This is an optimization exercise on Yosys and OpenROAD, whose aim is small area, a short achievable clock period and few clock cycles, not a production implementation. At most, simulation tests tie the RTL to the original design; equivalence was not proved. Some runs may be left out. An edit can pass the tests and still lose a function that they never use. Only the layout flow was run in run 11; the RTL was not checked for function there.

==> flow/design.v <==
module ytydla_cmac(ytydla_core_clk,
                   ytydla_core_rst_n,
                   mem2cmac_valid,
                   mem2cmac_dat_0,
                   mem2cmac_dat_1,
                   mem2cmac_dat_2,
                   mem2cmac_dat_3,
                   mem2cmac_dat_4,
                   mem2cmac_dat_5,
                   mem2cmac_dat_6,
                   mem2cmac_dat_7,
                   mem2cmac_dat_size,
                   mem2cmac_wt_0,
                   mem2cmac_wt_1,
                   mem2cmac_wt_2,
                   mem2cmac_wt_3,
                   mem2cmac_wt_4,
                   mem2cmac_wt_5,
                   mem2cmac_wt_6,
                   mem2cmac_wt_7,
                   cmac2mem_result,
                   cmac2mem_valid);
    input                                    ytydla_core_clk;
    input                                    ytydla_core_rst_n;
    input                                    mem2cmac_valid;
    input       [32 - 1:0]  mem2cmac_dat_0;
    input       [32 - 1:0]  mem2cmac_dat_1;
    input       [32 - 1:0]  mem2cmac_dat_2;
    input       [32 - 1:0]  mem2cmac_dat_3;
    input       [32 - 1:0]  mem2cmac_dat_4;
    input       [32 - 1:0]  mem2cmac_dat_5;
    input       [32 - 1:0]  mem2cmac_dat_6;
    input       [32 - 1:0]  mem2cmac_dat_7;
    input       [31:0]                       mem2cmac_dat_size;
    input       [32 - 1:0]  mem2cmac_wt_0;
    input       [32 - 1:0]  mem2cmac_wt_1;
    input       [32 - 1:0]  mem2cmac_wt_2;
    input       [32 - 1:0]  mem2cmac_wt_3;
    input       [32 - 1:0]  mem2cmac_wt_4;
    input       [32 - 1:0]  mem2cmac_wt_5;
    input       [32 - 1:0]  mem2cmac_wt_6;
    input       [32 - 1:0]  mem2cmac_wt_7;
    output  logic  [32 - 1:0]  cmac2mem_result;
    output  logic                               cmac2mem_valid;
    logic [43:0] accS, accC;      
    logic [31:0] dat [8];
    logic [31:0] wt  [8];
    assign dat[0] = mem2cmac_dat_0; assign dat[1] = mem2cmac_dat_1;
    assign dat[2] = mem2cmac_dat_2; assign dat[3] = mem2cmac_dat_3;
    assign dat[4] = mem2cmac_dat_4; assign dat[5] = mem2cmac_dat_5;
    assign dat[6] = mem2cmac_dat_6; assign dat[7] = mem2cmac_dat_7;
    assign wt[0]  = mem2cmac_wt_0;  assign wt[1]  = mem2cmac_wt_1;
    assign wt[2]  = mem2cmac_wt_2;  assign wt[3]  = mem2cmac_wt_3;
    assign wt[4]  = mem2cmac_wt_4;  assign wt[5]  = mem2cmac_wt_5;
    assign wt[6]  = mem2cmac_wt_6;  assign wt[7]  = mem2cmac_wt_7;
    logic [7:0] act;                  
    always_comb
        for (int i = 0; i < 8; i++)
            act[i] = (mem2cmac_dat_size > i);
    logic dwide_in, wwide_in;
    always_comb begin
        dwide_in = 1'b0;
        wwide_in = 1'b0;
        for (int i = 0; i < 8; i++) begin
            dwide_in = dwide_in | ~((&dat[i][31:16]) | ~(|dat[i][31:16]));
            wwide_in = wwide_in | ~((&wt[i][31:16]) | ~(|wt[i][31:16]));
        end
    end
    localparam logic [1:0] PH_IDLE = 2'd0, PH_ISSUE = 2'd1, PH_DRAIN = 2'd2, PH_OUT = 2'd3;
    logic [1:0]  phase;
    logic [1:0]  cls_r;               
    logic [2:0]  k_r;                 
    logic [1:0]  grp_r;               
    logic [1:0]  cls;
    logic [2:0]  kk;
    logic [1:0]  cgrp;
    always_comb begin
        if (phase == PH_ISSUE) begin
            cls = cls_r; kk = k_r; cgrp = grp_r;
        end else begin
            cls = {dwide_in, wwide_in}; kk = '0; cgrp = '0;
        end
    end
    logic fl, klast, a_0, a_17;
    always_comb begin
        fl = 0; klast = 0; a_0 = 0; a_17 = 0;
        case ({cls, kk})
            {2'b00, 3'd0}: begin fl = 1; klast = 1; end
            {2'b10, 3'd0}: begin  end
            {2'b10, 3'd1}: begin fl = 1; klast = 1; a_17 = (cgrp == 0); end
            {2'b01, 3'd0}: begin  end
            {2'b01, 3'd1}: begin fl = 1; klast = 1; a_17 = (cgrp == 0); end
            {2'b11, 3'd0}: begin  end
            {2'b11, 3'd1}: begin a_17 = (cgrp == 0); end
            {2'b11, 3'd2}: begin a_0 = (cgrp == 0); end
            {2'b11, 3'd3}: begin fl = 1; klast = 1; a_17 = (cgrp == 0); end
            default: ;
        endcase
        if (cgrp != 0) begin a_17 = 0; a_0 = 1; end
    end
    logic rd_H, rd_L, rd_N, rw_H, rw_L, rw_N;
    always_comb begin
        rd_H = 0; rd_L = 0; rd_N = 0; rw_H = 0; rw_L = 0; rw_N = 0;
        case ({cls_r, k_r})
            {2'b00, 3'd0}: begin rd_N = 1; rw_N = 1; end
            {2'b10, 3'd0}: begin rd_H = 1; rw_N = 1; end
            {2'b10, 3'd1}: begin rd_L = 1; rw_N = 1; end
            {2'b01, 3'd0}: begin rd_N = 1; rw_H = 1; end
            {2'b01, 3'd1}: begin rd_N = 1; rw_L = 1; end
            {2'b11, 3'd0}: begin rd_H = 1; rw_H = 1; end
            {2'b11, 3'd1}: begin rd_H = 1; rw_L = 1; end
            {2'b11, 3'd2}: begin rd_L = 1; rw_H = 1; end
            {2'b11, 3'd3}: begin rd_L = 1; rw_L = 1; end
            default: ;
        endcase
    end
    logic glast;
    always_comb begin
        glast = 1'b1;
        for (int g = 0; g < 4 - 1; g++)
            if (cgrp == g) glast = ~act[(g + 1) * 2];
    end
    always_ff @(posedge ytydla_core_clk or negedge ytydla_core_rst_n) begin
        if (~ytydla_core_rst_n) begin
            phase <= PH_IDLE;
        end else begin
            case (phase)
                PH_IDLE:  if (mem2cmac_valid) phase <= (glast & klast) ? PH_DRAIN : PH_ISSUE;
                PH_ISSUE: if (glast & klast) phase <= PH_DRAIN;
                PH_DRAIN: phase <= PH_OUT;
                default:  phase <= PH_IDLE;
            endcase
        end
    end
    always_ff @(posedge ytydla_core_clk) begin
        cls_r <= cls;
        if (!glast) begin
            grp_r <= cgrp + 1'b1;
            k_r   <= kk;
        end else begin
            grp_r <= '0;
            k_r   <= kk + 1'b1;
        end
    end
    logic s2_fl;
    logic s2_a0, s2_a17;
    always_ff @(posedge ytydla_core_clk) begin
        s2_fl <= fl;
        s2_a0 <= a_0;
        s2_a17 <= a_17;
    end
    assign cmac2mem_valid = (phase == PH_OUT);
    logic [31:0] dsl0, wsl0;
    logic        asl0;
    logic [17:0] dc0;
    logic [18:0] wc0;    
    logic [17:0] dr0;
    logic [8:0]  bn0, b10, b20;
    always_comb begin
        dsl0 = dat[0]; wsl0 = wt[0]; asl0 = act[0];
        if (grp_r == 1) begin dsl0 = dat[2]; wsl0 = wt[2]; asl0 = act[2]; end
        if (grp_r == 2) begin dsl0 = dat[4]; wsl0 = wt[4]; asl0 = act[4]; end
        if (grp_r == 3) begin dsl0 = dat[6]; wsl0 = wt[6]; asl0 = act[6]; end
        if (phase == PH_ISSUE) begin
            dc0 = ({18{rd_H}} & {{3{dsl0[31]}}, dsl0[31:17]}) | ({18{rd_L}} & {1'b0, dsl0[16:0]}) | ({18{rd_N}} & {dsl0[16], dsl0[16:0]});
            if (!asl0) dc0 = 18'd0;
            wc0[17:0] = ({18{rw_H}} & {{3{wsl0[31]}}, wsl0[31:17]}) | ({18{rw_L}} & {1'b0, wsl0[16:0]}) | ({18{rw_N}} & {wsl0[16], wsl0[16:0]});
        end else begin
            dc0 = dwide_in ? {{3{dat[0][31]}}, dat[0][31:17]} : {dat[0][16], dat[0][16:0]};
            if (!act[0]) dc0 = 18'd0;
            wc0[17:0] = wwide_in ? {{3{wt[0][31]}}, wt[0][31:17]} : {wt[0][16], wt[0][16:0]};
        end
        wc0[18] = wc0[17];
    end
    always_ff @(posedge ytydla_core_clk) begin
        dr0 <= dc0;
        bn0[0] <= wc0[1];
        b10[0] <= wc0[0] ^ 1'b0;
        b20[0] <= (wc0[1] & ~wc0[0] & ~1'b0) | (~wc0[1] & wc0[0] & 1'b0);
        bn0[1] <= wc0[3];
        b10[1] <= wc0[2] ^ wc0[1];
        b20[1] <= (wc0[3] & ~wc0[2] & ~wc0[1]) | (~wc0[3] & wc0[2] & wc0[1]);
        bn0[2] <= wc0[5];
        b10[2] <= wc0[4] ^ wc0[3];
        b20[2] <= (wc0[5] & ~wc0[4] & ~wc0[3]) | (~wc0[5] & wc0[4] & wc0[3]);
        bn0[3] <= wc0[7];
        b10[3] <= wc0[6] ^ wc0[5];
        b20[3] <= (wc0[7] & ~wc0[6] & ~wc0[5]) | (~wc0[7] & wc0[6] & wc0[5]);
        bn0[4] <= wc0[9];
        b10[4] <= wc0[8] ^ wc0[7];
        b20[4] <= (wc0[9] & ~wc0[8] & ~wc0[7]) | (~wc0[9] & wc0[8] & wc0[7]);
        bn0[5] <= wc0[11];
        b10[5] <= wc0[10] ^ wc0[9];
        b20[5] <= (wc0[11] & ~wc0[10] & ~wc0[9]) | (~wc0[11] & wc0[10] & wc0[9]);
        bn0[6] <= wc0[13];
        b10[6] <= wc0[12] ^ wc0[11];
        b20[6] <= (wc0[13] & ~wc0[12] & ~wc0[11]) | (~wc0[13] & wc0[12] & wc0[11]);
        bn0[7] <= wc0[15];
        b10[7] <= wc0[14] ^ wc0[13];
        b20[7] <= (wc0[15] & ~wc0[14] & ~wc0[13]) | (~wc0[15] & wc0[14] & wc0[13]);
        bn0[8] <= wc0[17];
        b10[8] <= wc0[16] ^ wc0[15];
        b20[8] <= (wc0[17] & ~wc0[16] & ~wc0[15]) | (~wc0[17] & wc0[16] & wc0[15]);
    end
    logic [31:0] dsl1, wsl1;
    logic        asl1;
    logic [17:0] dc1;
    logic [18:0] wc1;    
    logic [17:0] dr1;
    logic [8:0]  bn1, b11, b21;
    always_comb begin
        dsl1 = dat[1]; wsl1 = wt[1]; asl1 = act[1];
        if (grp_r == 1) begin dsl1 = dat[3]; wsl1 = wt[3]; asl1 = act[3]; end
        if (grp_r == 2) begin dsl1 = dat[5]; wsl1 = wt[5]; asl1 = act[5]; end
        if (grp_r == 3) begin dsl1 = dat[7]; wsl1 = wt[7]; asl1 = act[7]; end
        if (phase == PH_ISSUE) begin
            dc1 = ({18{rd_H}} & {{3{dsl1[31]}}, dsl1[31:17]}) | ({18{rd_L}} & {1'b0, dsl1[16:0]}) | ({18{rd_N}} & {dsl1[16], dsl1[16:0]});
            if (!asl1) dc1 = 18'd0;
            wc1[17:0] = ({18{rw_H}} & {{3{wsl1[31]}}, wsl1[31:17]}) | ({18{rw_L}} & {1'b0, wsl1[16:0]}) | ({18{rw_N}} & {wsl1[16], wsl1[16:0]});
        end else begin
            dc1 = dwide_in ? {{3{dat[1][31]}}, dat[1][31:17]} : {dat[1][16], dat[1][16:0]};
            if (!act[1]) dc1 = 18'd0;
            wc1[17:0] = wwide_in ? {{3{wt[1][31]}}, wt[1][31:17]} : {wt[1][16], wt[1][16:0]};
        end
        wc1[18] = wc1[17];
    end
    always_ff @(posedge ytydla_core_clk) begin
        dr1 <= dc1;
        bn1[0] <= wc1[1];
        b11[0] <= wc1[0] ^ 1'b0;
        b21[0] <= (wc1[1] & ~wc1[0] & ~1'b0) | (~wc1[1] & wc1[0] & 1'b0);
        bn1[1] <= wc1[3];
        b11[1] <= wc1[2] ^ wc1[1];
        b21[1] <= (wc1[3] & ~wc1[2] & ~wc1[1]) | (~wc1[3] & wc1[2] & wc1[1]);
        bn1[2] <= wc1[5];
        b11[2] <= wc1[4] ^ wc1[3];
        b21[2] <= (wc1[5] & ~wc1[4] & ~wc1[3]) | (~wc1[5] & wc1[4] & wc1[3]);
        bn1[3] <= wc1[7];
        b11[3] <= wc1[6] ^ wc1[5];
        b21[3] <= (wc1[7] & ~wc1[6] & ~wc1[5]) | (~wc1[7] & wc1[6] & wc1[5]);
        bn1[4] <= wc1[9];
        b11[4] <= wc1[8] ^ wc1[7];
        b21[4] <= (wc1[9] & ~wc1[8] & ~wc1[7]) | (~wc1[9] & wc1[8] & wc1[7]);
        bn1[5] <= wc1[11];
        b11[5] <= wc1[10] ^ wc1[9];
        b21[5] <= (wc1[11] & ~wc1[10] & ~wc1[9]) | (~wc1[11] & wc1[10] & wc1[9]);
        bn1[6] <= wc1[13];
        b11[6] <= wc1[12] ^ wc1[11];
        b21[6] <= (wc1[13] & ~wc1[12] & ~wc1[11]) | (~wc1[13] & wc1[12] & wc1[11]);
        bn1[7] <= wc1[15];
        b11[7] <= wc1[14] ^ wc1[13];
        b21[7] <= (wc1[15] & ~wc1[14] & ~wc1[13]) | (~wc1[15] & wc1[14] & wc1[13]);
        bn1[8] <= wc1[17];
        b11[8] <= wc1[16] ^ wc1[15];
        b21[8] <= (wc1[17] & ~wc1[16] & ~wc1[15]) | (~wc1[17] & wc1[16] & wc1[15]);
    end
    wire pp0_0_0 = ((b10[0] & dr0[0]) | (b20[0] & 1'b0)) ^ bn0[0];
    wire pp0_0_1 = ((b10[0] & dr0[1]) | (b20[0] & dr0[0])) ^ bn0[0];
    wire pp0_0_2 = ((b10[0] & dr0[2]) | (b20[0] & dr0[1])) ^ bn0[0];
    wire pp0_0_3 = ((b10[0] & dr0[3]) | (b20[0] & dr0[2])) ^ bn0[0];
    wire pp0_0_4 = ((b10[0] & dr0[4]) | (b20[0] & dr0[3])) ^ bn0[0];
    wire pp0_0_5 = ((b10[0] & dr0[5]) | (b20[0] & dr0[4])) ^ bn0[0];
    wire pp0_0_6 = ((b10[0] & dr0[6]) | (b20[0] & dr0[5])) ^ bn0[0];
    wire pp0_0_7 = ((b10[0] & dr0[7]) | (b20[0] & dr0[6])) ^ bn0[0];
    wire pp0_0_8 = ((b10[0] & dr0[8]) | (b20[0] & dr0[7])) ^ bn0[0];
    wire pp0_0_9 = ((b10[0] & dr0[9]) | (b20[0] & dr0[8])) ^ bn0[0];
    wire pp0_0_10 = ((b10[0] & dr0[10]) | (b20[0] & dr0[9])) ^ bn0[0];
    wire pp0_0_11 = ((b10[0] & dr0[11]) | (b20[0] & dr0[10])) ^ bn0[0];
    wire pp0_0_12 = ((b10[0] & dr0[12]) | (b20[0] & dr0[11])) ^ bn0[0];
    wire pp0_0_13 = ((b10[0] & dr0[13]) | (b20[0] & dr0[12])) ^ bn0[0];
    wire pp0_0_14 = ((b10[0] & dr0[14]) | (b20[0] & dr0[13])) ^ bn0[0];
    wire pp0_0_15 = ((b10[0] & dr0[15]) | (b20[0] & dr0[14])) ^ bn0[0];
    wire pp0_0_16 = ((b10[0] & dr0[16]) | (b20[0] & dr0[15])) ^ bn0[0];
    wire pp0_0_17 = ((b10[0] & dr0[17]) | (b20[0] & dr0[16])) ^ bn0[0];
    wire pp0_0_18 = ~(((b10[0] & dr0[17]) | (b20[0] & dr0[17])) ^ bn0[0]);
    wire pp0_1_0 = ((b10[1] & dr0[0]) | (b20[1] & 1'b0)) ^ bn0[1];
    wire pp0_1_1 = ((b10[1] & dr0[1]) | (b20[1] & dr0[0])) ^ bn0[1];
    wire pp0_1_2 = ((b10[1] & dr0[2]) | (b20[1] & dr0[1])) ^ bn0[1];
    wire pp0_1_3 = ((b10[1] & dr0[3]) | (b20[1] & dr0[2])) ^ bn0[1];
    wire pp0_1_4 = ((b10[1] & dr0[4]) | (b20[1] & dr0[3])) ^ bn0[1];
    wire pp0_1_5 = ((b10[1] & dr0[5]) | (b20[1] & dr0[4])) ^ bn0[1];
    wire pp0_1_6 = ((b10[1] & dr0[6]) | (b20[1] & dr0[5])) ^ bn0[1];
    wire pp0_1_7 = ((b10[1] & dr0[7]) | (b20[1] & dr0[6])) ^ bn0[1];
    wire pp0_1_8 = ((b10[1] & dr0[8]) | (b20[1] & dr0[7])) ^ bn0[1];
    wire pp0_1_9 = ((b10[1] & dr0[9]) | (b20[1] & dr0[8])) ^ bn0[1];
    wire pp0_1_10 = ((b10[1] & dr0[10]) | (b20[1] & dr0[9])) ^ bn0[1];
    wire pp0_1_11 = ((b10[1] & dr0[11]) | (b20[1] & dr0[10])) ^ bn0[1];
    wire pp0_1_12 = ((b10[1] & dr0[12]) | (b20[1] & dr0[11])) ^ bn0[1];
    wire pp0_1_13 = ((b10[1] & dr0[13]) | (b20[1] & dr0[12])) ^ bn0[1];
    wire pp0_1_14 = ((b10[1] & dr0[14]) | (b20[1] & dr0[13])) ^ bn0[1];
    wire pp0_1_15 = ((b10[1] & dr0[15]) | (b20[1] & dr0[14])) ^ bn0[1];
    wire pp0_1_16 = ((b10[1] & dr0[16]) | (b20[1] & dr0[15])) ^ bn0[1];
    wire pp0_1_17 = ((b10[1] & dr0[17]) | (b20[1] & dr0[16])) ^ bn0[1];
    wire pp0_1_18 = ~(((b10[1] & dr0[17]) | (b20[1] & dr0[17])) ^ bn0[1]);
    wire pp0_2_0 = ((b10[2] & dr0[0]) | (b20[2] & 1'b0)) ^ bn0[2];
    wire pp0_2_1 = ((b10[2] & dr0[1]) | (b20[2] & dr0[0])) ^ bn0[2];
    wire pp0_2_2 = ((b10[2] & dr0[2]) | (b20[2] & dr0[1])) ^ bn0[2];
    wire pp0_2_3 = ((b10[2] & dr0[3]) | (b20[2] & dr0[2])) ^ bn0[2];
    wire pp0_2_4 = ((b10[2] & dr0[4]) | (b20[2] & dr0[3])) ^ bn0[2];
    wire pp0_2_5 = ((b10[2] & dr0[5]) | (b20[2] & dr0[4])) ^ bn0[2];
    wire pp0_2_6 = ((b10[2] & dr0[6]) | (b20[2] & dr0[5])) ^ bn0[2];
    wire pp0_2_7 = ((b10[2] & dr0[7]) | (b20[2] & dr0[6])) ^ bn0[2];
    wire pp0_2_8 = ((b10[2] & dr0[8]) | (b20[2] & dr0[7])) ^ bn0[2];
    wire pp0_2_9 = ((b10[2] & dr0[9]) | (b20[2] & dr0[8])) ^ bn0[2];
    wire pp0_2_10 = ((b10[2] & dr0[10]) | (b20[2] & dr0[9])) ^ bn0[2];
    wire pp0_2_11 = ((b10[2] & dr0[11]) | (b20[2] & dr0[10])) ^ bn0[2];
    wire pp0_2_12 = ((b10[2] & dr0[12]) | (b20[2] & dr0[11])) ^ bn0[2];
    wire pp0_2_13 = ((b10[2] & dr0[13]) | (b20[2] & dr0[12])) ^ bn0[2];
    wire pp0_2_14 = ((b10[2] & dr0[14]) | (b20[2] & dr0[13])) ^ bn0[2];
    wire pp0_2_15 = ((b10[2] & dr0[15]) | (b20[2] & dr0[14])) ^ bn0[2];
    wire pp0_2_16 = ((b10[2] & dr0[16]) | (b20[2] & dr0[15])) ^ bn0[2];
    wire pp0_2_17 = ((b10[2] & dr0[17]) | (b20[2] & dr0[16])) ^ bn0[2];
    wire pp0_2_18 = ~(((b10[2] & dr0[17]) | (b20[2] & dr0[17])) ^ bn0[2]);
    wire pp0_3_0 = ((b10[3] & dr0[0]) | (b20[3] & 1'b0)) ^ bn0[3];
    wire pp0_3_1 = ((b10[3] & dr0[1]) | (b20[3] & dr0[0])) ^ bn0[3];
    wire pp0_3_2 = ((b10[3] & dr0[2]) | (b20[3] & dr0[1])) ^ bn0[3];
    wire pp0_3_3 = ((b10[3] & dr0[3]) | (b20[3] & dr0[2])) ^ bn0[3];
    wire pp0_3_4 = ((b10[3] & dr0[4]) | (b20[3] & dr0[3])) ^ bn0[3];
    wire pp0_3_5 = ((b10[3] & dr0[5]) | (b20[3] & dr0[4])) ^ bn0[3];
    wire pp0_3_6 = ((b10[3] & dr0[6]) | (b20[3] & dr0[5])) ^ bn0[3];
    wire pp0_3_7 = ((b10[3] & dr0[7]) | (b20[3] & dr0[6])) ^ bn0[3];
    wire pp0_3_8 = ((b10[3] & dr0[8]) | (b20[3] & dr0[7])) ^ bn0[3];
    wire pp0_3_9 = ((b10[3] & dr0[9]) | (b20[3] & dr0[8])) ^ bn0[3];
    wire pp0_3_10 = ((b10[3] & dr0[10]) | (b20[3] & dr0[9])) ^ bn0[3];
    wire pp0_3_11 = ((b10[3] & dr0[11]) | (b20[3] & dr0[10])) ^ bn0[3];
    wire pp0_3_12 = ((b10[3] & dr0[12]) | (b20[3] & dr0[11])) ^ bn0[3];
    wire pp0_3_13 = ((b10[3] & dr0[13]) | (b20[3] & dr0[12])) ^ bn0[3];
    wire pp0_3_14 = ((b10[3] & dr0[14]) | (b20[3] & dr0[13])) ^ bn0[3];
    wire pp0_3_15 = ((b10[3] & dr0[15]) | (b20[3] & dr0[14])) ^ bn0[3];
    wire pp0_3_16 = ((b10[3] & dr0[16]) | (b20[3] & dr0[15])) ^ bn0[3];
    wire pp0_3_17 = ((b10[3] & dr0[17]) | (b20[3] & dr0[16])) ^ bn0[3];
    wire pp0_3_18 = ~(((b10[3] & dr0[17]) | (b20[3] & dr0[17])) ^ bn0[3]);
    wire pp0_4_0 = ((b10[4] & dr0[0]) | (b20[4] & 1'b0)) ^ bn0[4];
    wire pp0_4_1 = ((b10[4] & dr0[1]) | (b20[4] & dr0[0])) ^ bn0[4];
    wire pp0_4_2 = ((b10[4] & dr0[2]) | (b20[4] & dr0[1])) ^ bn0[4];
    wire pp0_4_3 = ((b10[4] & dr0[3]) | (b20[4] & dr0[2])) ^ bn0[4];
    wire pp0_4_4 = ((b10[4] & dr0[4]) | (b20[4] & dr0[3])) ^ bn0[4];
    wire pp0_4_5 = ((b10[4] & dr0[5]) | (b20[4] & dr0[4])) ^ bn0[4];
    wire pp0_4_6 = ((b10[4] & dr0[6]) | (b20[4] & dr0[5])) ^ bn0[4];
    wire pp0_4_7 = ((b10[4] & dr0[7]) | (b20[4] & dr0[6])) ^ bn0[4];
    wire pp0_4_8 = ((b10[4] & dr0[8]) | (b20[4] & dr0[7])) ^ bn0[4];
    wire pp0_4_9 = ((b10[4] & dr0[9]) | (b20[4] & dr0[8])) ^ bn0[4];
    wire pp0_4_10 = ((b10[4] & dr0[10]) | (b20[4] & dr0[9])) ^ bn0[4];
    wire pp0_4_11 = ((b10[4] & dr0[11]) | (b20[4] & dr0[10])) ^ bn0[4];
    wire pp0_4_12 = ((b10[4] & dr0[12]) | (b20[4] & dr0[11])) ^ bn0[4];
    wire pp0_4_13 = ((b10[4] & dr0[13]) | (b20[4] & dr0[12])) ^ bn0[4];
    wire pp0_4_14 = ((b10[4] & dr0[14]) | (b20[4] & dr0[13])) ^ bn0[4];
    wire pp0_4_15 = ((b10[4] & dr0[15]) | (b20[4] & dr0[14])) ^ bn0[4];
    wire pp0_4_16 = ((b10[4] & dr0[16]) | (b20[4] & dr0[15])) ^ bn0[4];
    wire pp0_4_17 = ((b10[4] & dr0[17]) | (b20[4] & dr0[16])) ^ bn0[4];
    wire pp0_4_18 = ~(((b10[4] & dr0[17]) | (b20[4] & dr0[17])) ^ bn0[4]);
    wire pp0_5_0 = ((b10[5] & dr0[0]) | (b20[5] & 1'b0)) ^ bn0[5];
    wire pp0_5_1 = ((b10[5] & dr0[1]) | (b20[5] & dr0[0])) ^ bn0[5];
    wire pp0_5_2 = ((b10[5] & dr0[2]) | (b20[5] & dr0[1])) ^ bn0[5];
    wire pp0_5_3 = ((b10[5] & dr0[3]) | (b20[5] & dr0[2])) ^ bn0[5];
    wire pp0_5_4 = ((b10[5] & dr0[4]) | (b20[5] & dr0[3])) ^ bn0[5];
    wire pp0_5_5 = ((b10[5] & dr0[5]) | (b20[5] & dr0[4])) ^ bn0[5];
    wire pp0_5_6 = ((b10[5] & dr0[6]) | (b20[5] & dr0[5])) ^ bn0[5];
    wire pp0_5_7 = ((b10[5] & dr0[7]) | (b20[5] & dr0[6])) ^ bn0[5];
    wire pp0_5_8 = ((b10[5] & dr0[8]) | (b20[5] & dr0[7])) ^ bn0[5];
    wire pp0_5_9 = ((b10[5] & dr0[9]) | (b20[5] & dr0[8])) ^ bn0[5];
    wire pp0_5_10 = ((b10[5] & dr0[10]) | (b20[5] & dr0[9])) ^ bn0[5];
    wire pp0_5_11 = ((b10[5] & dr0[11]) | (b20[5] & dr0[10])) ^ bn0[5];
    wire pp0_5_12 = ((b10[5] & dr0[12]) | (b20[5] & dr0[11])) ^ bn0[5];
    wire pp0_5_13 = ((b10[5] & dr0[13]) | (b20[5] & dr0[12])) ^ bn0[5];
    wire pp0_5_14 = ((b10[5] & dr0[14]) | (b20[5] & dr0[13])) ^ bn0[5];
    wire pp0_5_15 = ((b10[5] & dr0[15]) | (b20[5] & dr0[14])) ^ bn0[5];
    wire pp0_5_16 = ((b10[5] & dr0[16]) | (b20[5] & dr0[15])) ^ bn0[5];
    wire pp0_5_17 = ((b10[5] & dr0[17]) | (b20[5] & dr0[16])) ^ bn0[5];
    wire pp0_5_18 = ~(((b10[5] & dr0[17]) | (b20[5] & dr0[17])) ^ bn0[5]);
    wire pp0_6_0 = ((b10[6] & dr0[0]) | (b20[6] & 1'b0)) ^ bn0[6];
    wire pp0_6_1 = ((b10[6] & dr0[1]) | (b20[6] & dr0[0])) ^ bn0[6];
    wire pp0_6_2 = ((b10[6] & dr0[2]) | (b20[6] & dr0[1])) ^ bn0[6];
    wire pp0_6_3 = ((b10[6] & dr0[3]) | (b20[6] & dr0[2])) ^ bn0[6];
    wire pp0_6_4 = ((b10[6] & dr0[4]) | (b20[6] & dr0[3])) ^ bn0[6];
    wire pp0_6_5 = ((b10[6] & dr0[5]) | (b20[6] & dr0[4])) ^ bn0[6];
    wire pp0_6_6 = ((b10[6] & dr0[6]) | (b20[6] & dr0[5])) ^ bn0[6];
    wire pp0_6_7 = ((b10[6] & dr0[7]) | (b20[6] & dr0[6])) ^ bn0[6];
    wire pp0_6_8 = ((b10[6] & dr0[8]) | (b20[6] & dr0[7])) ^ bn0[6];
    wire pp0_6_9 = ((b10[6] & dr0[9]) | (b20[6] & dr0[8])) ^ bn0[6];
    wire pp0_6_10 = ((b10[6] & dr0[10]) | (b20[6] & dr0[9])) ^ bn0[6];
    wire pp0_6_11 = ((b10[6] & dr0[11]) | (b20[6] & dr0[10])) ^ bn0[6];
    wire pp0_6_12 = ((b10[6] & dr0[12]) | (b20[6] & dr0[11])) ^ bn0[6];
    wire pp0_6_13 = ((b10[6] & dr0[13]) | (b20[6] & dr0[12])) ^ bn0[6];
    wire pp0_6_14 = ((b10[6] & dr0[14]) | (b20[6] & dr0[13])) ^ bn0[6];
    wire pp0_6_15 = ((b10[6] & dr0[15]) | (b20[6] & dr0[14])) ^ bn0[6];
    wire pp0_6_16 = ((b10[6] & dr0[16]) | (b20[6] & dr0[15])) ^ bn0[6];
    wire pp0_6_17 = ((b10[6] & dr0[17]) | (b20[6] & dr0[16])) ^ bn0[6];
    wire pp0_6_18 = ~(((b10[6] & dr0[17]) | (b20[6] & dr0[17])) ^ bn0[6]);
    wire pp0_7_0 = ((b10[7] & dr0[0]) | (b20[7] & 1'b0)) ^ bn0[7];
    wire pp0_7_1 = ((b10[7] & dr0[1]) | (b20[7] & dr0[0])) ^ bn0[7];
    wire pp0_7_2 = ((b10[7] & dr0[2]) | (b20[7] & dr0[1])) ^ bn0[7];
    wire pp0_7_3 = ((b10[7] & dr0[3]) | (b20[7] & dr0[2])) ^ bn0[7];
    wire pp0_7_4 = ((b10[7] & dr0[4]) | (b20[7] & dr0[3])) ^ bn0[7];
    wire pp0_7_5 = ((b10[7] & dr0[5]) | (b20[7] & dr0[4])) ^ bn0[7];
    wire pp0_7_6 = ((b10[7] & dr0[6]) | (b20[7] & dr0[5])) ^ bn0[7];
    wire pp0_7_7 = ((b10[7] & dr0[7]) | (b20[7] & dr0[6])) ^ bn0[7];
    wire pp0_7_8 = ((b10[7] & dr0[8]) | (b20[7] & dr0[7])) ^ bn0[7];
    wire pp0_7_9 = ((b10[7] & dr0[9]) | (b20[7] & dr0[8])) ^ bn0[7];
    wire pp0_7_10 = ((b10[7] & dr0[10]) | (b20[7] & dr0[9])) ^ bn0[7];
    wire pp0_7_11 = ((b10[7] & dr0[11]) | (b20[7] & dr0[10])) ^ bn0[7];
    wire pp0_7_12 = ((b10[7] & dr0[12]) | (b20[7] & dr0[11])) ^ bn0[7];
    wire pp0_7_13 = ((b10[7] & dr0[13]) | (b20[7] & dr0[12])) ^ bn0[7];
    wire pp0_7_14 = ((b10[7] & dr0[14]) | (b20[7] & dr0[13])) ^ bn0[7];
    wire pp0_7_15 = ((b10[7] & dr0[15]) | (b20[7] & dr0[14])) ^ bn0[7];
    wire pp0_7_16 = ((b10[7] & dr0[16]) | (b20[7] & dr0[15])) ^ bn0[7];
    wire pp0_7_17 = ((b10[7] & dr0[17]) | (b20[7] & dr0[16])) ^ bn0[7];
    wire pp0_7_18 = ~(((b10[7] & dr0[17]) | (b20[7] & dr0[17])) ^ bn0[7]);
    wire pp0_8_0 = ((b10[8] & dr0[0]) | (b20[8] & 1'b0)) ^ bn0[8];
    wire pp0_8_1 = ((b10[8] & dr0[1]) | (b20[8] & dr0[0])) ^ bn0[8];
    wire pp0_8_2 = ((b10[8] & dr0[2]) | (b20[8] & dr0[1])) ^ bn0[8];
    wire pp0_8_3 = ((b10[8] & dr0[3]) | (b20[8] & dr0[2])) ^ bn0[8];
    wire pp0_8_4 = ((b10[8] & dr0[4]) | (b20[8] & dr0[3])) ^ bn0[8];
    wire pp0_8_5 = ((b10[8] & dr0[5]) | (b20[8] & dr0[4])) ^ bn0[8];
    wire pp0_8_6 = ((b10[8] & dr0[6]) | (b20[8] & dr0[5])) ^ bn0[8];
    wire pp0_8_7 = ((b10[8] & dr0[7]) | (b20[8] & dr0[6])) ^ bn0[8];
    wire pp0_8_8 = ((b10[8] & dr0[8]) | (b20[8] & dr0[7])) ^ bn0[8];
    wire pp0_8_9 = ((b10[8] & dr0[9]) | (b20[8] & dr0[8])) ^ bn0[8];
    wire pp0_8_10 = ((b10[8] & dr0[10]) | (b20[8] & dr0[9])) ^ bn0[8];
    wire pp0_8_11 = ((b10[8] & dr0[11]) | (b20[8] & dr0[10])) ^ bn0[8];
    wire pp0_8_12 = ((b10[8] & dr0[12]) | (b20[8] & dr0[11])) ^ bn0[8];
    wire pp0_8_13 = ((b10[8] & dr0[13]) | (b20[8] & dr0[12])) ^ bn0[8];
    wire pp0_8_14 = ((b10[8] & dr0[14]) | (b20[8] & dr0[13])) ^ bn0[8];
    wire pp0_8_15 = ((b10[8] & dr0[15]) | (b20[8] & dr0[14])) ^ bn0[8];
    wire pp0_8_16 = ((b10[8] & dr0[16]) | (b20[8] & dr0[15])) ^ bn0[8];
    wire pp0_8_17 = ((b10[8] & dr0[17]) | (b20[8] & dr0[16])) ^ bn0[8];
    wire pp0_8_18 = ~(((b10[8] & dr0[17]) | (b20[8] & dr0[17])) ^ bn0[8]);
    wire pp1_0_0 = ((b11[0] & dr1[0]) | (b21[0] & 1'b0)) ^ bn1[0];
    wire pp1_0_1 = ((b11[0] & dr1[1]) | (b21[0] & dr1[0])) ^ bn1[0];
    wire pp1_0_2 = ((b11[0] & dr1[2]) | (b21[0] & dr1[1])) ^ bn1[0];
    wire pp1_0_3 = ((b11[0] & dr1[3]) | (b21[0] & dr1[2])) ^ bn1[0];
    wire pp1_0_4 = ((b11[0] & dr1[4]) | (b21[0] & dr1[3])) ^ bn1[0];
    wire pp1_0_5 = ((b11[0] & dr1[5]) | (b21[0] & dr1[4])) ^ bn1[0];
    wire pp1_0_6 = ((b11[0] & dr1[6]) | (b21[0] & dr1[5])) ^ bn1[0];
    wire pp1_0_7 = ((b11[0] & dr1[7]) | (b21[0] & dr1[6])) ^ bn1[0];
    wire pp1_0_8 = ((b11[0] & dr1[8]) | (b21[0] & dr1[7])) ^ bn1[0];
    wire pp1_0_9 = ((b11[0] & dr1[9]) | (b21[0] & dr1[8])) ^ bn1[0];
    wire pp1_0_10 = ((b11[0] & dr1[10]) | (b21[0] & dr1[9])) ^ bn1[0];
    wire pp1_0_11 = ((b11[0] & dr1[11]) | (b21[0] & dr1[10])) ^ bn1[0];
    wire pp1_0_12 = ((b11[0] & dr1[12]) | (b21[0] & dr1[11])) ^ bn1[0];
    wire pp1_0_13 = ((b11[0] & dr1[13]) | (b21[0] & dr1[12])) ^ bn1[0];
    wire pp1_0_14 = ((b11[0] & dr1[14]) | (b21[0] & dr1[13])) ^ bn1[0];
    wire pp1_0_15 = ((b11[0] & dr1[15]) | (b21[0] & dr1[14])) ^ bn1[0];
    wire pp1_0_16 = ((b11[0] & dr1[16]) | (b21[0] & dr1[15])) ^ bn1[0];
    wire pp1_0_17 = ((b11[0] & dr1[17]) | (b21[0] & dr1[16])) ^ bn1[0];
    wire pp1_0_18 = ~(((b11[0] & dr1[17]) | (b21[0] & dr1[17])) ^ bn1[0]);
    wire pp1_1_0 = ((b11[1] & dr1[0]) | (b21[1] & 1'b0)) ^ bn1[1];
    wire pp1_1_1 = ((b11[1] & dr1[1]) | (b21[1] & dr1[0])) ^ bn1[1];
    wire pp1_1_2 = ((b11[1] & dr1[2]) | (b21[1] & dr1[1])) ^ bn1[1];
    wire pp1_1_3 = ((b11[1] & dr1[3]) | (b21[1] & dr1[2])) ^ bn1[1];
    wire pp1_1_4 = ((b11[1] & dr1[4]) | (b21[1] & dr1[3])) ^ bn1[1];
    wire pp1_1_5 = ((b11[1] & dr1[5]) | (b21[1] & dr1[4])) ^ bn1[1];
    wire pp1_1_6 = ((b11[1] & dr1[6]) | (b21[1] & dr1[5])) ^ bn1[1];
    wire pp1_1_7 = ((b11[1] & dr1[7]) | (b21[1] & dr1[6])) ^ bn1[1];
    wire pp1_1_8 = ((b11[1] & dr1[8]) | (b21[1] & dr1[7])) ^ bn1[1];
    wire pp1_1_9 = ((b11[1] & dr1[9]) | (b21[1] & dr1[8])) ^ bn1[1];
    wire pp1_1_10 = ((b11[1] & dr1[10]) | (b21[1] & dr1[9])) ^ bn1[1];
    wire pp1_1_11 = ((b11[1] & dr1[11]) | (b21[1] & dr1[10])) ^ bn1[1];
    wire pp1_1_12 = ((b11[1] & dr1[12]) | (b21[1] & dr1[11])) ^ bn1[1];
    wire pp1_1_13 = ((b11[1] & dr1[13]) | (b21[1] & dr1[12])) ^ bn1[1];
    wire pp1_1_14 = ((b11[1] & dr1[14]) | (b21[1] & dr1[13])) ^ bn1[1];
    wire pp1_1_15 = ((b11[1] & dr1[15]) | (b21[1] & dr1[14])) ^ bn1[1];
    wire pp1_1_16 = ((b11[1] & dr1[16]) | (b21[1] & dr1[15])) ^ bn1[1];
    wire pp1_1_17 = ((b11[1] & dr1[17]) | (b21[1] & dr1[16])) ^ bn1[1];
    wire pp1_1_18 = ~(((b11[1] & dr1[17]) | (b21[1] & dr1[17])) ^ bn1[1]);
    wire pp1_2_0 = ((b11[2] & dr1[0]) | (b21[2] & 1'b0)) ^ bn1[2];
    wire pp1_2_1 = ((b11[2] & dr1[1]) | (b21[2] & dr1[0])) ^ bn1[2];
    wire pp1_2_2 = ((b11[2] & dr1[2]) | (b21[2] & dr1[1])) ^ bn1[2];
    wire pp1_2_3 = ((b11[2] & dr1[3]) | (b21[2] & dr1[2])) ^ bn1[2];
    wire pp1_2_4 = ((b11[2] & dr1[4]) | (b21[2] & dr1[3])) ^ bn1[2];
    wire pp1_2_5 = ((b11[2] & dr1[5]) | (b21[2] & dr1[4])) ^ bn1[2];
    wire pp1_2_6 = ((b11[2] & dr1[6]) | (b21[2] & dr1[5])) ^ bn1[2];
    wire pp1_2_7 = ((b11[2] & dr1[7]) | (b21[2] & dr1[6])) ^ bn1[2];
    wire pp1_2_8 = ((b11[2] & dr1[8]) | (b21[2] & dr1[7])) ^ bn1[2];
    wire pp1_2_9 = ((b11[2] & dr1[9]) | (b21[2] & dr1[8])) ^ bn1[2];
    wire pp1_2_10 = ((b11[2] & dr1[10]) | (b21[2] & dr1[9])) ^ bn1[2];
    wire pp1_2_11 = ((b11[2] & dr1[11]) | (b21[2] & dr1[10])) ^ bn1[2];
    wire pp1_2_12 = ((b11[2] & dr1[12]) | (b21[2] & dr1[11])) ^ bn1[2];
    wire pp1_2_13 = ((b11[2] & dr1[13]) | (b21[2] & dr1[12])) ^ bn1[2];
    wire pp1_2_14 = ((b11[2] & dr1[14]) | (b21[2] & dr1[13])) ^ bn1[2];
    wire pp1_2_15 = ((b11[2] & dr1[15]) | (b21[2] & dr1[14])) ^ bn1[2];
    wire pp1_2_16 = ((b11[2] & dr1[16]) | (b21[2] & dr1[15])) ^ bn1[2];
    wire pp1_2_17 = ((b11[2] & dr1[17]) | (b21[2] & dr1[16])) ^ bn1[2];
    wire pp1_2_18 = ~(((b11[2] & dr1[17]) | (b21[2] & dr1[17])) ^ bn1[2]);
    wire pp1_3_0 = ((b11[3] & dr1[0]) | (b21[3] & 1'b0)) ^ bn1[3];
    wire pp1_3_1 = ((b11[3] & dr1[1]) | (b21[3] & dr1[0])) ^ bn1[3];
    wire pp1_3_2 = ((b11[3] & dr1[2]) | (b21[3] & dr1[1])) ^ bn1[3];
    wire pp1_3_3 = ((b11[3] & dr1[3]) | (b21[3] & dr1[2])) ^ bn1[3];
    wire pp1_3_4 = ((b11[3] & dr1[4]) | (b21[3] & dr1[3])) ^ bn1[3];
    wire pp1_3_5 = ((b11[3] & dr1[5]) | (b21[3] & dr1[4])) ^ bn1[3];
    wire pp1_3_6 = ((b11[3] & dr1[6]) | (b21[3] & dr1[5])) ^ bn1[3];
    wire pp1_3_7 = ((b11[3] & dr1[7]) | (b21[3] & dr1[6])) ^ bn1[3];
    wire pp1_3_8 = ((b11[3] & dr1[8]) | (b21[3] & dr1[7])) ^ bn1[3];
    wire pp1_3_9 = ((b11[3] & dr1[9]) | (b21[3] & dr1[8])) ^ bn1[3];
    wire pp1_3_10 = ((b11[3] & dr1[10]) | (b21[3] & dr1[9])) ^ bn1[3];
    wire pp1_3_11 = ((b11[3] & dr1[11]) | (b21[3] & dr1[10])) ^ bn1[3];
    wire pp1_3_12 = ((b11[3] & dr1[12]) | (b21[3] & dr1[11])) ^ bn1[3];
    wire pp1_3_13 = ((b11[3] & dr1[13]) | (b21[3] & dr1[12])) ^ bn1[3];
    wire pp1_3_14 = ((b11[3] & dr1[14]) | (b21[3] & dr1[13])) ^ bn1[3];
    wire pp1_3_15 = ((b11[3] & dr1[15]) | (b21[3] & dr1[14])) ^ bn1[3];
    wire pp1_3_16 = ((b11[3] & dr1[16]) | (b21[3] & dr1[15])) ^ bn1[3];
    wire pp1_3_17 = ((b11[3] & dr1[17]) | (b21[3] & dr1[16])) ^ bn1[3];
    wire pp1_3_18 = ~(((b11[3] & dr1[17]) | (b21[3] & dr1[17])) ^ bn1[3]);
    wire pp1_4_0 = ((b11[4] & dr1[0]) | (b21[4] & 1'b0)) ^ bn1[4];
    wire pp1_4_1 = ((b11[4] & dr1[1]) | (b21[4] & dr1[0])) ^ bn1[4];
    wire pp1_4_2 = ((b11[4] & dr1[2]) | (b21[4] & dr1[1])) ^ bn1[4];
    wire pp1_4_3 = ((b11[4] & dr1[3]) | (b21[4] & dr1[2])) ^ bn1[4];
    wire pp1_4_4 = ((b11[4] & dr1[4]) | (b21[4] & dr1[3])) ^ bn1[4];
    wire pp1_4_5 = ((b11[4] & dr1[5]) | (b21[4] & dr1[4])) ^ bn1[4];
    wire pp1_4_6 = ((b11[4] & dr1[6]) | (b21[4] & dr1[5])) ^ bn1[4];
    wire pp1_4_7 = ((b11[4] & dr1[7]) | (b21[4] & dr1[6])) ^ bn1[4];
    wire pp1_4_8 = ((b11[4] & dr1[8]) | (b21[4] & dr1[7])) ^ bn1[4];
    wire pp1_4_9 = ((b11[4] & dr1[9]) | (b21[4] & dr1[8])) ^ bn1[4];
    wire pp1_4_10 = ((b11[4] & dr1[10]) | (b21[4] & dr1[9])) ^ bn1[4];
    wire pp1_4_11 = ((b11[4] & dr1[11]) | (b21[4] & dr1[10])) ^ bn1[4];
    wire pp1_4_12 = ((b11[4] & dr1[12]) | (b21[4] & dr1[11])) ^ bn1[4];
    wire pp1_4_13 = ((b11[4] & dr1[13]) | (b21[4] & dr1[12])) ^ bn1[4];
    wire pp1_4_14 = ((b11[4] & dr1[14]) | (b21[4] & dr1[13])) ^ bn1[4];
    wire pp1_4_15 = ((b11[4] & dr1[15]) | (b21[4] & dr1[14])) ^ bn1[4];
    wire pp1_4_16 = ((b11[4] & dr1[16]) | (b21[4] & dr1[15])) ^ bn1[4];
    wire pp1_4_17 = ((b11[4] & dr1[17]) | (b21[4] & dr1[16])) ^ bn1[4];
    wire pp1_4_18 = ~(((b11[4] & dr1[17]) | (b21[4] & dr1[17])) ^ bn1[4]);
    wire pp1_5_0 = ((b11[5] & dr1[0]) | (b21[5] & 1'b0)) ^ bn1[5];
    wire pp1_5_1 = ((b11[5] & dr1[1]) | (b21[5] & dr1[0])) ^ bn1[5];
    wire pp1_5_2 = ((b11[5] & dr1[2]) | (b21[5] & dr1[1])) ^ bn1[5];
    wire pp1_5_3 = ((b11[5] & dr1[3]) | (b21[5] & dr1[2])) ^ bn1[5];
    wire pp1_5_4 = ((b11[5] & dr1[4]) | (b21[5] & dr1[3])) ^ bn1[5];
    wire pp1_5_5 = ((b11[5] & dr1[5]) | (b21[5] & dr1[4])) ^ bn1[5];
    wire pp1_5_6 = ((b11[5] & dr1[6]) | (b21[5] & dr1[5])) ^ bn1[5];
    wire pp1_5_7 = ((b11[5] & dr1[7]) | (b21[5] & dr1[6])) ^ bn1[5];
    wire pp1_5_8 = ((b11[5] & dr1[8]) | (b21[5] & dr1[7])) ^ bn1[5];
    wire pp1_5_9 = ((b11[5] & dr1[9]) | (b21[5] & dr1[8])) ^ bn1[5];
    wire pp1_5_10 = ((b11[5] & dr1[10]) | (b21[5] & dr1[9])) ^ bn1[5];
    wire pp1_5_11 = ((b11[5] & dr1[11]) | (b21[5] & dr1[10])) ^ bn1[5];
    wire pp1_5_12 = ((b11[5] & dr1[12]) | (b21[5] & dr1[11])) ^ bn1[5];
    wire pp1_5_13 = ((b11[5] & dr1[13]) | (b21[5] & dr1[12])) ^ bn1[5];
    wire pp1_5_14 = ((b11[5] & dr1[14]) | (b21[5] & dr1[13])) ^ bn1[5];
    wire pp1_5_15 = ((b11[5] & dr1[15]) | (b21[5] & dr1[14])) ^ bn1[5];
    wire pp1_5_16 = ((b11[5] & dr1[16]) | (b21[5] & dr1[15])) ^ bn1[5];
    wire pp1_5_17 = ((b11[5] & dr1[17]) | (b21[5] & dr1[16])) ^ bn1[5];
    wire pp1_5_18 = ~(((b11[5] & dr1[17]) | (b21[5] & dr1[17])) ^ bn1[5]);
    wire pp1_6_0 = ((b11[6] & dr1[0]) | (b21[6] & 1'b0)) ^ bn1[6];
    wire pp1_6_1 = ((b11[6] & dr1[1]) | (b21[6] & dr1[0])) ^ bn1[6];
    wire pp1_6_2 = ((b11[6] & dr1[2]) | (b21[6] & dr1[1])) ^ bn1[6];
    wire pp1_6_3 = ((b11[6] & dr1[3]) | (b21[6] & dr1[2])) ^ bn1[6];
    wire pp1_6_4 = ((b11[6] & dr1[4]) | (b21[6] & dr1[3])) ^ bn1[6];
    wire pp1_6_5 = ((b11[6] & dr1[5]) | (b21[6] & dr1[4])) ^ bn1[6];
    wire pp1_6_6 = ((b11[6] & dr1[6]) | (b21[6] & dr1[5])) ^ bn1[6];
    wire pp1_6_7 = ((b11[6] & dr1[7]) | (b21[6] & dr1[6])) ^ bn1[6];
    wire pp1_6_8 = ((b11[6] & dr1[8]) | (b21[6] & dr1[7])) ^ bn1[6];
    wire pp1_6_9 = ((b11[6] & dr1[9]) | (b21[6] & dr1[8])) ^ bn1[6];
    wire pp1_6_10 = ((b11[6] & dr1[10]) | (b21[6] & dr1[9])) ^ bn1[6];
    wire pp1_6_11 = ((b11[6] & dr1[11]) | (b21[6] & dr1[10])) ^ bn1[6];
    wire pp1_6_12 = ((b11[6] & dr1[12]) | (b21[6] & dr1[11])) ^ bn1[6];
    wire pp1_6_13 = ((b11[6] & dr1[13]) | (b21[6] & dr1[12])) ^ bn1[6];
    wire pp1_6_14 = ((b11[6] & dr1[14]) | (b21[6] & dr1[13])) ^ bn1[6];
    wire pp1_6_15 = ((b11[6] & dr1[15]) | (b21[6] & dr1[14])) ^ bn1[6];
    wire pp1_6_16 = ((b11[6] & dr1[16]) | (b21[6] & dr1[15])) ^ bn1[6];
    wire pp1_6_17 = ((b11[6] & dr1[17]) | (b21[6] & dr1[16])) ^ bn1[6];
    wire pp1_6_18 = ~(((b11[6] & dr1[17]) | (b21[6] & dr1[17])) ^ bn1[6]);
    wire pp1_7_0 = ((b11[7] & dr1[0]) | (b21[7] & 1'b0)) ^ bn1[7];
    wire pp1_7_1 = ((b11[7] & dr1[1]) | (b21[7] & dr1[0])) ^ bn1[7];
    wire pp1_7_2 = ((b11[7] & dr1[2]) | (b21[7] & dr1[1])) ^ bn1[7];
    wire pp1_7_3 = ((b11[7] & dr1[3]) | (b21[7] & dr1[2])) ^ bn1[7];
    wire pp1_7_4 = ((b11[7] & dr1[4]) | (b21[7] & dr1[3])) ^ bn1[7];
    wire pp1_7_5 = ((b11[7] & dr1[5]) | (b21[7] & dr1[4])) ^ bn1[7];
    wire pp1_7_6 = ((b11[7] & dr1[6]) | (b21[7] & dr1[5])) ^ bn1[7];
    wire pp1_7_7 = ((b11[7] & dr1[7]) | (b21[7] & dr1[6])) ^ bn1[7];
    wire pp1_7_8 = ((b11[7] & dr1[8]) | (b21[7] & dr1[7])) ^ bn1[7];
    wire pp1_7_9 = ((b11[7] & dr1[9]) | (b21[7] & dr1[8])) ^ bn1[7];
    wire pp1_7_10 = ((b11[7] & dr1[10]) | (b21[7] & dr1[9])) ^ bn1[7];
    wire pp1_7_11 = ((b11[7] & dr1[11]) | (b21[7] & dr1[10])) ^ bn1[7];
    wire pp1_7_12 = ((b11[7] & dr1[12]) | (b21[7] & dr1[11])) ^ bn1[7];
    wire pp1_7_13 = ((b11[7] & dr1[13]) | (b21[7] & dr1[12])) ^ bn1[7];
    wire pp1_7_14 = ((b11[7] & dr1[14]) | (b21[7] & dr1[13])) ^ bn1[7];
    wire pp1_7_15 = ((b11[7] & dr1[15]) | (b21[7] & dr1[14])) ^ bn1[7];
    wire pp1_7_16 = ((b11[7] & dr1[16]) | (b21[7] & dr1[15])) ^ bn1[7];
    wire pp1_7_17 = ((b11[7] & dr1[17]) | (b21[7] & dr1[16])) ^ bn1[7];
    wire pp1_7_18 = ~(((b11[7] & dr1[17]) | (b21[7] & dr1[17])) ^ bn1[7]);
    wire pp1_8_0 = ((b11[8] & dr1[0]) | (b21[8] & 1'b0)) ^ bn1[8];
    wire pp1_8_1 = ((b11[8] & dr1[1]) | (b21[8] & dr1[0])) ^ bn1[8];
    wire pp1_8_2 = ((b11[8] & dr1[2]) | (b21[8] & dr1[1])) ^ bn1[8];
    wire pp1_8_3 = ((b11[8] & dr1[3]) | (b21[8] & dr1[2])) ^ bn1[8];
    wire pp1_8_4 = ((b11[8] & dr1[4]) | (b21[8] & dr1[3])) ^ bn1[8];
    wire pp1_8_5 = ((b11[8] & dr1[5]) | (b21[8] & dr1[4])) ^ bn1[8];
    wire pp1_8_6 = ((b11[8] & dr1[6]) | (b21[8] & dr1[5])) ^ bn1[8];
    wire pp1_8_7 = ((b11[8] & dr1[7]) | (b21[8] & dr1[6])) ^ bn1[8];
    wire pp1_8_8 = ((b11[8] & dr1[8]) | (b21[8] & dr1[7])) ^ bn1[8];
    wire pp1_8_9 = ((b11[8] & dr1[9]) | (b21[8] & dr1[8])) ^ bn1[8];
    wire pp1_8_10 = ((b11[8] & dr1[10]) | (b21[8] & dr1[9])) ^ bn1[8];
    wire pp1_8_11 = ((b11[8] & dr1[11]) | (b21[8] & dr1[10])) ^ bn1[8];
    wire pp1_8_12 = ((b11[8] & dr1[12]) | (b21[8] & dr1[11])) ^ bn1[8];
    wire pp1_8_13 = ((b11[8] & dr1[13]) | (b21[8] & dr1[12])) ^ bn1[8];
    wire pp1_8_14 = ((b11[8] & dr1[14]) | (b21[8] & dr1[13])) ^ bn1[8];
    wire pp1_8_15 = ((b11[8] & dr1[15]) | (b21[8] & dr1[14])) ^ bn1[8];
    wire pp1_8_16 = ((b11[8] & dr1[16]) | (b21[8] & dr1[15])) ^ bn1[8];
    wire pp1_8_17 = ((b11[8] & dr1[17]) | (b21[8] & dr1[16])) ^ bn1[8];
    wire pp1_8_18 = ~(((b11[8] & dr1[17]) | (b21[8] & dr1[17])) ^ bn1[8]);
    wire s1;
    wire c2;
    wire s3;
    wire c4;
    wire s5;
    wire c6;
    wire s7;
    wire c8;
    wire s9;
    wire c10;
    wire s11;
    wire c12;
    wire s13;
    wire c14;
    wire s15;
    wire c16;
    wire s17;
    wire c18;
    wire s19;
    wire c20;
    wire s21;
    wire c22;
    wire s23;
    wire c24;
    wire s25;
    wire c26;
    wire s27;
    wire c28;
    wire s29;
    wire c30;
    wire s31;
    wire c32;
    wire s33;
    wire c34;
    wire s35;
    wire c36;
    wire s37;
    wire c38;
    wire s39;
    wire c40;
    wire s41;
    wire c42;
    wire s43;
    wire c44;
    wire s45;
    wire c46;
    wire s47;
    wire c48;
    wire s49;
    wire c50;
    wire s51;
    wire c52;
    wire s53;
    wire c54;
    wire s55;
    wire c56;
    wire s57;
    wire c58;
    wire s59;
    wire c60;
    wire m61;
    wire m62;
    wire m63;
    wire m64;
    wire m65;
    wire m66;
    wire m67;
    wire m68;
    wire m69;
    wire m70;
    wire m71;
    wire m72;
    wire m73;
    wire m74;
    wire m75;
    wire m76;
    wire m77;
    wire m78;
    wire m79;
    wire m80;
    wire m81;
    wire m82;
    wire m83;
    wire g84;
    wire p85;
    wire g86;
    wire p87;
    wire g88;
    wire p89;
    wire g90;
    wire p91;
    wire g92;
    wire p93;
    wire g94;
    wire p95;
    wire g96;
    wire p97;
    wire g98;
    wire p99;
    wire g100;
    wire p101;
    wire g102;
    wire p103;
    wire g104;
    wire p105;
    wire g106;
    wire p107;
    wire g108;
    wire p109;
    wire g110;
    wire p111;
    wire g112;
    wire p113;
    wire g114;
    wire p115;
    wire g116;
    wire p117;
    wire g118;
    wire p119;
    wire g120;
    wire p121;
    wire g122;
    wire p123;
    wire g124;
    wire p125;
    wire g126;
    wire p127;
    wire g128;
    wire p129;
    wire m130;
    wire s131;
    wire c132;
    wire s133;
    wire c134;
    wire s135;
    wire c136;
    wire s137;
    wire c138;
    wire s139;
    wire c140;
    wire s141;
    wire c142;
    wire s143;
    wire c144;
    wire s145;
    wire c146;
    wire s147;
    wire c148;
    wire s149;
    wire c150;
    wire s151;
    wire c152;
    wire s153;
    wire c154;
    wire s155;
    wire c156;
    wire s157;
    wire c158;
    wire s159;
    wire c160;
    wire s161;
    wire c162;
    wire s163;
    wire c164;
    wire s165;
    wire c166;
    wire s167;
    wire c168;
    wire s169;
    wire c170;
    wire s171;
    wire c172;
    wire s173;
    wire c174;
    wire s175;
    wire c176;
    wire s177;
    wire c178;
    wire s179;
    wire c180;
    wire s181;
    wire c182;
    wire s183;
    wire c184;
    wire s185;
    wire c186;
    wire s187;
    wire c188;
    wire s189;
    wire c190;
    wire m191;
    wire m192;
    wire m193;
    wire m194;
    wire m195;
    wire m196;
    wire m197;
    wire m198;
    wire m199;
    wire m200;
    wire m201;
    wire m202;
    wire m203;
    wire m204;
    wire m205;
    wire m206;
    wire m207;
    wire m208;
    wire m209;
    wire m210;
    wire m211;
    wire m212;
    wire m213;
    wire g214;
    wire p215;
    wire g216;
    wire p217;
    wire g218;
    wire p219;
    wire g220;
    wire p221;
    wire g222;
    wire p223;
    wire g224;
    wire p225;
    wire g226;
    wire p227;
    wire g228;
    wire p229;
    wire g230;
    wire p231;
    wire g232;
    wire p233;
    wire g234;
    wire p235;
    wire g236;
    wire p237;
    wire g238;
    wire p239;
    wire g240;
    wire p241;
    wire g242;
    wire p243;
    wire g244;
    wire p245;
    wire g246;
    wire p247;
    wire g248;
    wire p249;
    wire g250;
    wire p251;
    wire g252;
    wire p253;
    wire g254;
    wire p255;
    wire g256;
    wire p257;
    wire g258;
    wire p259;
    wire m260;
    wire ai261;
    wire ai262;
    wire ai263;
    wire ai264;
    wire ai265;
    wire ai266;
    wire ai267;
    wire ai268;
    wire ai269;
    wire ai270;
    wire ai271;
    wire ai272;
    wire ai273;
    wire ai274;
    wire ai275;
    wire ai276;
    wire ai277;
    wire ai278;
    wire ai279;
    wire ai280;
    wire ai281;
    wire ai282;
    wire ai283;
    wire ai284;
    wire ai285;
    wire ai286;
    wire ai287;
    wire ai288;
    wire ai289;
    wire ai290;
    wire ai291;
    wire ai292;
    wire ai293;
    wire ai294;
    wire ai295;
    wire ai296;
    wire ai297;
    wire ai298;
    wire ai299;
    wire ai300;
    wire ai301;
    wire ai302;
    wire ai303;
    wire ai304;
    wire ai305;
    wire ai306;
    wire ai307;
    wire ai308;
    wire ai309;
    wire ai310;
    wire ai311;
    wire ai312;
    wire ai313;
    wire ai314;
    wire ai315;
    wire ai316;
    wire ai317;
    wire ai318;
    wire ai319;
    wire ai320;
    wire ai321;
    wire ai322;
    wire ai323;
    wire ai324;
    wire ai325;
    wire ai326;
    wire ai327;
    wire ai328;
    wire ai329;
    wire ai330;
    wire ai331;
    wire ai332;
    wire ai333;
    wire ai334;
    wire ai335;
    wire ai336;
    wire ai337;
    wire ai338;
    wire ai339;
    wire ai340;
    wire ai341;
    wire ai342;
    wire ai343;
    wire ai344;
    wire ai345;
    wire ai346;
    wire ai347;
    wire ai348;
    wire s349;
    wire c350;
    wire s351;
    wire c352;
    wire s353;
    wire c354;
    wire s355;
    wire c356;
    wire s357;
    wire c358;
    wire s359;
    wire c360;
    wire s361;
    wire c362;
    wire s363;
    wire c364;
    wire s365;
    wire c366;
    wire s367;
    wire c368;
    wire s369;
    wire c370;
    wire s371;
    wire c372;
    wire s373;
    wire c374;
    wire s375;
    wire c376;
    wire s377;
    wire c378;
    wire s379;
    wire c380;
    wire s381;
    wire c382;
    wire s383;
    wire c384;
    wire s385;
    wire c386;
    wire s387;
    wire c388;
    wire s389;
    wire c390;
    wire s391;
    wire c392;
    wire s393;
    wire c394;
    wire s395;
    wire c396;
    wire s397;
    wire c398;
    wire s399;
    wire c400;
    wire s401;
    wire c402;
    wire s403;
    wire c404;
    wire s405;
    wire c406;
    wire s407;
    wire c408;
    wire s409;
    wire c410;
    wire s411;
    wire c412;
    wire s413;
    wire c414;
    wire s415;
    wire c416;
    wire s417;
    wire c418;
    wire s419;
    wire c420;
    wire s421;
    wire c422;
    wire s423;
    wire c424;
    wire s425;
    wire c426;
    wire s427;
    wire c428;
    wire s429;
    wire c430;
    wire s431;
    wire c432;
    wire s433;
    wire c434;
    wire s435;
    wire c436;
    wire s437;
    wire c438;
    wire s439;
    wire c440;
    wire s441;
    wire c442;
    wire s443;
    wire c444;
    wire s445;
    wire c446;
    wire s447;
    wire c448;
    wire s449;
    wire c450;
    wire s451;
    wire c452;
    wire s453;
    wire c454;
    wire s455;
    wire c456;
    wire s457;
    wire c458;
    wire s459;
    wire c460;
    wire s461;
    wire c462;
    wire s463;
    wire c464;
    wire s465;
    wire c466;
    wire s467;
    wire c468;
    wire s469;
    wire c470;
    wire s471;
    wire c472;
    wire s473;
    wire c474;
    wire s475;
    wire c476;
    wire s477;
    wire c478;
    wire s479;
    wire c480;
    wire s481;
    wire c482;
    wire s483;
    wire c484;
    wire s485;
    wire c486;
    wire s487;
    wire c488;
    wire s489;
    wire c490;
    wire s491;
    wire c492;
    wire s493;
    wire c494;
    wire s495;
    wire c496;
    wire s497;
    wire c498;
    wire s499;
    wire c500;
    wire s501;
    wire c502;
    wire s503;
    wire c504;
    wire s505;
    wire c506;
    wire s507;
    wire c508;
    wire s509;
    wire c510;
    wire s511;
    wire c512;
    wire s513;
    wire c514;
    wire s515;
    wire c516;
    wire s517;
    wire c518;
    wire s519;
    wire c520;
    wire s521;
    wire c522;
    wire s523;
    wire c524;
    wire s525;
    wire c526;
    wire s527;
    wire c528;
    wire s529;
    wire c530;
    wire s531;
    wire c532;
    wire s533;
    wire c534;
    wire s535;
    wire c536;
    wire s537;
    wire c538;
    wire s539;
    wire c540;
    wire s541;
    wire c542;
    wire s543;
    wire c544;
    wire s545;
    wire c546;
    wire s547;
    wire c548;
    wire s549;
    wire c550;
    wire s551;
    wire c552;
    wire s553;
    wire c554;
    wire s555;
    wire c556;
    wire s557;
    wire c558;
    wire s559;
    wire c560;
    wire s561;
    wire c562;
    wire s563;
    wire c564;
    wire s565;
    wire c566;
    wire s567;
    wire c568;
    wire s569;
    wire c570;
    wire s571;
    wire c572;
    wire s573;
    wire c574;
    wire s575;
    wire c576;
    wire s577;
    wire c578;
    wire s579;
    wire c580;
    wire s581;
    wire c582;
    wire s583;
    wire c584;
    wire s585;
    wire c586;
    wire s587;
    wire c588;
    wire s589;
    wire c590;
    wire s591;
    wire c592;
    wire s593;
    wire c594;
    wire s595;
    wire c596;
    wire s597;
    wire c598;
    wire s599;
    wire c600;
    wire s601;
    wire c602;
    wire s603;
    wire c604;
    wire s605;
    wire c606;
    wire s607;
    wire c608;
    wire s609;
    wire c610;
    wire s611;
    wire c612;
    wire s613;
    wire c614;
    wire s615;
    wire c616;
    wire s617;
    wire c618;
    wire s619;
    wire c620;
    wire s621;
    wire c622;
    wire s623;
    wire c624;
    wire s625;
    wire c626;
    wire s627;
    wire c628;
    wire s629;
    wire c630;
    wire s631;
    wire c632;
    wire s633;
    wire c634;
    wire s635;
    wire c636;
    wire s637;
    wire c638;
    wire s639;
    wire c640;
    wire s641;
    wire c642;
    wire s643;
    wire c644;
    wire s645;
    wire c646;
    wire s647;
    wire c648;
    wire s649;
    wire c650;
    wire s651;
    wire c652;
    wire s653;
    wire c654;
    wire s655;
    wire c656;
    wire s657;
    wire c658;
    wire s659;
    wire c660;
    wire s661;
    wire c662;
    wire s663;
    wire c664;
    wire s665;
    wire c666;
    wire s667;
    wire c668;
    wire s669;
    wire c670;
    wire s671;
    wire c672;
    wire s673;
    wire c674;
    wire s675;
    wire c676;
    wire s677;
    wire c678;
    wire s679;
    wire c680;
    wire s681;
    wire c682;
    wire s683;
    wire c684;
    wire s685;
    wire c686;
    wire s687;
    wire c688;
    wire s689;
    wire c690;
    wire s691;
    wire c692;
    wire s693;
    wire c694;
    wire s695;
    wire c696;
    wire s697;
    wire c698;
    wire s699;
    wire c700;
    wire s701;
    wire c702;
    wire s703;
    wire c704;
    wire s705;
    wire c706;
    wire s707;
    wire c708;
    wire s709;
    wire c710;
    wire s711;
    wire c712;
    wire s713;
    wire c714;
    wire s715;
    wire c716;
    wire s717;
    wire c718;
    wire s719;
    wire c720;
    wire s721;
    wire c722;
    wire s723;
    wire c724;
    wire s725;
    wire c726;
    wire s727;
    wire c728;
    wire s729;
    wire c730;
    wire s731;
    wire c732;
    wire s733;
    wire c734;
    wire s735;
    wire c736;
    wire s737;
    wire c738;
    wire s739;
    wire c740;
    wire s741;
    wire c742;
    wire s743;
    wire c744;
    wire s745;
    wire c746;
    wire s747;
    wire c748;
    wire s749;
    wire c750;
    wire s751;
    wire c752;
    wire s753;
    wire c754;
    wire s755;
    wire c756;
    wire s757;
    wire c758;
    wire s759;
    wire c760;
    wire s761;
    wire c762;
    wire s763;
    wire c764;
    wire s765;
    wire c766;
    wire s767;
    wire c768;
    wire s769;
    wire c770;
    wire s771;
    wire c772;
    wire s773;
    wire c774;
    wire s775;
    wire c776;
    wire s777;
    wire c778;
    wire s779;
    wire c780;
    wire s781;
    wire c782;
    wire s783;
    wire c784;
    wire s785;
    wire c786;
    wire s787;
    wire c788;
    wire s789;
    wire c790;
    wire s791;
    wire c792;
    wire s793;
    wire c794;
    wire s795;
    wire c796;
    wire s797;
    wire c798;
    wire s799;
    wire c800;
    wire s801;
    wire c802;
    wire s803;
    wire c804;
    wire s805;
    wire c806;
    wire s807;
    wire c808;
    wire s809;
    wire c810;
    wire s811;
    wire c812;
    wire s813;
    wire c814;
    wire s815;
    wire c816;
    wire s817;
    wire c818;
    wire s819;
    wire c820;
    wire s821;
    wire c822;
    wire s823;
    wire c824;
    wire s825;
    wire c826;
    wire s827;
    wire c828;
    wire s829;
    wire c830;
    wire s831;
    wire c832;
    wire s833;
    wire c834;
    wire s835;
    wire c836;
    wire s837;
    wire c838;
    wire s839;
    wire c840;
    wire s841;
    wire c842;
    wire s843;
    wire c844;
    wire s845;
    wire c846;
    wire s847;
    wire c848;
    wire s849;
    wire c850;
    wire s851;
    wire c852;
    wire s853;
    wire c854;
    wire s855;
    wire c856;
    wire s857;
    wire c858;
    wire s859;
    wire c860;
    wire s861;
    wire c862;
    wire s863;
    wire c864;
    wire s865;
    wire c866;
    wire s867;
    wire c868;
    wire s869;
    wire c870;
    wire s871;
    wire c872;
    wire s873;
    wire c874;
    wire s875;
    wire c876;
    wire s877;
    wire c878;
    wire s879;
    wire c880;
    wire s881;
    wire c882;
    wire s883;
    wire c884;
    wire s885;
    wire c886;
    wire s887;
    wire c888;
    wire s889;
    wire c890;
    wire s891;
    wire c892;
    wire s893;
    wire c894;
    wire s895;
    wire c896;
    wire s897;
    wire c898;
    wire s899;
    wire c900;
    wire s901;
    wire c902;
    wire s903;
    wire c904;
    wire s905;
    wire c906;
    wire s907;
    wire c908;
    wire s909;
    wire c910;
    wire s911;
    wire c912;
    wire s913;
    wire c914;
    wire s915;
    wire c916;
    wire s917;
    wire c918;
    wire s919;
    wire c920;
    wire s921;
    wire c922;
    wire s923;
    wire c924;
    wire s925;
    wire c926;
    wire s927;
    wire c928;
    wire s929;
    wire c930;
    wire s931;
    wire c932;
    wire s933;
    wire c934;
    wire s935;
    wire c936;
    wire s937;
    wire c938;
    wire s939;
    wire c940;
    wire s941;
    wire c942;
    wire s943;
    wire c944;
    wire s945;
    wire c946;
    wire s947;
    wire c948;
    wire s949;
    wire c950;
    wire s951;
    wire c952;
    wire s953;
    wire c954;
    wire s955;
    wire c956;
    wire s957;
    wire c958;
    wire s959;
    wire c960;
    wire s961;
    wire c962;
    wire s963;
    wire c964;
    wire s965;
    wire c966;
    wire s967;
    wire c968;
    wire s969;
    wire c970;
    wire s971;
    wire c972;
    wire s973;
    wire c974;
    wire s975;
    wire c976;
    wire s977;
    wire c978;
    wire s979;
    wire c980;
    wire s981;
    wire c982;
    wire s983;
    wire c984;
    wire s985;
    wire c986;
    wire s987;
    wire c988;
    wire s989;
    wire c990;
    wire s991;
    wire c992;
    wire s993;
    wire c994;
    wire s995;
    wire c996;
    wire s997;
    wire c998;
    wire s999;
    wire c1000;
    wire s1001;
    wire c1002;
    wire s1003;
    wire c1004;
    wire s1005;
    wire c1006;
    wire s1007;
    wire c1008;
    wire s1009;
    wire c1010;
    wire s1011;
    wire c1012;
    wire s1013;
    wire c1014;
    wire s1015;
    wire c1016;
    wire s1017;
    wire c1018;
    wire s1019;
    wire c1020;
    wire s1021;
    wire c1022;
    wire s1023;
    wire c1024;
    wire s1025;
    wire c1026;
    wire s1027;
    wire c1028;
    wire s1029;
    wire c1030;
    wire s1031;
    wire c1032;
    wire s1033;
    wire c1034;
    wire s1035;
    wire c1036;
    wire s1037;
    wire c1038;
    wire s1039;
    wire c1040;
    wire s1041;
    wire c1042;
    wire s1043;
    wire c1044;
    wire s1045;
    wire c1046;
    wire s1047;
    wire c1048;
    wire s1049;
    wire c1050;
    wire s1051;
    wire c1052;
    wire s1053;
    wire c1054;
    wire s1055;
    wire c1056;
    wire s1057;
    wire c1058;
    wire s1059;
    wire c1060;
    wire s1061;
    wire c1062;
    wire s1063;
    wire c1064;
    wire s1065;
    wire c1066;
    assign s1 = bn0[1] ^ pp0_0_2;
    assign c2 = bn0[1] & pp0_0_2;
    assign s3 = pp0_0_3 ^ pp0_1_1;
    assign c4 = pp0_0_3 & pp0_1_1;
    assign s5 = bn0[2] ^ pp0_0_4 ^ pp0_1_2;
    assign c6 = (bn0[2] & pp0_0_4) | (bn0[2] & pp0_1_2) | (pp0_0_4 & pp0_1_2);
    assign s7 = pp0_2_0 ^ c4;
    assign c8 = pp0_2_0 & c4;
    assign s9 = pp0_0_5 ^ pp0_1_3 ^ pp0_2_1;
    assign c10 = (pp0_0_5 & pp0_1_3) | (pp0_0_5 & pp0_2_1) | (pp0_1_3 & pp0_2_1);
    assign s11 = c6 ^ c8;
    assign c12 = c6 & c8;
    assign s13 = bn0[3] ^ pp0_0_6 ^ pp0_1_4;
    assign c14 = (bn0[3] & pp0_0_6) | (bn0[3] & pp0_1_4) | (pp0_0_6 & pp0_1_4);
    assign s15 = pp0_2_2 ^ pp0_3_0 ^ c10;
    assign c16 = (pp0_2_2 & pp0_3_0) | (pp0_2_2 & c10) | (pp0_3_0 & c10);
    assign s17 = s13 ^ c12;
    assign c18 = s13 & c12;
    assign s19 = pp0_0_7 ^ pp0_1_5 ^ pp0_2_3;
    assign c20 = (pp0_0_7 & pp0_1_5) | (pp0_0_7 & pp0_2_3) | (pp0_1_5 & pp0_2_3);
    assign s21 = pp0_3_1 ^ c14 ^ s19;
    assign c22 = (pp0_3_1 & c14) | (pp0_3_1 & s19) | (c14 & s19);
    assign s23 = c16 ^ c18;
    assign c24 = c16 & c18;
    assign s25 = bn0[4] ^ pp0_0_8 ^ pp0_1_6;
    assign c26 = (bn0[4] & pp0_0_8) | (bn0[4] & pp0_1_6) | (pp0_0_8 & pp0_1_6);
    assign s27 = pp0_2_4 ^ pp0_3_2 ^ pp0_4_0;
    assign c28 = (pp0_2_4 & pp0_3_2) | (pp0_2_4 & pp0_4_0) | (pp0_3_2 & pp0_4_0);
    assign s29 = c20 ^ s25 ^ s27;
    assign c30 = (c20 & s25) | (c20 & s27) | (s25 & s27);
    assign s31 = c22 ^ s29;
    assign c32 = c22 & s29;
    assign s33 = pp0_0_9 ^ pp0_1_7 ^ pp0_2_5;
    assign c34 = (pp0_0_9 & pp0_1_7) | (pp0_0_9 & pp0_2_5) | (pp0_1_7 & pp0_2_5);
    assign s35 = pp0_3_3 ^ pp0_4_1 ^ c26;
    assign c36 = (pp0_3_3 & pp0_4_1) | (pp0_3_3 & c26) | (pp0_4_1 & c26);
    assign s37 = c28 ^ s33 ^ c30;
    assign c38 = (c28 & s33) | (c28 & c30) | (s33 & c30);
    assign s39 = s35 ^ c32;
    assign c40 = s35 & c32;
    assign s41 = bn0[5] ^ pp0_0_10 ^ pp0_1_8;
    assign c42 = (bn0[5] & pp0_0_10) | (bn0[5] & pp0_1_8) | (pp0_0_10 & pp0_1_8);
    assign s43 = pp0_2_6 ^ pp0_3_4 ^ pp0_4_2;
    assign c44 = (pp0_2_6 & pp0_3_4) | (pp0_2_6 & pp0_4_2) | (pp0_3_4 & pp0_4_2);
    assign s45 = pp0_5_0 ^ c34 ^ s41;
    assign c46 = (pp0_5_0 & c34) | (pp0_5_0 & s41) | (c34 & s41);
    assign s47 = s43 ^ c36 ^ s45;
    assign c48 = (s43 & c36) | (s43 & s45) | (c36 & s45);
    assign s49 = c38 ^ c40;
    assign c50 = c38 & c40;
    assign s51 = pp0_0_11 ^ pp0_1_9 ^ pp0_2_7;
    assign c52 = (pp0_0_11 & pp0_1_9) | (pp0_0_11 & pp0_2_7) | (pp0_1_9 & pp0_2_7);
    assign s53 = pp0_3_5 ^ pp0_4_3 ^ pp0_5_1;
    assign c54 = (pp0_3_5 & pp0_4_3) | (pp0_3_5 & pp0_5_1) | (pp0_4_3 & pp0_5_1);
    assign s55 = c42 ^ c44 ^ s51;
    assign c56 = (c42 & c44) | (c42 & s51) | (c44 & s51);
    assign s57 = s53 ^ c46 ^ s55;
    assign c58 = (s53 & c46) | (s53 & s55) | (c46 & s55);
    assign s59 = c48 ^ s57;
    assign c60 = c48 & s57;
    assign m61 = pp0_0_0 & ~s2_fl;
    assign m62 = bn0[0] & ~s2_fl;
    assign m63 = pp0_0_1 & ~s2_fl;
    assign m64 = pp0_1_0 & ~s2_fl;
    assign m65 = s1 & ~s2_fl;
    assign m66 = c2 & ~s2_fl;
    assign m67 = s3 & ~s2_fl;
    assign m68 = s5 & ~s2_fl;
    assign m69 = s7 & ~s2_fl;
    assign m70 = s9 & ~s2_fl;
    assign m71 = s11 & ~s2_fl;
    assign m72 = s15 & ~s2_fl;
    assign m73 = s17 & ~s2_fl;
    assign m74 = s21 & ~s2_fl;
    assign m75 = s23 & ~s2_fl;
    assign m76 = c24 & ~s2_fl;
    assign m77 = s31 & ~s2_fl;
    assign m78 = s37 & ~s2_fl;
    assign m79 = s39 & ~s2_fl;
    assign m80 = s47 & ~s2_fl;
    assign m81 = s49 & ~s2_fl;
    assign m82 = c50 & ~s2_fl;
    assign m83 = s59 & ~s2_fl;
    assign g84 = pp0_0_0 & bn0[0];
    assign p85 = pp0_0_0 | bn0[0];
    assign g86 = pp0_0_1 & 1'b0;
    assign p87 = pp0_0_1 | 1'b0;
    assign g88 = pp0_1_0 & s1;
    assign p89 = pp0_1_0 | s1;
    assign g90 = c2 & s3;
    assign p91 = c2 | s3;
    assign g92 = s5 & s7;
    assign p93 = s5 | s7;
    assign g94 = s9 & s11;
    assign p95 = s9 | s11;
    assign g96 = s15 & s17;
    assign p97 = s15 | s17;
    assign g98 = s21 & s23;
    assign p99 = s21 | s23;
    assign g100 = c24 & s31;
    assign p101 = c24 | s31;
    assign g102 = s37 & s39;
    assign p103 = s37 | s39;
    assign g104 = s47 & s49;
    assign p105 = s47 | s49;
    assign g106 = c50 & s59;
    assign p107 = c50 | s59;
    assign g108 = g86 | (p87 & g84);
    assign p109 = p87 & p85;
    assign g110 = g90 | (p91 & g88);
    assign p111 = p91 & p89;
    assign g112 = g94 | (p95 & g92);
    assign p113 = p95 & p93;
    assign g114 = g98 | (p99 & g96);
    assign p115 = p99 & p97;
    assign g116 = g102 | (p103 & g100);
    assign p117 = p103 & p101;
    assign g118 = g106 | (p107 & g104);
    assign p119 = p107 & p105;
    assign g120 = g110 | (p111 & g108);
    assign p121 = p111 & p109;
    assign g122 = g114 | (p115 & g112);
    assign p123 = p115 & p113;
    assign g124 = g118 | (p119 & g116);
    assign p125 = p119 & p117;
    assign g126 = g122 | (p123 & g120);
    assign p127 = p123 & p121;
    assign g128 = g124 | (p125 & g126);
    assign p129 = p125 & p127;
    assign m130 = g128 & s2_fl;
    assign s131 = bn1[1] ^ pp1_0_2;
    assign c132 = bn1[1] & pp1_0_2;
    assign s133 = pp1_0_3 ^ pp1_1_1;
    assign c134 = pp1_0_3 & pp1_1_1;
    assign s135 = bn1[2] ^ pp1_0_4 ^ pp1_1_2;
    assign c136 = (bn1[2] & pp1_0_4) | (bn1[2] & pp1_1_2) | (pp1_0_4 & pp1_1_2);
    assign s137 = pp1_2_0 ^ c134;
    assign c138 = pp1_2_0 & c134;
    assign s139 = pp1_0_5 ^ pp1_1_3 ^ pp1_2_1;
    assign c140 = (pp1_0_5 & pp1_1_3) | (pp1_0_5 & pp1_2_1) | (pp1_1_3 & pp1_2_1);
    assign s141 = c136 ^ c138;
    assign c142 = c136 & c138;
    assign s143 = bn1[3] ^ pp1_0_6 ^ pp1_1_4;
    assign c144 = (bn1[3] & pp1_0_6) | (bn1[3] & pp1_1_4) | (pp1_0_6 & pp1_1_4);
    assign s145 = pp1_2_2 ^ pp1_3_0 ^ c140;
    assign c146 = (pp1_2_2 & pp1_3_0) | (pp1_2_2 & c140) | (pp1_3_0 & c140);
    assign s147 = s143 ^ c142;
    assign c148 = s143 & c142;
    assign s149 = pp1_0_7 ^ pp1_1_5 ^ pp1_2_3;
    assign c150 = (pp1_0_7 & pp1_1_5) | (pp1_0_7 & pp1_2_3) | (pp1_1_5 & pp1_2_3);
    assign s151 = pp1_3_1 ^ c144 ^ s149;
    assign c152 = (pp1_3_1 & c144) | (pp1_3_1 & s149) | (c144 & s149);
    assign s153 = c146 ^ c148;
    assign c154 = c146 & c148;
    assign s155 = bn1[4] ^ pp1_0_8 ^ pp1_1_6;
    assign c156 = (bn1[4] & pp1_0_8) | (bn1[4] & pp1_1_6) | (pp1_0_8 & pp1_1_6);
    assign s157 = pp1_2_4 ^ pp1_3_2 ^ pp1_4_0;
    assign c158 = (pp1_2_4 & pp1_3_2) | (pp1_2_4 & pp1_4_0) | (pp1_3_2 & pp1_4_0);
    assign s159 = c150 ^ s155 ^ s157;
    assign c160 = (c150 & s155) | (c150 & s157) | (s155 & s157);
    assign s161 = c152 ^ s159;
    assign c162 = c152 & s159;
    assign s163 = pp1_0_9 ^ pp1_1_7 ^ pp1_2_5;
    assign c164 = (pp1_0_9 & pp1_1_7) | (pp1_0_9 & pp1_2_5) | (pp1_1_7 & pp1_2_5);
    assign s165 = pp1_3_3 ^ pp1_4_1 ^ c156;
    assign c166 = (pp1_3_3 & pp1_4_1) | (pp1_3_3 & c156) | (pp1_4_1 & c156);
    assign s167 = c158 ^ s163 ^ c160;
    assign c168 = (c158 & s163) | (c158 & c160) | (s163 & c160);
    assign s169 = s165 ^ c162;
    assign c170 = s165 & c162;
    assign s171 = bn1[5] ^ pp1_0_10 ^ pp1_1_8;
    assign c172 = (bn1[5] & pp1_0_10) | (bn1[5] & pp1_1_8) | (pp1_0_10 & pp1_1_8);
    assign s173 = pp1_2_6 ^ pp1_3_4 ^ pp1_4_2;
    assign c174 = (pp1_2_6 & pp1_3_4) | (pp1_2_6 & pp1_4_2) | (pp1_3_4 & pp1_4_2);
    assign s175 = pp1_5_0 ^ c164 ^ s171;
    assign c176 = (pp1_5_0 & c164) | (pp1_5_0 & s171) | (c164 & s171);
    assign s177 = s173 ^ c166 ^ s175;
    assign c178 = (s173 & c166) | (s173 & s175) | (c166 & s175);
    assign s179 = c168 ^ c170;
    assign c180 = c168 & c170;
    assign s181 = pp1_0_11 ^ pp1_1_9 ^ pp1_2_7;
    assign c182 = (pp1_0_11 & pp1_1_9) | (pp1_0_11 & pp1_2_7) | (pp1_1_9 & pp1_2_7);
    assign s183 = pp1_3_5 ^ pp1_4_3 ^ pp1_5_1;
    assign c184 = (pp1_3_5 & pp1_4_3) | (pp1_3_5 & pp1_5_1) | (pp1_4_3 & pp1_5_1);
    assign s185 = c172 ^ c174 ^ s181;
    assign c186 = (c172 & c174) | (c172 & s181) | (c174 & s181);
    assign s187 = s183 ^ c176 ^ s185;
    assign c188 = (s183 & c176) | (s183 & s185) | (c176 & s185);
    assign s189 = c178 ^ s187;
    assign c190 = c178 & s187;
    assign m191 = pp1_0_0 & ~s2_fl;
    assign m192 = bn1[0] & ~s2_fl;
    assign m193 = pp1_0_1 & ~s2_fl;
    assign m194 = pp1_1_0 & ~s2_fl;
    assign m195 = s131 & ~s2_fl;
    assign m196 = c132 & ~s2_fl;
    assign m197 = s133 & ~s2_fl;
    assign m198 = s135 & ~s2_fl;
    assign m199 = s137 & ~s2_fl;
    assign m200 = s139 & ~s2_fl;
    assign m201 = s141 & ~s2_fl;
    assign m202 = s145 & ~s2_fl;
    assign m203 = s147 & ~s2_fl;
    assign m204 = s151 & ~s2_fl;
    assign m205 = s153 & ~s2_fl;
    assign m206 = c154 & ~s2_fl;
    assign m207 = s161 & ~s2_fl;
    assign m208 = s167 & ~s2_fl;
    assign m209 = s169 & ~s2_fl;
    assign m210 = s177 & ~s2_fl;
    assign m211 = s179 & ~s2_fl;
    assign m212 = c180 & ~s2_fl;
    assign m213 = s189 & ~s2_fl;
    assign g214 = pp1_0_0 & bn1[0];
    assign p215 = pp1_0_0 | bn1[0];
    assign g216 = pp1_0_1 & 1'b0;
    assign p217 = pp1_0_1 | 1'b0;
    assign g218 = pp1_1_0 & s131;
    assign p219 = pp1_1_0 | s131;
    assign g220 = c132 & s133;
    assign p221 = c132 | s133;
    assign g222 = s135 & s137;
    assign p223 = s135 | s137;
    assign g224 = s139 & s141;
    assign p225 = s139 | s141;
    assign g226 = s145 & s147;
    assign p227 = s145 | s147;
    assign g228 = s151 & s153;
    assign p229 = s151 | s153;
    assign g230 = c154 & s161;
    assign p231 = c154 | s161;
    assign g232 = s167 & s169;
    assign p233 = s167 | s169;
    assign g234 = s177 & s179;
    assign p235 = s177 | s179;
    assign g236 = c180 & s189;
    assign p237 = c180 | s189;
    assign g238 = g216 | (p217 & g214);
    assign p239 = p217 & p215;
    assign g240 = g220 | (p221 & g218);
    assign p241 = p221 & p219;
    assign g242 = g224 | (p225 & g222);
    assign p243 = p225 & p223;
    assign g244 = g228 | (p229 & g226);
    assign p245 = p229 & p227;
    assign g246 = g232 | (p233 & g230);
    assign p247 = p233 & p231;
    assign g248 = g236 | (p237 & g234);
    assign p249 = p237 & p235;
    assign g250 = g240 | (p241 & g238);
    assign p251 = p241 & p239;
    assign g252 = g244 | (p245 & g242);
    assign p253 = p245 & p243;
    assign g254 = g248 | (p249 & g246);
    assign p255 = p249 & p247;
    assign g256 = g252 | (p253 & g250);
    assign p257 = p253 & p251;
    assign g258 = g254 | (p255 & g256);
    assign p259 = p255 & p257;
    assign m260 = g258 & s2_fl;
    assign ai261 = (s2_a0 & accS[0]);
    assign ai262 = (s2_a0 & accS[1]);
    assign ai263 = (s2_a0 & accS[2]);
    assign ai264 = (s2_a0 & accS[3]);
    assign ai265 = (s2_a0 & accS[4]);
    assign ai266 = (s2_a0 & accS[5]);
    assign ai267 = (s2_a0 & accS[6]);
    assign ai268 = (s2_a0 & accS[7]);
    assign ai269 = (s2_a0 & accS[8]);
    assign ai270 = (s2_a0 & accS[9]);
    assign ai271 = (s2_a0 & accS[10]);
    assign ai272 = (s2_a0 & accS[11]);
    assign ai273 = (s2_a0 & accS[12]);
    assign ai274 = (s2_a0 & accS[13]);
    assign ai275 = (s2_a0 & accS[14]);
    assign ai276 = (s2_a0 & accS[15]);
    assign ai277 = (s2_a0 & accS[16]);
    assign ai278 = (s2_a0 & accS[17]) | (s2_a17 & accS[0]);
    assign ai279 = (s2_a0 & accS[18]) | (s2_a17 & accS[1]);
    assign ai280 = (s2_a0 & accS[19]) | (s2_a17 & accS[2]);
    assign ai281 = (s2_a0 & accS[20]) | (s2_a17 & accS[3]);
    assign ai282 = (s2_a0 & accS[21]) | (s2_a17 & accS[4]);
    assign ai283 = (s2_a0 & accS[22]) | (s2_a17 & accS[5]);
    assign ai284 = (s2_a0 & accS[23]) | (s2_a17 & accS[6]);
    assign ai285 = (s2_a0 & accS[24]) | (s2_a17 & accS[7]);
    assign ai286 = (s2_a0 & accS[25]) | (s2_a17 & accS[8]);
    assign ai287 = (s2_a0 & accS[26]) | (s2_a17 & accS[9]);
    assign ai288 = (s2_a0 & accS[27]) | (s2_a17 & accS[10]);
    assign ai289 = (s2_a0 & accS[28]) | (s2_a17 & accS[11]);
    assign ai290 = (s2_a0 & accS[29]) | (s2_a17 & accS[12]);
    assign ai291 = (s2_a0 & accS[30]) | (s2_a17 & accS[13]);
    assign ai292 = (s2_a0 & accS[31]) | (s2_a17 & accS[14]);
    assign ai293 = (s2_a0 & accS[32]) | (s2_a17 & accS[15]);
    assign ai294 = (s2_a0 & accS[33]) | (s2_a17 & accS[16]);
    assign ai295 = (s2_a0 & accS[34]) | (s2_a17 & accS[17]);
    assign ai296 = (s2_a0 & accS[35]) | (s2_a17 & accS[18]);
    assign ai297 = (s2_a0 & accS[36]) | (s2_a17 & accS[19]);
    assign ai298 = (s2_a0 & accS[37]) | (s2_a17 & accS[20]);
    assign ai299 = (s2_a0 & accS[38]) | (s2_a17 & accS[21]);
    assign ai300 = (s2_a0 & accS[39]) | (s2_a17 & accS[22]);
    assign ai301 = (s2_a0 & accS[40]) | (s2_a17 & accS[23]);
    assign ai302 = (s2_a0 & accS[41]) | (s2_a17 & accS[24]);
    assign ai303 = (s2_a0 & accS[42]) | (s2_a17 & accS[25]);
    assign ai304 = (s2_a0 & accS[43]) | (s2_a17 & accS[26]);
    assign ai305 = (s2_a0 & accC[0]);
    assign ai306 = (s2_a0 & accC[1]);
    assign ai307 = (s2_a0 & accC[2]);
    assign ai308 = (s2_a0 & accC[3]);
    assign ai309 = (s2_a0 & accC[4]);
    assign ai310 = (s2_a0 & accC[5]);
    assign ai311 = (s2_a0 & accC[6]);
    assign ai312 = (s2_a0 & accC[7]);
    assign ai313 = (s2_a0 & accC[8]);
    assign ai314 = (s2_a0 & accC[9]);
    assign ai315 = (s2_a0 & accC[10]);
    assign ai316 = (s2_a0 & accC[11]);
    assign ai317 = (s2_a0 & accC[12]);
    assign ai318 = (s2_a0 & accC[13]);
    assign ai319 = (s2_a0 & accC[14]);
    assign ai320 = (s2_a0 & accC[15]);
    assign ai321 = (s2_a0 & accC[16]);
    assign ai322 = (s2_a0 & accC[17]) | (s2_a17 & accC[0]);
    assign ai323 = (s2_a0 & accC[18]) | (s2_a17 & accC[1]);
    assign ai324 = (s2_a0 & accC[19]) | (s2_a17 & accC[2]);
    assign ai325 = (s2_a0 & accC[20]) | (s2_a17 & accC[3]);
    assign ai326 = (s2_a0 & accC[21]) | (s2_a17 & accC[4]);
    assign ai327 = (s2_a0 & accC[22]) | (s2_a17 & accC[5]);
    assign ai328 = (s2_a0 & accC[23]) | (s2_a17 & accC[6]);
    assign ai329 = (s2_a0 & accC[24]) | (s2_a17 & accC[7]);
    assign ai330 = (s2_a0 & accC[25]) | (s2_a17 & accC[8]);
    assign ai331 = (s2_a0 & accC[26]) | (s2_a17 & accC[9]);
    assign ai332 = (s2_a0 & accC[27]) | (s2_a17 & accC[10]);
    assign ai333 = (s2_a0 & accC[28]) | (s2_a17 & accC[11]);
    assign ai334 = (s2_a0 & accC[29]) | (s2_a17 & accC[12]);
    assign ai335 = (s2_a0 & accC[30]) | (s2_a17 & accC[13]);
    assign ai336 = (s2_a0 & accC[31]) | (s2_a17 & accC[14]);
    assign ai337 = (s2_a0 & accC[32]) | (s2_a17 & accC[15]);
    assign ai338 = (s2_a0 & accC[33]) | (s2_a17 & accC[16]);
    assign ai339 = (s2_a0 & accC[34]) | (s2_a17 & accC[17]);
    assign ai340 = (s2_a0 & accC[35]) | (s2_a17 & accC[18]);
    assign ai341 = (s2_a0 & accC[36]) | (s2_a17 & accC[19]);
    assign ai342 = (s2_a0 & accC[37]) | (s2_a17 & accC[20]);
    assign ai343 = (s2_a0 & accC[38]) | (s2_a17 & accC[21]);
    assign ai344 = (s2_a0 & accC[39]) | (s2_a17 & accC[22]);
    assign ai345 = (s2_a0 & accC[40]) | (s2_a17 & accC[23]);
    assign ai346 = (s2_a0 & accC[41]) | (s2_a17 & accC[24]);
    assign ai347 = (s2_a0 & accC[42]) | (s2_a17 & accC[25]);
    assign ai348 = (s2_a0 & accC[43]) | (s2_a17 & accC[26]);
    assign s349 = m62 ^ m192 ^ ai261;
    assign c350 = (m62 & m192) | (m62 & ai261) | (m192 & ai261);
    assign s351 = ai305 ^ m61 ^ m191;
    assign c352 = (ai305 & m61) | (ai305 & m191) | (m61 & m191);
    assign s353 = ai262 ^ ai306 ^ m63;
    assign c354 = (ai262 & ai306) | (ai262 & m63) | (ai306 & m63);
    assign s355 = m193 ^ c350 ^ c352;
    assign c356 = (m193 & c350) | (m193 & c352) | (c350 & c352);
    assign s357 = ai263 ^ ai307 ^ m64;
    assign c358 = (ai263 & ai307) | (ai263 & m64) | (ai307 & m64);
    assign s359 = m194 ^ m65 ^ m195;
    assign c360 = (m194 & m65) | (m194 & m195) | (m65 & m195);
    assign s361 = c354 ^ s357 ^ s359;
    assign c362 = (c354 & s357) | (c354 & s359) | (s357 & s359);
    assign s363 = ai264 ^ ai308 ^ m66;
    assign c364 = (ai264 & ai308) | (ai264 & m66) | (ai308 & m66);
    assign s365 = m196 ^ m67 ^ m197;
    assign c366 = (m196 & m67) | (m196 & m197) | (m67 & m197);
    assign s367 = c358 ^ c360 ^ s363;
    assign c368 = (c358 & c360) | (c358 & s363) | (c360 & s363);
    assign s369 = s365 ^ c362;
    assign c370 = s365 & c362;
    assign s371 = ai265 ^ ai309 ^ m68;
    assign c372 = (ai265 & ai309) | (ai265 & m68) | (ai309 & m68);
    assign s373 = m198 ^ m69 ^ m199;
    assign c374 = (m198 & m69) | (m198 & m199) | (m69 & m199);
    assign s375 = c364 ^ c366 ^ s371;
    assign c376 = (c364 & c366) | (c364 & s371) | (c366 & s371);
    assign s377 = s373 ^ c368 ^ c370;
    assign c378 = (s373 & c368) | (s373 & c370) | (c368 & c370);
    assign s379 = ai266 ^ ai310 ^ m70;
    assign c380 = (ai266 & ai310) | (ai266 & m70) | (ai310 & m70);
    assign s381 = m200 ^ m71 ^ m201;
    assign c382 = (m200 & m71) | (m200 & m201) | (m71 & m201);
    assign s383 = c372 ^ s379 ^ c374;
    assign c384 = (c372 & s379) | (c372 & c374) | (s379 & c374);
    assign s385 = s381 ^ c376 ^ s383;
    assign c386 = (s381 & c376) | (s381 & s383) | (c376 & s383);
    assign s387 = ai267 ^ ai311 ^ m72;
    assign c388 = (ai267 & ai311) | (ai267 & m72) | (ai311 & m72);
    assign s389 = m202 ^ c380 ^ m73;
    assign c390 = (m202 & c380) | (m202 & m73) | (c380 & m73);
    assign s391 = m203 ^ c382 ^ s387;
    assign c392 = (m203 & c382) | (m203 & s387) | (c382 & s387);
    assign s393 = c384 ^ s389 ^ s391;
    assign c394 = (c384 & s389) | (c384 & s391) | (s389 & s391);
    assign s395 = ai268 ^ ai312 ^ m74;
    assign c396 = (ai268 & ai312) | (ai268 & m74) | (ai312 & m74);
    assign s397 = m204 ^ m75 ^ m205;
    assign c398 = (m204 & m75) | (m204 & m205) | (m75 & m205);
    assign s399 = c388 ^ c390 ^ s395;
    assign c400 = (c388 & c390) | (c388 & s395) | (c390 & s395);
    assign s401 = s397 ^ c392 ^ s399;
    assign c402 = (s397 & c392) | (s397 & s399) | (c392 & s399);
    assign s403 = ai269 ^ ai313 ^ m76;
    assign c404 = (ai269 & ai313) | (ai269 & m76) | (ai313 & m76);
    assign s405 = m206 ^ m77 ^ m207;
    assign c406 = (m206 & m77) | (m206 & m207) | (m77 & m207);
    assign s407 = c396 ^ c398 ^ s403;
    assign c408 = (c396 & c398) | (c396 & s403) | (c398 & s403);
    assign s409 = s405 ^ c400 ^ s407;
    assign c410 = (s405 & c400) | (s405 & s407) | (c400 & s407);
    assign s411 = ai270 ^ ai314 ^ m78;
    assign c412 = (ai270 & ai314) | (ai270 & m78) | (ai314 & m78);
    assign s413 = m208 ^ m79 ^ m209;
    assign c414 = (m208 & m79) | (m208 & m209) | (m79 & m209);
    assign s415 = c404 ^ c406 ^ s411;
    assign c416 = (c404 & c406) | (c404 & s411) | (c406 & s411);
    assign s417 = s413 ^ c408 ^ s415;
    assign c418 = (s413 & c408) | (s413 & s415) | (c408 & s415);
    assign s419 = ai271 ^ ai315 ^ m80;
    assign c420 = (ai271 & ai315) | (ai271 & m80) | (ai315 & m80);
    assign s421 = m210 ^ m81 ^ m211;
    assign c422 = (m210 & m81) | (m210 & m211) | (m81 & m211);
    assign s423 = c412 ^ c414 ^ s419;
    assign c424 = (c412 & c414) | (c412 & s419) | (c414 & s419);
    assign s425 = s421 ^ c416 ^ s423;
    assign c426 = (s421 & c416) | (s421 & s423) | (c416 & s423);
    assign s427 = ai272 ^ ai316 ^ m82;
    assign c428 = (ai272 & ai316) | (ai272 & m82) | (ai316 & m82);
    assign s429 = m212 ^ m83 ^ m213;
    assign c430 = (m212 & m83) | (m212 & m213) | (m83 & m213);
    assign s431 = c420 ^ c422 ^ s427;
    assign c432 = (c420 & c422) | (c420 & s427) | (c422 & s427);
    assign s433 = s429 ^ c424 ^ s431;
    assign c434 = (s429 & c424) | (s429 & s431) | (c424 & s431);
    assign s435 = bn0[6] ^ bn1[6] ^ pp0_0_12;
    assign c436 = (bn0[6] & bn1[6]) | (bn0[6] & pp0_0_12) | (bn1[6] & pp0_0_12);
    assign s437 = pp0_1_10 ^ pp0_2_8 ^ pp0_3_6;
    assign c438 = (pp0_1_10 & pp0_2_8) | (pp0_1_10 & pp0_3_6) | (pp0_2_8 & pp0_3_6);
    assign s439 = pp0_4_4 ^ pp0_5_2 ^ pp0_6_0;
    assign c440 = (pp0_4_4 & pp0_5_2) | (pp0_4_4 & pp0_6_0) | (pp0_5_2 & pp0_6_0);
    assign s441 = pp1_0_12 ^ pp1_1_10 ^ pp1_2_8;
    assign c442 = (pp1_0_12 & pp1_1_10) | (pp1_0_12 & pp1_2_8) | (pp1_1_10 & pp1_2_8);
    assign s443 = pp1_3_6 ^ pp1_4_4 ^ pp1_5_2;
    assign c444 = (pp1_3_6 & pp1_4_4) | (pp1_3_6 & pp1_5_2) | (pp1_4_4 & pp1_5_2);
    assign s445 = pp1_6_0 ^ ai273 ^ ai317;
    assign c446 = (pp1_6_0 & ai273) | (pp1_6_0 & ai317) | (ai273 & ai317);
    assign s447 = c52 ^ c54 ^ c182;
    assign c448 = (c52 & c54) | (c52 & c182) | (c54 & c182);
    assign s449 = c184 ^ s435 ^ s437;
    assign c450 = (c184 & s435) | (c184 & s437) | (s435 & s437);
    assign s451 = s439 ^ s441 ^ s443;
    assign c452 = (s439 & s441) | (s439 & s443) | (s441 & s443);
    assign s453 = s445 ^ c56 ^ c186;
    assign c454 = (s445 & c56) | (s445 & c186) | (c56 & c186);
    assign s455 = s447 ^ s449 ^ s451;
    assign c456 = (s447 & s449) | (s447 & s451) | (s449 & s451);
    assign s457 = c58 ^ c188 ^ s453;
    assign c458 = (c58 & c188) | (c58 & s453) | (c188 & s453);
    assign s459 = s455 ^ c60 ^ c190;
    assign c460 = (s455 & c60) | (s455 & c190) | (c60 & c190);
    assign s461 = s457 ^ s459 ^ c428;
    assign c462 = (s457 & s459) | (s457 & c428) | (s459 & c428);
    assign s463 = c430 ^ m130 ^ m260;
    assign c464 = (c430 & m130) | (c430 & m260) | (m130 & m260);
    assign s465 = c432 ^ s461 ^ s463;
    assign c466 = (c432 & s461) | (c432 & s463) | (s461 & s463);
    assign s467 = pp0_0_13 ^ pp0_1_11 ^ pp0_2_9;
    assign c468 = (pp0_0_13 & pp0_1_11) | (pp0_0_13 & pp0_2_9) | (pp0_1_11 & pp0_2_9);
    assign s469 = pp0_3_7 ^ pp0_4_5 ^ pp0_5_3;
    assign c470 = (pp0_3_7 & pp0_4_5) | (pp0_3_7 & pp0_5_3) | (pp0_4_5 & pp0_5_3);
    assign s471 = pp0_6_1 ^ pp1_0_13 ^ pp1_1_11;
    assign c472 = (pp0_6_1 & pp1_0_13) | (pp0_6_1 & pp1_1_11) | (pp1_0_13 & pp1_1_11);
    assign s473 = pp1_2_9 ^ pp1_3_7 ^ pp1_4_5;
    assign c474 = (pp1_2_9 & pp1_3_7) | (pp1_2_9 & pp1_4_5) | (pp1_3_7 & pp1_4_5);
    assign s475 = pp1_5_3 ^ pp1_6_1 ^ ai274;
    assign c476 = (pp1_5_3 & pp1_6_1) | (pp1_5_3 & ai274) | (pp1_6_1 & ai274);
    assign s477 = ai318 ^ c436 ^ c438;
    assign c478 = (ai318 & c436) | (ai318 & c438) | (c436 & c438);
    assign s479 = c440 ^ c442 ^ c444;
    assign c480 = (c440 & c442) | (c440 & c444) | (c442 & c444);
    assign s481 = c446 ^ s467 ^ s469;
    assign c482 = (c446 & s467) | (c446 & s469) | (s467 & s469);
    assign s483 = s471 ^ s473 ^ s475;
    assign c484 = (s471 & s473) | (s471 & s475) | (s473 & s475);
    assign s485 = c448 ^ c450 ^ c452;
    assign c486 = (c448 & c450) | (c448 & c452) | (c450 & c452);
    assign s487 = s477 ^ s479 ^ s481;
    assign c488 = (s477 & s479) | (s477 & s481) | (s479 & s481);
    assign s489 = s483 ^ c454 ^ c456;
    assign c490 = (s483 & c454) | (s483 & c456) | (c454 & c456);
    assign s491 = s485 ^ s487 ^ c458;
    assign c492 = (s485 & s487) | (s485 & c458) | (s487 & c458);
    assign s493 = s489 ^ c460 ^ s491;
    assign c494 = (s489 & c460) | (s489 & s491) | (c460 & s491);
    assign s495 = c462 ^ s493 ^ c464;
    assign c496 = (c462 & s493) | (c462 & c464) | (s493 & c464);
    assign s497 = bn0[7] ^ bn1[7] ^ pp0_0_14;
    assign c498 = (bn0[7] & bn1[7]) | (bn0[7] & pp0_0_14) | (bn1[7] & pp0_0_14);
    assign s499 = pp0_1_12 ^ pp0_2_10 ^ pp0_3_8;
    assign c500 = (pp0_1_12 & pp0_2_10) | (pp0_1_12 & pp0_3_8) | (pp0_2_10 & pp0_3_8);
    assign s501 = pp0_4_6 ^ pp0_5_4 ^ pp0_6_2;
    assign c502 = (pp0_4_6 & pp0_5_4) | (pp0_4_6 & pp0_6_2) | (pp0_5_4 & pp0_6_2);
    assign s503 = pp0_7_0 ^ pp1_0_14 ^ pp1_1_12;
    assign c504 = (pp0_7_0 & pp1_0_14) | (pp0_7_0 & pp1_1_12) | (pp1_0_14 & pp1_1_12);
    assign s505 = pp1_2_10 ^ pp1_3_8 ^ pp1_4_6;
    assign c506 = (pp1_2_10 & pp1_3_8) | (pp1_2_10 & pp1_4_6) | (pp1_3_8 & pp1_4_6);
    assign s507 = pp1_5_4 ^ pp1_6_2 ^ pp1_7_0;
    assign c508 = (pp1_5_4 & pp1_6_2) | (pp1_5_4 & pp1_7_0) | (pp1_6_2 & pp1_7_0);
    assign s509 = ai275 ^ ai319 ^ c468;
    assign c510 = (ai275 & ai319) | (ai275 & c468) | (ai319 & c468);
    assign s511 = c470 ^ c472 ^ c474;
    assign c512 = (c470 & c472) | (c470 & c474) | (c472 & c474);
    assign s513 = c476 ^ s497 ^ s499;
    assign c514 = (c476 & s497) | (c476 & s499) | (s497 & s499);
    assign s515 = s501 ^ s503 ^ s505;
    assign c516 = (s501 & s503) | (s501 & s505) | (s503 & s505);
    assign s517 = s507 ^ c478 ^ c480;
    assign c518 = (s507 & c478) | (s507 & c480) | (c478 & c480);
    assign s519 = c482 ^ c484 ^ s509;
    assign c520 = (c482 & c484) | (c482 & s509) | (c484 & s509);
    assign s521 = s511 ^ s513 ^ s515;
    assign c522 = (s511 & s513) | (s511 & s515) | (s513 & s515);
    assign s523 = c486 ^ s517 ^ c488;
    assign c524 = (c486 & s517) | (c486 & c488) | (s517 & c488);
    assign s525 = s519 ^ s521 ^ c490;
    assign c526 = (s519 & s521) | (s519 & c490) | (s521 & c490);
    assign s527 = s523 ^ c492 ^ s525;
    assign c528 = (s523 & c492) | (s523 & s525) | (c492 & s525);
    assign s529 = c494 ^ s527;
    assign c530 = c494 & s527;
    assign s531 = pp0_0_15 ^ pp0_1_13 ^ pp0_2_11;
    assign c532 = (pp0_0_15 & pp0_1_13) | (pp0_0_15 & pp0_2_11) | (pp0_1_13 & pp0_2_11);
    assign s533 = pp0_3_9 ^ pp0_4_7 ^ pp0_5_5;
    assign c534 = (pp0_3_9 & pp0_4_7) | (pp0_3_9 & pp0_5_5) | (pp0_4_7 & pp0_5_5);
    assign s535 = pp0_6_3 ^ pp0_7_1 ^ pp1_0_15;
    assign c536 = (pp0_6_3 & pp0_7_1) | (pp0_6_3 & pp1_0_15) | (pp0_7_1 & pp1_0_15);
    assign s537 = pp1_1_13 ^ pp1_2_11 ^ pp1_3_9;
    assign c538 = (pp1_1_13 & pp1_2_11) | (pp1_1_13 & pp1_3_9) | (pp1_2_11 & pp1_3_9);
    assign s539 = pp1_4_7 ^ pp1_5_5 ^ pp1_6_3;
    assign c540 = (pp1_4_7 & pp1_5_5) | (pp1_4_7 & pp1_6_3) | (pp1_5_5 & pp1_6_3);
    assign s541 = pp1_7_1 ^ ai276 ^ ai320;
    assign c542 = (pp1_7_1 & ai276) | (pp1_7_1 & ai320) | (ai276 & ai320);
    assign s543 = c498 ^ c500 ^ c502;
    assign c544 = (c498 & c500) | (c498 & c502) | (c500 & c502);
    assign s545 = c504 ^ c506 ^ c508;
    assign c546 = (c504 & c506) | (c504 & c508) | (c506 & c508);
    assign s547 = s531 ^ s533 ^ s535;
    assign c548 = (s531 & s533) | (s531 & s535) | (s533 & s535);
    assign s549 = s537 ^ s539 ^ s541;
    assign c550 = (s537 & s539) | (s537 & s541) | (s539 & s541);
    assign s551 = c510 ^ c512 ^ c514;
    assign c552 = (c510 & c512) | (c510 & c514) | (c512 & c514);
    assign s553 = c516 ^ s543 ^ s545;
    assign c554 = (c516 & s543) | (c516 & s545) | (s543 & s545);
    assign s555 = s547 ^ s549 ^ c518;
    assign c556 = (s547 & s549) | (s547 & c518) | (s549 & c518);
    assign s557 = c520 ^ c522 ^ s551;
    assign c558 = (c520 & c522) | (c520 & s551) | (c522 & s551);
    assign s559 = s553 ^ s555 ^ c524;
    assign c560 = (s553 & s555) | (s553 & c524) | (s555 & c524);
    assign s561 = s557 ^ c526 ^ s559;
    assign c562 = (s557 & c526) | (s557 & s559) | (c526 & s559);
    assign s563 = c528 ^ s561;
    assign c564 = c528 & s561;
    assign s565 = bn0[8] ^ bn1[8] ^ pp0_0_16;
    assign c566 = (bn0[8] & bn1[8]) | (bn0[8] & pp0_0_16) | (bn1[8] & pp0_0_16);
    assign s567 = pp0_1_14 ^ pp0_2_12 ^ pp0_3_10;
    assign c568 = (pp0_1_14 & pp0_2_12) | (pp0_1_14 & pp0_3_10) | (pp0_2_12 & pp0_3_10);
    assign s569 = pp0_4_8 ^ pp0_5_6 ^ pp0_6_4;
    assign c570 = (pp0_4_8 & pp0_5_6) | (pp0_4_8 & pp0_6_4) | (pp0_5_6 & pp0_6_4);
    assign s571 = pp0_7_2 ^ pp0_8_0 ^ pp1_0_16;
    assign c572 = (pp0_7_2 & pp0_8_0) | (pp0_7_2 & pp1_0_16) | (pp0_8_0 & pp1_0_16);
    assign s573 = pp1_1_14 ^ pp1_2_12 ^ pp1_3_10;
    assign c574 = (pp1_1_14 & pp1_2_12) | (pp1_1_14 & pp1_3_10) | (pp1_2_12 & pp1_3_10);
    assign s575 = pp1_4_8 ^ pp1_5_6 ^ pp1_6_4;
    assign c576 = (pp1_4_8 & pp1_5_6) | (pp1_4_8 & pp1_6_4) | (pp1_5_6 & pp1_6_4);
    assign s577 = pp1_7_2 ^ pp1_8_0 ^ ai277;
    assign c578 = (pp1_7_2 & pp1_8_0) | (pp1_7_2 & ai277) | (pp1_8_0 & ai277);
    assign s579 = ai321 ^ c532 ^ c534;
    assign c580 = (ai321 & c532) | (ai321 & c534) | (c532 & c534);
    assign s581 = c536 ^ c538 ^ c540;
    assign c582 = (c536 & c538) | (c536 & c540) | (c538 & c540);
    assign s583 = c542 ^ s565 ^ s567;
    assign c584 = (c542 & s565) | (c542 & s567) | (s565 & s567);
    assign s585 = s569 ^ s571 ^ s573;
    assign c586 = (s569 & s571) | (s569 & s573) | (s571 & s573);
    assign s587 = s575 ^ s577 ^ c544;
    assign c588 = (s575 & s577) | (s575 & c544) | (s577 & c544);
    assign s589 = c546 ^ c548 ^ c550;
    assign c590 = (c546 & c548) | (c546 & c550) | (c548 & c550);
    assign s591 = s579 ^ s581 ^ s583;
    assign c592 = (s579 & s581) | (s579 & s583) | (s581 & s583);
    assign s593 = s585 ^ c552 ^ c554;
    assign c594 = (s585 & c552) | (s585 & c554) | (c552 & c554);
    assign s595 = s587 ^ s589 ^ s591;
    assign c596 = (s587 & s589) | (s587 & s591) | (s589 & s591);
    assign s597 = c556 ^ c558 ^ s593;
    assign c598 = (c556 & c558) | (c556 & s593) | (c558 & s593);
    assign s599 = s595 ^ c560 ^ s597;
    assign c600 = (s595 & c560) | (s595 & s597) | (c560 & s597);
    assign s601 = c562 ^ s599;
    assign c602 = c562 & s599;
    assign s603 = pp0_0_17 ^ pp0_1_15 ^ pp0_2_13;
    assign c604 = (pp0_0_17 & pp0_1_15) | (pp0_0_17 & pp0_2_13) | (pp0_1_15 & pp0_2_13);
    assign s605 = pp0_3_11 ^ pp0_4_9 ^ pp0_5_7;
    assign c606 = (pp0_3_11 & pp0_4_9) | (pp0_3_11 & pp0_5_7) | (pp0_4_9 & pp0_5_7);
    assign s607 = pp0_6_5 ^ pp0_7_3 ^ pp0_8_1;
    assign c608 = (pp0_6_5 & pp0_7_3) | (pp0_6_5 & pp0_8_1) | (pp0_7_3 & pp0_8_1);
    assign s609 = pp1_0_17 ^ pp1_1_15 ^ pp1_2_13;
    assign c610 = (pp1_0_17 & pp1_1_15) | (pp1_0_17 & pp1_2_13) | (pp1_1_15 & pp1_2_13);
    assign s611 = pp1_3_11 ^ pp1_4_9 ^ pp1_5_7;
    assign c612 = (pp1_3_11 & pp1_4_9) | (pp1_3_11 & pp1_5_7) | (pp1_4_9 & pp1_5_7);
    assign s613 = pp1_6_5 ^ pp1_7_3 ^ pp1_8_1;
    assign c614 = (pp1_6_5 & pp1_7_3) | (pp1_6_5 & pp1_8_1) | (pp1_7_3 & pp1_8_1);
    assign s615 = ai278 ^ ai322 ^ c566;
    assign c616 = (ai278 & ai322) | (ai278 & c566) | (ai322 & c566);
    assign s617 = c568 ^ c570 ^ c572;
    assign c618 = (c568 & c570) | (c568 & c572) | (c570 & c572);
    assign s619 = c574 ^ c576 ^ c578;
    assign c620 = (c574 & c576) | (c574 & c578) | (c576 & c578);
    assign s621 = s603 ^ s605 ^ s607;
    assign c622 = (s603 & s605) | (s603 & s607) | (s605 & s607);
    assign s623 = s609 ^ s611 ^ s613;
    assign c624 = (s609 & s611) | (s609 & s613) | (s611 & s613);
    assign s625 = c580 ^ c582 ^ c584;
    assign c626 = (c580 & c582) | (c580 & c584) | (c582 & c584);
    assign s627 = c586 ^ s615 ^ s617;
    assign c628 = (c586 & s615) | (c586 & s617) | (s615 & s617);
    assign s629 = s619 ^ s621 ^ s623;
    assign c630 = (s619 & s621) | (s619 & s623) | (s621 & s623);
    assign s631 = c588 ^ c590 ^ c592;
    assign c632 = (c588 & c590) | (c588 & c592) | (c590 & c592);
    assign s633 = s625 ^ s627 ^ s629;
    assign c634 = (s625 & s627) | (s625 & s629) | (s627 & s629);
    assign s635 = c594 ^ c596 ^ s631;
    assign c636 = (c594 & c596) | (c594 & s631) | (c596 & s631);
    assign s637 = s633 ^ c598 ^ s635;
    assign c638 = (s633 & c598) | (s633 & s635) | (c598 & s635);
    assign s639 = c600 ^ s637;
    assign c640 = c600 & s637;
    assign s641 = pp0_0_18 ^ pp0_1_16 ^ pp0_2_14;
    assign c642 = (pp0_0_18 & pp0_1_16) | (pp0_0_18 & pp0_2_14) | (pp0_1_16 & pp0_2_14);
    assign s643 = pp0_3_12 ^ pp0_4_10 ^ pp0_5_8;
    assign c644 = (pp0_3_12 & pp0_4_10) | (pp0_3_12 & pp0_5_8) | (pp0_4_10 & pp0_5_8);
    assign s645 = pp0_6_6 ^ pp0_7_4 ^ pp0_8_2;
    assign c646 = (pp0_6_6 & pp0_7_4) | (pp0_6_6 & pp0_8_2) | (pp0_7_4 & pp0_8_2);
    assign s647 = pp1_0_18 ^ pp1_1_16 ^ pp1_2_14;
    assign c648 = (pp1_0_18 & pp1_1_16) | (pp1_0_18 & pp1_2_14) | (pp1_1_16 & pp1_2_14);
    assign s649 = pp1_3_12 ^ pp1_4_10 ^ pp1_5_8;
    assign c650 = (pp1_3_12 & pp1_4_10) | (pp1_3_12 & pp1_5_8) | (pp1_4_10 & pp1_5_8);
    assign s651 = pp1_6_6 ^ pp1_7_4 ^ pp1_8_2;
    assign c652 = (pp1_6_6 & pp1_7_4) | (pp1_6_6 & pp1_8_2) | (pp1_7_4 & pp1_8_2);
    assign s653 = ai279 ^ ai323 ^ c604;
    assign c654 = (ai279 & ai323) | (ai279 & c604) | (ai323 & c604);
    assign s655 = c606 ^ c608 ^ c610;
    assign c656 = (c606 & c608) | (c606 & c610) | (c608 & c610);
    assign s657 = c612 ^ c614 ^ s641;
    assign c658 = (c612 & c614) | (c612 & s641) | (c614 & s641);
    assign s659 = s643 ^ s645 ^ s647;
    assign c660 = (s643 & s645) | (s643 & s647) | (s645 & s647);
    assign s661 = s649 ^ s651 ^ c616;
    assign c662 = (s649 & s651) | (s649 & c616) | (s651 & c616);
    assign s663 = c618 ^ c620 ^ c622;
    assign c664 = (c618 & c620) | (c618 & c622) | (c620 & c622);
    assign s665 = c624 ^ s653 ^ s655;
    assign c666 = (c624 & s653) | (c624 & s655) | (s653 & s655);
    assign s667 = s657 ^ s659 ^ c626;
    assign c668 = (s657 & s659) | (s657 & c626) | (s659 & c626);
    assign s669 = c628 ^ s661 ^ c630;
    assign c670 = (c628 & s661) | (c628 & c630) | (s661 & c630);
    assign s671 = s663 ^ s665 ^ c632;
    assign c672 = (s663 & s665) | (s663 & c632) | (s665 & c632);
    assign s673 = s667 ^ c634 ^ s669;
    assign c674 = (s667 & c634) | (s667 & s669) | (c634 & s669);
    assign s675 = c636 ^ s671 ^ s673;
    assign c676 = (c636 & s671) | (c636 & s673) | (s671 & s673);
    assign s677 = c638 ^ s675;
    assign c678 = c638 & s675;
    assign s679 = 1'b1 ^ pp0_1_17 ^ pp0_2_15;
    assign c680 = (1'b1 & pp0_1_17) | (1'b1 & pp0_2_15) | (pp0_1_17 & pp0_2_15);
    assign s681 = pp0_3_13 ^ pp0_4_11 ^ pp0_5_9;
    assign c682 = (pp0_3_13 & pp0_4_11) | (pp0_3_13 & pp0_5_9) | (pp0_4_11 & pp0_5_9);
    assign s683 = pp0_6_7 ^ pp0_7_5 ^ pp0_8_3;
    assign c684 = (pp0_6_7 & pp0_7_5) | (pp0_6_7 & pp0_8_3) | (pp0_7_5 & pp0_8_3);
    assign s685 = pp1_1_17 ^ pp1_2_15 ^ pp1_3_13;
    assign c686 = (pp1_1_17 & pp1_2_15) | (pp1_1_17 & pp1_3_13) | (pp1_2_15 & pp1_3_13);
    assign s687 = pp1_4_11 ^ pp1_5_9 ^ pp1_6_7;
    assign c688 = (pp1_4_11 & pp1_5_9) | (pp1_4_11 & pp1_6_7) | (pp1_5_9 & pp1_6_7);
    assign s689 = pp1_7_5 ^ pp1_8_3 ^ ai280;
    assign c690 = (pp1_7_5 & pp1_8_3) | (pp1_7_5 & ai280) | (pp1_8_3 & ai280);
    assign s691 = ai324 ^ c642 ^ c644;
    assign c692 = (ai324 & c642) | (ai324 & c644) | (c642 & c644);
    assign s693 = c646 ^ c648 ^ c650;
    assign c694 = (c646 & c648) | (c646 & c650) | (c648 & c650);
    assign s695 = c652 ^ s679 ^ s681;
    assign c696 = (c652 & s679) | (c652 & s681) | (s679 & s681);
    assign s697 = s683 ^ s685 ^ s687;
    assign c698 = (s683 & s685) | (s683 & s687) | (s685 & s687);
    assign s699 = s689 ^ c654 ^ c656;
    assign c700 = (s689 & c654) | (s689 & c656) | (c654 & c656);
    assign s701 = c658 ^ c660 ^ s691;
    assign c702 = (c658 & c660) | (c658 & s691) | (c660 & s691);
    assign s703 = s693 ^ s695 ^ s697;
    assign c704 = (s693 & s695) | (s693 & s697) | (s695 & s697);
    assign s705 = c662 ^ c664 ^ c666;
    assign c706 = (c662 & c664) | (c662 & c666) | (c664 & c666);
    assign s707 = s699 ^ s701 ^ s703;
    assign c708 = (s699 & s701) | (s699 & s703) | (s701 & s703);
    assign s709 = c668 ^ c670 ^ s705;
    assign c710 = (c668 & c670) | (c668 & s705) | (c670 & s705);
    assign s711 = s707 ^ c672 ^ c674;
    assign c712 = (s707 & c672) | (s707 & c674) | (c672 & c674);
    assign s713 = s709 ^ s711 ^ c676;
    assign c714 = (s709 & s711) | (s709 & c676) | (s711 & c676);
    assign s715 = 1'b1 ^ pp0_1_18 ^ pp0_2_16;
    assign c716 = (1'b1 & pp0_1_18) | (1'b1 & pp0_2_16) | (pp0_1_18 & pp0_2_16);
    assign s717 = pp0_3_14 ^ pp0_4_12 ^ pp0_5_10;
    assign c718 = (pp0_3_14 & pp0_4_12) | (pp0_3_14 & pp0_5_10) | (pp0_4_12 & pp0_5_10);
    assign s719 = pp0_6_8 ^ pp0_7_6 ^ pp0_8_4;
    assign c720 = (pp0_6_8 & pp0_7_6) | (pp0_6_8 & pp0_8_4) | (pp0_7_6 & pp0_8_4);
    assign s721 = pp1_1_18 ^ pp1_2_16 ^ pp1_3_14;
    assign c722 = (pp1_1_18 & pp1_2_16) | (pp1_1_18 & pp1_3_14) | (pp1_2_16 & pp1_3_14);
    assign s723 = pp1_4_12 ^ pp1_5_10 ^ pp1_6_8;
    assign c724 = (pp1_4_12 & pp1_5_10) | (pp1_4_12 & pp1_6_8) | (pp1_5_10 & pp1_6_8);
    assign s725 = pp1_7_6 ^ pp1_8_4 ^ ai281;
    assign c726 = (pp1_7_6 & pp1_8_4) | (pp1_7_6 & ai281) | (pp1_8_4 & ai281);
    assign s727 = ai325 ^ c680 ^ c682;
    assign c728 = (ai325 & c680) | (ai325 & c682) | (c680 & c682);
    assign s729 = c684 ^ c686 ^ c688;
    assign c730 = (c684 & c686) | (c684 & c688) | (c686 & c688);
    assign s731 = c690 ^ s715 ^ s717;
    assign c732 = (c690 & s715) | (c690 & s717) | (s715 & s717);
    assign s733 = s719 ^ s721 ^ s723;
    assign c734 = (s719 & s721) | (s719 & s723) | (s721 & s723);
    assign s735 = s725 ^ c692 ^ c694;
    assign c736 = (s725 & c692) | (s725 & c694) | (c692 & c694);
    assign s737 = c696 ^ c698 ^ s727;
    assign c738 = (c696 & c698) | (c696 & s727) | (c698 & s727);
    assign s739 = s729 ^ s731 ^ s733;
    assign c740 = (s729 & s731) | (s729 & s733) | (s731 & s733);
    assign s741 = c700 ^ c702 ^ s735;
    assign c742 = (c700 & c702) | (c700 & s735) | (c702 & s735);
    assign s743 = c704 ^ s737 ^ s739;
    assign c744 = (c704 & s737) | (c704 & s739) | (s737 & s739);
    assign s745 = c706 ^ s741 ^ c708;
    assign c746 = (c706 & s741) | (c706 & c708) | (s741 & c708);
    assign s747 = s743 ^ c710 ^ s745;
    assign c748 = (s743 & c710) | (s743 & s745) | (c710 & s745);
    assign s749 = c712 ^ s747;
    assign c750 = c712 & s747;
    assign s751 = pp0_2_17 ^ pp0_3_15 ^ pp0_4_13;
    assign c752 = (pp0_2_17 & pp0_3_15) | (pp0_2_17 & pp0_4_13) | (pp0_3_15 & pp0_4_13);
    assign s753 = pp0_5_11 ^ pp0_6_9 ^ pp0_7_7;
    assign c754 = (pp0_5_11 & pp0_6_9) | (pp0_5_11 & pp0_7_7) | (pp0_6_9 & pp0_7_7);
    assign s755 = pp0_8_5 ^ pp1_2_17 ^ pp1_3_15;
    assign c756 = (pp0_8_5 & pp1_2_17) | (pp0_8_5 & pp1_3_15) | (pp1_2_17 & pp1_3_15);
    assign s757 = pp1_4_13 ^ pp1_5_11 ^ pp1_6_9;
    assign c758 = (pp1_4_13 & pp1_5_11) | (pp1_4_13 & pp1_6_9) | (pp1_5_11 & pp1_6_9);
    assign s759 = pp1_7_7 ^ pp1_8_5 ^ ai282;
    assign c760 = (pp1_7_7 & pp1_8_5) | (pp1_7_7 & ai282) | (pp1_8_5 & ai282);
    assign s761 = ai326 ^ c716 ^ c718;
    assign c762 = (ai326 & c716) | (ai326 & c718) | (c716 & c718);
    assign s763 = c720 ^ c722 ^ c724;
    assign c764 = (c720 & c722) | (c720 & c724) | (c722 & c724);
    assign s765 = c726 ^ s751 ^ s753;
    assign c766 = (c726 & s751) | (c726 & s753) | (s751 & s753);
    assign s767 = s755 ^ s757 ^ s759;
    assign c768 = (s755 & s757) | (s755 & s759) | (s757 & s759);
    assign s769 = c728 ^ c730 ^ c732;
    assign c770 = (c728 & c730) | (c728 & c732) | (c730 & c732);
    assign s771 = c734 ^ s761 ^ s763;
    assign c772 = (c734 & s761) | (c734 & s763) | (s761 & s763);
    assign s773 = s765 ^ s767 ^ c736;
    assign c774 = (s765 & s767) | (s765 & c736) | (s767 & c736);
    assign s775 = c738 ^ c740 ^ s769;
    assign c776 = (c738 & c740) | (c738 & s769) | (c740 & s769);
    assign s777 = s771 ^ c742 ^ s773;
    assign c778 = (s771 & c742) | (s771 & s773) | (c742 & s773);
    assign s779 = c744 ^ s775 ^ s777;
    assign c780 = (c744 & s775) | (c744 & s777) | (s775 & s777);
    assign s781 = c746 ^ s779 ^ c748;
    assign c782 = (c746 & s779) | (c746 & c748) | (s779 & c748);
    assign s783 = 1'b1 ^ pp0_2_18 ^ pp0_3_16;
    assign c784 = (1'b1 & pp0_2_18) | (1'b1 & pp0_3_16) | (pp0_2_18 & pp0_3_16);
    assign s785 = pp0_4_14 ^ pp0_5_12 ^ pp0_6_10;
    assign c786 = (pp0_4_14 & pp0_5_12) | (pp0_4_14 & pp0_6_10) | (pp0_5_12 & pp0_6_10);
    assign s787 = pp0_7_8 ^ pp0_8_6 ^ pp1_2_18;
    assign c788 = (pp0_7_8 & pp0_8_6) | (pp0_7_8 & pp1_2_18) | (pp0_8_6 & pp1_2_18);
    assign s789 = pp1_3_16 ^ pp1_4_14 ^ pp1_5_12;
    assign c790 = (pp1_3_16 & pp1_4_14) | (pp1_3_16 & pp1_5_12) | (pp1_4_14 & pp1_5_12);
    assign s791 = pp1_6_10 ^ pp1_7_8 ^ pp1_8_6;
    assign c792 = (pp1_6_10 & pp1_7_8) | (pp1_6_10 & pp1_8_6) | (pp1_7_8 & pp1_8_6);
    assign s793 = ai283 ^ ai327 ^ c752;
    assign c794 = (ai283 & ai327) | (ai283 & c752) | (ai327 & c752);
    assign s795 = c754 ^ c756 ^ c758;
    assign c796 = (c754 & c756) | (c754 & c758) | (c756 & c758);
    assign s797 = c760 ^ s783 ^ s785;
    assign c798 = (c760 & s783) | (c760 & s785) | (s783 & s785);
    assign s799 = s787 ^ s789 ^ s791;
    assign c800 = (s787 & s789) | (s787 & s791) | (s789 & s791);
    assign s801 = c762 ^ c764 ^ c766;
    assign c802 = (c762 & c764) | (c762 & c766) | (c764 & c766);
    assign s803 = c768 ^ s793 ^ s795;
    assign c804 = (c768 & s793) | (c768 & s795) | (s793 & s795);
    assign s805 = s797 ^ s799 ^ c770;
    assign c806 = (s797 & s799) | (s797 & c770) | (s799 & c770);
    assign s807 = c772 ^ s801 ^ s803;
    assign c808 = (c772 & s801) | (c772 & s803) | (s801 & s803);
    assign s809 = c774 ^ c776 ^ s805;
    assign c810 = (c774 & c776) | (c774 & s805) | (c776 & s805);
    assign s811 = s807 ^ c778 ^ s809;
    assign c812 = (s807 & c778) | (s807 & s809) | (c778 & s809);
    assign s813 = c780 ^ s811;
    assign c814 = c780 & s811;
    assign s815 = pp0_3_17 ^ pp0_4_15 ^ pp0_5_13;
    assign c816 = (pp0_3_17 & pp0_4_15) | (pp0_3_17 & pp0_5_13) | (pp0_4_15 & pp0_5_13);
    assign s817 = pp0_6_11 ^ pp0_7_9 ^ pp0_8_7;
    assign c818 = (pp0_6_11 & pp0_7_9) | (pp0_6_11 & pp0_8_7) | (pp0_7_9 & pp0_8_7);
    assign s819 = pp1_3_17 ^ pp1_4_15 ^ pp1_5_13;
    assign c820 = (pp1_3_17 & pp1_4_15) | (pp1_3_17 & pp1_5_13) | (pp1_4_15 & pp1_5_13);
    assign s821 = pp1_6_11 ^ pp1_7_9 ^ pp1_8_7;
    assign c822 = (pp1_6_11 & pp1_7_9) | (pp1_6_11 & pp1_8_7) | (pp1_7_9 & pp1_8_7);
    assign s823 = ai284 ^ ai328 ^ c784;
    assign c824 = (ai284 & ai328) | (ai284 & c784) | (ai328 & c784);
    assign s825 = c786 ^ c788 ^ c790;
    assign c826 = (c786 & c788) | (c786 & c790) | (c788 & c790);
    assign s827 = c792 ^ s815 ^ s817;
    assign c828 = (c792 & s815) | (c792 & s817) | (s815 & s817);
    assign s829 = s819 ^ s821 ^ c794;
    assign c830 = (s819 & s821) | (s819 & c794) | (s821 & c794);
    assign s831 = c796 ^ c798 ^ c800;
    assign c832 = (c796 & c798) | (c796 & c800) | (c798 & c800);
    assign s833 = s823 ^ s825 ^ s827;
    assign c834 = (s823 & s825) | (s823 & s827) | (s825 & s827);
    assign s835 = c802 ^ c804 ^ s829;
    assign c836 = (c802 & c804) | (c802 & s829) | (c804 & s829);
    assign s837 = s831 ^ s833 ^ c806;
    assign c838 = (s831 & s833) | (s831 & c806) | (s833 & c806);
    assign s839 = c808 ^ s835 ^ s837;
    assign c840 = (c808 & s835) | (c808 & s837) | (s835 & s837);
    assign s841 = c810 ^ s839 ^ c812;
    assign c842 = (c810 & s839) | (c810 & c812) | (s839 & c812);
    assign s843 = 1'b1 ^ pp0_3_18 ^ pp0_4_16;
    assign c844 = (1'b1 & pp0_3_18) | (1'b1 & pp0_4_16) | (pp0_3_18 & pp0_4_16);
    assign s845 = pp0_5_14 ^ pp0_6_12 ^ pp0_7_10;
    assign c846 = (pp0_5_14 & pp0_6_12) | (pp0_5_14 & pp0_7_10) | (pp0_6_12 & pp0_7_10);
    assign s847 = pp0_8_8 ^ pp1_3_18 ^ pp1_4_16;
    assign c848 = (pp0_8_8 & pp1_3_18) | (pp0_8_8 & pp1_4_16) | (pp1_3_18 & pp1_4_16);
    assign s849 = pp1_5_14 ^ pp1_6_12 ^ pp1_7_10;
    assign c850 = (pp1_5_14 & pp1_6_12) | (pp1_5_14 & pp1_7_10) | (pp1_6_12 & pp1_7_10);
    assign s851 = pp1_8_8 ^ ai285 ^ ai329;
    assign c852 = (pp1_8_8 & ai285) | (pp1_8_8 & ai329) | (ai285 & ai329);
    assign s853 = c816 ^ c818 ^ c820;
    assign c854 = (c816 & c818) | (c816 & c820) | (c818 & c820);
    assign s855 = c822 ^ s843 ^ s845;
    assign c856 = (c822 & s843) | (c822 & s845) | (s843 & s845);
    assign s857 = s847 ^ s849 ^ s851;
    assign c858 = (s847 & s849) | (s847 & s851) | (s849 & s851);
    assign s859 = c824 ^ c826 ^ c828;
    assign c860 = (c824 & c826) | (c824 & c828) | (c826 & c828);
    assign s861 = s853 ^ s855 ^ s857;
    assign c862 = (s853 & s855) | (s853 & s857) | (s855 & s857);
    assign s863 = c830 ^ c832 ^ c834;
    assign c864 = (c830 & c832) | (c830 & c834) | (c832 & c834);
    assign s865 = s859 ^ s861 ^ c836;
    assign c866 = (s859 & s861) | (s859 & c836) | (s861 & c836);
    assign s867 = s863 ^ c838 ^ s865;
    assign c868 = (s863 & c838) | (s863 & s865) | (c838 & s865);
    assign s869 = c840 ^ s867;
    assign c870 = c840 & s867;
    assign s871 = pp0_4_17 ^ pp0_5_15 ^ pp0_6_13;
    assign c872 = (pp0_4_17 & pp0_5_15) | (pp0_4_17 & pp0_6_13) | (pp0_5_15 & pp0_6_13);
    assign s873 = pp0_7_11 ^ pp0_8_9 ^ pp1_4_17;
    assign c874 = (pp0_7_11 & pp0_8_9) | (pp0_7_11 & pp1_4_17) | (pp0_8_9 & pp1_4_17);
    assign s875 = pp1_5_15 ^ pp1_6_13 ^ pp1_7_11;
    assign c876 = (pp1_5_15 & pp1_6_13) | (pp1_5_15 & pp1_7_11) | (pp1_6_13 & pp1_7_11);
    assign s877 = pp1_8_9 ^ ai286 ^ ai330;
    assign c878 = (pp1_8_9 & ai286) | (pp1_8_9 & ai330) | (ai286 & ai330);
    assign s879 = c844 ^ c846 ^ c848;
    assign c880 = (c844 & c846) | (c844 & c848) | (c846 & c848);
    assign s881 = c850 ^ c852 ^ s871;
    assign c882 = (c850 & c852) | (c850 & s871) | (c852 & s871);
    assign s883 = s873 ^ s875 ^ s877;
    assign c884 = (s873 & s875) | (s873 & s877) | (s875 & s877);
    assign s885 = c854 ^ c856 ^ c858;
    assign c886 = (c854 & c856) | (c854 & c858) | (c856 & c858);
    assign s887 = s879 ^ s881 ^ s883;
    assign c888 = (s879 & s881) | (s879 & s883) | (s881 & s883);
    assign s889 = c860 ^ c862 ^ s885;
    assign c890 = (c860 & c862) | (c860 & s885) | (c862 & s885);
    assign s891 = s887 ^ c864 ^ s889;
    assign c892 = (s887 & c864) | (s887 & s889) | (c864 & s889);
    assign s893 = c866 ^ s891 ^ c868;
    assign c894 = (c866 & s891) | (c866 & c868) | (s891 & c868);
    assign s895 = 1'b1 ^ pp0_4_18 ^ pp0_5_16;
    assign c896 = (1'b1 & pp0_4_18) | (1'b1 & pp0_5_16) | (pp0_4_18 & pp0_5_16);
    assign s897 = pp0_6_14 ^ pp0_7_12 ^ pp0_8_10;
    assign c898 = (pp0_6_14 & pp0_7_12) | (pp0_6_14 & pp0_8_10) | (pp0_7_12 & pp0_8_10);
    assign s899 = pp1_4_18 ^ pp1_5_16 ^ pp1_6_14;
    assign c900 = (pp1_4_18 & pp1_5_16) | (pp1_4_18 & pp1_6_14) | (pp1_5_16 & pp1_6_14);
    assign s901 = pp1_7_12 ^ pp1_8_10 ^ ai287;
    assign c902 = (pp1_7_12 & pp1_8_10) | (pp1_7_12 & ai287) | (pp1_8_10 & ai287);
    assign s903 = ai331 ^ c872 ^ c874;
    assign c904 = (ai331 & c872) | (ai331 & c874) | (c872 & c874);
    assign s905 = c876 ^ c878 ^ s895;
    assign c906 = (c876 & c878) | (c876 & s895) | (c878 & s895);
    assign s907 = s897 ^ s899 ^ s901;
    assign c908 = (s897 & s899) | (s897 & s901) | (s899 & s901);
    assign s909 = c880 ^ c882 ^ c884;
    assign c910 = (c880 & c882) | (c880 & c884) | (c882 & c884);
    assign s911 = s903 ^ s905 ^ s907;
    assign c912 = (s903 & s905) | (s903 & s907) | (s905 & s907);
    assign s913 = c886 ^ c888 ^ s909;
    assign c914 = (c886 & c888) | (c886 & s909) | (c888 & s909);
    assign s915 = s911 ^ c890 ^ s913;
    assign c916 = (s911 & c890) | (s911 & s913) | (c890 & s913);
    assign s917 = c892 ^ s915;
    assign c918 = c892 & s915;
    assign s919 = pp0_5_17 ^ pp0_6_15 ^ pp0_7_13;
    assign c920 = (pp0_5_17 & pp0_6_15) | (pp0_5_17 & pp0_7_13) | (pp0_6_15 & pp0_7_13);
    assign s921 = pp0_8_11 ^ pp1_5_17 ^ pp1_6_15;
    assign c922 = (pp0_8_11 & pp1_5_17) | (pp0_8_11 & pp1_6_15) | (pp1_5_17 & pp1_6_15);
    assign s923 = pp1_7_13 ^ pp1_8_11 ^ ai288;
    assign c924 = (pp1_7_13 & pp1_8_11) | (pp1_7_13 & ai288) | (pp1_8_11 & ai288);
    assign s925 = ai332 ^ c896 ^ c898;
    assign c926 = (ai332 & c896) | (ai332 & c898) | (c896 & c898);
    assign s927 = c900 ^ c902 ^ s919;
    assign c928 = (c900 & c902) | (c900 & s919) | (c902 & s919);
    assign s929 = s921 ^ s923 ^ c904;
    assign c930 = (s921 & s923) | (s921 & c904) | (s923 & c904);
    assign s931 = c906 ^ c908 ^ s925;
    assign c932 = (c906 & c908) | (c906 & s925) | (c908 & s925);
    assign s933 = s927 ^ c910 ^ s929;
    assign c934 = (s927 & c910) | (s927 & s929) | (c910 & s929);
    assign s935 = c912 ^ s931 ^ c914;
    assign c936 = (c912 & s931) | (c912 & c914) | (s931 & c914);
    assign s937 = s933 ^ c916 ^ s935;
    assign c938 = (s933 & c916) | (s933 & s935) | (c916 & s935);
    assign s939 = 1'b1 ^ pp0_5_18 ^ pp0_6_16;
    assign c940 = (1'b1 & pp0_5_18) | (1'b1 & pp0_6_16) | (pp0_5_18 & pp0_6_16);
    assign s941 = pp0_7_14 ^ pp0_8_12 ^ pp1_5_18;
    assign c942 = (pp0_7_14 & pp0_8_12) | (pp0_7_14 & pp1_5_18) | (pp0_8_12 & pp1_5_18);
    assign s943 = pp1_6_16 ^ pp1_7_14 ^ pp1_8_12;
    assign c944 = (pp1_6_16 & pp1_7_14) | (pp1_6_16 & pp1_8_12) | (pp1_7_14 & pp1_8_12);
    assign s945 = ai289 ^ ai333 ^ c920;
    assign c946 = (ai289 & ai333) | (ai289 & c920) | (ai333 & c920);
    assign s947 = c922 ^ c924 ^ s939;
    assign c948 = (c922 & c924) | (c922 & s939) | (c924 & s939);
    assign s949 = s941 ^ s943 ^ c926;
    assign c950 = (s941 & s943) | (s941 & c926) | (s943 & c926);
    assign s951 = c928 ^ s945 ^ s947;
    assign c952 = (c928 & s945) | (c928 & s947) | (s945 & s947);
    assign s953 = c930 ^ c932 ^ s949;
    assign c954 = (c930 & c932) | (c930 & s949) | (c932 & s949);
    assign s955 = s951 ^ c934 ^ s953;
    assign c956 = (s951 & c934) | (s951 & s953) | (c934 & s953);
    assign s957 = c936 ^ s955;
    assign c958 = c936 & s955;
    assign s959 = pp0_6_17 ^ pp0_7_15 ^ pp0_8_13;
    assign c960 = (pp0_6_17 & pp0_7_15) | (pp0_6_17 & pp0_8_13) | (pp0_7_15 & pp0_8_13);
    assign s961 = pp1_6_17 ^ pp1_7_15 ^ pp1_8_13;
    assign c962 = (pp1_6_17 & pp1_7_15) | (pp1_6_17 & pp1_8_13) | (pp1_7_15 & pp1_8_13);
    assign s963 = ai290 ^ ai334 ^ c940;
    assign c964 = (ai290 & ai334) | (ai290 & c940) | (ai334 & c940);
    assign s965 = c942 ^ c944 ^ s959;
    assign c966 = (c942 & c944) | (c942 & s959) | (c944 & s959);
    assign s967 = s961 ^ c946 ^ c948;
    assign c968 = (s961 & c946) | (s961 & c948) | (c946 & c948);
    assign s969 = s963 ^ s965 ^ c950;
    assign c970 = (s963 & s965) | (s963 & c950) | (s965 & c950);
    assign s971 = c952 ^ s967 ^ c954;
    assign c972 = (c952 & s967) | (c952 & c954) | (s967 & c954);
    assign s973 = s969 ^ s971 ^ c956;
    assign c974 = (s969 & s971) | (s969 & c956) | (s971 & c956);
    assign s975 = 1'b1 ^ pp0_6_18 ^ pp0_7_16;
    assign c976 = (1'b1 & pp0_6_18) | (1'b1 & pp0_7_16) | (pp0_6_18 & pp0_7_16);
    assign s977 = pp0_8_14 ^ pp1_6_18 ^ pp1_7_16;
    assign c978 = (pp0_8_14 & pp1_6_18) | (pp0_8_14 & pp1_7_16) | (pp1_6_18 & pp1_7_16);
    assign s979 = pp1_8_14 ^ ai291 ^ ai335;
    assign c980 = (pp1_8_14 & ai291) | (pp1_8_14 & ai335) | (ai291 & ai335);
    assign s981 = c960 ^ c962 ^ s975;
    assign c982 = (c960 & c962) | (c960 & s975) | (c962 & s975);
    assign s983 = s977 ^ s979 ^ c964;
    assign c984 = (s977 & s979) | (s977 & c964) | (s979 & c964);
    assign s985 = c966 ^ s981 ^ c968;
    assign c986 = (c966 & s981) | (c966 & c968) | (s981 & c968);
    assign s987 = s983 ^ c970 ^ s985;
    assign c988 = (s983 & c970) | (s983 & s985) | (c970 & s985);
    assign s989 = c972 ^ s987;
    assign c990 = c972 & s987;
    assign s991 = pp0_7_17 ^ pp0_8_15 ^ pp1_7_17;
    assign c992 = (pp0_7_17 & pp0_8_15) | (pp0_7_17 & pp1_7_17) | (pp0_8_15 & pp1_7_17);
    assign s993 = pp1_8_15 ^ ai292 ^ ai336;
    assign c994 = (pp1_8_15 & ai292) | (pp1_8_15 & ai336) | (ai292 & ai336);
    assign s995 = c976 ^ c978 ^ c980;
    assign c996 = (c976 & c978) | (c976 & c980) | (c978 & c980);
    assign s997 = s991 ^ s993 ^ c982;
    assign c998 = (s991 & s993) | (s991 & c982) | (s993 & c982);
    assign s999 = s995 ^ c984 ^ s997;
    assign c1000 = (s995 & c984) | (s995 & s997) | (c984 & s997);
    assign s1001 = c986 ^ s999 ^ c988;
    assign c1002 = (c986 & s999) | (c986 & c988) | (s999 & c988);
    assign s1003 = 1'b1 ^ pp0_7_18 ^ pp0_8_16;
    assign c1004 = (1'b1 & pp0_7_18) | (1'b1 & pp0_8_16) | (pp0_7_18 & pp0_8_16);
    assign s1005 = pp1_7_18 ^ pp1_8_16 ^ ai293;
    assign c1006 = (pp1_7_18 & pp1_8_16) | (pp1_7_18 & ai293) | (pp1_8_16 & ai293);
    assign s1007 = ai337 ^ c992 ^ c994;
    assign c1008 = (ai337 & c992) | (ai337 & c994) | (c992 & c994);
    assign s1009 = s1003 ^ s1005 ^ c996;
    assign c1010 = (s1003 & s1005) | (s1003 & c996) | (s1005 & c996);
    assign s1011 = s1007 ^ c998 ^ s1009;
    assign c1012 = (s1007 & c998) | (s1007 & s1009) | (c998 & s1009);
    assign s1013 = c1000 ^ s1011;
    assign c1014 = c1000 & s1011;
    assign s1015 = pp0_8_17 ^ pp1_8_17 ^ ai294;
    assign c1016 = (pp0_8_17 & pp1_8_17) | (pp0_8_17 & ai294) | (pp1_8_17 & ai294);
    assign s1017 = ai338 ^ c1004 ^ c1006;
    assign c1018 = (ai338 & c1004) | (ai338 & c1006) | (c1004 & c1006);
    assign s1019 = s1015 ^ c1008 ^ s1017;
    assign c1020 = (s1015 & c1008) | (s1015 & s1017) | (c1008 & s1017);
    assign s1021 = c1010 ^ s1019 ^ c1012;
    assign c1022 = (c1010 & s1019) | (c1010 & c1012) | (s1019 & c1012);
    assign s1023 = 1'b1 ^ pp0_8_18 ^ pp1_8_18;
    assign c1024 = (1'b1 & pp0_8_18) | (1'b1 & pp1_8_18) | (pp0_8_18 & pp1_8_18);
    assign s1025 = ai295 ^ ai339 ^ c1016;
    assign c1026 = (ai295 & ai339) | (ai295 & c1016) | (ai339 & c1016);
    assign s1027 = s1023 ^ c1018 ^ s1025;
    assign c1028 = (s1023 & c1018) | (s1023 & s1025) | (c1018 & s1025);
    assign s1029 = c1020 ^ s1027;
    assign c1030 = c1020 & s1027;
    assign s1031 = ai296 ^ ai340 ^ c1024;
    assign c1032 = (ai296 & ai340) | (ai296 & c1024) | (ai340 & c1024);
    assign s1033 = c1026 ^ s1031 ^ c1028;
    assign c1034 = (c1026 & s1031) | (c1026 & c1028) | (s1031 & c1028);
    assign s1035 = 1'b1 ^ ai297 ^ ai341;
    assign c1036 = (1'b1 & ai297) | (1'b1 & ai341) | (ai297 & ai341);
    assign s1037 = s1035 ^ c1032;
    assign c1038 = s1035 & c1032;
    assign s1039 = 1'b1 ^ ai298 ^ ai342;
    assign c1040 = (1'b1 & ai298) | (1'b1 & ai342) | (ai298 & ai342);
    assign s1041 = c1036 ^ s1039;
    assign c1042 = c1036 & s1039;
    assign s1043 = 1'b1 ^ ai299 ^ ai343;
    assign c1044 = (1'b1 & ai299) | (1'b1 & ai343) | (ai299 & ai343);
    assign s1045 = c1040 ^ s1043;
    assign c1046 = c1040 & s1043;
    assign s1047 = 1'b1 ^ ai300 ^ ai344;
    assign c1048 = (1'b1 & ai300) | (1'b1 & ai344) | (ai300 & ai344);
    assign s1049 = c1044 ^ s1047;
    assign c1050 = c1044 & s1047;
    assign s1051 = 1'b1 ^ ai301 ^ ai345;
    assign c1052 = (1'b1 & ai301) | (1'b1 & ai345) | (ai301 & ai345);
    assign s1053 = c1048 ^ s1051;
    assign c1054 = c1048 & s1051;
    assign s1055 = 1'b1 ^ ai302 ^ ai346;
    assign c1056 = (1'b1 & ai302) | (1'b1 & ai346) | (ai302 & ai346);
    assign s1057 = c1052 ^ s1055;
    assign c1058 = c1052 & s1055;
    assign s1059 = 1'b1 ^ ai303 ^ ai347;
    assign c1060 = (1'b1 & ai303) | (1'b1 & ai347) | (ai303 & ai347);
    assign s1061 = c1056 ^ s1059;
    assign c1062 = c1056 & s1059;
    assign s1063 = 1'b1 ^ ai304 ^ ai348;
    assign c1064 = (1'b1 & ai304) | (1'b1 & ai348) | (ai304 & ai348);
    assign s1065 = c1060 ^ s1063;
    assign c1066 = c1060 & s1063;
    wire  [43:0] nxtS = {c1062, c1058, c1054, c1050, c1046, c1042, c1038, c1034, c1030, c1022, c1014, c1002, c990, c974, c958, c938, c918, c894, c870, c842, c814, c782, c750, c714, c678, c640, c602, c564, c530, c496, c466, c434, c426, c418, c410, c402, c394, c386, c378, s375, s367, c356, s353, s349};
    wire  [43:0] nxtC = {s1065, s1061, s1057, s1053, s1049, s1045, s1041, s1037, s1033, s1029, s1021, s1013, s1001, s989, s973, s957, s937, s917, s893, s869, s841, s813, s781, s749, s713, s677, s639, s601, s563, s529, s495, s465, s433, s425, s417, s409, s401, s393, s385, s377, s369, s361, s355, s351};
    always_ff @(posedge ytydla_core_clk) begin
        accS <= nxtS;
        accC <= nxtC;
    end
    assign cmac2mem_result = accS[43:12] + accC[43:12];
endmodule
==> flow/flow/run.sh <==
#!/bin/bash
# The standard layout (standard.sh, all ORFS steps unchanged), except that the port
# buffers that global placement inserts use the plain sky130 buffer cell named below instead
# of the cell buffer_ports picks by default (a clock delay buffer).
set -euo pipefail
export BUFFER_PORTS_ARGS="-buffer_cell sky130_fd_sc_hd__buf_1"
bash standard.sh > standard_flow.log 2>&1
==> flow/standard.sh <==
#!/bin/bash
# synth_recipe.tcl (not shown) runs the flow's synth.tcl, then flattens the netlist and writes it again
# the make line also repeats each setting of config.mk as NAME=value (left out here)
make -C /OpenROAD-flow-scripts/flow DESIGN_CONFIG=/design/flow/config.mk WORK_HOME=/design/flow/orfs CLKGATE_MAP_FILE= SYNTH_SCRIPT=/design/flow/synth_recipe.tcl "${@:-finish}"
==> flow/config.mk <==
export PLATFORM = sky130hd
export DESIGN_NAME = ytydla_cmac
export DESIGN_NICKNAME = ytydla_cmac
export VERILOG_FILES = /design/flow/design.v
export SDC_FILE = /design/flow/constraint.sdc
export NUM_CORES = 4
export LEC_CHECK = 0
export CAP_MARGIN = 20
export CORE_MARGIN = 2
export CORE_UTILIZATION = 45
export PLACE_DENSITY = 0.6
export SETUP_SLACK_MARGIN = 4.5
export SLEW_MARGIN = 20
==> flow/constraint.sdc <==
create_clock -name core_clock -period 9.0 [get_ports {ytydla_core_clk}]
set_input_delay 1.8000 -clock core_clock [delete_from_list [all_inputs] [get_ports {ytydla_core_clk}]]
set_output_delay 1.8000 -clock core_clock [all_outputs]
set_load 0.01 [all_outputs]
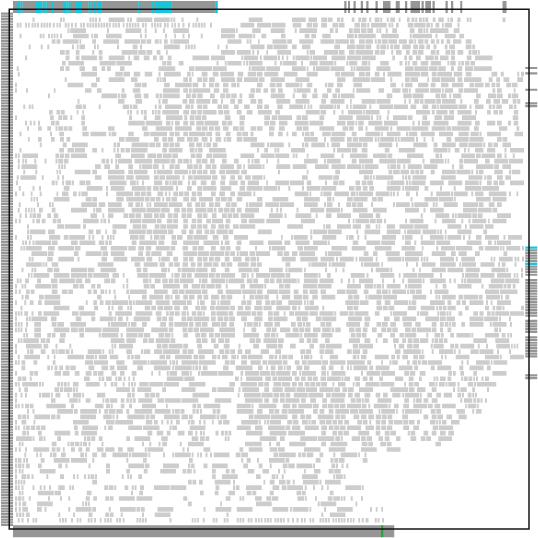
**Above:** run 1 (pin placement).
Drawn at 2 px/um. Pins as bars across the die edge, other pins in gray.
Green is ytydla_core_rst_n, pins 1, direction input, edge south. Cyan is mem2cmac_wt_5, pins 32, direction input, edge 30 north, 2 east.
All pins by edge: 207 south, 189 west, 139 north, 45 east.

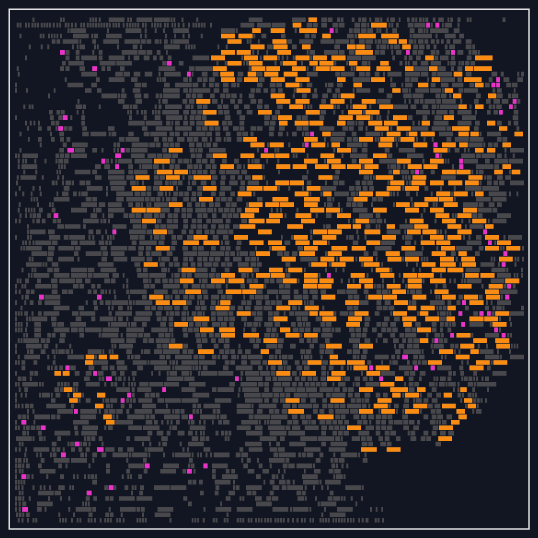
**Above:** run 1 (logic cells by family).
Drawn at 2 px/um.
Magenta is and/or cells, cells 76, most used and2_1, where widely spread. Orange is fa/ha/maj cells, cells 466, most used fa_1.

==> results.toml, run 1 <==
[placed_design]
portBuffers = 579
hpwl_um = 117000

[cts]
clockRootBuffer = "clkbuf_16"
clk_pin_slew_ns = 0.08

[grt]
grt_pass1_vias = 27627
grt_max_degree = 99

[logic_synthesis]
yosysWarnings = 3
synth-seq-area-share_pct = 13.4
synthTopCellsByCount = "inv_1, a22oi_1, fa_1"

[hold_path]
min_path_cells = 1
min_path_type = "reg2reg"
holdPathEnd = "s2_fl"
worstHoldStart = "k_r[2]"

[layout]
reg_top3 = "accC x44, accS x44"

[status]
status = "timing/DRC/antenna clean"

[routing]
drc_errors = 0
drt_first_pass_iters = 7

[sta]
slew_headroom_pct = 37.6
whs_ns = 0.551
finalCriticalPeriod_ns = 4.95
hold_viol = 0
rsz0062_at_grt = "yes"

[floorplanning]
initial_core_util_pct = 45.5

[flow_run]
drv_cap = 0
Testbench counts for the RTL of run 1, summed over its fixed seeds: cycles 16,597.
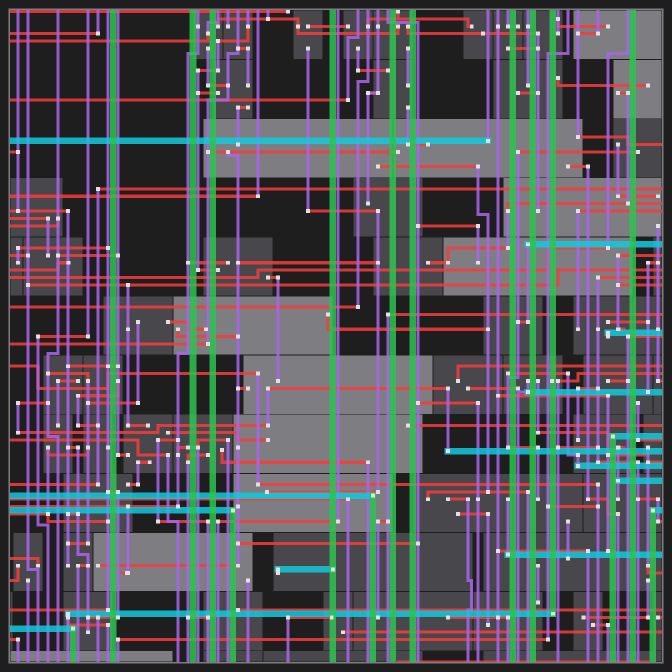
**Above:** run 1 (zoomed window).
Window x 50 to 80, y 179 to 209 um. Cells in gray, sequential cells in the stronger gray; small squares are vias.
Green is M4. Red is M1. Cyan is M3. Purple is M2.
Sequential cells in the window: 9. Most frequent: xnor2_1 (7), nand2_1 (7), dfxtp_4 (6). Netlist names of flops here include b11 (3), b21 (3), bn1 (3). 53 logic cells have their middle in the window.

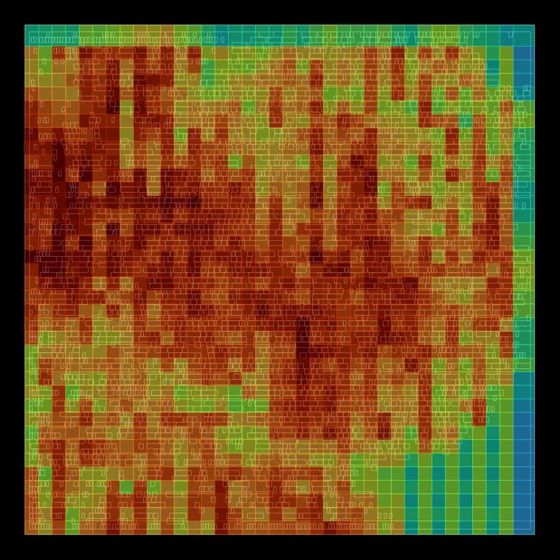
**Above:** run 1 (congestion heat map).
met1 usage: 53.6%
Top Usage Layer GRT: met2
Global Route met2 Usage: 61.3%

## run 1: per-layer routing
metal  wire [um]  up-vias  GRT usage (%)
li1            -    11911              -
met1       53700    14493           53.6
met2       61800     2354           61.3
met3       22800      547           21.2
met4       10800       20           24.3
met5         128        -              0
## run 1: critical path: cells and delay by family (launching register included)
family / cells / cell delay [ns]
flops: 1 / 0.38
simple gates: 1 / 0.33
compound gates: 8 / 1.54
fa+ha+maj: 1 / 0.23
buf+inv: 1 / 0.14
## run 1: layout make-up
cell class	instances	area (um2)
tap	855	1070
multi-input combinational	2167	23600
clock inverter	13	133
timing repair buffer	842	4560
clock buffer	19	453
inverter	409	1620
antenna	29	72.6
fill	5941	28600
sequential	196	4280
## run 1: worst max path at each step
stage / from / to / slack, ns / cells past startpoint
after floorplan: bn0[7] / accC[19] / 4.48 / 14
after global placement: bn0[4] / accC[12] / 3.62 / 13
after detailed placement: bn0[4] / accC[12] / 3.59 / 13
after CTS: accC[25] / cmac2mem_result[31] / 3.99 / 10
after global routing: accS[13] / cmac2mem_result[31] / 3.93 / 11
final: accS[13] / cmac2mem_result[31] / 4.05 / 11
## run 1: kinds of logic (layout without fill, tap and decap cells)
logic type               after synthesis  after routing  synth area share (%)
buffers and inverters                677           1283                  8.95
AO/OA/AOI/OAI                        662            662                  16.4
adder cells (fa/ha/maj)              466            466                  29.1
AND/OR/NAND/NOR                      453            453                  8.43
XOR/XNOR                             391            391                  11.7
flip-flops                           196            196                  13.4
multiplexers                         195            195                  12.0
other                                  0             29                     0
## run 1: cell usage in the layout, fill, tap and decap left out, types with 37 or more instances in the layout
cell	n
ha_1	83
nor4_1	68
dfxtp_1	91
a22oi_1	356
mux4_2	124
xor2_1	60
buf_4	216
mux2i_1	66
xnor2_1	306
o22ai_1	39
buf_1	555
nand4_1	88
nand2_1	91
inv_1	384
o21ai_0	37
a22oi_2	37
fa_1	328
dfxtp_4	87
nor2_1	53
## run 1: what timing repair did
item,CTS,global route
endpoints found under the hold margin,0,0
pin swaps,40,92
endpoints found under the setup margin,72,59
setup buffers,102,133
gates resized for setup,281,181
## run 1: through the flow
stage          cell area (um2)  util (%)  setup slack (ns)  instances
2_1_floorplan            29300         -              4.48       3040
3_3_place_gp             31700      49.2              3.62       4233
3_5_place_dp             31700      49.2              3.59       4234
4_1_cts                  33900      52.6              3.99       4368
5_1_grt                  35800      55.5              3.93       4511
6_report                 35800      55.6              4.05       4530
--- run 2 (diff from run 1) ---
--- a/flow/design.v
+++ b/flow/design.v
@@ -2736,3 +2736,331 @@
     end
-    assign cmac2mem_result = accS[43:12] + accC[43:12];
+    wire [31:0] op = accS[43:12] ^ accC[43:12];
+    wire [31:0] og0 = accS[43:12] & accC[43:12];
+    wire [31:0] opp0 = op;
+    wire [31:0] og1, opp1;
+    assign og1[0] = og0[0];
+    assign opp1[0] = opp0[0];
+    assign og1[1] = og0[1] | (opp0[1] & og0[0]);
+    assign opp1[1] = opp0[1] & opp0[0];
+    assign og1[2] = og0[2] | (opp0[2] & og0[1]);
+    assign opp1[2] = opp0[2] & opp0[1];
+    assign og1[3] = og0[3] | (opp0[3] & og0[2]);
+    assign opp1[3] = opp0[3] & opp0[2];
+    assign og1[4] = og0[4] | (opp0[4] & og0[3]);
+    assign opp1[4] = opp0[4] & opp0[3];
+    assign og1[5] = og0[5] | (opp0[5] & og0[4]);
+    assign opp1[5] = opp0[5] & opp0[4];
+    assign og1[6] = og0[6] | (opp0[6] & og0[5]);
+    assign opp1[6] = opp0[6] & opp0[5];
+    assign og1[7] = og0[7] | (opp0[7] & og0[6]);
+    assign opp1[7] = opp0[7] & opp0[6];
+    assign og1[8] = og0[8] | (opp0[8] & og0[7]);
+    assign opp1[8] = opp0[8] & opp0[7];
+    assign og1[9] = og0[9] | (opp0[9] & og0[8]);
+    assign opp1[9] = opp0[9] & opp0[8];
+    assign og1[10] = og0[10] | (opp0[10] & og0[9]);
+    assign opp1[10] = opp0[10] & opp0[9];
+    assign og1[11] = og0[11] | (opp0[11] & og0[10]);
+    assign opp1[11] = opp0[11] & opp0[10];
+    assign og1[12] = og0[12] | (opp0[12] & og0[11]);
+    assign opp1[12] = opp0[12] & opp0[11];
+    assign og1[13] = og0[13] | (opp0[13] & og0[12]);
+    assign opp1[13] = opp0[13] & opp0[12];
+    assign og1[14] = og0[14] | (opp0[14] & og0[13]);
+    assign opp1[14] = opp0[14] & opp0[13];
+    assign og1[15] = og0[15] | (opp0[15] & og0[14]);
+    assign opp1[15] = opp0[15] & opp0[14];
+    assign og1[16] = og0[16] | (opp0[16] & og0[15]);
+    assign opp1[16] = opp0[16] & opp0[15];
+    assign og1[17] = og0[17] | (opp0[17] & og0[16]);
+    assign opp1[17] = opp0[17] & opp0[16];
+    assign og1[18] = og0[18] | (opp0[18] & og0[17]);
+    assign opp1[18] = opp0[18] & opp0[17];
+    assign og1[19] = og0[19] | (opp0[19] & og0[18]);
+    assign opp1[19] = opp0[19] & opp0[18];
+    assign og1[20] = og0[20] | (opp0[20] & og0[19]);
+    assign opp1[20] = opp0[20] & opp0[19];
+    assign og1[21] = og0[21] | (opp0[21] & og0[20]);
+    assign opp1[21] = opp0[21] & opp0[20];
+    assign og1[22] = og0[22] | (opp0[22] & og0[21]);
+    assign opp1[22] = opp0[22] & opp0[21];
+    assign og1[23] = og0[23] | (opp0[23] & og0[22]);
+    assign opp1[23] = opp0[23] & opp0[22];
+    assign og1[24] = og0[24] | (opp0[24] & og0[23]);
+    assign opp1[24] = opp0[24] & opp0[23];
+    assign og1[25] = og0[25] | (opp0[25] & og0[24]);
+    assign opp1[25] = opp0[25] & opp0[24];
+    assign og1[26] = og0[26] | (opp0[26] & og0[25]);
+    assign opp1[26] = opp0[26] & opp0[25];
+    assign og1[27] = og0[27] | (opp0[27] & og0[26]);
+    assign opp1[27] = opp0[27] & opp0[26];
+    assign og1[28] = og0[28] | (opp0[28] & og0[27]);
+    assign opp1[28] = opp0[28] & opp0[27];
+    assign og1[29] = og0[29] | (opp0[29] & og0[28]);
+    assign opp1[29] = opp0[29] & opp0[28];
+    assign og1[30] = og0[30] | (opp0[30] & og0[29]);
+    assign opp1[30] = opp0[30] & opp0[29];
+    assign og1[31] = og0[31] | (opp0[31] & og0[30]);
+    assign opp1[31] = opp0[31] & opp0[30];
+    wire [31:0] og2, opp2;
+    assign og2[0] = og1[0];
+    assign opp2[0] = opp1[0];
+    assign og2[1] = og1[1];
+    assign opp2[1] = opp1[1];
+    assign og2[2] = og1[2] | (opp1[2] & og1[0]);
+    assign opp2[2] = opp1[2] & opp1[0];
+    assign og2[3] = og1[3] | (opp1[3] & og1[1]);
+    assign opp2[3] = opp1[3] & opp1[1];
+    assign og2[4] = og1[4] | (opp1[4] & og1[2]);
+    assign opp2[4] = opp1[4] & opp1[2];
+    assign og2[5] = og1[5] | (opp1[5] & og1[3]);
+    assign opp2[5] = opp1[5] & opp1[3];
+    assign og2[6] = og1[6] | (opp1[6] & og1[4]);
+    assign opp2[6] = opp1[6] & opp1[4];
+    assign og2[7] = og1[7] | (opp1[7] & og1[5]);
+    assign opp2[7] = opp1[7] & opp1[5];
+    assign og2[8] = og1[8] | (opp1[8] & og1[6]);
+    assign opp2[8] = opp1[8] & opp1[6];
+    assign og2[9] = og1[9] | (opp1[9] & og1[7]);
+    assign opp2[9] = opp1[9] & opp1[7];
+    assign og2[10] = og1[10] | (opp1[10] & og1[8]);
+    assign opp2[10] = opp1[10] & opp1[8];
+    assign og2[11] = og1[11] | (opp1[11] & og1[9]);
+    assign opp2[11] = opp1[11] & opp1[9];
+    assign og2[12] = og1[12] | (opp1[12] & og1[10]);
+    assign opp2[12] = opp1[12] & opp1[10];
+    assign og2[13] = og1[13] | (opp1[13] & og1[11]);
+    assign opp2[13] = opp1[13] & opp1[11];
+    assign og2[14] = og1[14] | (opp1[14] & og1[12]);
+    assign opp2[14] = opp1[14] & opp1[12];
+    assign og2[15] = og1[15] | (opp1[15] & og1[13]);
+    assign opp2[15] = opp1[15] & opp1[13];
+    assign og2[16] = og1[16] | (opp1[16] & og1[14]);
+    assign opp2[16] = opp1[16] & opp1[14];
+    assign og2[17] = og1[17] | (opp1[17] & og1[15]);
+    assign opp2[17] = opp1[17] & opp1[15];
+    assign og2[18] = og1[18] | (opp1[18] & og1[16]);
+    assign opp2[18] = opp1[18] & opp1[16];
+    assign og2[19] = og1[19] | (opp1[19] & og1[17]);
+    assign opp2[19] = opp1[19] & opp1[17];
+    assign og2[20] = og1[20] | (opp1[20] & og1[18]);
+    assign opp2[20] = opp1[20] & opp1[18];
+    assign og2[21] = og1[21] | (opp1[21] & og1[19]);
+    assign opp2[21] = opp1[21] & opp1[19];
+    assign og2[22] = og1[22] | (opp1[22] & og1[20]);
+    assign opp2[22] = opp1[22] & opp1[20];
+    assign og2[23] = og1[23] | (opp1[23] & og1[21]);
+    assign opp2[23] = opp1[23] & opp1[21];
+    assign og2[24] = og1[24] | (opp1[24] & og1[22]);
+    assign opp2[24] = opp1[24] & opp1[22];
+    assign og2[25] = og1[25] | (opp1[25] & og1[23]);
+    assign opp2[25] = opp1[25] & opp1[23];
+    assign og2[26] = og1[26] | (opp1[26] & og1[24]);
+    assign opp2[26] = opp1[26] & opp1[24];
+    assign og2[27] = og1[27] | (opp1[27] & og1[25]);
+    assign opp2[27] = opp1[27] & opp1[25];
+    assign og2[28] = og1[28] | (opp1[28] & og1[26]);
+    assign opp2[28] = opp1[28] & opp1[26];
+    assign og2[29] = og1[29] | (opp1[29] & og1[27]);
+    assign opp2[29] = opp1[29] & opp1[27];
+    assign og2[30] = og1[30] | (opp1[30] & og1[28]);
+    assign opp2[30] = opp1[30] & opp1[28];
+    assign og2[31] = og1[31] | (opp1[31] & og1[29]);
+    assign opp2[31] = opp1[31] & opp1[29];
+    wire [31:0] og3, opp3;
+    assign og3[0] = og2[0];
+    assign opp3[0] = opp2[0];
+    assign og3[1] = og2[1];
+    assign opp3[1] = opp2[1];
+    assign og3[2] = og2[2];
+    assign opp3[2] = opp2[2];
+    assign og3[3] = og2[3];
+    assign opp3[3] = opp2[3];
+    assign og3[4] = og2[4] | (opp2[4] & og2[0]);
+    assign opp3[4] = opp2[4] & opp2[0];
+    assign og3[5] = og2[5] | (opp2[5] & og2[1]);
+    assign opp3[5] = opp2[5] & opp2[1];
+    assign og3[6] = og2[6] | (opp2[6] & og2[2]);
+    assign opp3[6] = opp2[6] & opp2[2];
+    assign og3[7] = og2[7] | (opp2[7] & og2[3]);
+    assign opp3[7] = opp2[7] & opp2[3];
+    assign og3[8] = og2[8] | (opp2[8] & og2[4]);
+    assign opp3[8] = opp2[8] & opp2[4];
+    assign og3[9] = og2[9] | (opp2[9] & og2[5]);
+    assign opp3[9] = opp2[9] & opp2[5];
+    assign og3[10] = og2[10] | (opp2[10] & og2[6]);
+    assign opp3[10] = opp2[10] & opp2[6];
+    assign og3[11] = og2[11] | (opp2[11] & og2[7]);
+    assign opp3[11] = opp2[11] & opp2[7];
+    assign og3[12] = og2[12] | (opp2[12] & og2[8]);
+    assign opp3[12] = opp2[12] & opp2[8];
+    assign og3[13] = og2[13] | (opp2[13] & og2[9]);
+    assign opp3[13] = opp2[13] & opp2[9];
+    assign og3[14] = og2[14] | (opp2[14] & og2[10]);
+    assign opp3[14] = opp2[14] & opp2[10];
+    assign og3[15] = og2[15] | (opp2[15] & og2[11]);
+    assign opp3[15] = opp2[15] & opp2[11];
+    assign og3[16] = og2[16] | (opp2[16] & og2[12]);
+    assign opp3[16] = opp2[16] & opp2[12];
+    assign og3[17] = og2[17] | (opp2[17] & og2[13]);
+    assign opp3[17] = opp2[17] & opp2[13];
+    assign og3[18] = og2[18] | (opp2[18] & og2[14]);
+    assign opp3[18] = opp2[18] & opp2[14];
+    assign og3[19] = og2[19] | (opp2[19] & og2[15]);
+    assign opp3[19] = opp2[19] & opp2[15];
+    assign og3[20] = og2[20] | (opp2[20] & og2[16]);
+    assign opp3[20] = opp2[20] & opp2[16];
+    assign og3[21] = og2[21] | (opp2[21] & og2[17]);
+    assign opp3[21] = opp2[21] & opp2[17];
+    assign og3[22] = og2[22] | (opp2[22] & og2[18]);
+    assign opp3[22] = opp2[22] & opp2[18];
+    assign og3[23] = og2[23] | (opp2[23] & og2[19]);
+    assign opp3[23] = opp2[23] & opp2[19];
+    assign og3[24] = og2[24] | (opp2[24] & og2[20]);
+    assign opp3[24] = opp2[24] & opp2[20];
+    assign og3[25] = og2[25] | (opp2[25] & og2[21]);
+    assign opp3[25] = opp2[25] & opp2[21];
+    assign og3[26] = og2[26] | (opp2[26] & og2[22]);
+    assign opp3[26] = opp2[26] & opp2[22];
+    assign og3[27] = og2[27] | (opp2[27] & og2[23]);
+    assign opp3[27] = opp2[27] & opp2[23];
+    assign og3[28] = og2[28] | (opp2[28] & og2[24]);
+    assign opp3[28] = opp2[28] & opp2[24];
+    assign og3[29] = og2[29] | (opp2[29] & og2[25]);
+    assign opp3[29] = opp2[29] & opp2[25];
+    assign og3[30] = og2[30] | (opp2[30] & og2[26]);
+    assign opp3[30] = opp2[30] & opp2[26];
+    assign og3[31] = og2[31] | (opp2[31] & og2[27]);
+    assign opp3[31] = opp2[31] & opp2[27];
+    wire [31:0] og4, opp4;
+    assign og4[0] = og3[0];
+    assign opp4[0] = opp3[0];
+    assign og4[1] = og3[1];
+    assign opp4[1] = opp3[1];
+    assign og4[2] = og3[2];
+    assign opp4[2] = opp3[2];
+    assign og4[3] = og3[3];
+    assign opp4[3] = opp3[3];
+    assign og4[4] = og3[4];
+    assign opp4[4] = opp3[4];
+    assign og4[5] = og3[5];
+    assign opp4[5] = opp3[5];
+    assign og4[6] = og3[6];
+    assign opp4[6] = opp3[6];
+    assign og4[7] = og3[7];
+    assign opp4[7] = opp3[7];
+    assign og4[8] = og3[8] | (opp3[8] & og3[0]);
+    assign opp4[8] = opp3[8] & opp3[0];
+    assign og4[9] = og3[9] | (opp3[9] & og3[1]);
+    assign opp4[9] = opp3[9] & opp3[1];
+    assign og4[10] = og3[10] | (opp3[10] & og3[2]);
+    assign opp4[10] = opp3[10] & opp3[2];
+    assign og4[11] = og3[11] | (opp3[11] & og3[3]);
+    assign opp4[11] = opp3[11] & opp3[3];
+    assign og4[12] = og3[12] | (opp3[12] & og3[4]);
+    assign opp4[12] = opp3[12] & opp3[4];
+    assign og4[13] = og3[13] | (opp3[13] & og3[5]);
+    assign opp4[13] = opp3[13] & opp3[5];
+    assign og4[14] = og3[14] | (opp3[14] & og3[6]);
+    assign opp4[14] = opp3[14] & opp3[6];
+    assign og4[15] = og3[15] | (opp3[15] & og3[7]);
+    assign opp4[15] = opp3[15] & opp3[7];
+    assign og4[16] = og3[16] | (opp3[16] & og3[8]);
+    assign opp4[16] = opp3[16] & opp3[8];
+    assign og4[17] = og3[17] | (opp3[17] & og3[9]);
+    assign opp4[17] = opp3[17] & opp3[9];
+    assign og4[18] = og3[18] | (opp3[18] & og3[10]);
+    assign opp4[18] = opp3[18] & opp3[10];
+    assign og4[19] = og3[19] | (opp3[19] & og3[11]);
+    assign opp4[19] = opp3[19] & opp3[11];
+    assign og4[20] = og3[20] | (opp3[20] & og3[12]);
+    assign opp4[20] = opp3[20] & opp3[12];
+    assign og4[21] = og3[21] | (opp3[21] & og3[13]);
+    assign opp4[21] = opp3[21] & opp3[13];
+    assign og4[22] = og3[22] | (opp3[22] & og3[14]);
+    assign opp4[22] = opp3[22] & opp3[14];
+    assign og4[23] = og3[23] | (opp3[23] & og3[15]);
+    assign opp4[23] = opp3[23] & opp3[15];
+    assign og4[24] = og3[24] | (opp3[24] & og3[16]);
+    assign opp4[24] = opp3[24] & opp3[16];
+    assign og4[25] = og3[25] | (opp3[25] & og3[17]);
+    assign opp4[25] = opp3[25] & opp3[17];
+    assign og4[26] = og3[26] | (opp3[26] & og3[18]);
+    assign opp4[26] = opp3[26] & opp3[18];
+    assign og4[27] = og3[27] | (opp3[27] & og3[19]);
+    assign opp4[27] = opp3[27] & opp3[19];
+    assign og4[28] = og3[28] | (opp3[28] & og3[20]);
+    assign opp4[28] = opp3[28] & opp3[20];
+    assign og4[29] = og3[29] | (opp3[29] & og3[21]);
+    assign opp4[29] = opp3[29] & opp3[21];
+    assign og4[30] = og3[30] | (opp3[30] & og3[22]);
+    assign opp4[30] = opp3[30] & opp3[22];
+    assign og4[31] = og3[31] | (opp3[31] & og3[23]);
+    assign opp4[31] = opp3[31] & opp3[23];
+    wire [31:0] og5, opp5;
+    assign og5[0] = og4[0];
+    assign opp5[0] = opp4[0];
+    assign og5[1] = og4[1];
+    assign opp5[1] = opp4[1];
+    assign og5[2] = og4[2];
+    assign opp5[2] = opp4[2];
+    assign og5[3] = og4[3];
+    assign opp5[3] = opp4[3];
+    assign og5[4] = og4[4];
+    assign opp5[4] = opp4[4];
+    assign og5[5] = og4[5];
+    assign opp5[5] = opp4[5];
+    assign og5[6] = og4[6];
+    assign opp5[6] = opp4[6];
+    assign og5[7] = og4[7];
+    assign opp5[7] = opp4[7];
+    assign og5[8] = og4[8];
+    assign opp5[8] = opp4[8];
+    assign og5[9] = og4[9];
+    assign opp5[9] = opp4[9];
+    assign og5[10] = og4[10];
+    assign opp5[10] = opp4[10];
+    assign og5[11] = og4[11];
+    assign opp5[11] = opp4[11];
+    assign og5[12] = og4[12];
+    assign opp5[12] = opp4[12];
+    assign og5[13] = og4[13];
+    assign opp5[13] = opp4[13];
+    assign og5[14] = og4[14];
+    assign opp5[14] = opp4[14];
+    assign og5[15] = og4[15];
+    assign opp5[15] = opp4[15];
+    assign og5[16] = og4[16] | (opp4[16] & og4[0]);
+    assign opp5[16] = opp4[16] & opp4[0];
+    assign og5[17] = og4[17] | (opp4[17] & og4[1]);
+    assign opp5[17] = opp4[17] & opp4[1];
+    assign og5[18] = og4[18] | (opp4[18] & og4[2]);
+    assign opp5[18] = opp4[18] & opp4[2];
+    assign og5[19] = og4[19] | (opp4[19] & og4[3]);
+    assign opp5[19] = opp4[19] & opp4[3];
+    assign og5[20] = og4[20] | (opp4[20] & og4[4]);
+    assign opp5[20] = opp4[20] & opp4[4];
+    assign og5[21] = og4[21] | (opp4[21] & og4[5]);
+    assign opp5[21] = opp4[21] & opp4[5];
+    assign og5[22] = og4[22] | (opp4[22] & og4[6]);
+    assign opp5[22] = opp4[22] & opp4[6];
+    assign og5[23] = og4[23] | (opp4[23] & og4[7]);
+    assign opp5[23] = opp4[23] & opp4[7];
+    assign og5[24] = og4[24] | (opp4[24] & og4[8]);
+    assign opp5[24] = opp4[24] & opp4[8];
+    assign og5[25] = og4[25] | (opp4[25] & og4[9]);
+    assign opp5[25] = opp4[25] & opp4[9];
+    assign og5[26] = og4[26] | (opp4[26] & og4[10]);
+    assign opp5[26] = opp4[26] & opp4[10];
+    assign og5[27] = og4[27] | (opp4[27] & og4[11]);
+    assign opp5[27] = opp4[27] & opp4[11];
+    assign og5[28] = og4[28] | (opp4[28] & og4[12]);
+    assign opp5[28] = opp4[28] & opp4[12];
+    assign og5[29] = og4[29] | (opp4[29] & og4[13]);
+    assign opp5[29] = opp4[29] & opp4[13];
+    assign og5[30] = og4[30] | (opp4[30] & og4[14]);
+    assign opp5[30] = opp4[30] & opp4[14];
+    assign og5[31] = og4[31] | (opp4[31] & og4[15]);
+    assign opp5[31] = opp4[31] & opp4[15];
+    assign cmac2mem_result = op ^ {og5[30:0], 1'b0};
 endmodule
--- a/flow/config.mk
+++ b/flow/config.mk
@@ -11,3 +11,3 @@
 export PLACE_DENSITY = 0.6
-export SETUP_SLACK_MARGIN = 4.5
+export SETUP_SLACK_MARGIN = 5.0
 export SLEW_MARGIN = 20
==> results.toml, run 2 <==
[status]
status = "timing/DRC/antenna clean"

[placed_design]
hpwl_um = 116000
place_inst = 4376
place_ws_ns = 3.78
portBuffers = 579

[critical_path]
cp.buffers_inverters = 1
cp_max_fo = 3
slowest_stage = "a2111oi_4"
cp_slowest_stage_delay_ns = 0.42
cp-end-kind = "primary output"
critPathTopFamily = "compound AO/OA/AOI/OAI gates"
crit_top_cell = "o21ai_2"

[layout]
reg_top3 = "accC x44, accS x44"
final_common_cell = "buf_1"
final_nets = 4886
multi_input_area_um2 = 25200
final_cells = 4774
seq_area_um2 = 4280
layout_common_cells = "buf_1, inv_1, buf_4"
fillers = 5652

[logic_synthesis]
yosysWarnings = 3
synthTopCellsByCount = "inv_1, fa_1, a22oi_1"
synth-seq-area-share_pct = 13.3
async_reset_ff_share_pct = 1.02
synth_edf_count = 0
syn_avg_cell_area_um2 = 9.22
yosysTopAreaCellShare_pct = 24.5

[cts]
cts.path.max_buffers = 2
clk_pin_slew_ns = 0.09
cts.htree.levels = 4
clockRootBuffer = "clkbuf_16"

[routing]
vias = 30805
drc_errors = 0
vias_per_cell = 6.45
drt_first_pass_iters = 9

[grt]
grt_pass1_vias = 29839
grt_max_degree = 80

[sta]
setup_viol = 0
worst_pin_slew_ns = 1.11
whs_ns = 0.512
drv_slew = 0
hold_viol = 0
fin_crit_sh_pct = 54.7
slew_headroom_pct = 25.8
finalCriticalPeriod_ns = 4.92
setup_ws_ns = 4.08
finalSetupTns_ns = 0
rsz0062_at_grt = "yes"

[floorplanning]
ioPinCount = 580
dieArea_um2 = 67600
initial_core_util_pct = 45.6
row_count = 93

[flow_run]
drv_cap = 0

[hold_path]
min_path_type = "reg2reg"
Testbench counts for the RTL of run 2, summed over its fixed seeds: cycles 16,597.
run 2: cell families (layout without fill, tap and decap cells):
family | Yosys count | after routing | share of synthesized area, %
AOI/OAI and AO/OA | 777 | 777 | 19.7
buffers and inverters | 706 | 1394 | 9.26
and+or+nand+nor | 519 | 520 | 9.31
adders and majority gates | 470 | 470 | 29.0
xor gates and xnor gates | 390 | 390 | 11.6
DFF | 196 | 196 | 13.3
muxes | 144 | 144 | 7.79
other | 0 | 28 | 0
run 2: worst paths after layout:
check	cells past startpoint	from	to
worst min-delay path	2	rw_N	bn1[8]
min in group asynchronous	1	ytydla_core_rst_n	phase[1]
worst min register to register	2	rw_N	bn1[8]
worst max-delay path	10	accS[16]	cmac2mem_result[29]
max in group asynchronous	1	ytydla_core_rst_n	phase[0]
worst max register to register	13	b20[0]	accC[19]
run 2: layer usage:
metal,global-route usage [%],up-vias,wire (um)
met2,64.4,2347,63900
met3,17.1,531,20200
met5,0,-,57
met1,56.2,15212,57800
li1,-,12705,-
met4,23.3,10,10500
run 2: timing repair:
| action | in CTS | in global routing |
|---|---|---|
| buffers inserted | 267 | 69 |
| endpoints found under the setup margin | 149 | 103 |
| gates resized for setup | 610 | 243 |
| pin swaps | 193 | 154 |
| cloned | 2 | 0 |
run 2: stage by stage:
step / cell area, um2
after floorplan: 30700
after global placement: 32300
after detailed placement: 32300
after CTS: 37200
after global routing: 38600
final: 38700
run 2: area by class of cell:
type | instances | share of cell area (%)
diodes | 28 | 0.181
clock buffers | 17 | 1.10
repair buffers | 950 | 15.0
flip-flops and latches | 196 | 11.1
well taps | 855 | 2.77
inverters | 412 | 4.28
clock inverters | 15 | 0.544
multi-input cells | 2301 | 65.1
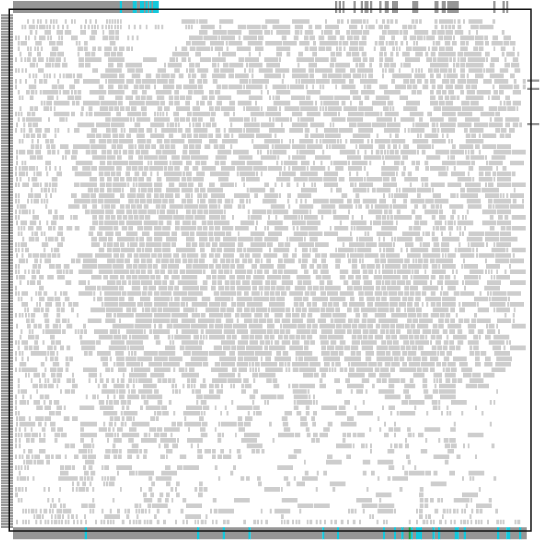
**Above:** run 2 (pin placement).
Drawn at 2 px/um. Pins as bars across the die edge, other pins in gray.
Cyan is mem2cmac_wt_5, pins 32, direction input, edge 22 south, 10 north. Green is ytydla_core_rst_n, pins 1, direction input, edge south.
All pins by edge: 279 south, 189 west, 109 north, 3 east.

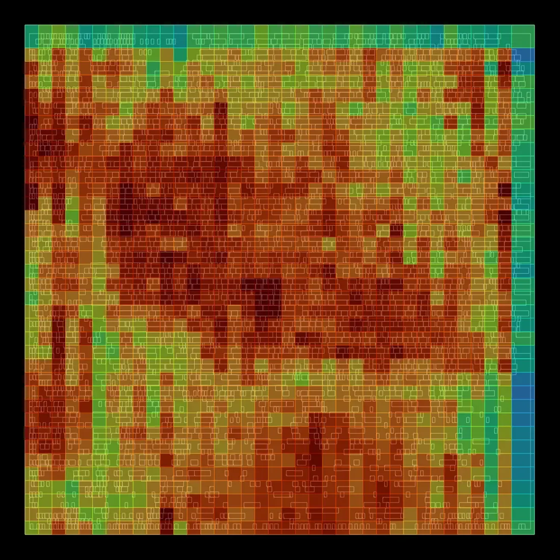
**Above:** run 2 (congestion heat map).
met1 usage: 56.2%
final core occ: 59.8%
WL per Instance: 31.9 um

--- run 3 (diff from run 2) ---
--- a/flow/config.mk
+++ b/flow/config.mk
@@ -11,3 +11,3 @@
 export PLACE_DENSITY = 0.6
-export SETUP_SLACK_MARGIN = 5.0
+export SETUP_SLACK_MARGIN = 3.5
 export SLEW_MARGIN = 20
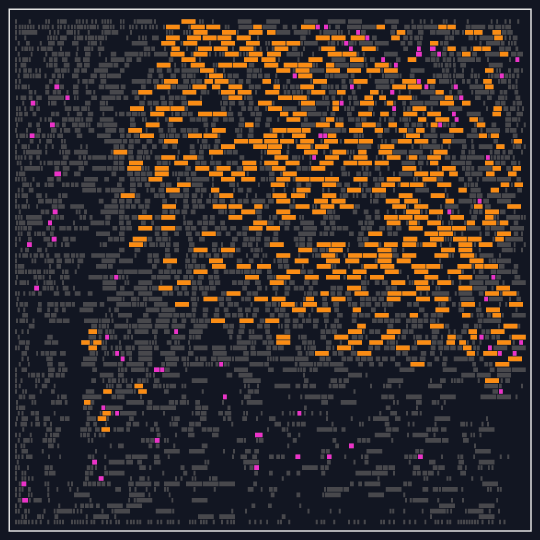
**Above:** run 3 (logic cells by family).
Drawn at 2 px/um.
Magenta is and/or cells, cells 74, most used and2_1, where widely spread. Orange is fa/ha/maj cells, cells 470, most used fa_1.
commonest non-fill, non-tap cell in the layout: buf_1
non-filler cells, final: 4453
multi-input combinational area share: 70.0%

==> results.toml, run 3 <==
[status]
status = "timing/DRC/antenna clean"

[routing]
drc_errors = 0
vias_per_cell = 6.49
drt_first_pass_iters = 8
vias = 28893

[logic_synthesis]
syn_avg_cell_area_um2 = 9.22
synth-xor-area-share_pct = 11.6
yosysTopAreaCellShare_pct = 24.5
synthAdderAreaFrac_pct = 29.0
synth_top_family_by_area = "adder cells"
yosys.area_share.simple_pct = 9.31
synthTopCellsByArea = "fa_1, dfxtp_1, xnor2_1, a22oi_1, mux4_2"
synthMuxAreaShare_pct = 7.79
async_reset_ff_share_pct = 1.02
yosysWarnings = 3
synth_edf_count = 0
synthTopCellsByCount = "inv_1, fa_1, a22oi_1"

[floorplanning]
ioPinCount = 580
initial_core_util_pct = 45.6
dieArea_um2 = 67600
row_count = 93

[sta]
setup_viol = 0
setup_ws_ns = 3.63
finalCriticalPeriod_ns = 5.37
finalSetupTns_ns = 0
whs_ns = 0.555
hold_viol = 0
drv_slew = 0
rsz0062_at_grt = "yes"
worst_pin_slew_ns = 1.19
fin_crit_sh_pct = 59.7

[layout]
layout_common_cells = "buf_1, inv_1, fa_1"
fillers = 6382
reg_top3 = "accC x44, accS x44"
final_nets = 4569

[placed_design]
hpwl_um = 118000
place_ws_ns = 3.52
place_inst = 4396

[cts]
clockRootBuffer = "clkbuf_16"
cts.htree.levels = 4
clk_pin_slew_ns = 0.08
cts_resized = 4
postCtsSetupBuffers = 1
cts.path.max_buffers = 2

[grt]
grt_pass1_vias = 27582
grt_max_degree = 80

[flow_run]
drv_cap = 0

[critical_path]
startpoint_type = "flop"
cp_max_fo = 3
cp-end-kind = "primary output"

[hold_path]
min_path_type = "reg2reg"
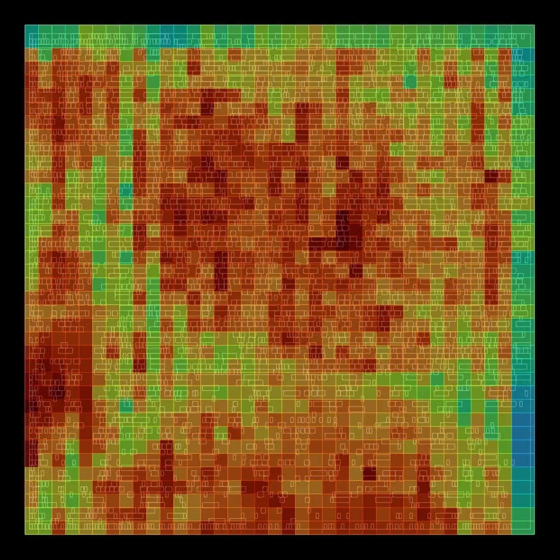
**Above:** run 3 (congestion heat map).
met3 usage: 13.3%
WL per Instance: 32.6 um
final core occ: 50.6%
Global Route met2 Usage: 61.8%
All-Layer GR Usage: 42.5%

==> run 3: per-stage QoR <==
stage	cell area (um2)
2_1_floorplan	29500
3_3_place_gp	32000
3_5_place_dp	32000
4_1_cts	32700
5_1_grt	32700
6_report	32700
==> run 3: path summary, 6_finish.rpt <==
check | to | startpoint | depth (start not counted) | slack, ns
worst max-delay path | cmac2mem_result[30] | accS[12] | 13 | 3.63
worst min-delay path | phase[1] | phase[1] | 1 | 0.56
worst max register to register | accC[19] | bn1[7] | 12 | 3.65
worst min register to register | phase[1] | phase[1] | 1 | 0.56
max in group asynchronous | phase[1] | ytydla_core_rst_n | 1 | 7.53
min in group asynchronous | phase[0] | ytydla_core_rst_n | 1 | 1.18
==> run 3: layout make-up <==
cell class                 instances  area, um2  area share, %
sequential                       196       3950           12.1
antenna                           24       60.1          0.183
clock buffer                      17        425           1.30
tap                              855       1070           3.27
timing repair buffer             634       2590           7.90
clock inverter                    15        180          0.550
multi-input combinational       2300      22900           70.0
inverter                         412       1550           4.75
==> run 3: metal layers <==
layer / part of all wire (%) / vias up / global-route usage [%] / routed length (um)
li1: - / 12050 / - / -
met3: 13 / 321 / 13.3 / 18800
met4: 4.5 / 4 / 17.5 / 6550
met1: 40 / 14310 / 58.4 / 58300
met2: 42 / 2208 / 61.8 / 61600
met5: 0.018 / - / 0 / 26
==> run 3: worst max-delay path, stage by stage, from the launching register on <==
cell and delay, ns:
dfxtp_1 0.36, ha_1 0.23, inv_1 0.07, fa_1 0.44
nor2b_1 0.22, o31ai_1 0.11, a211o_1 0.30, a21o_1 0.22
a31oi_2 0.25, a211oi_1 0.15, o31ai_1 0.28, a21oi_1 0.12
xnor2_1 0.14, buf_1 0.16
==> run 3: cell families after synthesis <==
family	Yosys count
AND/OR/NAND/NOR	519
buffers and inverters	706
XOR/XNOR	390
adder cells (fa/ha/maj)	470
flip-flops	196
AO/OA/AOI/OAI	777
multiplexers	144
--- run 4 (diff from run 3) ---
--- a/flow/config.mk
+++ b/flow/config.mk
@@ -7,3 +7,3 @@
 export LEC_CHECK = 0
-export CAP_MARGIN = 20
+export CAP_MARGIN = 5
 export CORE_MARGIN = 2
@@ -11,3 +11,3 @@
 export PLACE_DENSITY = 0.6
-export SETUP_SLACK_MARGIN = 3.5
-export SLEW_MARGIN = 20
+export SETUP_SLACK_MARGIN = 4.0
+export SLEW_MARGIN = 5
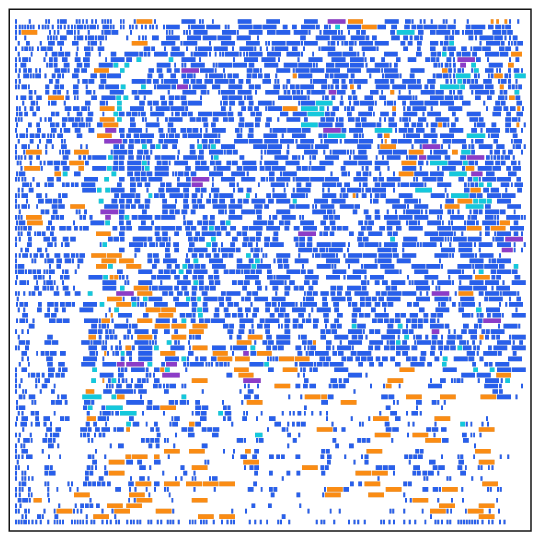
**Above:** run 4 (cell sizes after repair).
Drawn at 2 px/um.
Blue is x1 and smaller, cells 3282. Cyan is x3 and x4, cells 126. Purple is x6 and larger, cells 30. Orange is x2, cells 172.
Final WS setup: 4.02 ns
fin area: 33300 um2
Non-clk bufs: 670

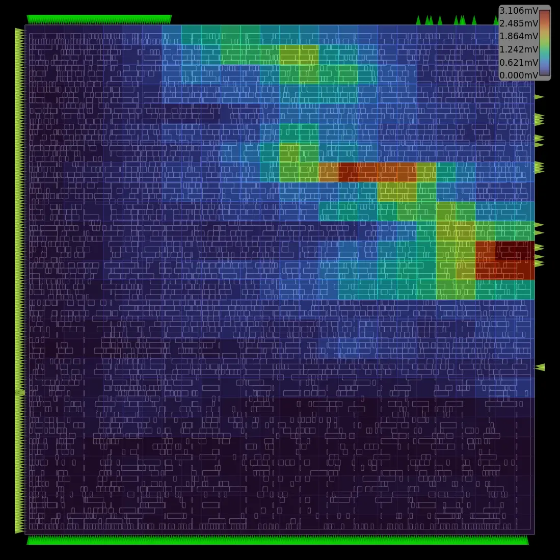
**Above:** run 4 (static IR drop).

==> results.toml, run 4 <==
[status]
status = "timing/DRC/antenna clean"

[cts]
postCtsSetupBuffers = 18
cts_resized = 60
clk_pin_slew_ns = 0.08
cts.path.max_buffers = 2

[logic_synthesis]
synth-seq-area-share_pct = 13.3
yosysTopAreaCellShare_pct = 24.5
synthTopCellsByCount = "inv_1, fa_1, a22oi_1"
yosysWarnings = 3

[routing]
drc_errors = 0
wl_per_cell_um = 32.6
drt_first_pass_iters = 7

[sta]
drv_slew = 0
hold_viol = 0
finalSetupTns_ns = 0
rsz0062_at_grt = "yes"

[grt]
grt_max_degree = 80
grt_usage_pct = 42.8

[floorplanning]
row_count = 93

[placed_design]
place_inst = 4396
place_ws_ns = 3.52

[layout]
final_nets = 4605
final_common_cell = "buf_1"
reg_top3 = "accC x44, accS x44"

[flow_run]
drv_cap = 0
## run 4: cell types whose count changed in the layout (fill, tap and decap cells not counted), sizes merged
cell,previous run,this run
clkinvlp,3,7
clkbuf,17,18
diode,24,23
buf,634,669
clkinv,11,8
inv,413,412
## run 4: critical path, cell delays in order, from the launching register on
cell and delay [ns]:
dfxtp_4 0.37, ha_4 0.15, inv_2 0.04, fa_2 0.41, nor2b_4 0.14, o31ai_2 0.07, a211o_1 0.30, a21o_1 0.24
a31oi_4 0.17, a211oi_2 0.11, o31ai_1 0.27, a21oi_1 0.12, xnor2_1 0.13, buf_2 0.14
## run 4: routing by layer
layer	wire length, um	vias up	global-route usage, %	part of all wire, %
met3	19600	349	13.0	13
li1	-	12120	-	-
met5	36	-	0	0.025
met4	7120	6	18.7	4.9
met2	61500	2343	61.5	42
met1	58100	14440	59.1	40
## run 4: logic make-up (layout without fill, tap and decap cells)
family / after synthesis / in the layout / share of synthesized area (%)
AOI/OAI and AO/OA: 777 / 777 / 19.7
buffers and inverters: 706 / 1114 / 9.26
and+or+nand+nor: 519 / 519 / 9.31
adders and majority gates: 470 / 470 / 29.0
xor gates and xnor gates: 390 / 390 / 11.6
DFF: 196 / 196 / 13.3
muxes: 144 / 144 / 7.79
other: 0 / 23 / 0
## run 4: cell type report
type	count	area [um2]	share of cell area, %
repair buffers	670	2870	8.61
flip-flops and latches	196	4030	12.1
inverters	412	1580	4.76
diodes	23	57.6	0.173
multi-input cells	2300	23100	69.3
clock buffers	17	425	1.28
well taps	855	1070	3.21
clock inverters	15	180	0.541
## run 4: worst paths after layout
check	slack, ns	from	depth (start not counted)	end
setup / recovery	4.02	accS[12]	13	cmac2mem_result[30]
hold / removal	0.55	phase[1]	1	phase[1]
setup reg to reg	4.06	dr0[6]	13	accC[12]
hold reg to reg	0.55	phase[1]	1	phase[1]
max in group asynchronous	7.51	ytydla_core_rst_n	1	phase[1]
min in group asynchronous	1.19	ytydla_core_rst_n	1	phase[0]
--- run 5 (diff from run 4) ---
--- a/flow/config.mk
+++ b/flow/config.mk
@@ -7,7 +7,7 @@
 export LEC_CHECK = 0
-export CAP_MARGIN = 5
+export CAP_MARGIN = 20
 export CORE_MARGIN = 2
-export CORE_UTILIZATION = 45
-export PLACE_DENSITY = 0.6
+export CORE_UTILIZATION = 55
+export PLACE_DENSITY = 0.7
 export SETUP_SLACK_MARGIN = 4.0
-export SLEW_MARGIN = 5
+export SLEW_MARGIN = 20
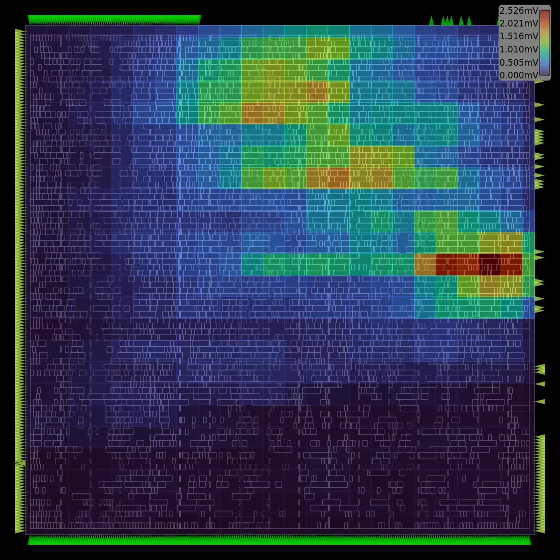
**Above:** run 5 (static IR drop).

==> results.toml, run 5 <==
[status]
status = "timing/DRC/antenna clean"

[cts]
cts.path.max_buffers = 2
clockRootBuffer = "clkbuf_16"

[logic_synthesis]
synth_edf_count = 0
synthTopCellsByCount = "inv_1, fa_1, a22oi_1"
yosysWarnings = 3

[sta]
setup_ws_ns = 3.90
setup_viol = 0
finalSetupTns_ns = 0
slew_headroom_pct = 27.3
fin_crit_sh_pct = 56.6
finalCriticalPeriod_ns = 5.10

[routing]
met2_length_um = 59700
wl_met1_um = 50900
drt_first_pass_iters = 13

[layout]
final_cells = 4304
final_nets = 4593

[grt]
grt_usage_pct = 52.0

[critical_path]
cp-end-kind = "primary output"

[placed_design]
place_inst = 4222
hpwl_um = 117000

[floorplanning]
row_count = 84
ioPinCount = 580

[flow_run]
drv_cap = 0

[power]
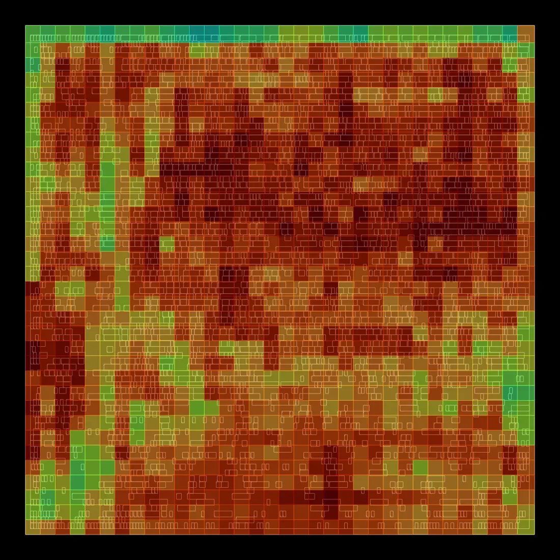
**Above:** run 5 (congestion heat map).
Global Route met2 Usage: 73.8%
met1 usage: 64.2%
WL per Instance: 34.6 um

run 5: cell counts after synthesis:
No cell type changed its count.
run 5: worst max-delay path, cell delays in order, from the launching register on:
cell	delay (ns)
dfxtp_4	0.39
ha_4	0.16
inv_4	0.04
fa_2	0.37
nor2b_4	0.19
o31ai_4	0.09
a211o_1	0.31
a21o_1	0.24
a31oi_4	0.21
a211oi_2	0.11
o31ai_1	0.25
a21oi_1	0.12
xnor2_1	0.15
buf_2	0.15
run 5: final cells by class:
cell class,count,area [um2]
Clock inverter,11,153
Timing Repair Buffer,658,2780
Sequential cell,196,4040
Multi-Input combinational cell,2300,23100
Inverter,412,1590
Fill cell,4284,19800
Tap cell,688,861
Clock buffer,20,437
Antenna cell,19,47.5
run 5: what timing repair did:
item | CTS | global route
buffers inserted | 9 | 22
resized for setup | 80 | 56
setup endpoints to repair | 46 | 29
endpoints found under the hold margin | 0 | 0
pin swaps | 13 | 12
run 5: per-stage QoR:
step | hold WS, ns | utilization (%)
after floorplan | 0.458 | -
after global placement | 0.530 | 60.2
after detailed placement | 0.567 | 60.2
after CTS | 0.583 | 61.9
after global routing | 0.616 | 62.5
final | 0.605 | 62.5
run 5: final timing paths:
check | start | to | slack, ns | cells past startpoint
max | accS[12] | cmac2mem_result[30] | 3.90 | 13
max in group asynchronous | ytydla_core_rst_n | phase[1] | 7.44 | 1
min reg2reg | accC[43] | accC[43] | 0.60 | 2
min | accC[43] | accC[43] | 0.60 | 2
max reg2reg | bn1[5] | accC[16] | 4.00 | 13
min in group asynchronous | ytydla_core_rst_n | phase[0] | 1.23 | 1
run 5: cell families (layout without fill, tap and decap cells):
group | count (synthesis) | after routing
AND/OR/NAND/NOR | 519 | 519
buffers and inverters | 706 | 1101
flip-flops | 196 | 196
multiplexers | 144 | 144
XOR/XNOR | 390 | 390
adder cells (fa/ha/maj) | 470 | 470
other | 0 | 19
AO/OA/AOI/OAI | 777 | 777
--- run 6 (diff from run 5) ---
--- a/flow/config.mk
+++ b/flow/config.mk
@@ -9,4 +9,4 @@
 export CORE_MARGIN = 2
-export CORE_UTILIZATION = 55
-export PLACE_DENSITY = 0.7
+export CORE_UTILIZATION = 45
+export PLACE_DENSITY = 0.5
 export SETUP_SLACK_MARGIN = 4.0
==> results.toml, run 6 <==
[logic_synthesis]
synth_area_leader_cell = "fa_1"
synthTopCellsByArea = "fa_1, dfxtp_1, xnor2_1, a22oi_1, mux4_2"
async_reset_ff_share_pct = 1.02
synthTopCellsByCount = "inv_1, fa_1, a22oi_1"
yosysTopAreaCellShare_pct = 24.5
synth-seq-area-share_pct = 13.3
syn_avg_cell_area_um2 = 9.22
synth_edf_count = 0
yosysWarnings = 3

[floorplanning]
initial_core_util_pct = 45.6
ioPinCount = 580
row_count = 93
dieArea_um2 = 67600

[sta]
fin_crit_sh_pct = 55.7
worst_pin_slew_ns = 1.11
finalCriticalPeriod_ns = 5.02
drv_slew = 0
max_freq_ghz = 0.199
setup_viol = 0
rsz0062_at_grt = "yes"
slew_headroom_pct = 26.1

[flow_run]
drv_cap = 0

[layout]
fillers = 6287
reg_top3 = "accC x44, accS x44"
layout_common_cells = "buf_1, inv_1, fa_1"
final_cells = 4456
final_common_cell = "buf_1"
final_nets = 4584

[critical_path]
cp-end-kind = "primary output"
startpoint_type = "flop"

[placed_design]
portBuffers = 579
place_ws_ns = 3.51
dpl_cell_area_um2 = 31900
hpwl_um = 112000
place_inst = 4379

[grt]
grt_pass1_vias = 28374
grt_max_degree = 93
grt_usage_pct = 39.9
antenna_found_initial = 15

[routing]
final_antenna_net_count = 0
drc_errors = 0
vias_per_cell = 6.47
wl_per_cell_um = 30.7

[cts]
cts.path.max_buffers = 2
clk_pin_slew_ns = 0.10
clockRootBuffer = "clkbuf_16"

[hold_path]
min_path_type = "reg2reg"

[status]
status = "timing/DRC/antenna clean"
[run 6: cell counts after synthesis]
No cell type changed its count.
[run 6: timing repair]
item | CTS | global route
setup buffers | 29 | 4
pin swaps | 12 | 7
setup endpoints to repair | 41 | 31
gates resized for setup | 88 | 66
[run 6: final cells by class]
cell class,instances,area (um2),share of cell area [%]
multi-input combinational,2300,23100,69.7
sequential,196,4080,12.3
timing repair buffer,649,2710,8.16
inverter,412,1590,4.79
tap,855,1070,3.23
clock buffer,17,425,1.28
clock inverter,15,161,0.487
antenna,12,30.0,0.0906
[run 6: worst paths after layout]
kind / startpoint / to / slack (ns) / cells after the start
worst max register to register: dr0[15] / accC[19] / 4.08 / 12
worst min-delay path: rw_N / bn0[8] / 0.55 / 2
max in group asynchronous: ytydla_core_rst_n / phase[1] / 7.78 / 1
worst max-delay path: accC[16] / cmac2mem_result[29] / 3.98 / 11
worst min register to register: rw_N / bn0[8] / 0.55 / 2
min in group asynchronous: ytydla_core_rst_n / phase[0] / 1.07 / 1
[run 6: per-layer routing]
layer / global-route usage (%) / share of wire (%) / vias up
li1: - / - / 12058
met1: 53.7 / 40 / 14385
met2: 62.6 / 45 / 2065
met3: 9.58 / 11 / 315
met4: 14.1 / 4.2 / 6
met5: 0 / 0.028 / -
[run 6: worst max-delay path, stage by stage (launching register included)]
cell,delay (ns)
dfxtp_4,0.38
ha_4,0.17
or3_4,0.38
a311oi_2,0.20
buf_4,0.18
o311ai_4,0.13
a2111oi_4,0.47
o21ai_2,0.14
a41oi_1,0.22
o21ai_0,0.12
xor2_1,0.15
buf_2,0.14
[run 6: through the flow]
stage	util [%]	hold slack, ns
floorplan	-	0.458
global placement	49.3	0.528
detailed placement	49.3	0.547
CTS	50.9	0.550
global route	51.2	0.566
finish	51.2	0.553
[run 6: kinds of logic after synthesis]
kind of cell	count (synthesis)	share of synthesized area, %
adder cells (fa/ha/maj)	470	29.0
AO/OA/AOI/OAI	777	19.7
XOR/XNOR	390	11.6
flip-flops	196	13.3
AND/OR/NAND/NOR	519	9.31
multiplexers	144	7.79
buffers and inverters	706	9.26
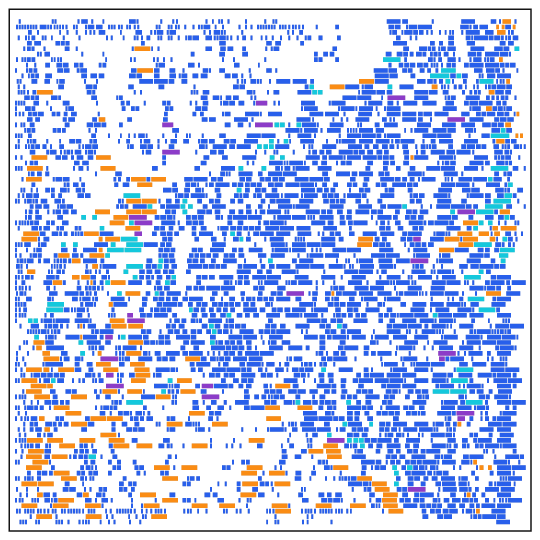
**Above:** run 6 (cell sizes after repair).
Drawn at 2 px/um.
Purple is x6 and larger, cells 27. Blue is x1 and smaller, cells 3261. Cyan is x3 and x4, cells 118. Orange is x2, cells 183.
Non-clk bufs: 649
Final WS setup: 3.98 ns
fin area: 33100 um2
area grow syn2layout: 12.3%

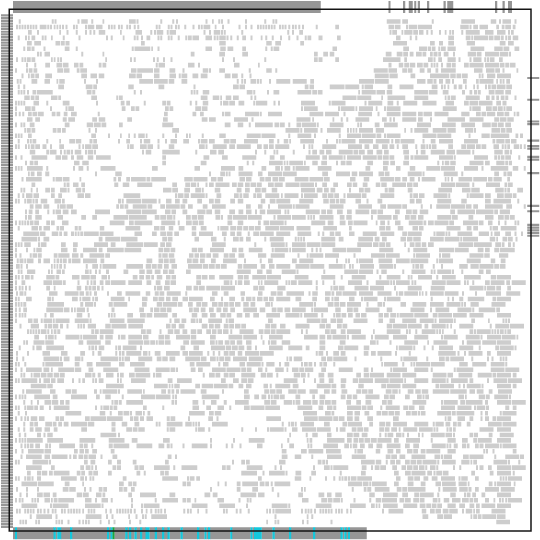
**Above:** run 6 (pin placement).
Drawn at 2 px/um. Pins as bars across the die edge, other pins in gray.
Green is ytydla_core_rst_n, pins 1, direction input, edge south. Cyan is mem2cmac_wt_5, pins 32, direction input, edge south.
All pins by edge: 192 south, 189 west, 182 north, 17 east.

--- run 7 (diff from run 6) ---
--- a/flow/config.mk
+++ b/flow/config.mk
@@ -10,3 +10,5 @@
 export CORE_UTILIZATION = 45
-export PLACE_DENSITY = 0.5
+export CTS_CLUSTER_DIAMETER = 150
+export CTS_CLUSTER_SIZE = 40
+export PLACE_DENSITY = 0.6
 export SETUP_SLACK_MARGIN = 4.0
==> results.toml, run 7 <==
[sta]
worst_pin_slew_ns = 1.07
fin_crit_sh_pct = 55.2
hold_viol = 0
slew_headroom_pct = 28.4
setup_viol = 0

[hold_path]
min_path_cells = 1

[critical_path]
startpoint_type = "flop"
r2r_cells = 13
r2r-end = "accC[12]"

[logic_synthesis]
synth_edf_count = 0
synthTopCellsByArea = "fa_1, dfxtp_1, xnor2_1, a22oi_1, mux4_2"
synth_area_leader_cell = "fa_1"
async_reset_ff_share_pct = 1.02

[layout]
reg_top3 = "accC x44, accS x44"
layout_common_cells = "buf_1, inv_1, fa_1"
final_common_cell = "buf_1"
multi_input_area_um2 = 23100

[floorplanning]
dieArea_um2 = 67600

[grt]
use_met1_pct = 59.1
grt_usage_pct = 42.8
antenna_found_initial = 31

[routing]
wl_met1_um = 58500
vias_per_cell = 6.49

[cts]
cts.htree.levels = 4
cts.path.max_buffers = 2
clockRootBuffer = "clkbuf_16"

[status]
status = "timing/DRC/antenna clean"

[placed_design]
place_inst = 4396
[run 7: cell types whose count changed in the layout (fill, tap and decap cells not counted), sizes merged]
| cell | before | now |
|---|---|---|
| buf | 648 | 669 |
| clkinv | 6 | 8 |
| inv | 409 | 412 |
| diode | 12 | 24 |
| clkinvlp | 12 | 7 |
[run 7: final cells by class]
| type | instances | area share, % |
|---|---|---|
| timing repair buffer | 670 | 8.61 |
| sequential | 196 | 12.1 |
| tap | 855 | 3.21 |
| clock inverter | 15 | 0.541 |
| clock buffer | 17 | 1.28 |
| inverter | 412 | 4.76 |
| antenna | 24 | 0.180 |
| multi-input combinational | 2300 | 69.3 |
[run 7: repair_timing]
| item | 4_1_cts | 5_1_grt |
|---|---|---|
| endpoints found under the setup margin | 42 | 26 |
| setup buffers | 18 | 19 |
| gates resized for setup | 60 | 65 |
| endpoints found under the hold margin | 0 | 0 |
| pin swaps | 11 | 15 |
[run 7: critical path, stage by stage (launching register included)]
cell and delay [ns]:
dfxtp_4 0.37, ha_4 0.15, inv_2 0.04, fa_2 0.41, nor2b_4 0.14, o31ai_2 0.07, a211o_1 0.30, a21o_1 0.24
a31oi_4 0.17, a211oi_2 0.11, o31ai_1 0.27, a21oi_1 0.12, xnor2_1 0.13, buf_2 0.14
[run 7: per-stage QoR]
stage               area, um2  utilization (%)  setup WS [ns]
global route            33300             51.5           3.93
global placement        32000             49.5           3.60
finish                  33300             51.5           4.03
floorplan               29500                -           4.20
CTS                     32900             50.9           3.96
detailed placement      32000             49.5           3.52
[run 7: worst max path at each step]
stage,startpoint,endpoint
after detailed placement,accS[13],cmac2mem_result[29]
after global routing,accS[12],cmac2mem_result[30]
final,accS[12],cmac2mem_result[30]
after CTS,accS[12],cmac2mem_result[30]
after floorplan,bn0[1],accC[12]
after global placement,accS[13],cmac2mem_result[29]
[run 7: cells by family after synthesis]
group,synth area share [%]
AO/OA/AOI/OAI,19.7
flip-flops,13.3
XOR/XNOR,11.6
buffers and inverters,9.26
multiplexers,7.79
AND/OR/NAND/NOR,9.31
adder cells (fa/ha/maj),29.0
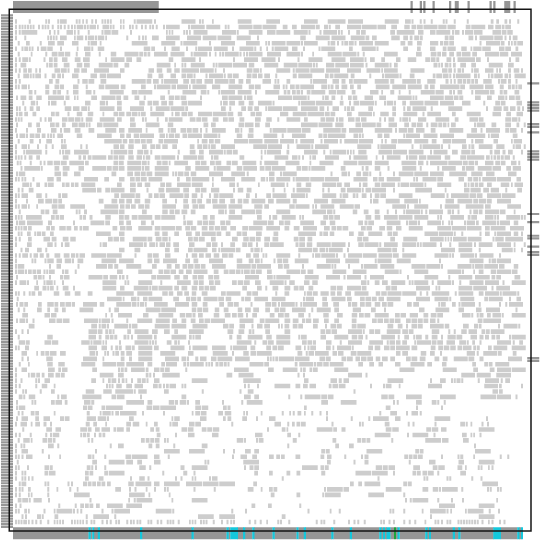
**Above:** run 7 (pin placement).
Drawn at 2 px/um. Pins as bars across the die edge, other pins in gray.
Green is ytydla_core_rst_n, pins 1, direction input, edge south. Cyan is mem2cmac_wt_5, pins 32, direction input, edge south.
All pins by edge: 277 south, 189 west, 93 north, 21 east.
input/output buffers: 579
Die Width: 260 um

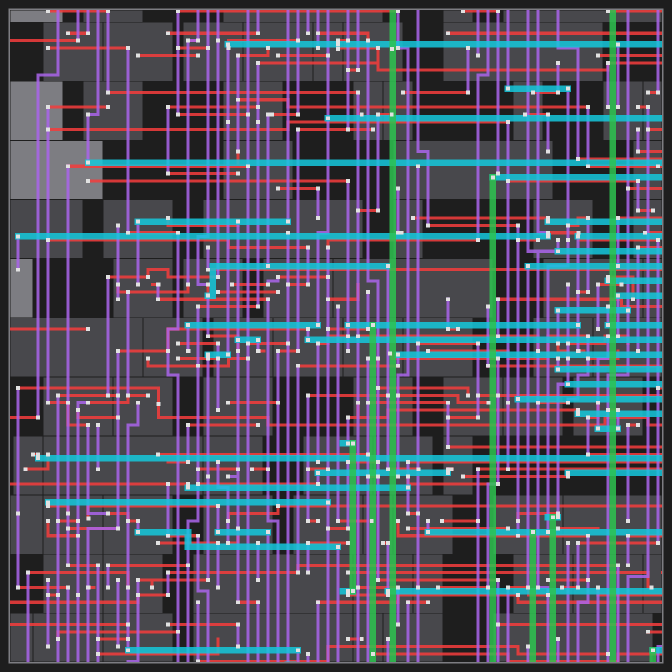
**Above:** run 7 (zoomed window).
Window x 50 to 80, y 180 to 210 um. Cells in gray, sequential cells in the stronger gray; small squares are vias.
Cyan is M3. Red is M1. Green is M4. Purple is M2.
Netlist names of flops here include dr1 (1). Sequential cells in the window: 1. 71 logic cells have their middle in the window. Most frequent: a22oi_1 (19), xnor2_1 (16), inv_1 (11).

--- run 8 (diff from run 7) ---
--- a/flow/config.mk
+++ b/flow/config.mk
@@ -10,4 +10,2 @@
 export CORE_UTILIZATION = 45
-export CTS_CLUSTER_DIAMETER = 150
-export CTS_CLUSTER_SIZE = 40
 export PLACE_DENSITY = 0.6
==> results.toml, run 8 <==
[status]
status = "timing/DRC/antenna clean"

[logic_synthesis]
synth-seq-area-share_pct = 13.3
async_reset_ff_share_pct = 1.02
synth_area_leader_cell = "fa_1"
yosysWarnings = 3

[routing]
vias_per_cell = 6.49
final_antenna_net_count = 0
vias = 29147
drt_first_pass_iters = 7

[sta]
finalSetupTns_ns = 0
hold_viol = 0
drv_slew = 0

[layout]
layout_common_cells = "buf_1, inv_1, fa_1"

[hold_path]
worstHoldStart = "phase[1]"
min_path_type = "reg2reg"

[critical_path]
r2r-end = "accC[12]"
r2r_start = "dr0[6]"
startpoint_type = "flop"
cp-end-kind = "primary output"
reg2reg_setup_slack_ns = 4.08
r2r_cells = 13
cp_max_fo = 3

[cts]
clk_pin_slew_ns = 0.08

[floorplanning]
ioPinCount = 580

[placed_design]
portBuffers = 579
hpwl_um = 118000
run 8: cell counts after synthesis:
No cell type changed its count.
run 8: repair_timing:
item	CTS	global route
gates resized for setup	60	65
pin swaps	11	15
endpoints found under the setup margin	42	26
buffers inserted	18	19
gates cloned	0	0
run 8: metal layers:
layer  global-route usage (%)  part of all wire (%)
met5                        0                 0.016
met4                     18.7                   4.8
met3                     13.0                    13
met2                     61.5                    42
met1                     59.1                    40
run 8: logic make-up after synthesis:
logic type | count (synthesis) | synth area share (%)
AOI/OAI and AO/OA | 777 | 19.7
buffers and inverters | 706 | 9.26
and+or+nand+nor | 519 | 9.31
adders and majority gates | 470 | 29.0
xor gates and xnor gates | 390 | 11.6
DFF | 196 | 13.3
muxes | 144 | 7.79
run 8: per-stage QoR:
step | setup WS (ns) | hold slack, ns | area, um2 | instances
2_1_floorplan | 4.20 | 0.458 | 29500 | 3202
3_3_place_gp | 3.60 | 0.536 | 32000 | 4396
3_5_place_dp | 3.52 | 0.534 | 32000 | 4396
4_1_cts | 3.96 | 0.553 | 32900 | 4446
5_1_grt | 3.93 | 0.600 | 33300 | 4482
6_report | 4.03 | 0.554 | 33300 | 4489
run 8: worst max path at each step:
stage,cells past startpoint,start,to
after global routing,13,accS[12],cmac2mem_result[30]
after CTS,13,accS[12],cmac2mem_result[30]
after floorplan,14,bn0[1],accC[12]
after global placement,11,accS[13],cmac2mem_result[29]
final,13,accS[12],cmac2mem_result[30]
after detailed placement,11,accS[13],cmac2mem_result[29]
run 8: cell type report:
cell class	count	area (um2)	area share, %
antenna	24	60.1	0.180
clock buffer	17	425	1.28
clock inverter	15	180	0.541
inverter	412	1580	4.76
multi-input combinational	2300	23100	69.3
sequential	196	4030	12.1
tap	855	1070	3.21
timing repair buffer	670	2870	8.61
run 8: worst max-delay path: cells and delay by family (launching register included):
kind,cells,cell delay [ns]
AO/OA/AOI/OAI,7,1.28
buffers and inverters,2,0.18
AND/OR/NAND/NOR,1,0.14
adder cells (fa/ha/maj),2,0.56
XOR/XNOR,1,0.13
flip-flops,1,0.37
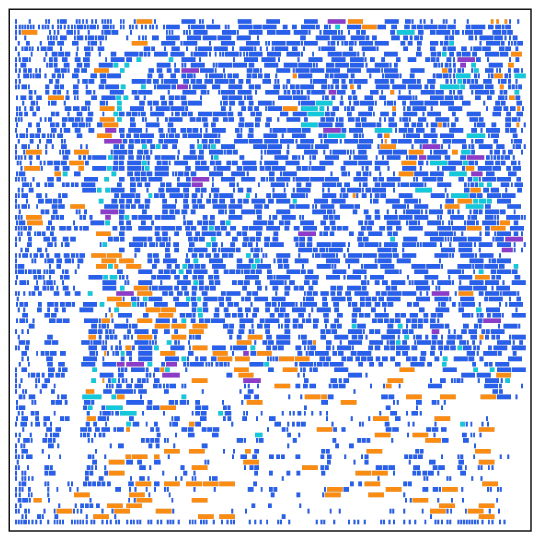
**Above:** run 8 (cell sizes after repair).
Drawn at 2 px/um.
Purple is x6 and larger, cells 30. Cyan is x3 and x4, cells 127. Blue is x1 and smaller, cells 3282. Orange is x2, cells 171.

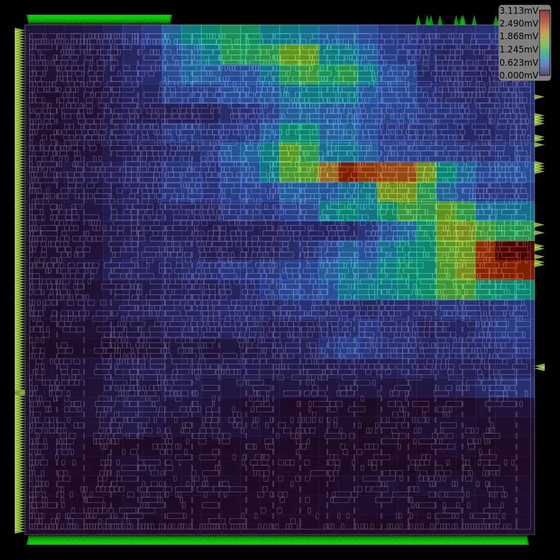
**Above:** run 8 (static IR drop).

--- run 9 (diff from run 8) ---
--- a/flow/config.mk
+++ b/flow/config.mk
@@ -11,3 +11,3 @@
 export PLACE_DENSITY = 0.6
-export SETUP_SLACK_MARGIN = 4.0
+export SETUP_SLACK_MARGIN = 4.25
 export SLEW_MARGIN = 20
==> results.toml, run 9 <==
[sta]
slew_headroom_pct = 25.3
max_freq_ghz = 0.204
finalCriticalPeriod_ns = 4.90
whs_ns = 0.573
finalSetupTns_ns = 0
drv_slew = 0
rsz0062_at_grt = "yes"
worst_pin_slew_ns = 1.12

[floorplanning]
ioPinCount = 580
dieArea_um2 = 67600
die_w_um = 260
row_count = 93
initial_core_util_pct = 45.6

[critical_path]
crit_chain = "ha_4, inv_2, fa_2, nor2b_4, o31ai_4, a211o_1, a21o_1, and3_1, o21bai_1, a21o_1, nand4b_1, o311ai_1, buf_2"
startpoint_type = "flop"
cp_slowest_stage_delay_ns = 0.40
critPathTopFamily = "compound AO/OA/AOI/OAI gates"
reg2reg_setup_slack_ns = 4.34
cp_max_fo = 3
cp-end-kind = "primary output"
slowest_stage = "dfxtp_4"

[grt]
grt_max_degree = 80
grt_usage_pct = 41.6

[logic_synthesis]
yosysWarnings = 3
synthMuxAreaShare_pct = 7.79
synthTopCellsByArea = "fa_1, dfxtp_1, xnor2_1, a22oi_1, mux4_2"
synth_top_family_by_area = "adder cells"
synth_area_leader_cell = "fa_1"
syn_avg_cell_area_um2 = 9.22
synth-seq-area-share_pct = 13.3
synth_edf_count = 0
yosysTopAreaCellShare_pct = 24.5
synth_compound_area_share_pct = 19.7
synthAdderAreaFrac_pct = 29.0

[routing]
drc_errors = 0
vias = 28997
drt_first_pass_iters = 7
final_antenna_net_count = 0
wl_per_cell_um = 31.6
vias_per_cell = 6.44

[status]
status = "timing/DRC/antenna clean"

[layout]
final_common_cell = "buf_1"
reg_top3 = "accC x44, accS x44"
final_nets = 4627
finish.utilization_pct = 52.5
final_cells = 4502

[cts]
clockRootBuffer = "clkbuf_16"
cts.htree.levels = 4

[flow_run]
drv_cap = 0

[hold_path]
min_path_type = "reg2reg"

[placed_design]
hpwl_um = 114000
portBuffers = 579
place_inst = 4391
## run 9: cell counts after synthesis
No cell type changed its count.
## run 9: kinds of logic (layout without fill, tap and decap cells)
family | Yosys count | in the layout
other | 0 | 15
buffers and inverters | 706 | 1135
flip-flops | 196 | 196
multiplexers | 144 | 144
adder cells (fa/ha/maj) | 470 | 470
AO/OA/AOI/OAI | 777 | 777
XOR/XNOR | 390 | 390
AND/OR/NAND/NOR | 519 | 520
## run 9: stage by stage
stage	instance area, um2	setup slack [ns]
after global placement	32000	3.39
final	34000	4.10
after detailed placement	32000	3.44
after floorplan	29500	4.25
after global routing	34000	3.93
after CTS	33300	4.00
## run 9: area by class of cell
cell class | count | area, um2
antenna | 15 | 37.5
clock buffer | 17 | 425
clock inverter | 15 | 190
fill | 6149 | 30700
inverter | 412 | 1600
multi-input combinational | 2301 | 23300
sequential | 196 | 4190
tap | 855 | 1070
timing repair buffer | 691 | 3120
## run 9: path summary, 6_finish.rpt
check,start,endpoint,cells after the start
worst max-delay path,accS[12],cmac2mem_result[24],13
worst min-delay path,phase[1],phase[1],1
worst max register to register,b20[8],accC[21],13
worst min register to register,phase[1],phase[1],1
max in group asynchronous,ytydla_core_rst_n,phase[1],1
min in group asynchronous,ytydla_core_rst_n,phase[0],1
## run 9: what timing repair did
item                       CTS  global route
gates resized for setup    169           111
cloned                       0             1
pin swaps                   31            22
setup endpoints to repair   61            37
buffers inserted            39            24
## run 9: metal layers
layer	vias up	GRT usage, %	part of all wire, %
met5	-	0	0.060
met2	2134	60.6	42
li1	12175	-	-
met4	12	16.8	4.7
met3	340	16.3	14
met1	14336	55.2	39
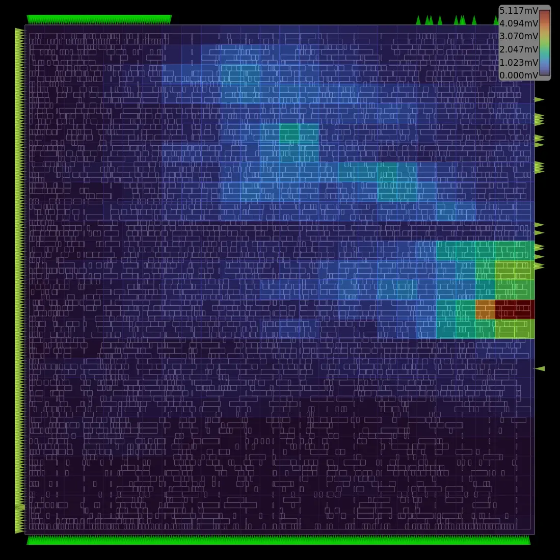
**Above:** run 9 (static IR drop).

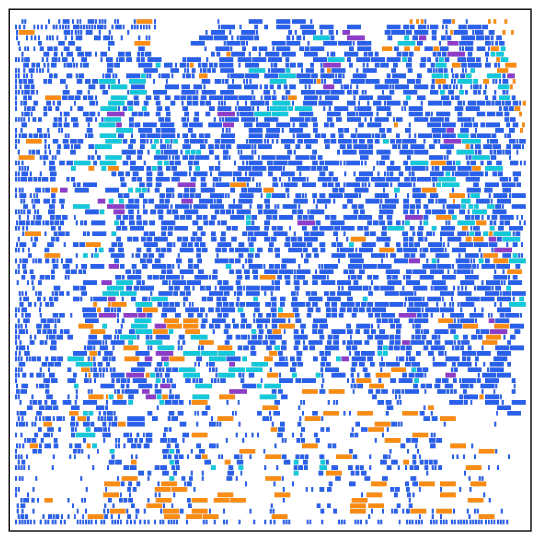
**Above:** run 9 (cell sizes after repair).
Drawn at 2 px/um.
Cyan is x3 and x4, cells 195. Blue is x1 and smaller, cells 3207. Orange is x2, cells 183. Purple is x6 and larger, cells 47.
Non-clk bufs: 691
Final WS setup: 4.10 ns
fin area: 34000 um2
area grow syn2layout: 15.1%

**Run 9: logic cells by family**

Drawn at 2 px/um.
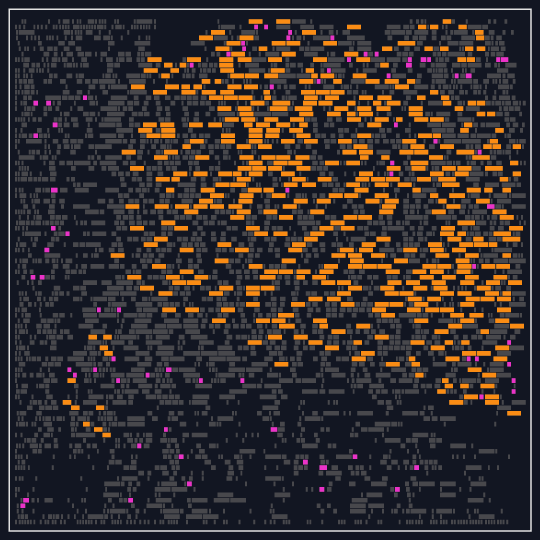

--- run 10 (diff from run 9) ---
==> flow/flow/run.sh (replaced) <==
#!/bin/bash
# The standard layout (standard.sh, all ORFS steps), with two changes:
#  - the port buffers that global placement inserts use the plain sky130 buffer cell named
#    below instead of the cell buffer_ports picks by default (a clock delay buffer);
#  - after the standard synthesis, fixinv.py removes the inverters that Yosys's full-adder
#    extraction leaves between full-adder cells (a full adder is self-dual, so a cell may
#    take inverted inputs and give inverted outputs).  Registers are not touched.
set -euo pipefail
export BUFFER_PORTS_ARGS="-buffer_cell sky130_fd_sc_hd__buf_1"
R=orfs/results/sky130hd/ytydla_cmac/base
bash standard.sh synth > standard_synth.log 2>&1
cp $R/1_2_yosys.v $R/1_2_yosys.standard.v
python3 flow/fixinv.py $R/1_2_yosys.v > fixinv.log 2>&1
rm -f $R/1_synth.odb $R/1_synth.sdc
bash standard.sh > standard_flow.log 2>&1
==> flow/flow/fixinv.py (new file) <==
#!/usr/bin/env python3
"""Remove the inverters that Yosys's extract_fa leaves around full-adder cells.

A full adder is self-dual: FA(~a, ~b, ~c) = (~sum, ~cout).  Every full-adder cell may so
be flipped (fed inverted inputs, giving inverted outputs) without changing the logic.
This script reads the synthesized netlist, looks through all inverters, picks a flip for
each full adder that needs few inverters, and writes the netlist back with only the
inverters that are still needed (one per net and polarity).  Registers and all other
cells are left as they are.
usage: fixinv.py NETLIST.v   (rewritten in place)"""
import re, sys

path = sys.argv[1]
src = open(path).read()
inst_re = re.compile(r'\n(\s*)(sky130_fd_sc_hd__\w+)\s+(\S+)\s*\((.*?)\);', re.S)
pin_re = re.compile(r'\.(\w+)\(\s*(.*?)\s*\)\s*(?:,|$)', re.S)
OUTPINS = {'X', 'Y', 'Q', 'Q_N', 'SUM', 'COUT', 'HI', 'LO'}

matches = list(inst_re.finditer(src))
head = src[:matches[0].start()]
tail = src[matches[-1].end():]
for a, b in zip(matches, matches[1:]):
    assert src[a.end():b.start()].strip() == '', 'unexpected text between cells'
assert tail.strip() == 'endmodule', 'unexpected text after cells'

insts = []
for m in matches:
    pins = {}
    for pm in pin_re.finditer(m.group(4)):
        pins[pm.group(1)] = pm.group(2).strip()
    insts.append({'type': m.group(2), 'name': m.group(3), 'pins': pins, 'indent': m.group(1)})

outports = set()
for m in re.finditer(r'^\s*output\s+(\[(\d+):(\d+)\]\s*)?(\S+?)\s*;', head, re.M):
    if m.group(1):
        hi, lo = int(m.group(2)), int(m.group(3))
        for i in range(min(hi, lo), max(hi, lo) + 1):
            outports.add(f'{m.group(4)}[{i}]')
    else:
        outports.add(m.group(4))

def is_inv(t):
    return re.match(r'sky130_fd_sc_hd__(clk)?inv_\d+$', t) is not None
def is_fa(t):
    return re.match(r'sky130_fd_sc_hd__fa_\d+$', t) is not None

driver = {}
for k, c in enumerate(insts):
    for p, n in c['pins'].items():
        if p in OUTPINS:
            driver[n] = (k, p)

removable = set(k for k, c in enumerate(insts) if is_inv(c['type']) and c['pins']['Y'] not in outports)

def resolve(net):
    par = 0
    seen = 0
    while net in driver and driver[net][0] in removable:
        net = insts[driver[net][0]]['pins']['A']
        par ^= 1
        seen += 1
        assert seen < 100
    return net, par

# loads: list of (inst, pin, base, parity)
loads = []
for k, c in enumerate(insts):
    if k in removable:
        continue
    for p, n in c['pins'].items():
        if p in OUTPINS:
            continue
        b, i = resolve(n)
        loads.append((k, p, b, i))
# output ports fed by removable inverters cannot exist (excluded above)

fas = [k for k, c in enumerate(insts) if is_fa(c['type'])]
flip = {k: 0 for k in fas}
fixed = set(k for k in fas if insts[k]['pins'].get('SUM') in outports or insts[k]['pins'].get('COUT') in outports)

loads_of = {}
for li, (k, p, b, i) in enumerate(loads):
    loads_of.setdefault(b, []).append(li)

def pol(b):
    d = driver.get(b)
    if d and d[0] in flip:
        return flip[d[0]]
    return 0

def need(li):
    k, p, b, i = loads[li]
    return i ^ flip.get(k, 0) ^ pol(b)

def netcost(b):
    return 1 if any(need(li) for li in loads_of.get(b, [])) else 0

def touched(k):
    c = insts[k]
    nets = set()
    for p in ('A', 'B', 'CIN'):
        nets.add(resolve(c['pins'][p])[0])
    for p in ('SUM', 'COUT'):
        if p in c['pins']:
            nets.add(c['pins'][p])
    return nets

before = sum(netcost(b) for b in loads_of)

def local_search(order):
    for it in range(50):
        changed = 0
        for k in order:
            if k in fixed:
                continue
            nets = touched(k)
            c0 = sum(netcost(b) for b in nets)
            flip[k] ^= 1
            c1 = sum(netcost(b) for b in nets)
            if c1 < c0 or (c1 == c0 and rnd.random() < 0.3):
                changed += c1 < c0
            else:
                flip[k] ^= 1
        if not changed:
            break

import random
rnd = random.Random(1)
best = None
for trial in range(12):
    for k in fas:
        flip[k] = 0 if trial == 0 else (rnd.random() < 0.5 and k not in fixed)
    order = list(fas)
    rnd.shuffle(order)
    local_search(order)
    cost = sum(netcost(b) for b in loads_of)
    if best is None or cost < best[0]:
        best = (cost, dict(flip))
flip.update(best[1])
after = sum(netcost(b) for b in loads_of)

# rewrite
invnet = {}
newcells = []
def inverted(b):
    if b not in invnet:
        n = f'fixinv_n{len(invnet)}'
        invnet[b] = n
        newcells.append((b, n))
    return invnet[b]

def fmt(n):
    return n + ' ' if n.startswith('\\') else n

for li, (k, p, b, i) in enumerate(loads):
    insts[k]['pins'][p] = inverted(b) if need(li) else b

out = [head.rstrip('\n')]
decl = [f'  wire {n};' for b, n in newcells]
out += decl
for k, c in enumerate(insts):
    if k in removable:
        continue
    pins = ',\n'.join(f'    .{p}({fmt(n)})' for p, n in c['pins'].items())
    out.append(f"{c['indent'].lstrip(chr(10))}{c['type']} {c['name']} (\n{pins}\n  );")
for j, (b, n) in enumerate(newcells):
    out.append(f'  sky130_fd_sc_hd__inv_1 fixinv_{j} (\n    .A({fmt(b)}),\n    .Y({n})\n  );')
out.append('endmodule')
open(path, 'w').write('\n'.join(out) + '\n')
print(f'full adders {len(fas)}, flipped {sum(flip.values())}; inverters: {len(removable)} removed, '
      f'{len(newcells)} written (cost estimate before {before}, after {after})')
if len(sys.argv) > 2:
    from collections import Counter
    cnt = Counter()
    for li, (k, p, b, i) in enumerate(loads):
        if need(li):
            d = driver.get(b)
            dt = insts[d[0]]['type'].replace('sky130_fd_sc_hd__', '') + '.' + d[1] if d else 'port'
            cnt[(dt, insts[k]['type'].replace('sky130_fd_sc_hd__', '') + '.' + p)] += 1
    for x, v in cnt.most_common(25):
        print(v, x)
--- a/flow/config.mk
+++ b/flow/config.mk
@@ -11,3 +11,3 @@
 export PLACE_DENSITY = 0.6
-export SETUP_SLACK_MARGIN = 4.25
+export SETUP_SLACK_MARGIN = 4.0
 export SLEW_MARGIN = 20
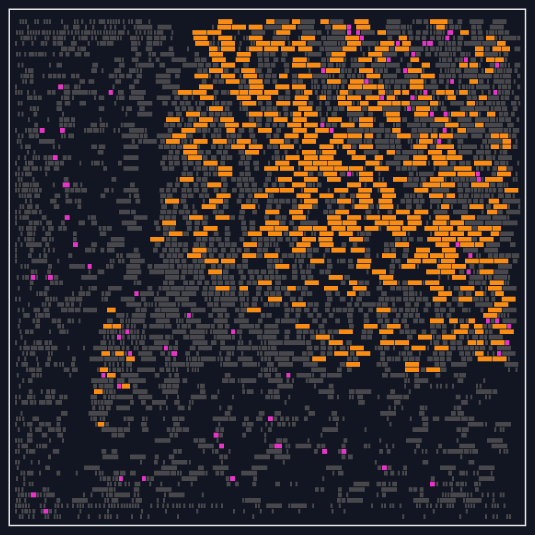
**Above:** run 10 (logic cells by family).
Drawn at 2 px/um.
Magenta is and/or cells, cells 74, most used and2_1, where widely spread. Orange is fa/ha/maj cells, cells 470, most used fa_1.
non-filler cells, final: 4322
multi-input combinational area share: 70.4%

==> results.toml, run 10 <==
[grt]
antenna_found_initial = 22
grt_pass1_vias = 29487
use_met3_pct = 15.7
grt_usage_pct = 44.4

[critical_path]
slowest_stage = "or3_1"
cp_slowest_stage_delay_ns = 0.41
r2r_cells = 10

[layout]
final_common_cell = "buf_1"
layout_common_cells = "buf_1, fa_1, a22oi_1"
finish.utilization_pct = 52.0
stdcell_area_um2 = 32900
reg_top3 = "accC x44, accS x44"

[floorplanning]
dieArea_um2 = 66300
initial_core_util_pct = 45.6
row_count = 92

[sta]
fin_crit_sh_pct = 55.9
worst_pin_slew_ns = 1.15
max_freq_ghz = 0.199
drv_slew = 0
slew_headroom_pct = 23.5
finalSetupTns_ns = 0
hold_viol = 0
finalCriticalPeriod_ns = 5.03

[status]
status = "timing/DRC/antenna clean"

[logic_synthesis]
syn_avg_cell_area_um2 = 9.51

[flow_run]
drv_cap = 0

[routing]
drt_first_pass_iters = 10
wl_per_cell_um = 34.7
final_antenna_net_count = 0

[hold_path]
min_path_cells = 1

[cts]
cts.htree.levels = 4
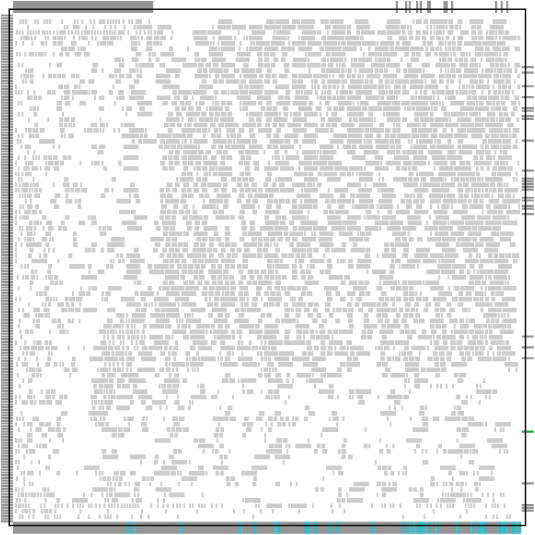
**Above:** run 10 (pin placement).
Drawn at 2 px/um. Pins as bars across the die edge, other pins in gray.
Green is ytydla_core_rst_n, pins 1, direction input, edge east. Cyan is mem2cmac_wt_5, pins 32, direction input, edge south.
Die Width: 257 um
chip height: 257 um

[run 10: stage by stage]
stage / hold WS (ns) / setup WS, ns / instances
after floorplan: 0.458 / 4.20 / 3039
after global placement: 0.522 / 3.70 / 4206
after detailed placement: 0.540 / 3.64 / 4207
after CTS: 0.559 / 3.98 / 4280
after global routing: 0.585 / 3.91 / 4316
final: 0.556 / 3.97 / 4322
[run 10: routing by layer]
metal | routed length (um) | share of wire [%]
met5 | 40 | 0.027
met4 | 8820 | 5.9
met3 | 21100 | 14
met2 | 63900 | 43
met1 | 56000 | 37
[run 10: worst max-delay path: cells and delay by family (launching register included)]
kind,cells,cell delay [ns]
compound gates,6,1.26
xor+xnor,1,0.13
fa+ha+maj,1,0.21
buf+inv,2,0.37
flops,1,0.34
simple gates,1,0.41
[run 10: repair_timing]
action,CTS,global route
setup buffers,41,30
cloned,0,0
setup endpoints to repair,29,30
pin swaps,17,22
gates resized for setup,76,69
[run 10: final timing paths]
path | startpoint | endpoint | slack (ns)
min | phase[1] | phase[1] | 0.56
max | accC[17] | cmac2mem_result[25] | 3.97
min reg2reg | phase[1] | phase[1] | 0.56
max reg2reg | dr1[0] | accC[19] | 4.04
min in group asynchronous | ytydla_core_rst_n | phase[1] | 1.20
max in group asynchronous | ytydla_core_rst_n | phase[0] | 7.49
[run 10: cell type report]
class / count / area [um2]
fill: 5916 / 30400
multi-input combinational: 2300 / 23100
sequential: 196 / 4060
timing repair buffer: 688 / 3030
tap: 846 / 1060
inverter: 249 / 980
clock buffer: 17 / 425
clock inverter: 15 / 181
antenna: 11 / 27.5
==> run 11: too many edits to list; what changed since run 10 <==
flow/design.v: 3066 -> 3069 lines; modules unchanged: 0
  ytydla_cmac_add: new, 331 lines
  ytydla_cmac: edited, 3066 -> 2738 lines
==> flow/flow/run.sh (replaced) <==
#!/bin/bash
# The standard layout (standard.sh, all ORFS steps unchanged), except that the port
# buffers that global placement inserts use the plain sky130 buffer cell named below instead
# of the cell buffer_ports picks by default (a clock delay buffer).
set -euo pipefail
export BUFFER_PORTS_ARGS="-buffer_cell sky130_fd_sc_hd__buf_1"
bash standard.sh > standard_flow.log 2>&1
--- a/flow/config.mk
+++ b/flow/config.mk
@@ -12,2 +12,4 @@
 export SETUP_SLACK_MARGIN = 4.0
 export SLEW_MARGIN = 20
+export SYNTH_HIERARCHICAL = 1
+export SYNTH_MINIMUM_KEEP_SIZE = 0
removed: flow/flow/fixinv.py
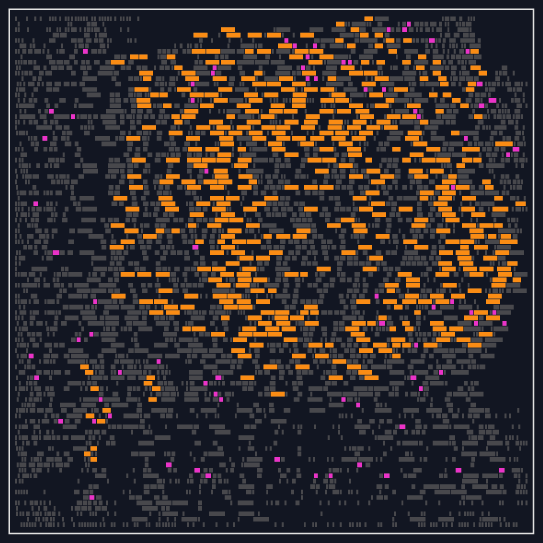
**Above:** run 11 (logic cells by family).
Drawn at 2 px/um.
Magenta is and/or cells, cells 78, most used and2_1, where widely spread. Orange is fa/ha/maj cells, cells 470, most used fa_1.

==> results.toml, run 11 <==
[flow_run]
drv_cap = 0

[placed_design]
dpl_cell_area_um2 = 32300
place_ws_ns = 3.61
hpwl_um = 110000

[floorplanning]
row_count = 94
dieArea_um2 = 68300
die_w_um = 261

[logic_synthesis]
synth-seq-area-share_pct = 13.2
synth_area_leader_cell = "fa_1"
synthTopCellsByArea = "fa_1, dfxtp_1, xnor2_1, a22oi_1, mux4_2"
yosysTopAreaCellShare_pct = 24.2
yosysWarnings = 9
synth_edf_count = 0
synthTopCellsByCount = "inv_1, fa_1, a22oi_1"
async_reset_ff_share_pct = 1.02

[sta]
max_freq_ghz = 0.194
fin_crit_sh_pct = 57.2
worst_pin_slew_ns = 1.20
setup_ws_ns = 3.85
slew_headroom_pct = 18.9
finalCriticalPeriod_ns = 5.15
drv_slew = 0

[cts]
cts.path.max_buffers = 2
clk_pin_slew_ns = 0.09
clockRootBuffer = "clkbuf_16"

[layout]
reg_top3 = "accC x44, accS x44"
final_nets = 4607
layout_common_cells = "buf_1, inv_1, fa_1"
area_growth_pct = 12.3
stdcell_area_um2 = 33500
fillers = 6401

[routing]
vias_per_cell = 6.35
wl_per_cell_um = 30.2

[critical_path]
cp-end-kind = "primary output"
r2r-end = "accC[21]"
r2r_start = "dr1[15]"
crit_chain = "ha_4, fa_2, a21o_1, a221oi_4, or3_4, nand3_4, a221oi_4, o21ai_2, or4_1, and3_1, buf_1"
cp_slowest_stage_delay_ns = 0.39
startpoint_type = "flop"

[hold_path]
min_path_type = "reg2reg"
holdPathEnd = "s2_fl"

[status]
status = "timing/DRC/antenna clean"
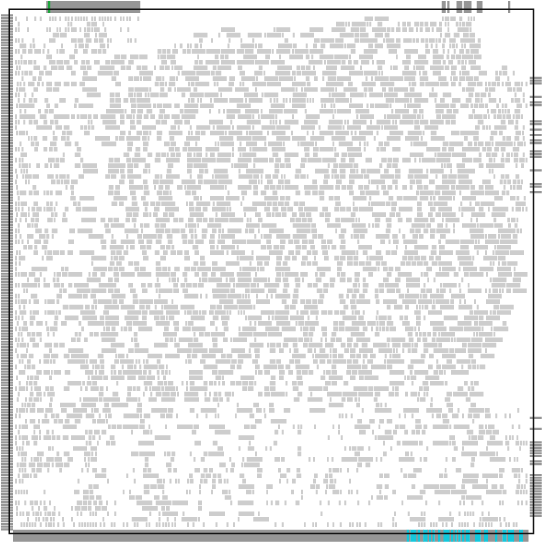
**Above:** run 11 (pin placement).
Drawn at 2 px/um. Pins as bars across the die edge, other pins in gray.
Cyan is mem2cmac_wt_5, pins 32, direction input, edge south. Green is ytydla_core_rst_n, pins 1, direction input, edge north.
All pins by edge: 280 south, 190 west, 65 north, 45 east.

## run 11: cell types whose count changed in the layout (fill, tap and decap cells not counted), sizes merged, moves of 10 or more
cell    previous run  this run
nand2            134       113
a22o              48        29
nor4              69        79
o21ai             50        60
buf              688       660
nor2              77        59
a21oi             73        98
a21o              45        35
inv              245       400
o221a              0        13
nand2b            28        38
## run 11: worst max path at each step
| stage | cells past startpoint | slack (ns) | from | to |
|---|---|---|---|---|
| after global placement | 10 | 3.04 | mem2cmac_dat_7[17] | phase[1] |
| after CTS | 11 | 3.78 | accC[12] | cmac2mem_result[28] |
| final | 11 | 3.85 | accC[12] | cmac2mem_result[28] |
| after floorplan | 18 | 4.18 | bn1[2] | accC[12] |
| after detailed placement | 10 | 3.61 | mem2cmac_dat_7[17] | phase[1] |
| after global routing | 11 | 3.76 | accC[12] | cmac2mem_result[28] |
## run 11: per-module statistics from Yosys, one instance, submodules excluded
module	times used	area, um2	flops+latches	cells inside
ytydla_cmac	1	28100	196	2979
ytydla_cmac_add	1	1690	0	238
## run 11: cells by family (layout without fill, tap and decap cells)
kind of cell | Yosys count | in the layout | share of synthesized area [%]
AOI/OAI and AO/OA | 808 | 808 | 20.3
muxes | 144 | 144 | 7.72
DFF | 196 | 196 | 13.2
other | 0 | 18 | 0
xor gates and xnor gates | 388 | 388 | 11.4
adders and majority gates | 470 | 470 | 28.7
and+or+nand+nor | 509 | 509 | 9.48
buffers and inverters | 702 | 1097 | 9.11
## run 11: area by class of cell
type | count | area [um2] | share of cell area [%]
well taps | 864 | 1080 | 3.23
flip-flops and latches | 196 | 4020 | 12.0
diodes | 18 | 45.0 | 0.135
repair buffers | 660 | 2820 | 8.41
clock buffers | 17 | 425 | 1.27
inverters | 405 | 1550 | 4.63
clock inverters | 15 | 198 | 0.591
multi-input cells | 2319 | 23300 | 69.7
## run 11: routing by layer
layer / global-route usage [%] / vias up / part of all wire (%)
li1: - / 12208 / -
met1: 51.9 / 14166 / 39
met2: 59.8 / 1848 / 43
met3: 11.0 / 329 / 12
met4: 20.8 / 6 / 5.9
met5: 0 / - / 0.030
## run 11: stage by stage
step           util (%)  std cells  hold slack [ns]
2_1_floorplan         -       3217            0.436
3_3_place_gp       49.1       4408            0.472
3_5_place_dp       49.2       4409            0.473
4_1_cts            50.5       4459            0.487
5_1_grt            51.0       4483            0.502
6_report           51.0       4494            0.490

afterwards: timing with drivers on the ports:
The results above use ideal ports. As a check the final layouts listed here were re-extracted and re-timed, cells and wires unchanged. Step 1 assumes that a clkbuf_16 drives the clock port and a buf_2 every other input. Step 2, shift: input delay + t, output delay - t, t = (earliest + latest rising clock arrival at the registers) / 2. This alone moves slack from input paths to output paths. Slacks: ideal / step 1 / step 2; pairs: ideal / step 1.
run | t (ns) | setup slack, ns | hold slack, ns | worst setup path at the end | cell pins on the clock port's net
run 1 | 0.561 | 4.054 / 3.997 / 3.827 | 0.551 / 0.551 / 0.551 | input to register | 1
run 2 | 0.569 | 4.076 / 4.013 / 4.271 | 0.512 / 0.512 / 0.512 | input to register | 1
run 3 | 0.570 | 3.631 / 3.573 / 3.565 | 0.555 / 0.555 / 0.555 | input to register | 1
run 4 | 0.571 | 4.022 / 3.966 / 3.594 | 0.554 / 0.554 / 0.554 | input to register | 1
run 5 | 0.546 | 3.905 / 3.851 / 3.530 | 0.605 / 0.605 / 0.605 | input to register | 1
run 6 | 0.564 | 3.984 / 3.932 / 3.627 | 0.553 / 0.553 / 0.553 | input to register | 1
run 7 | 0.569 | 4.028 / 3.972 / 3.587 | 0.554 / 0.554 / 0.554 | input to register | 1
run 8 | 0.569 | 4.028 / 3.972 / 3.587 | 0.554 / 0.554 / 0.554 | input to register | 1
run 9 | 0.567 | 4.095 / 4.042 / 3.907 | 0.573 / 0.573 / 0.573 | input to register | 1
run 10 | 0.561 | 3.971 / 3.918 / 3.618 | 0.556 / 0.556 / 0.556 | input to register | 1
run 11 | 0.570 | 3.851 / 3.789 / 3.659 | 0.490 / 0.490 / 0.490 | input to register | 1
After both steps setup and hold are still met in every run listed.
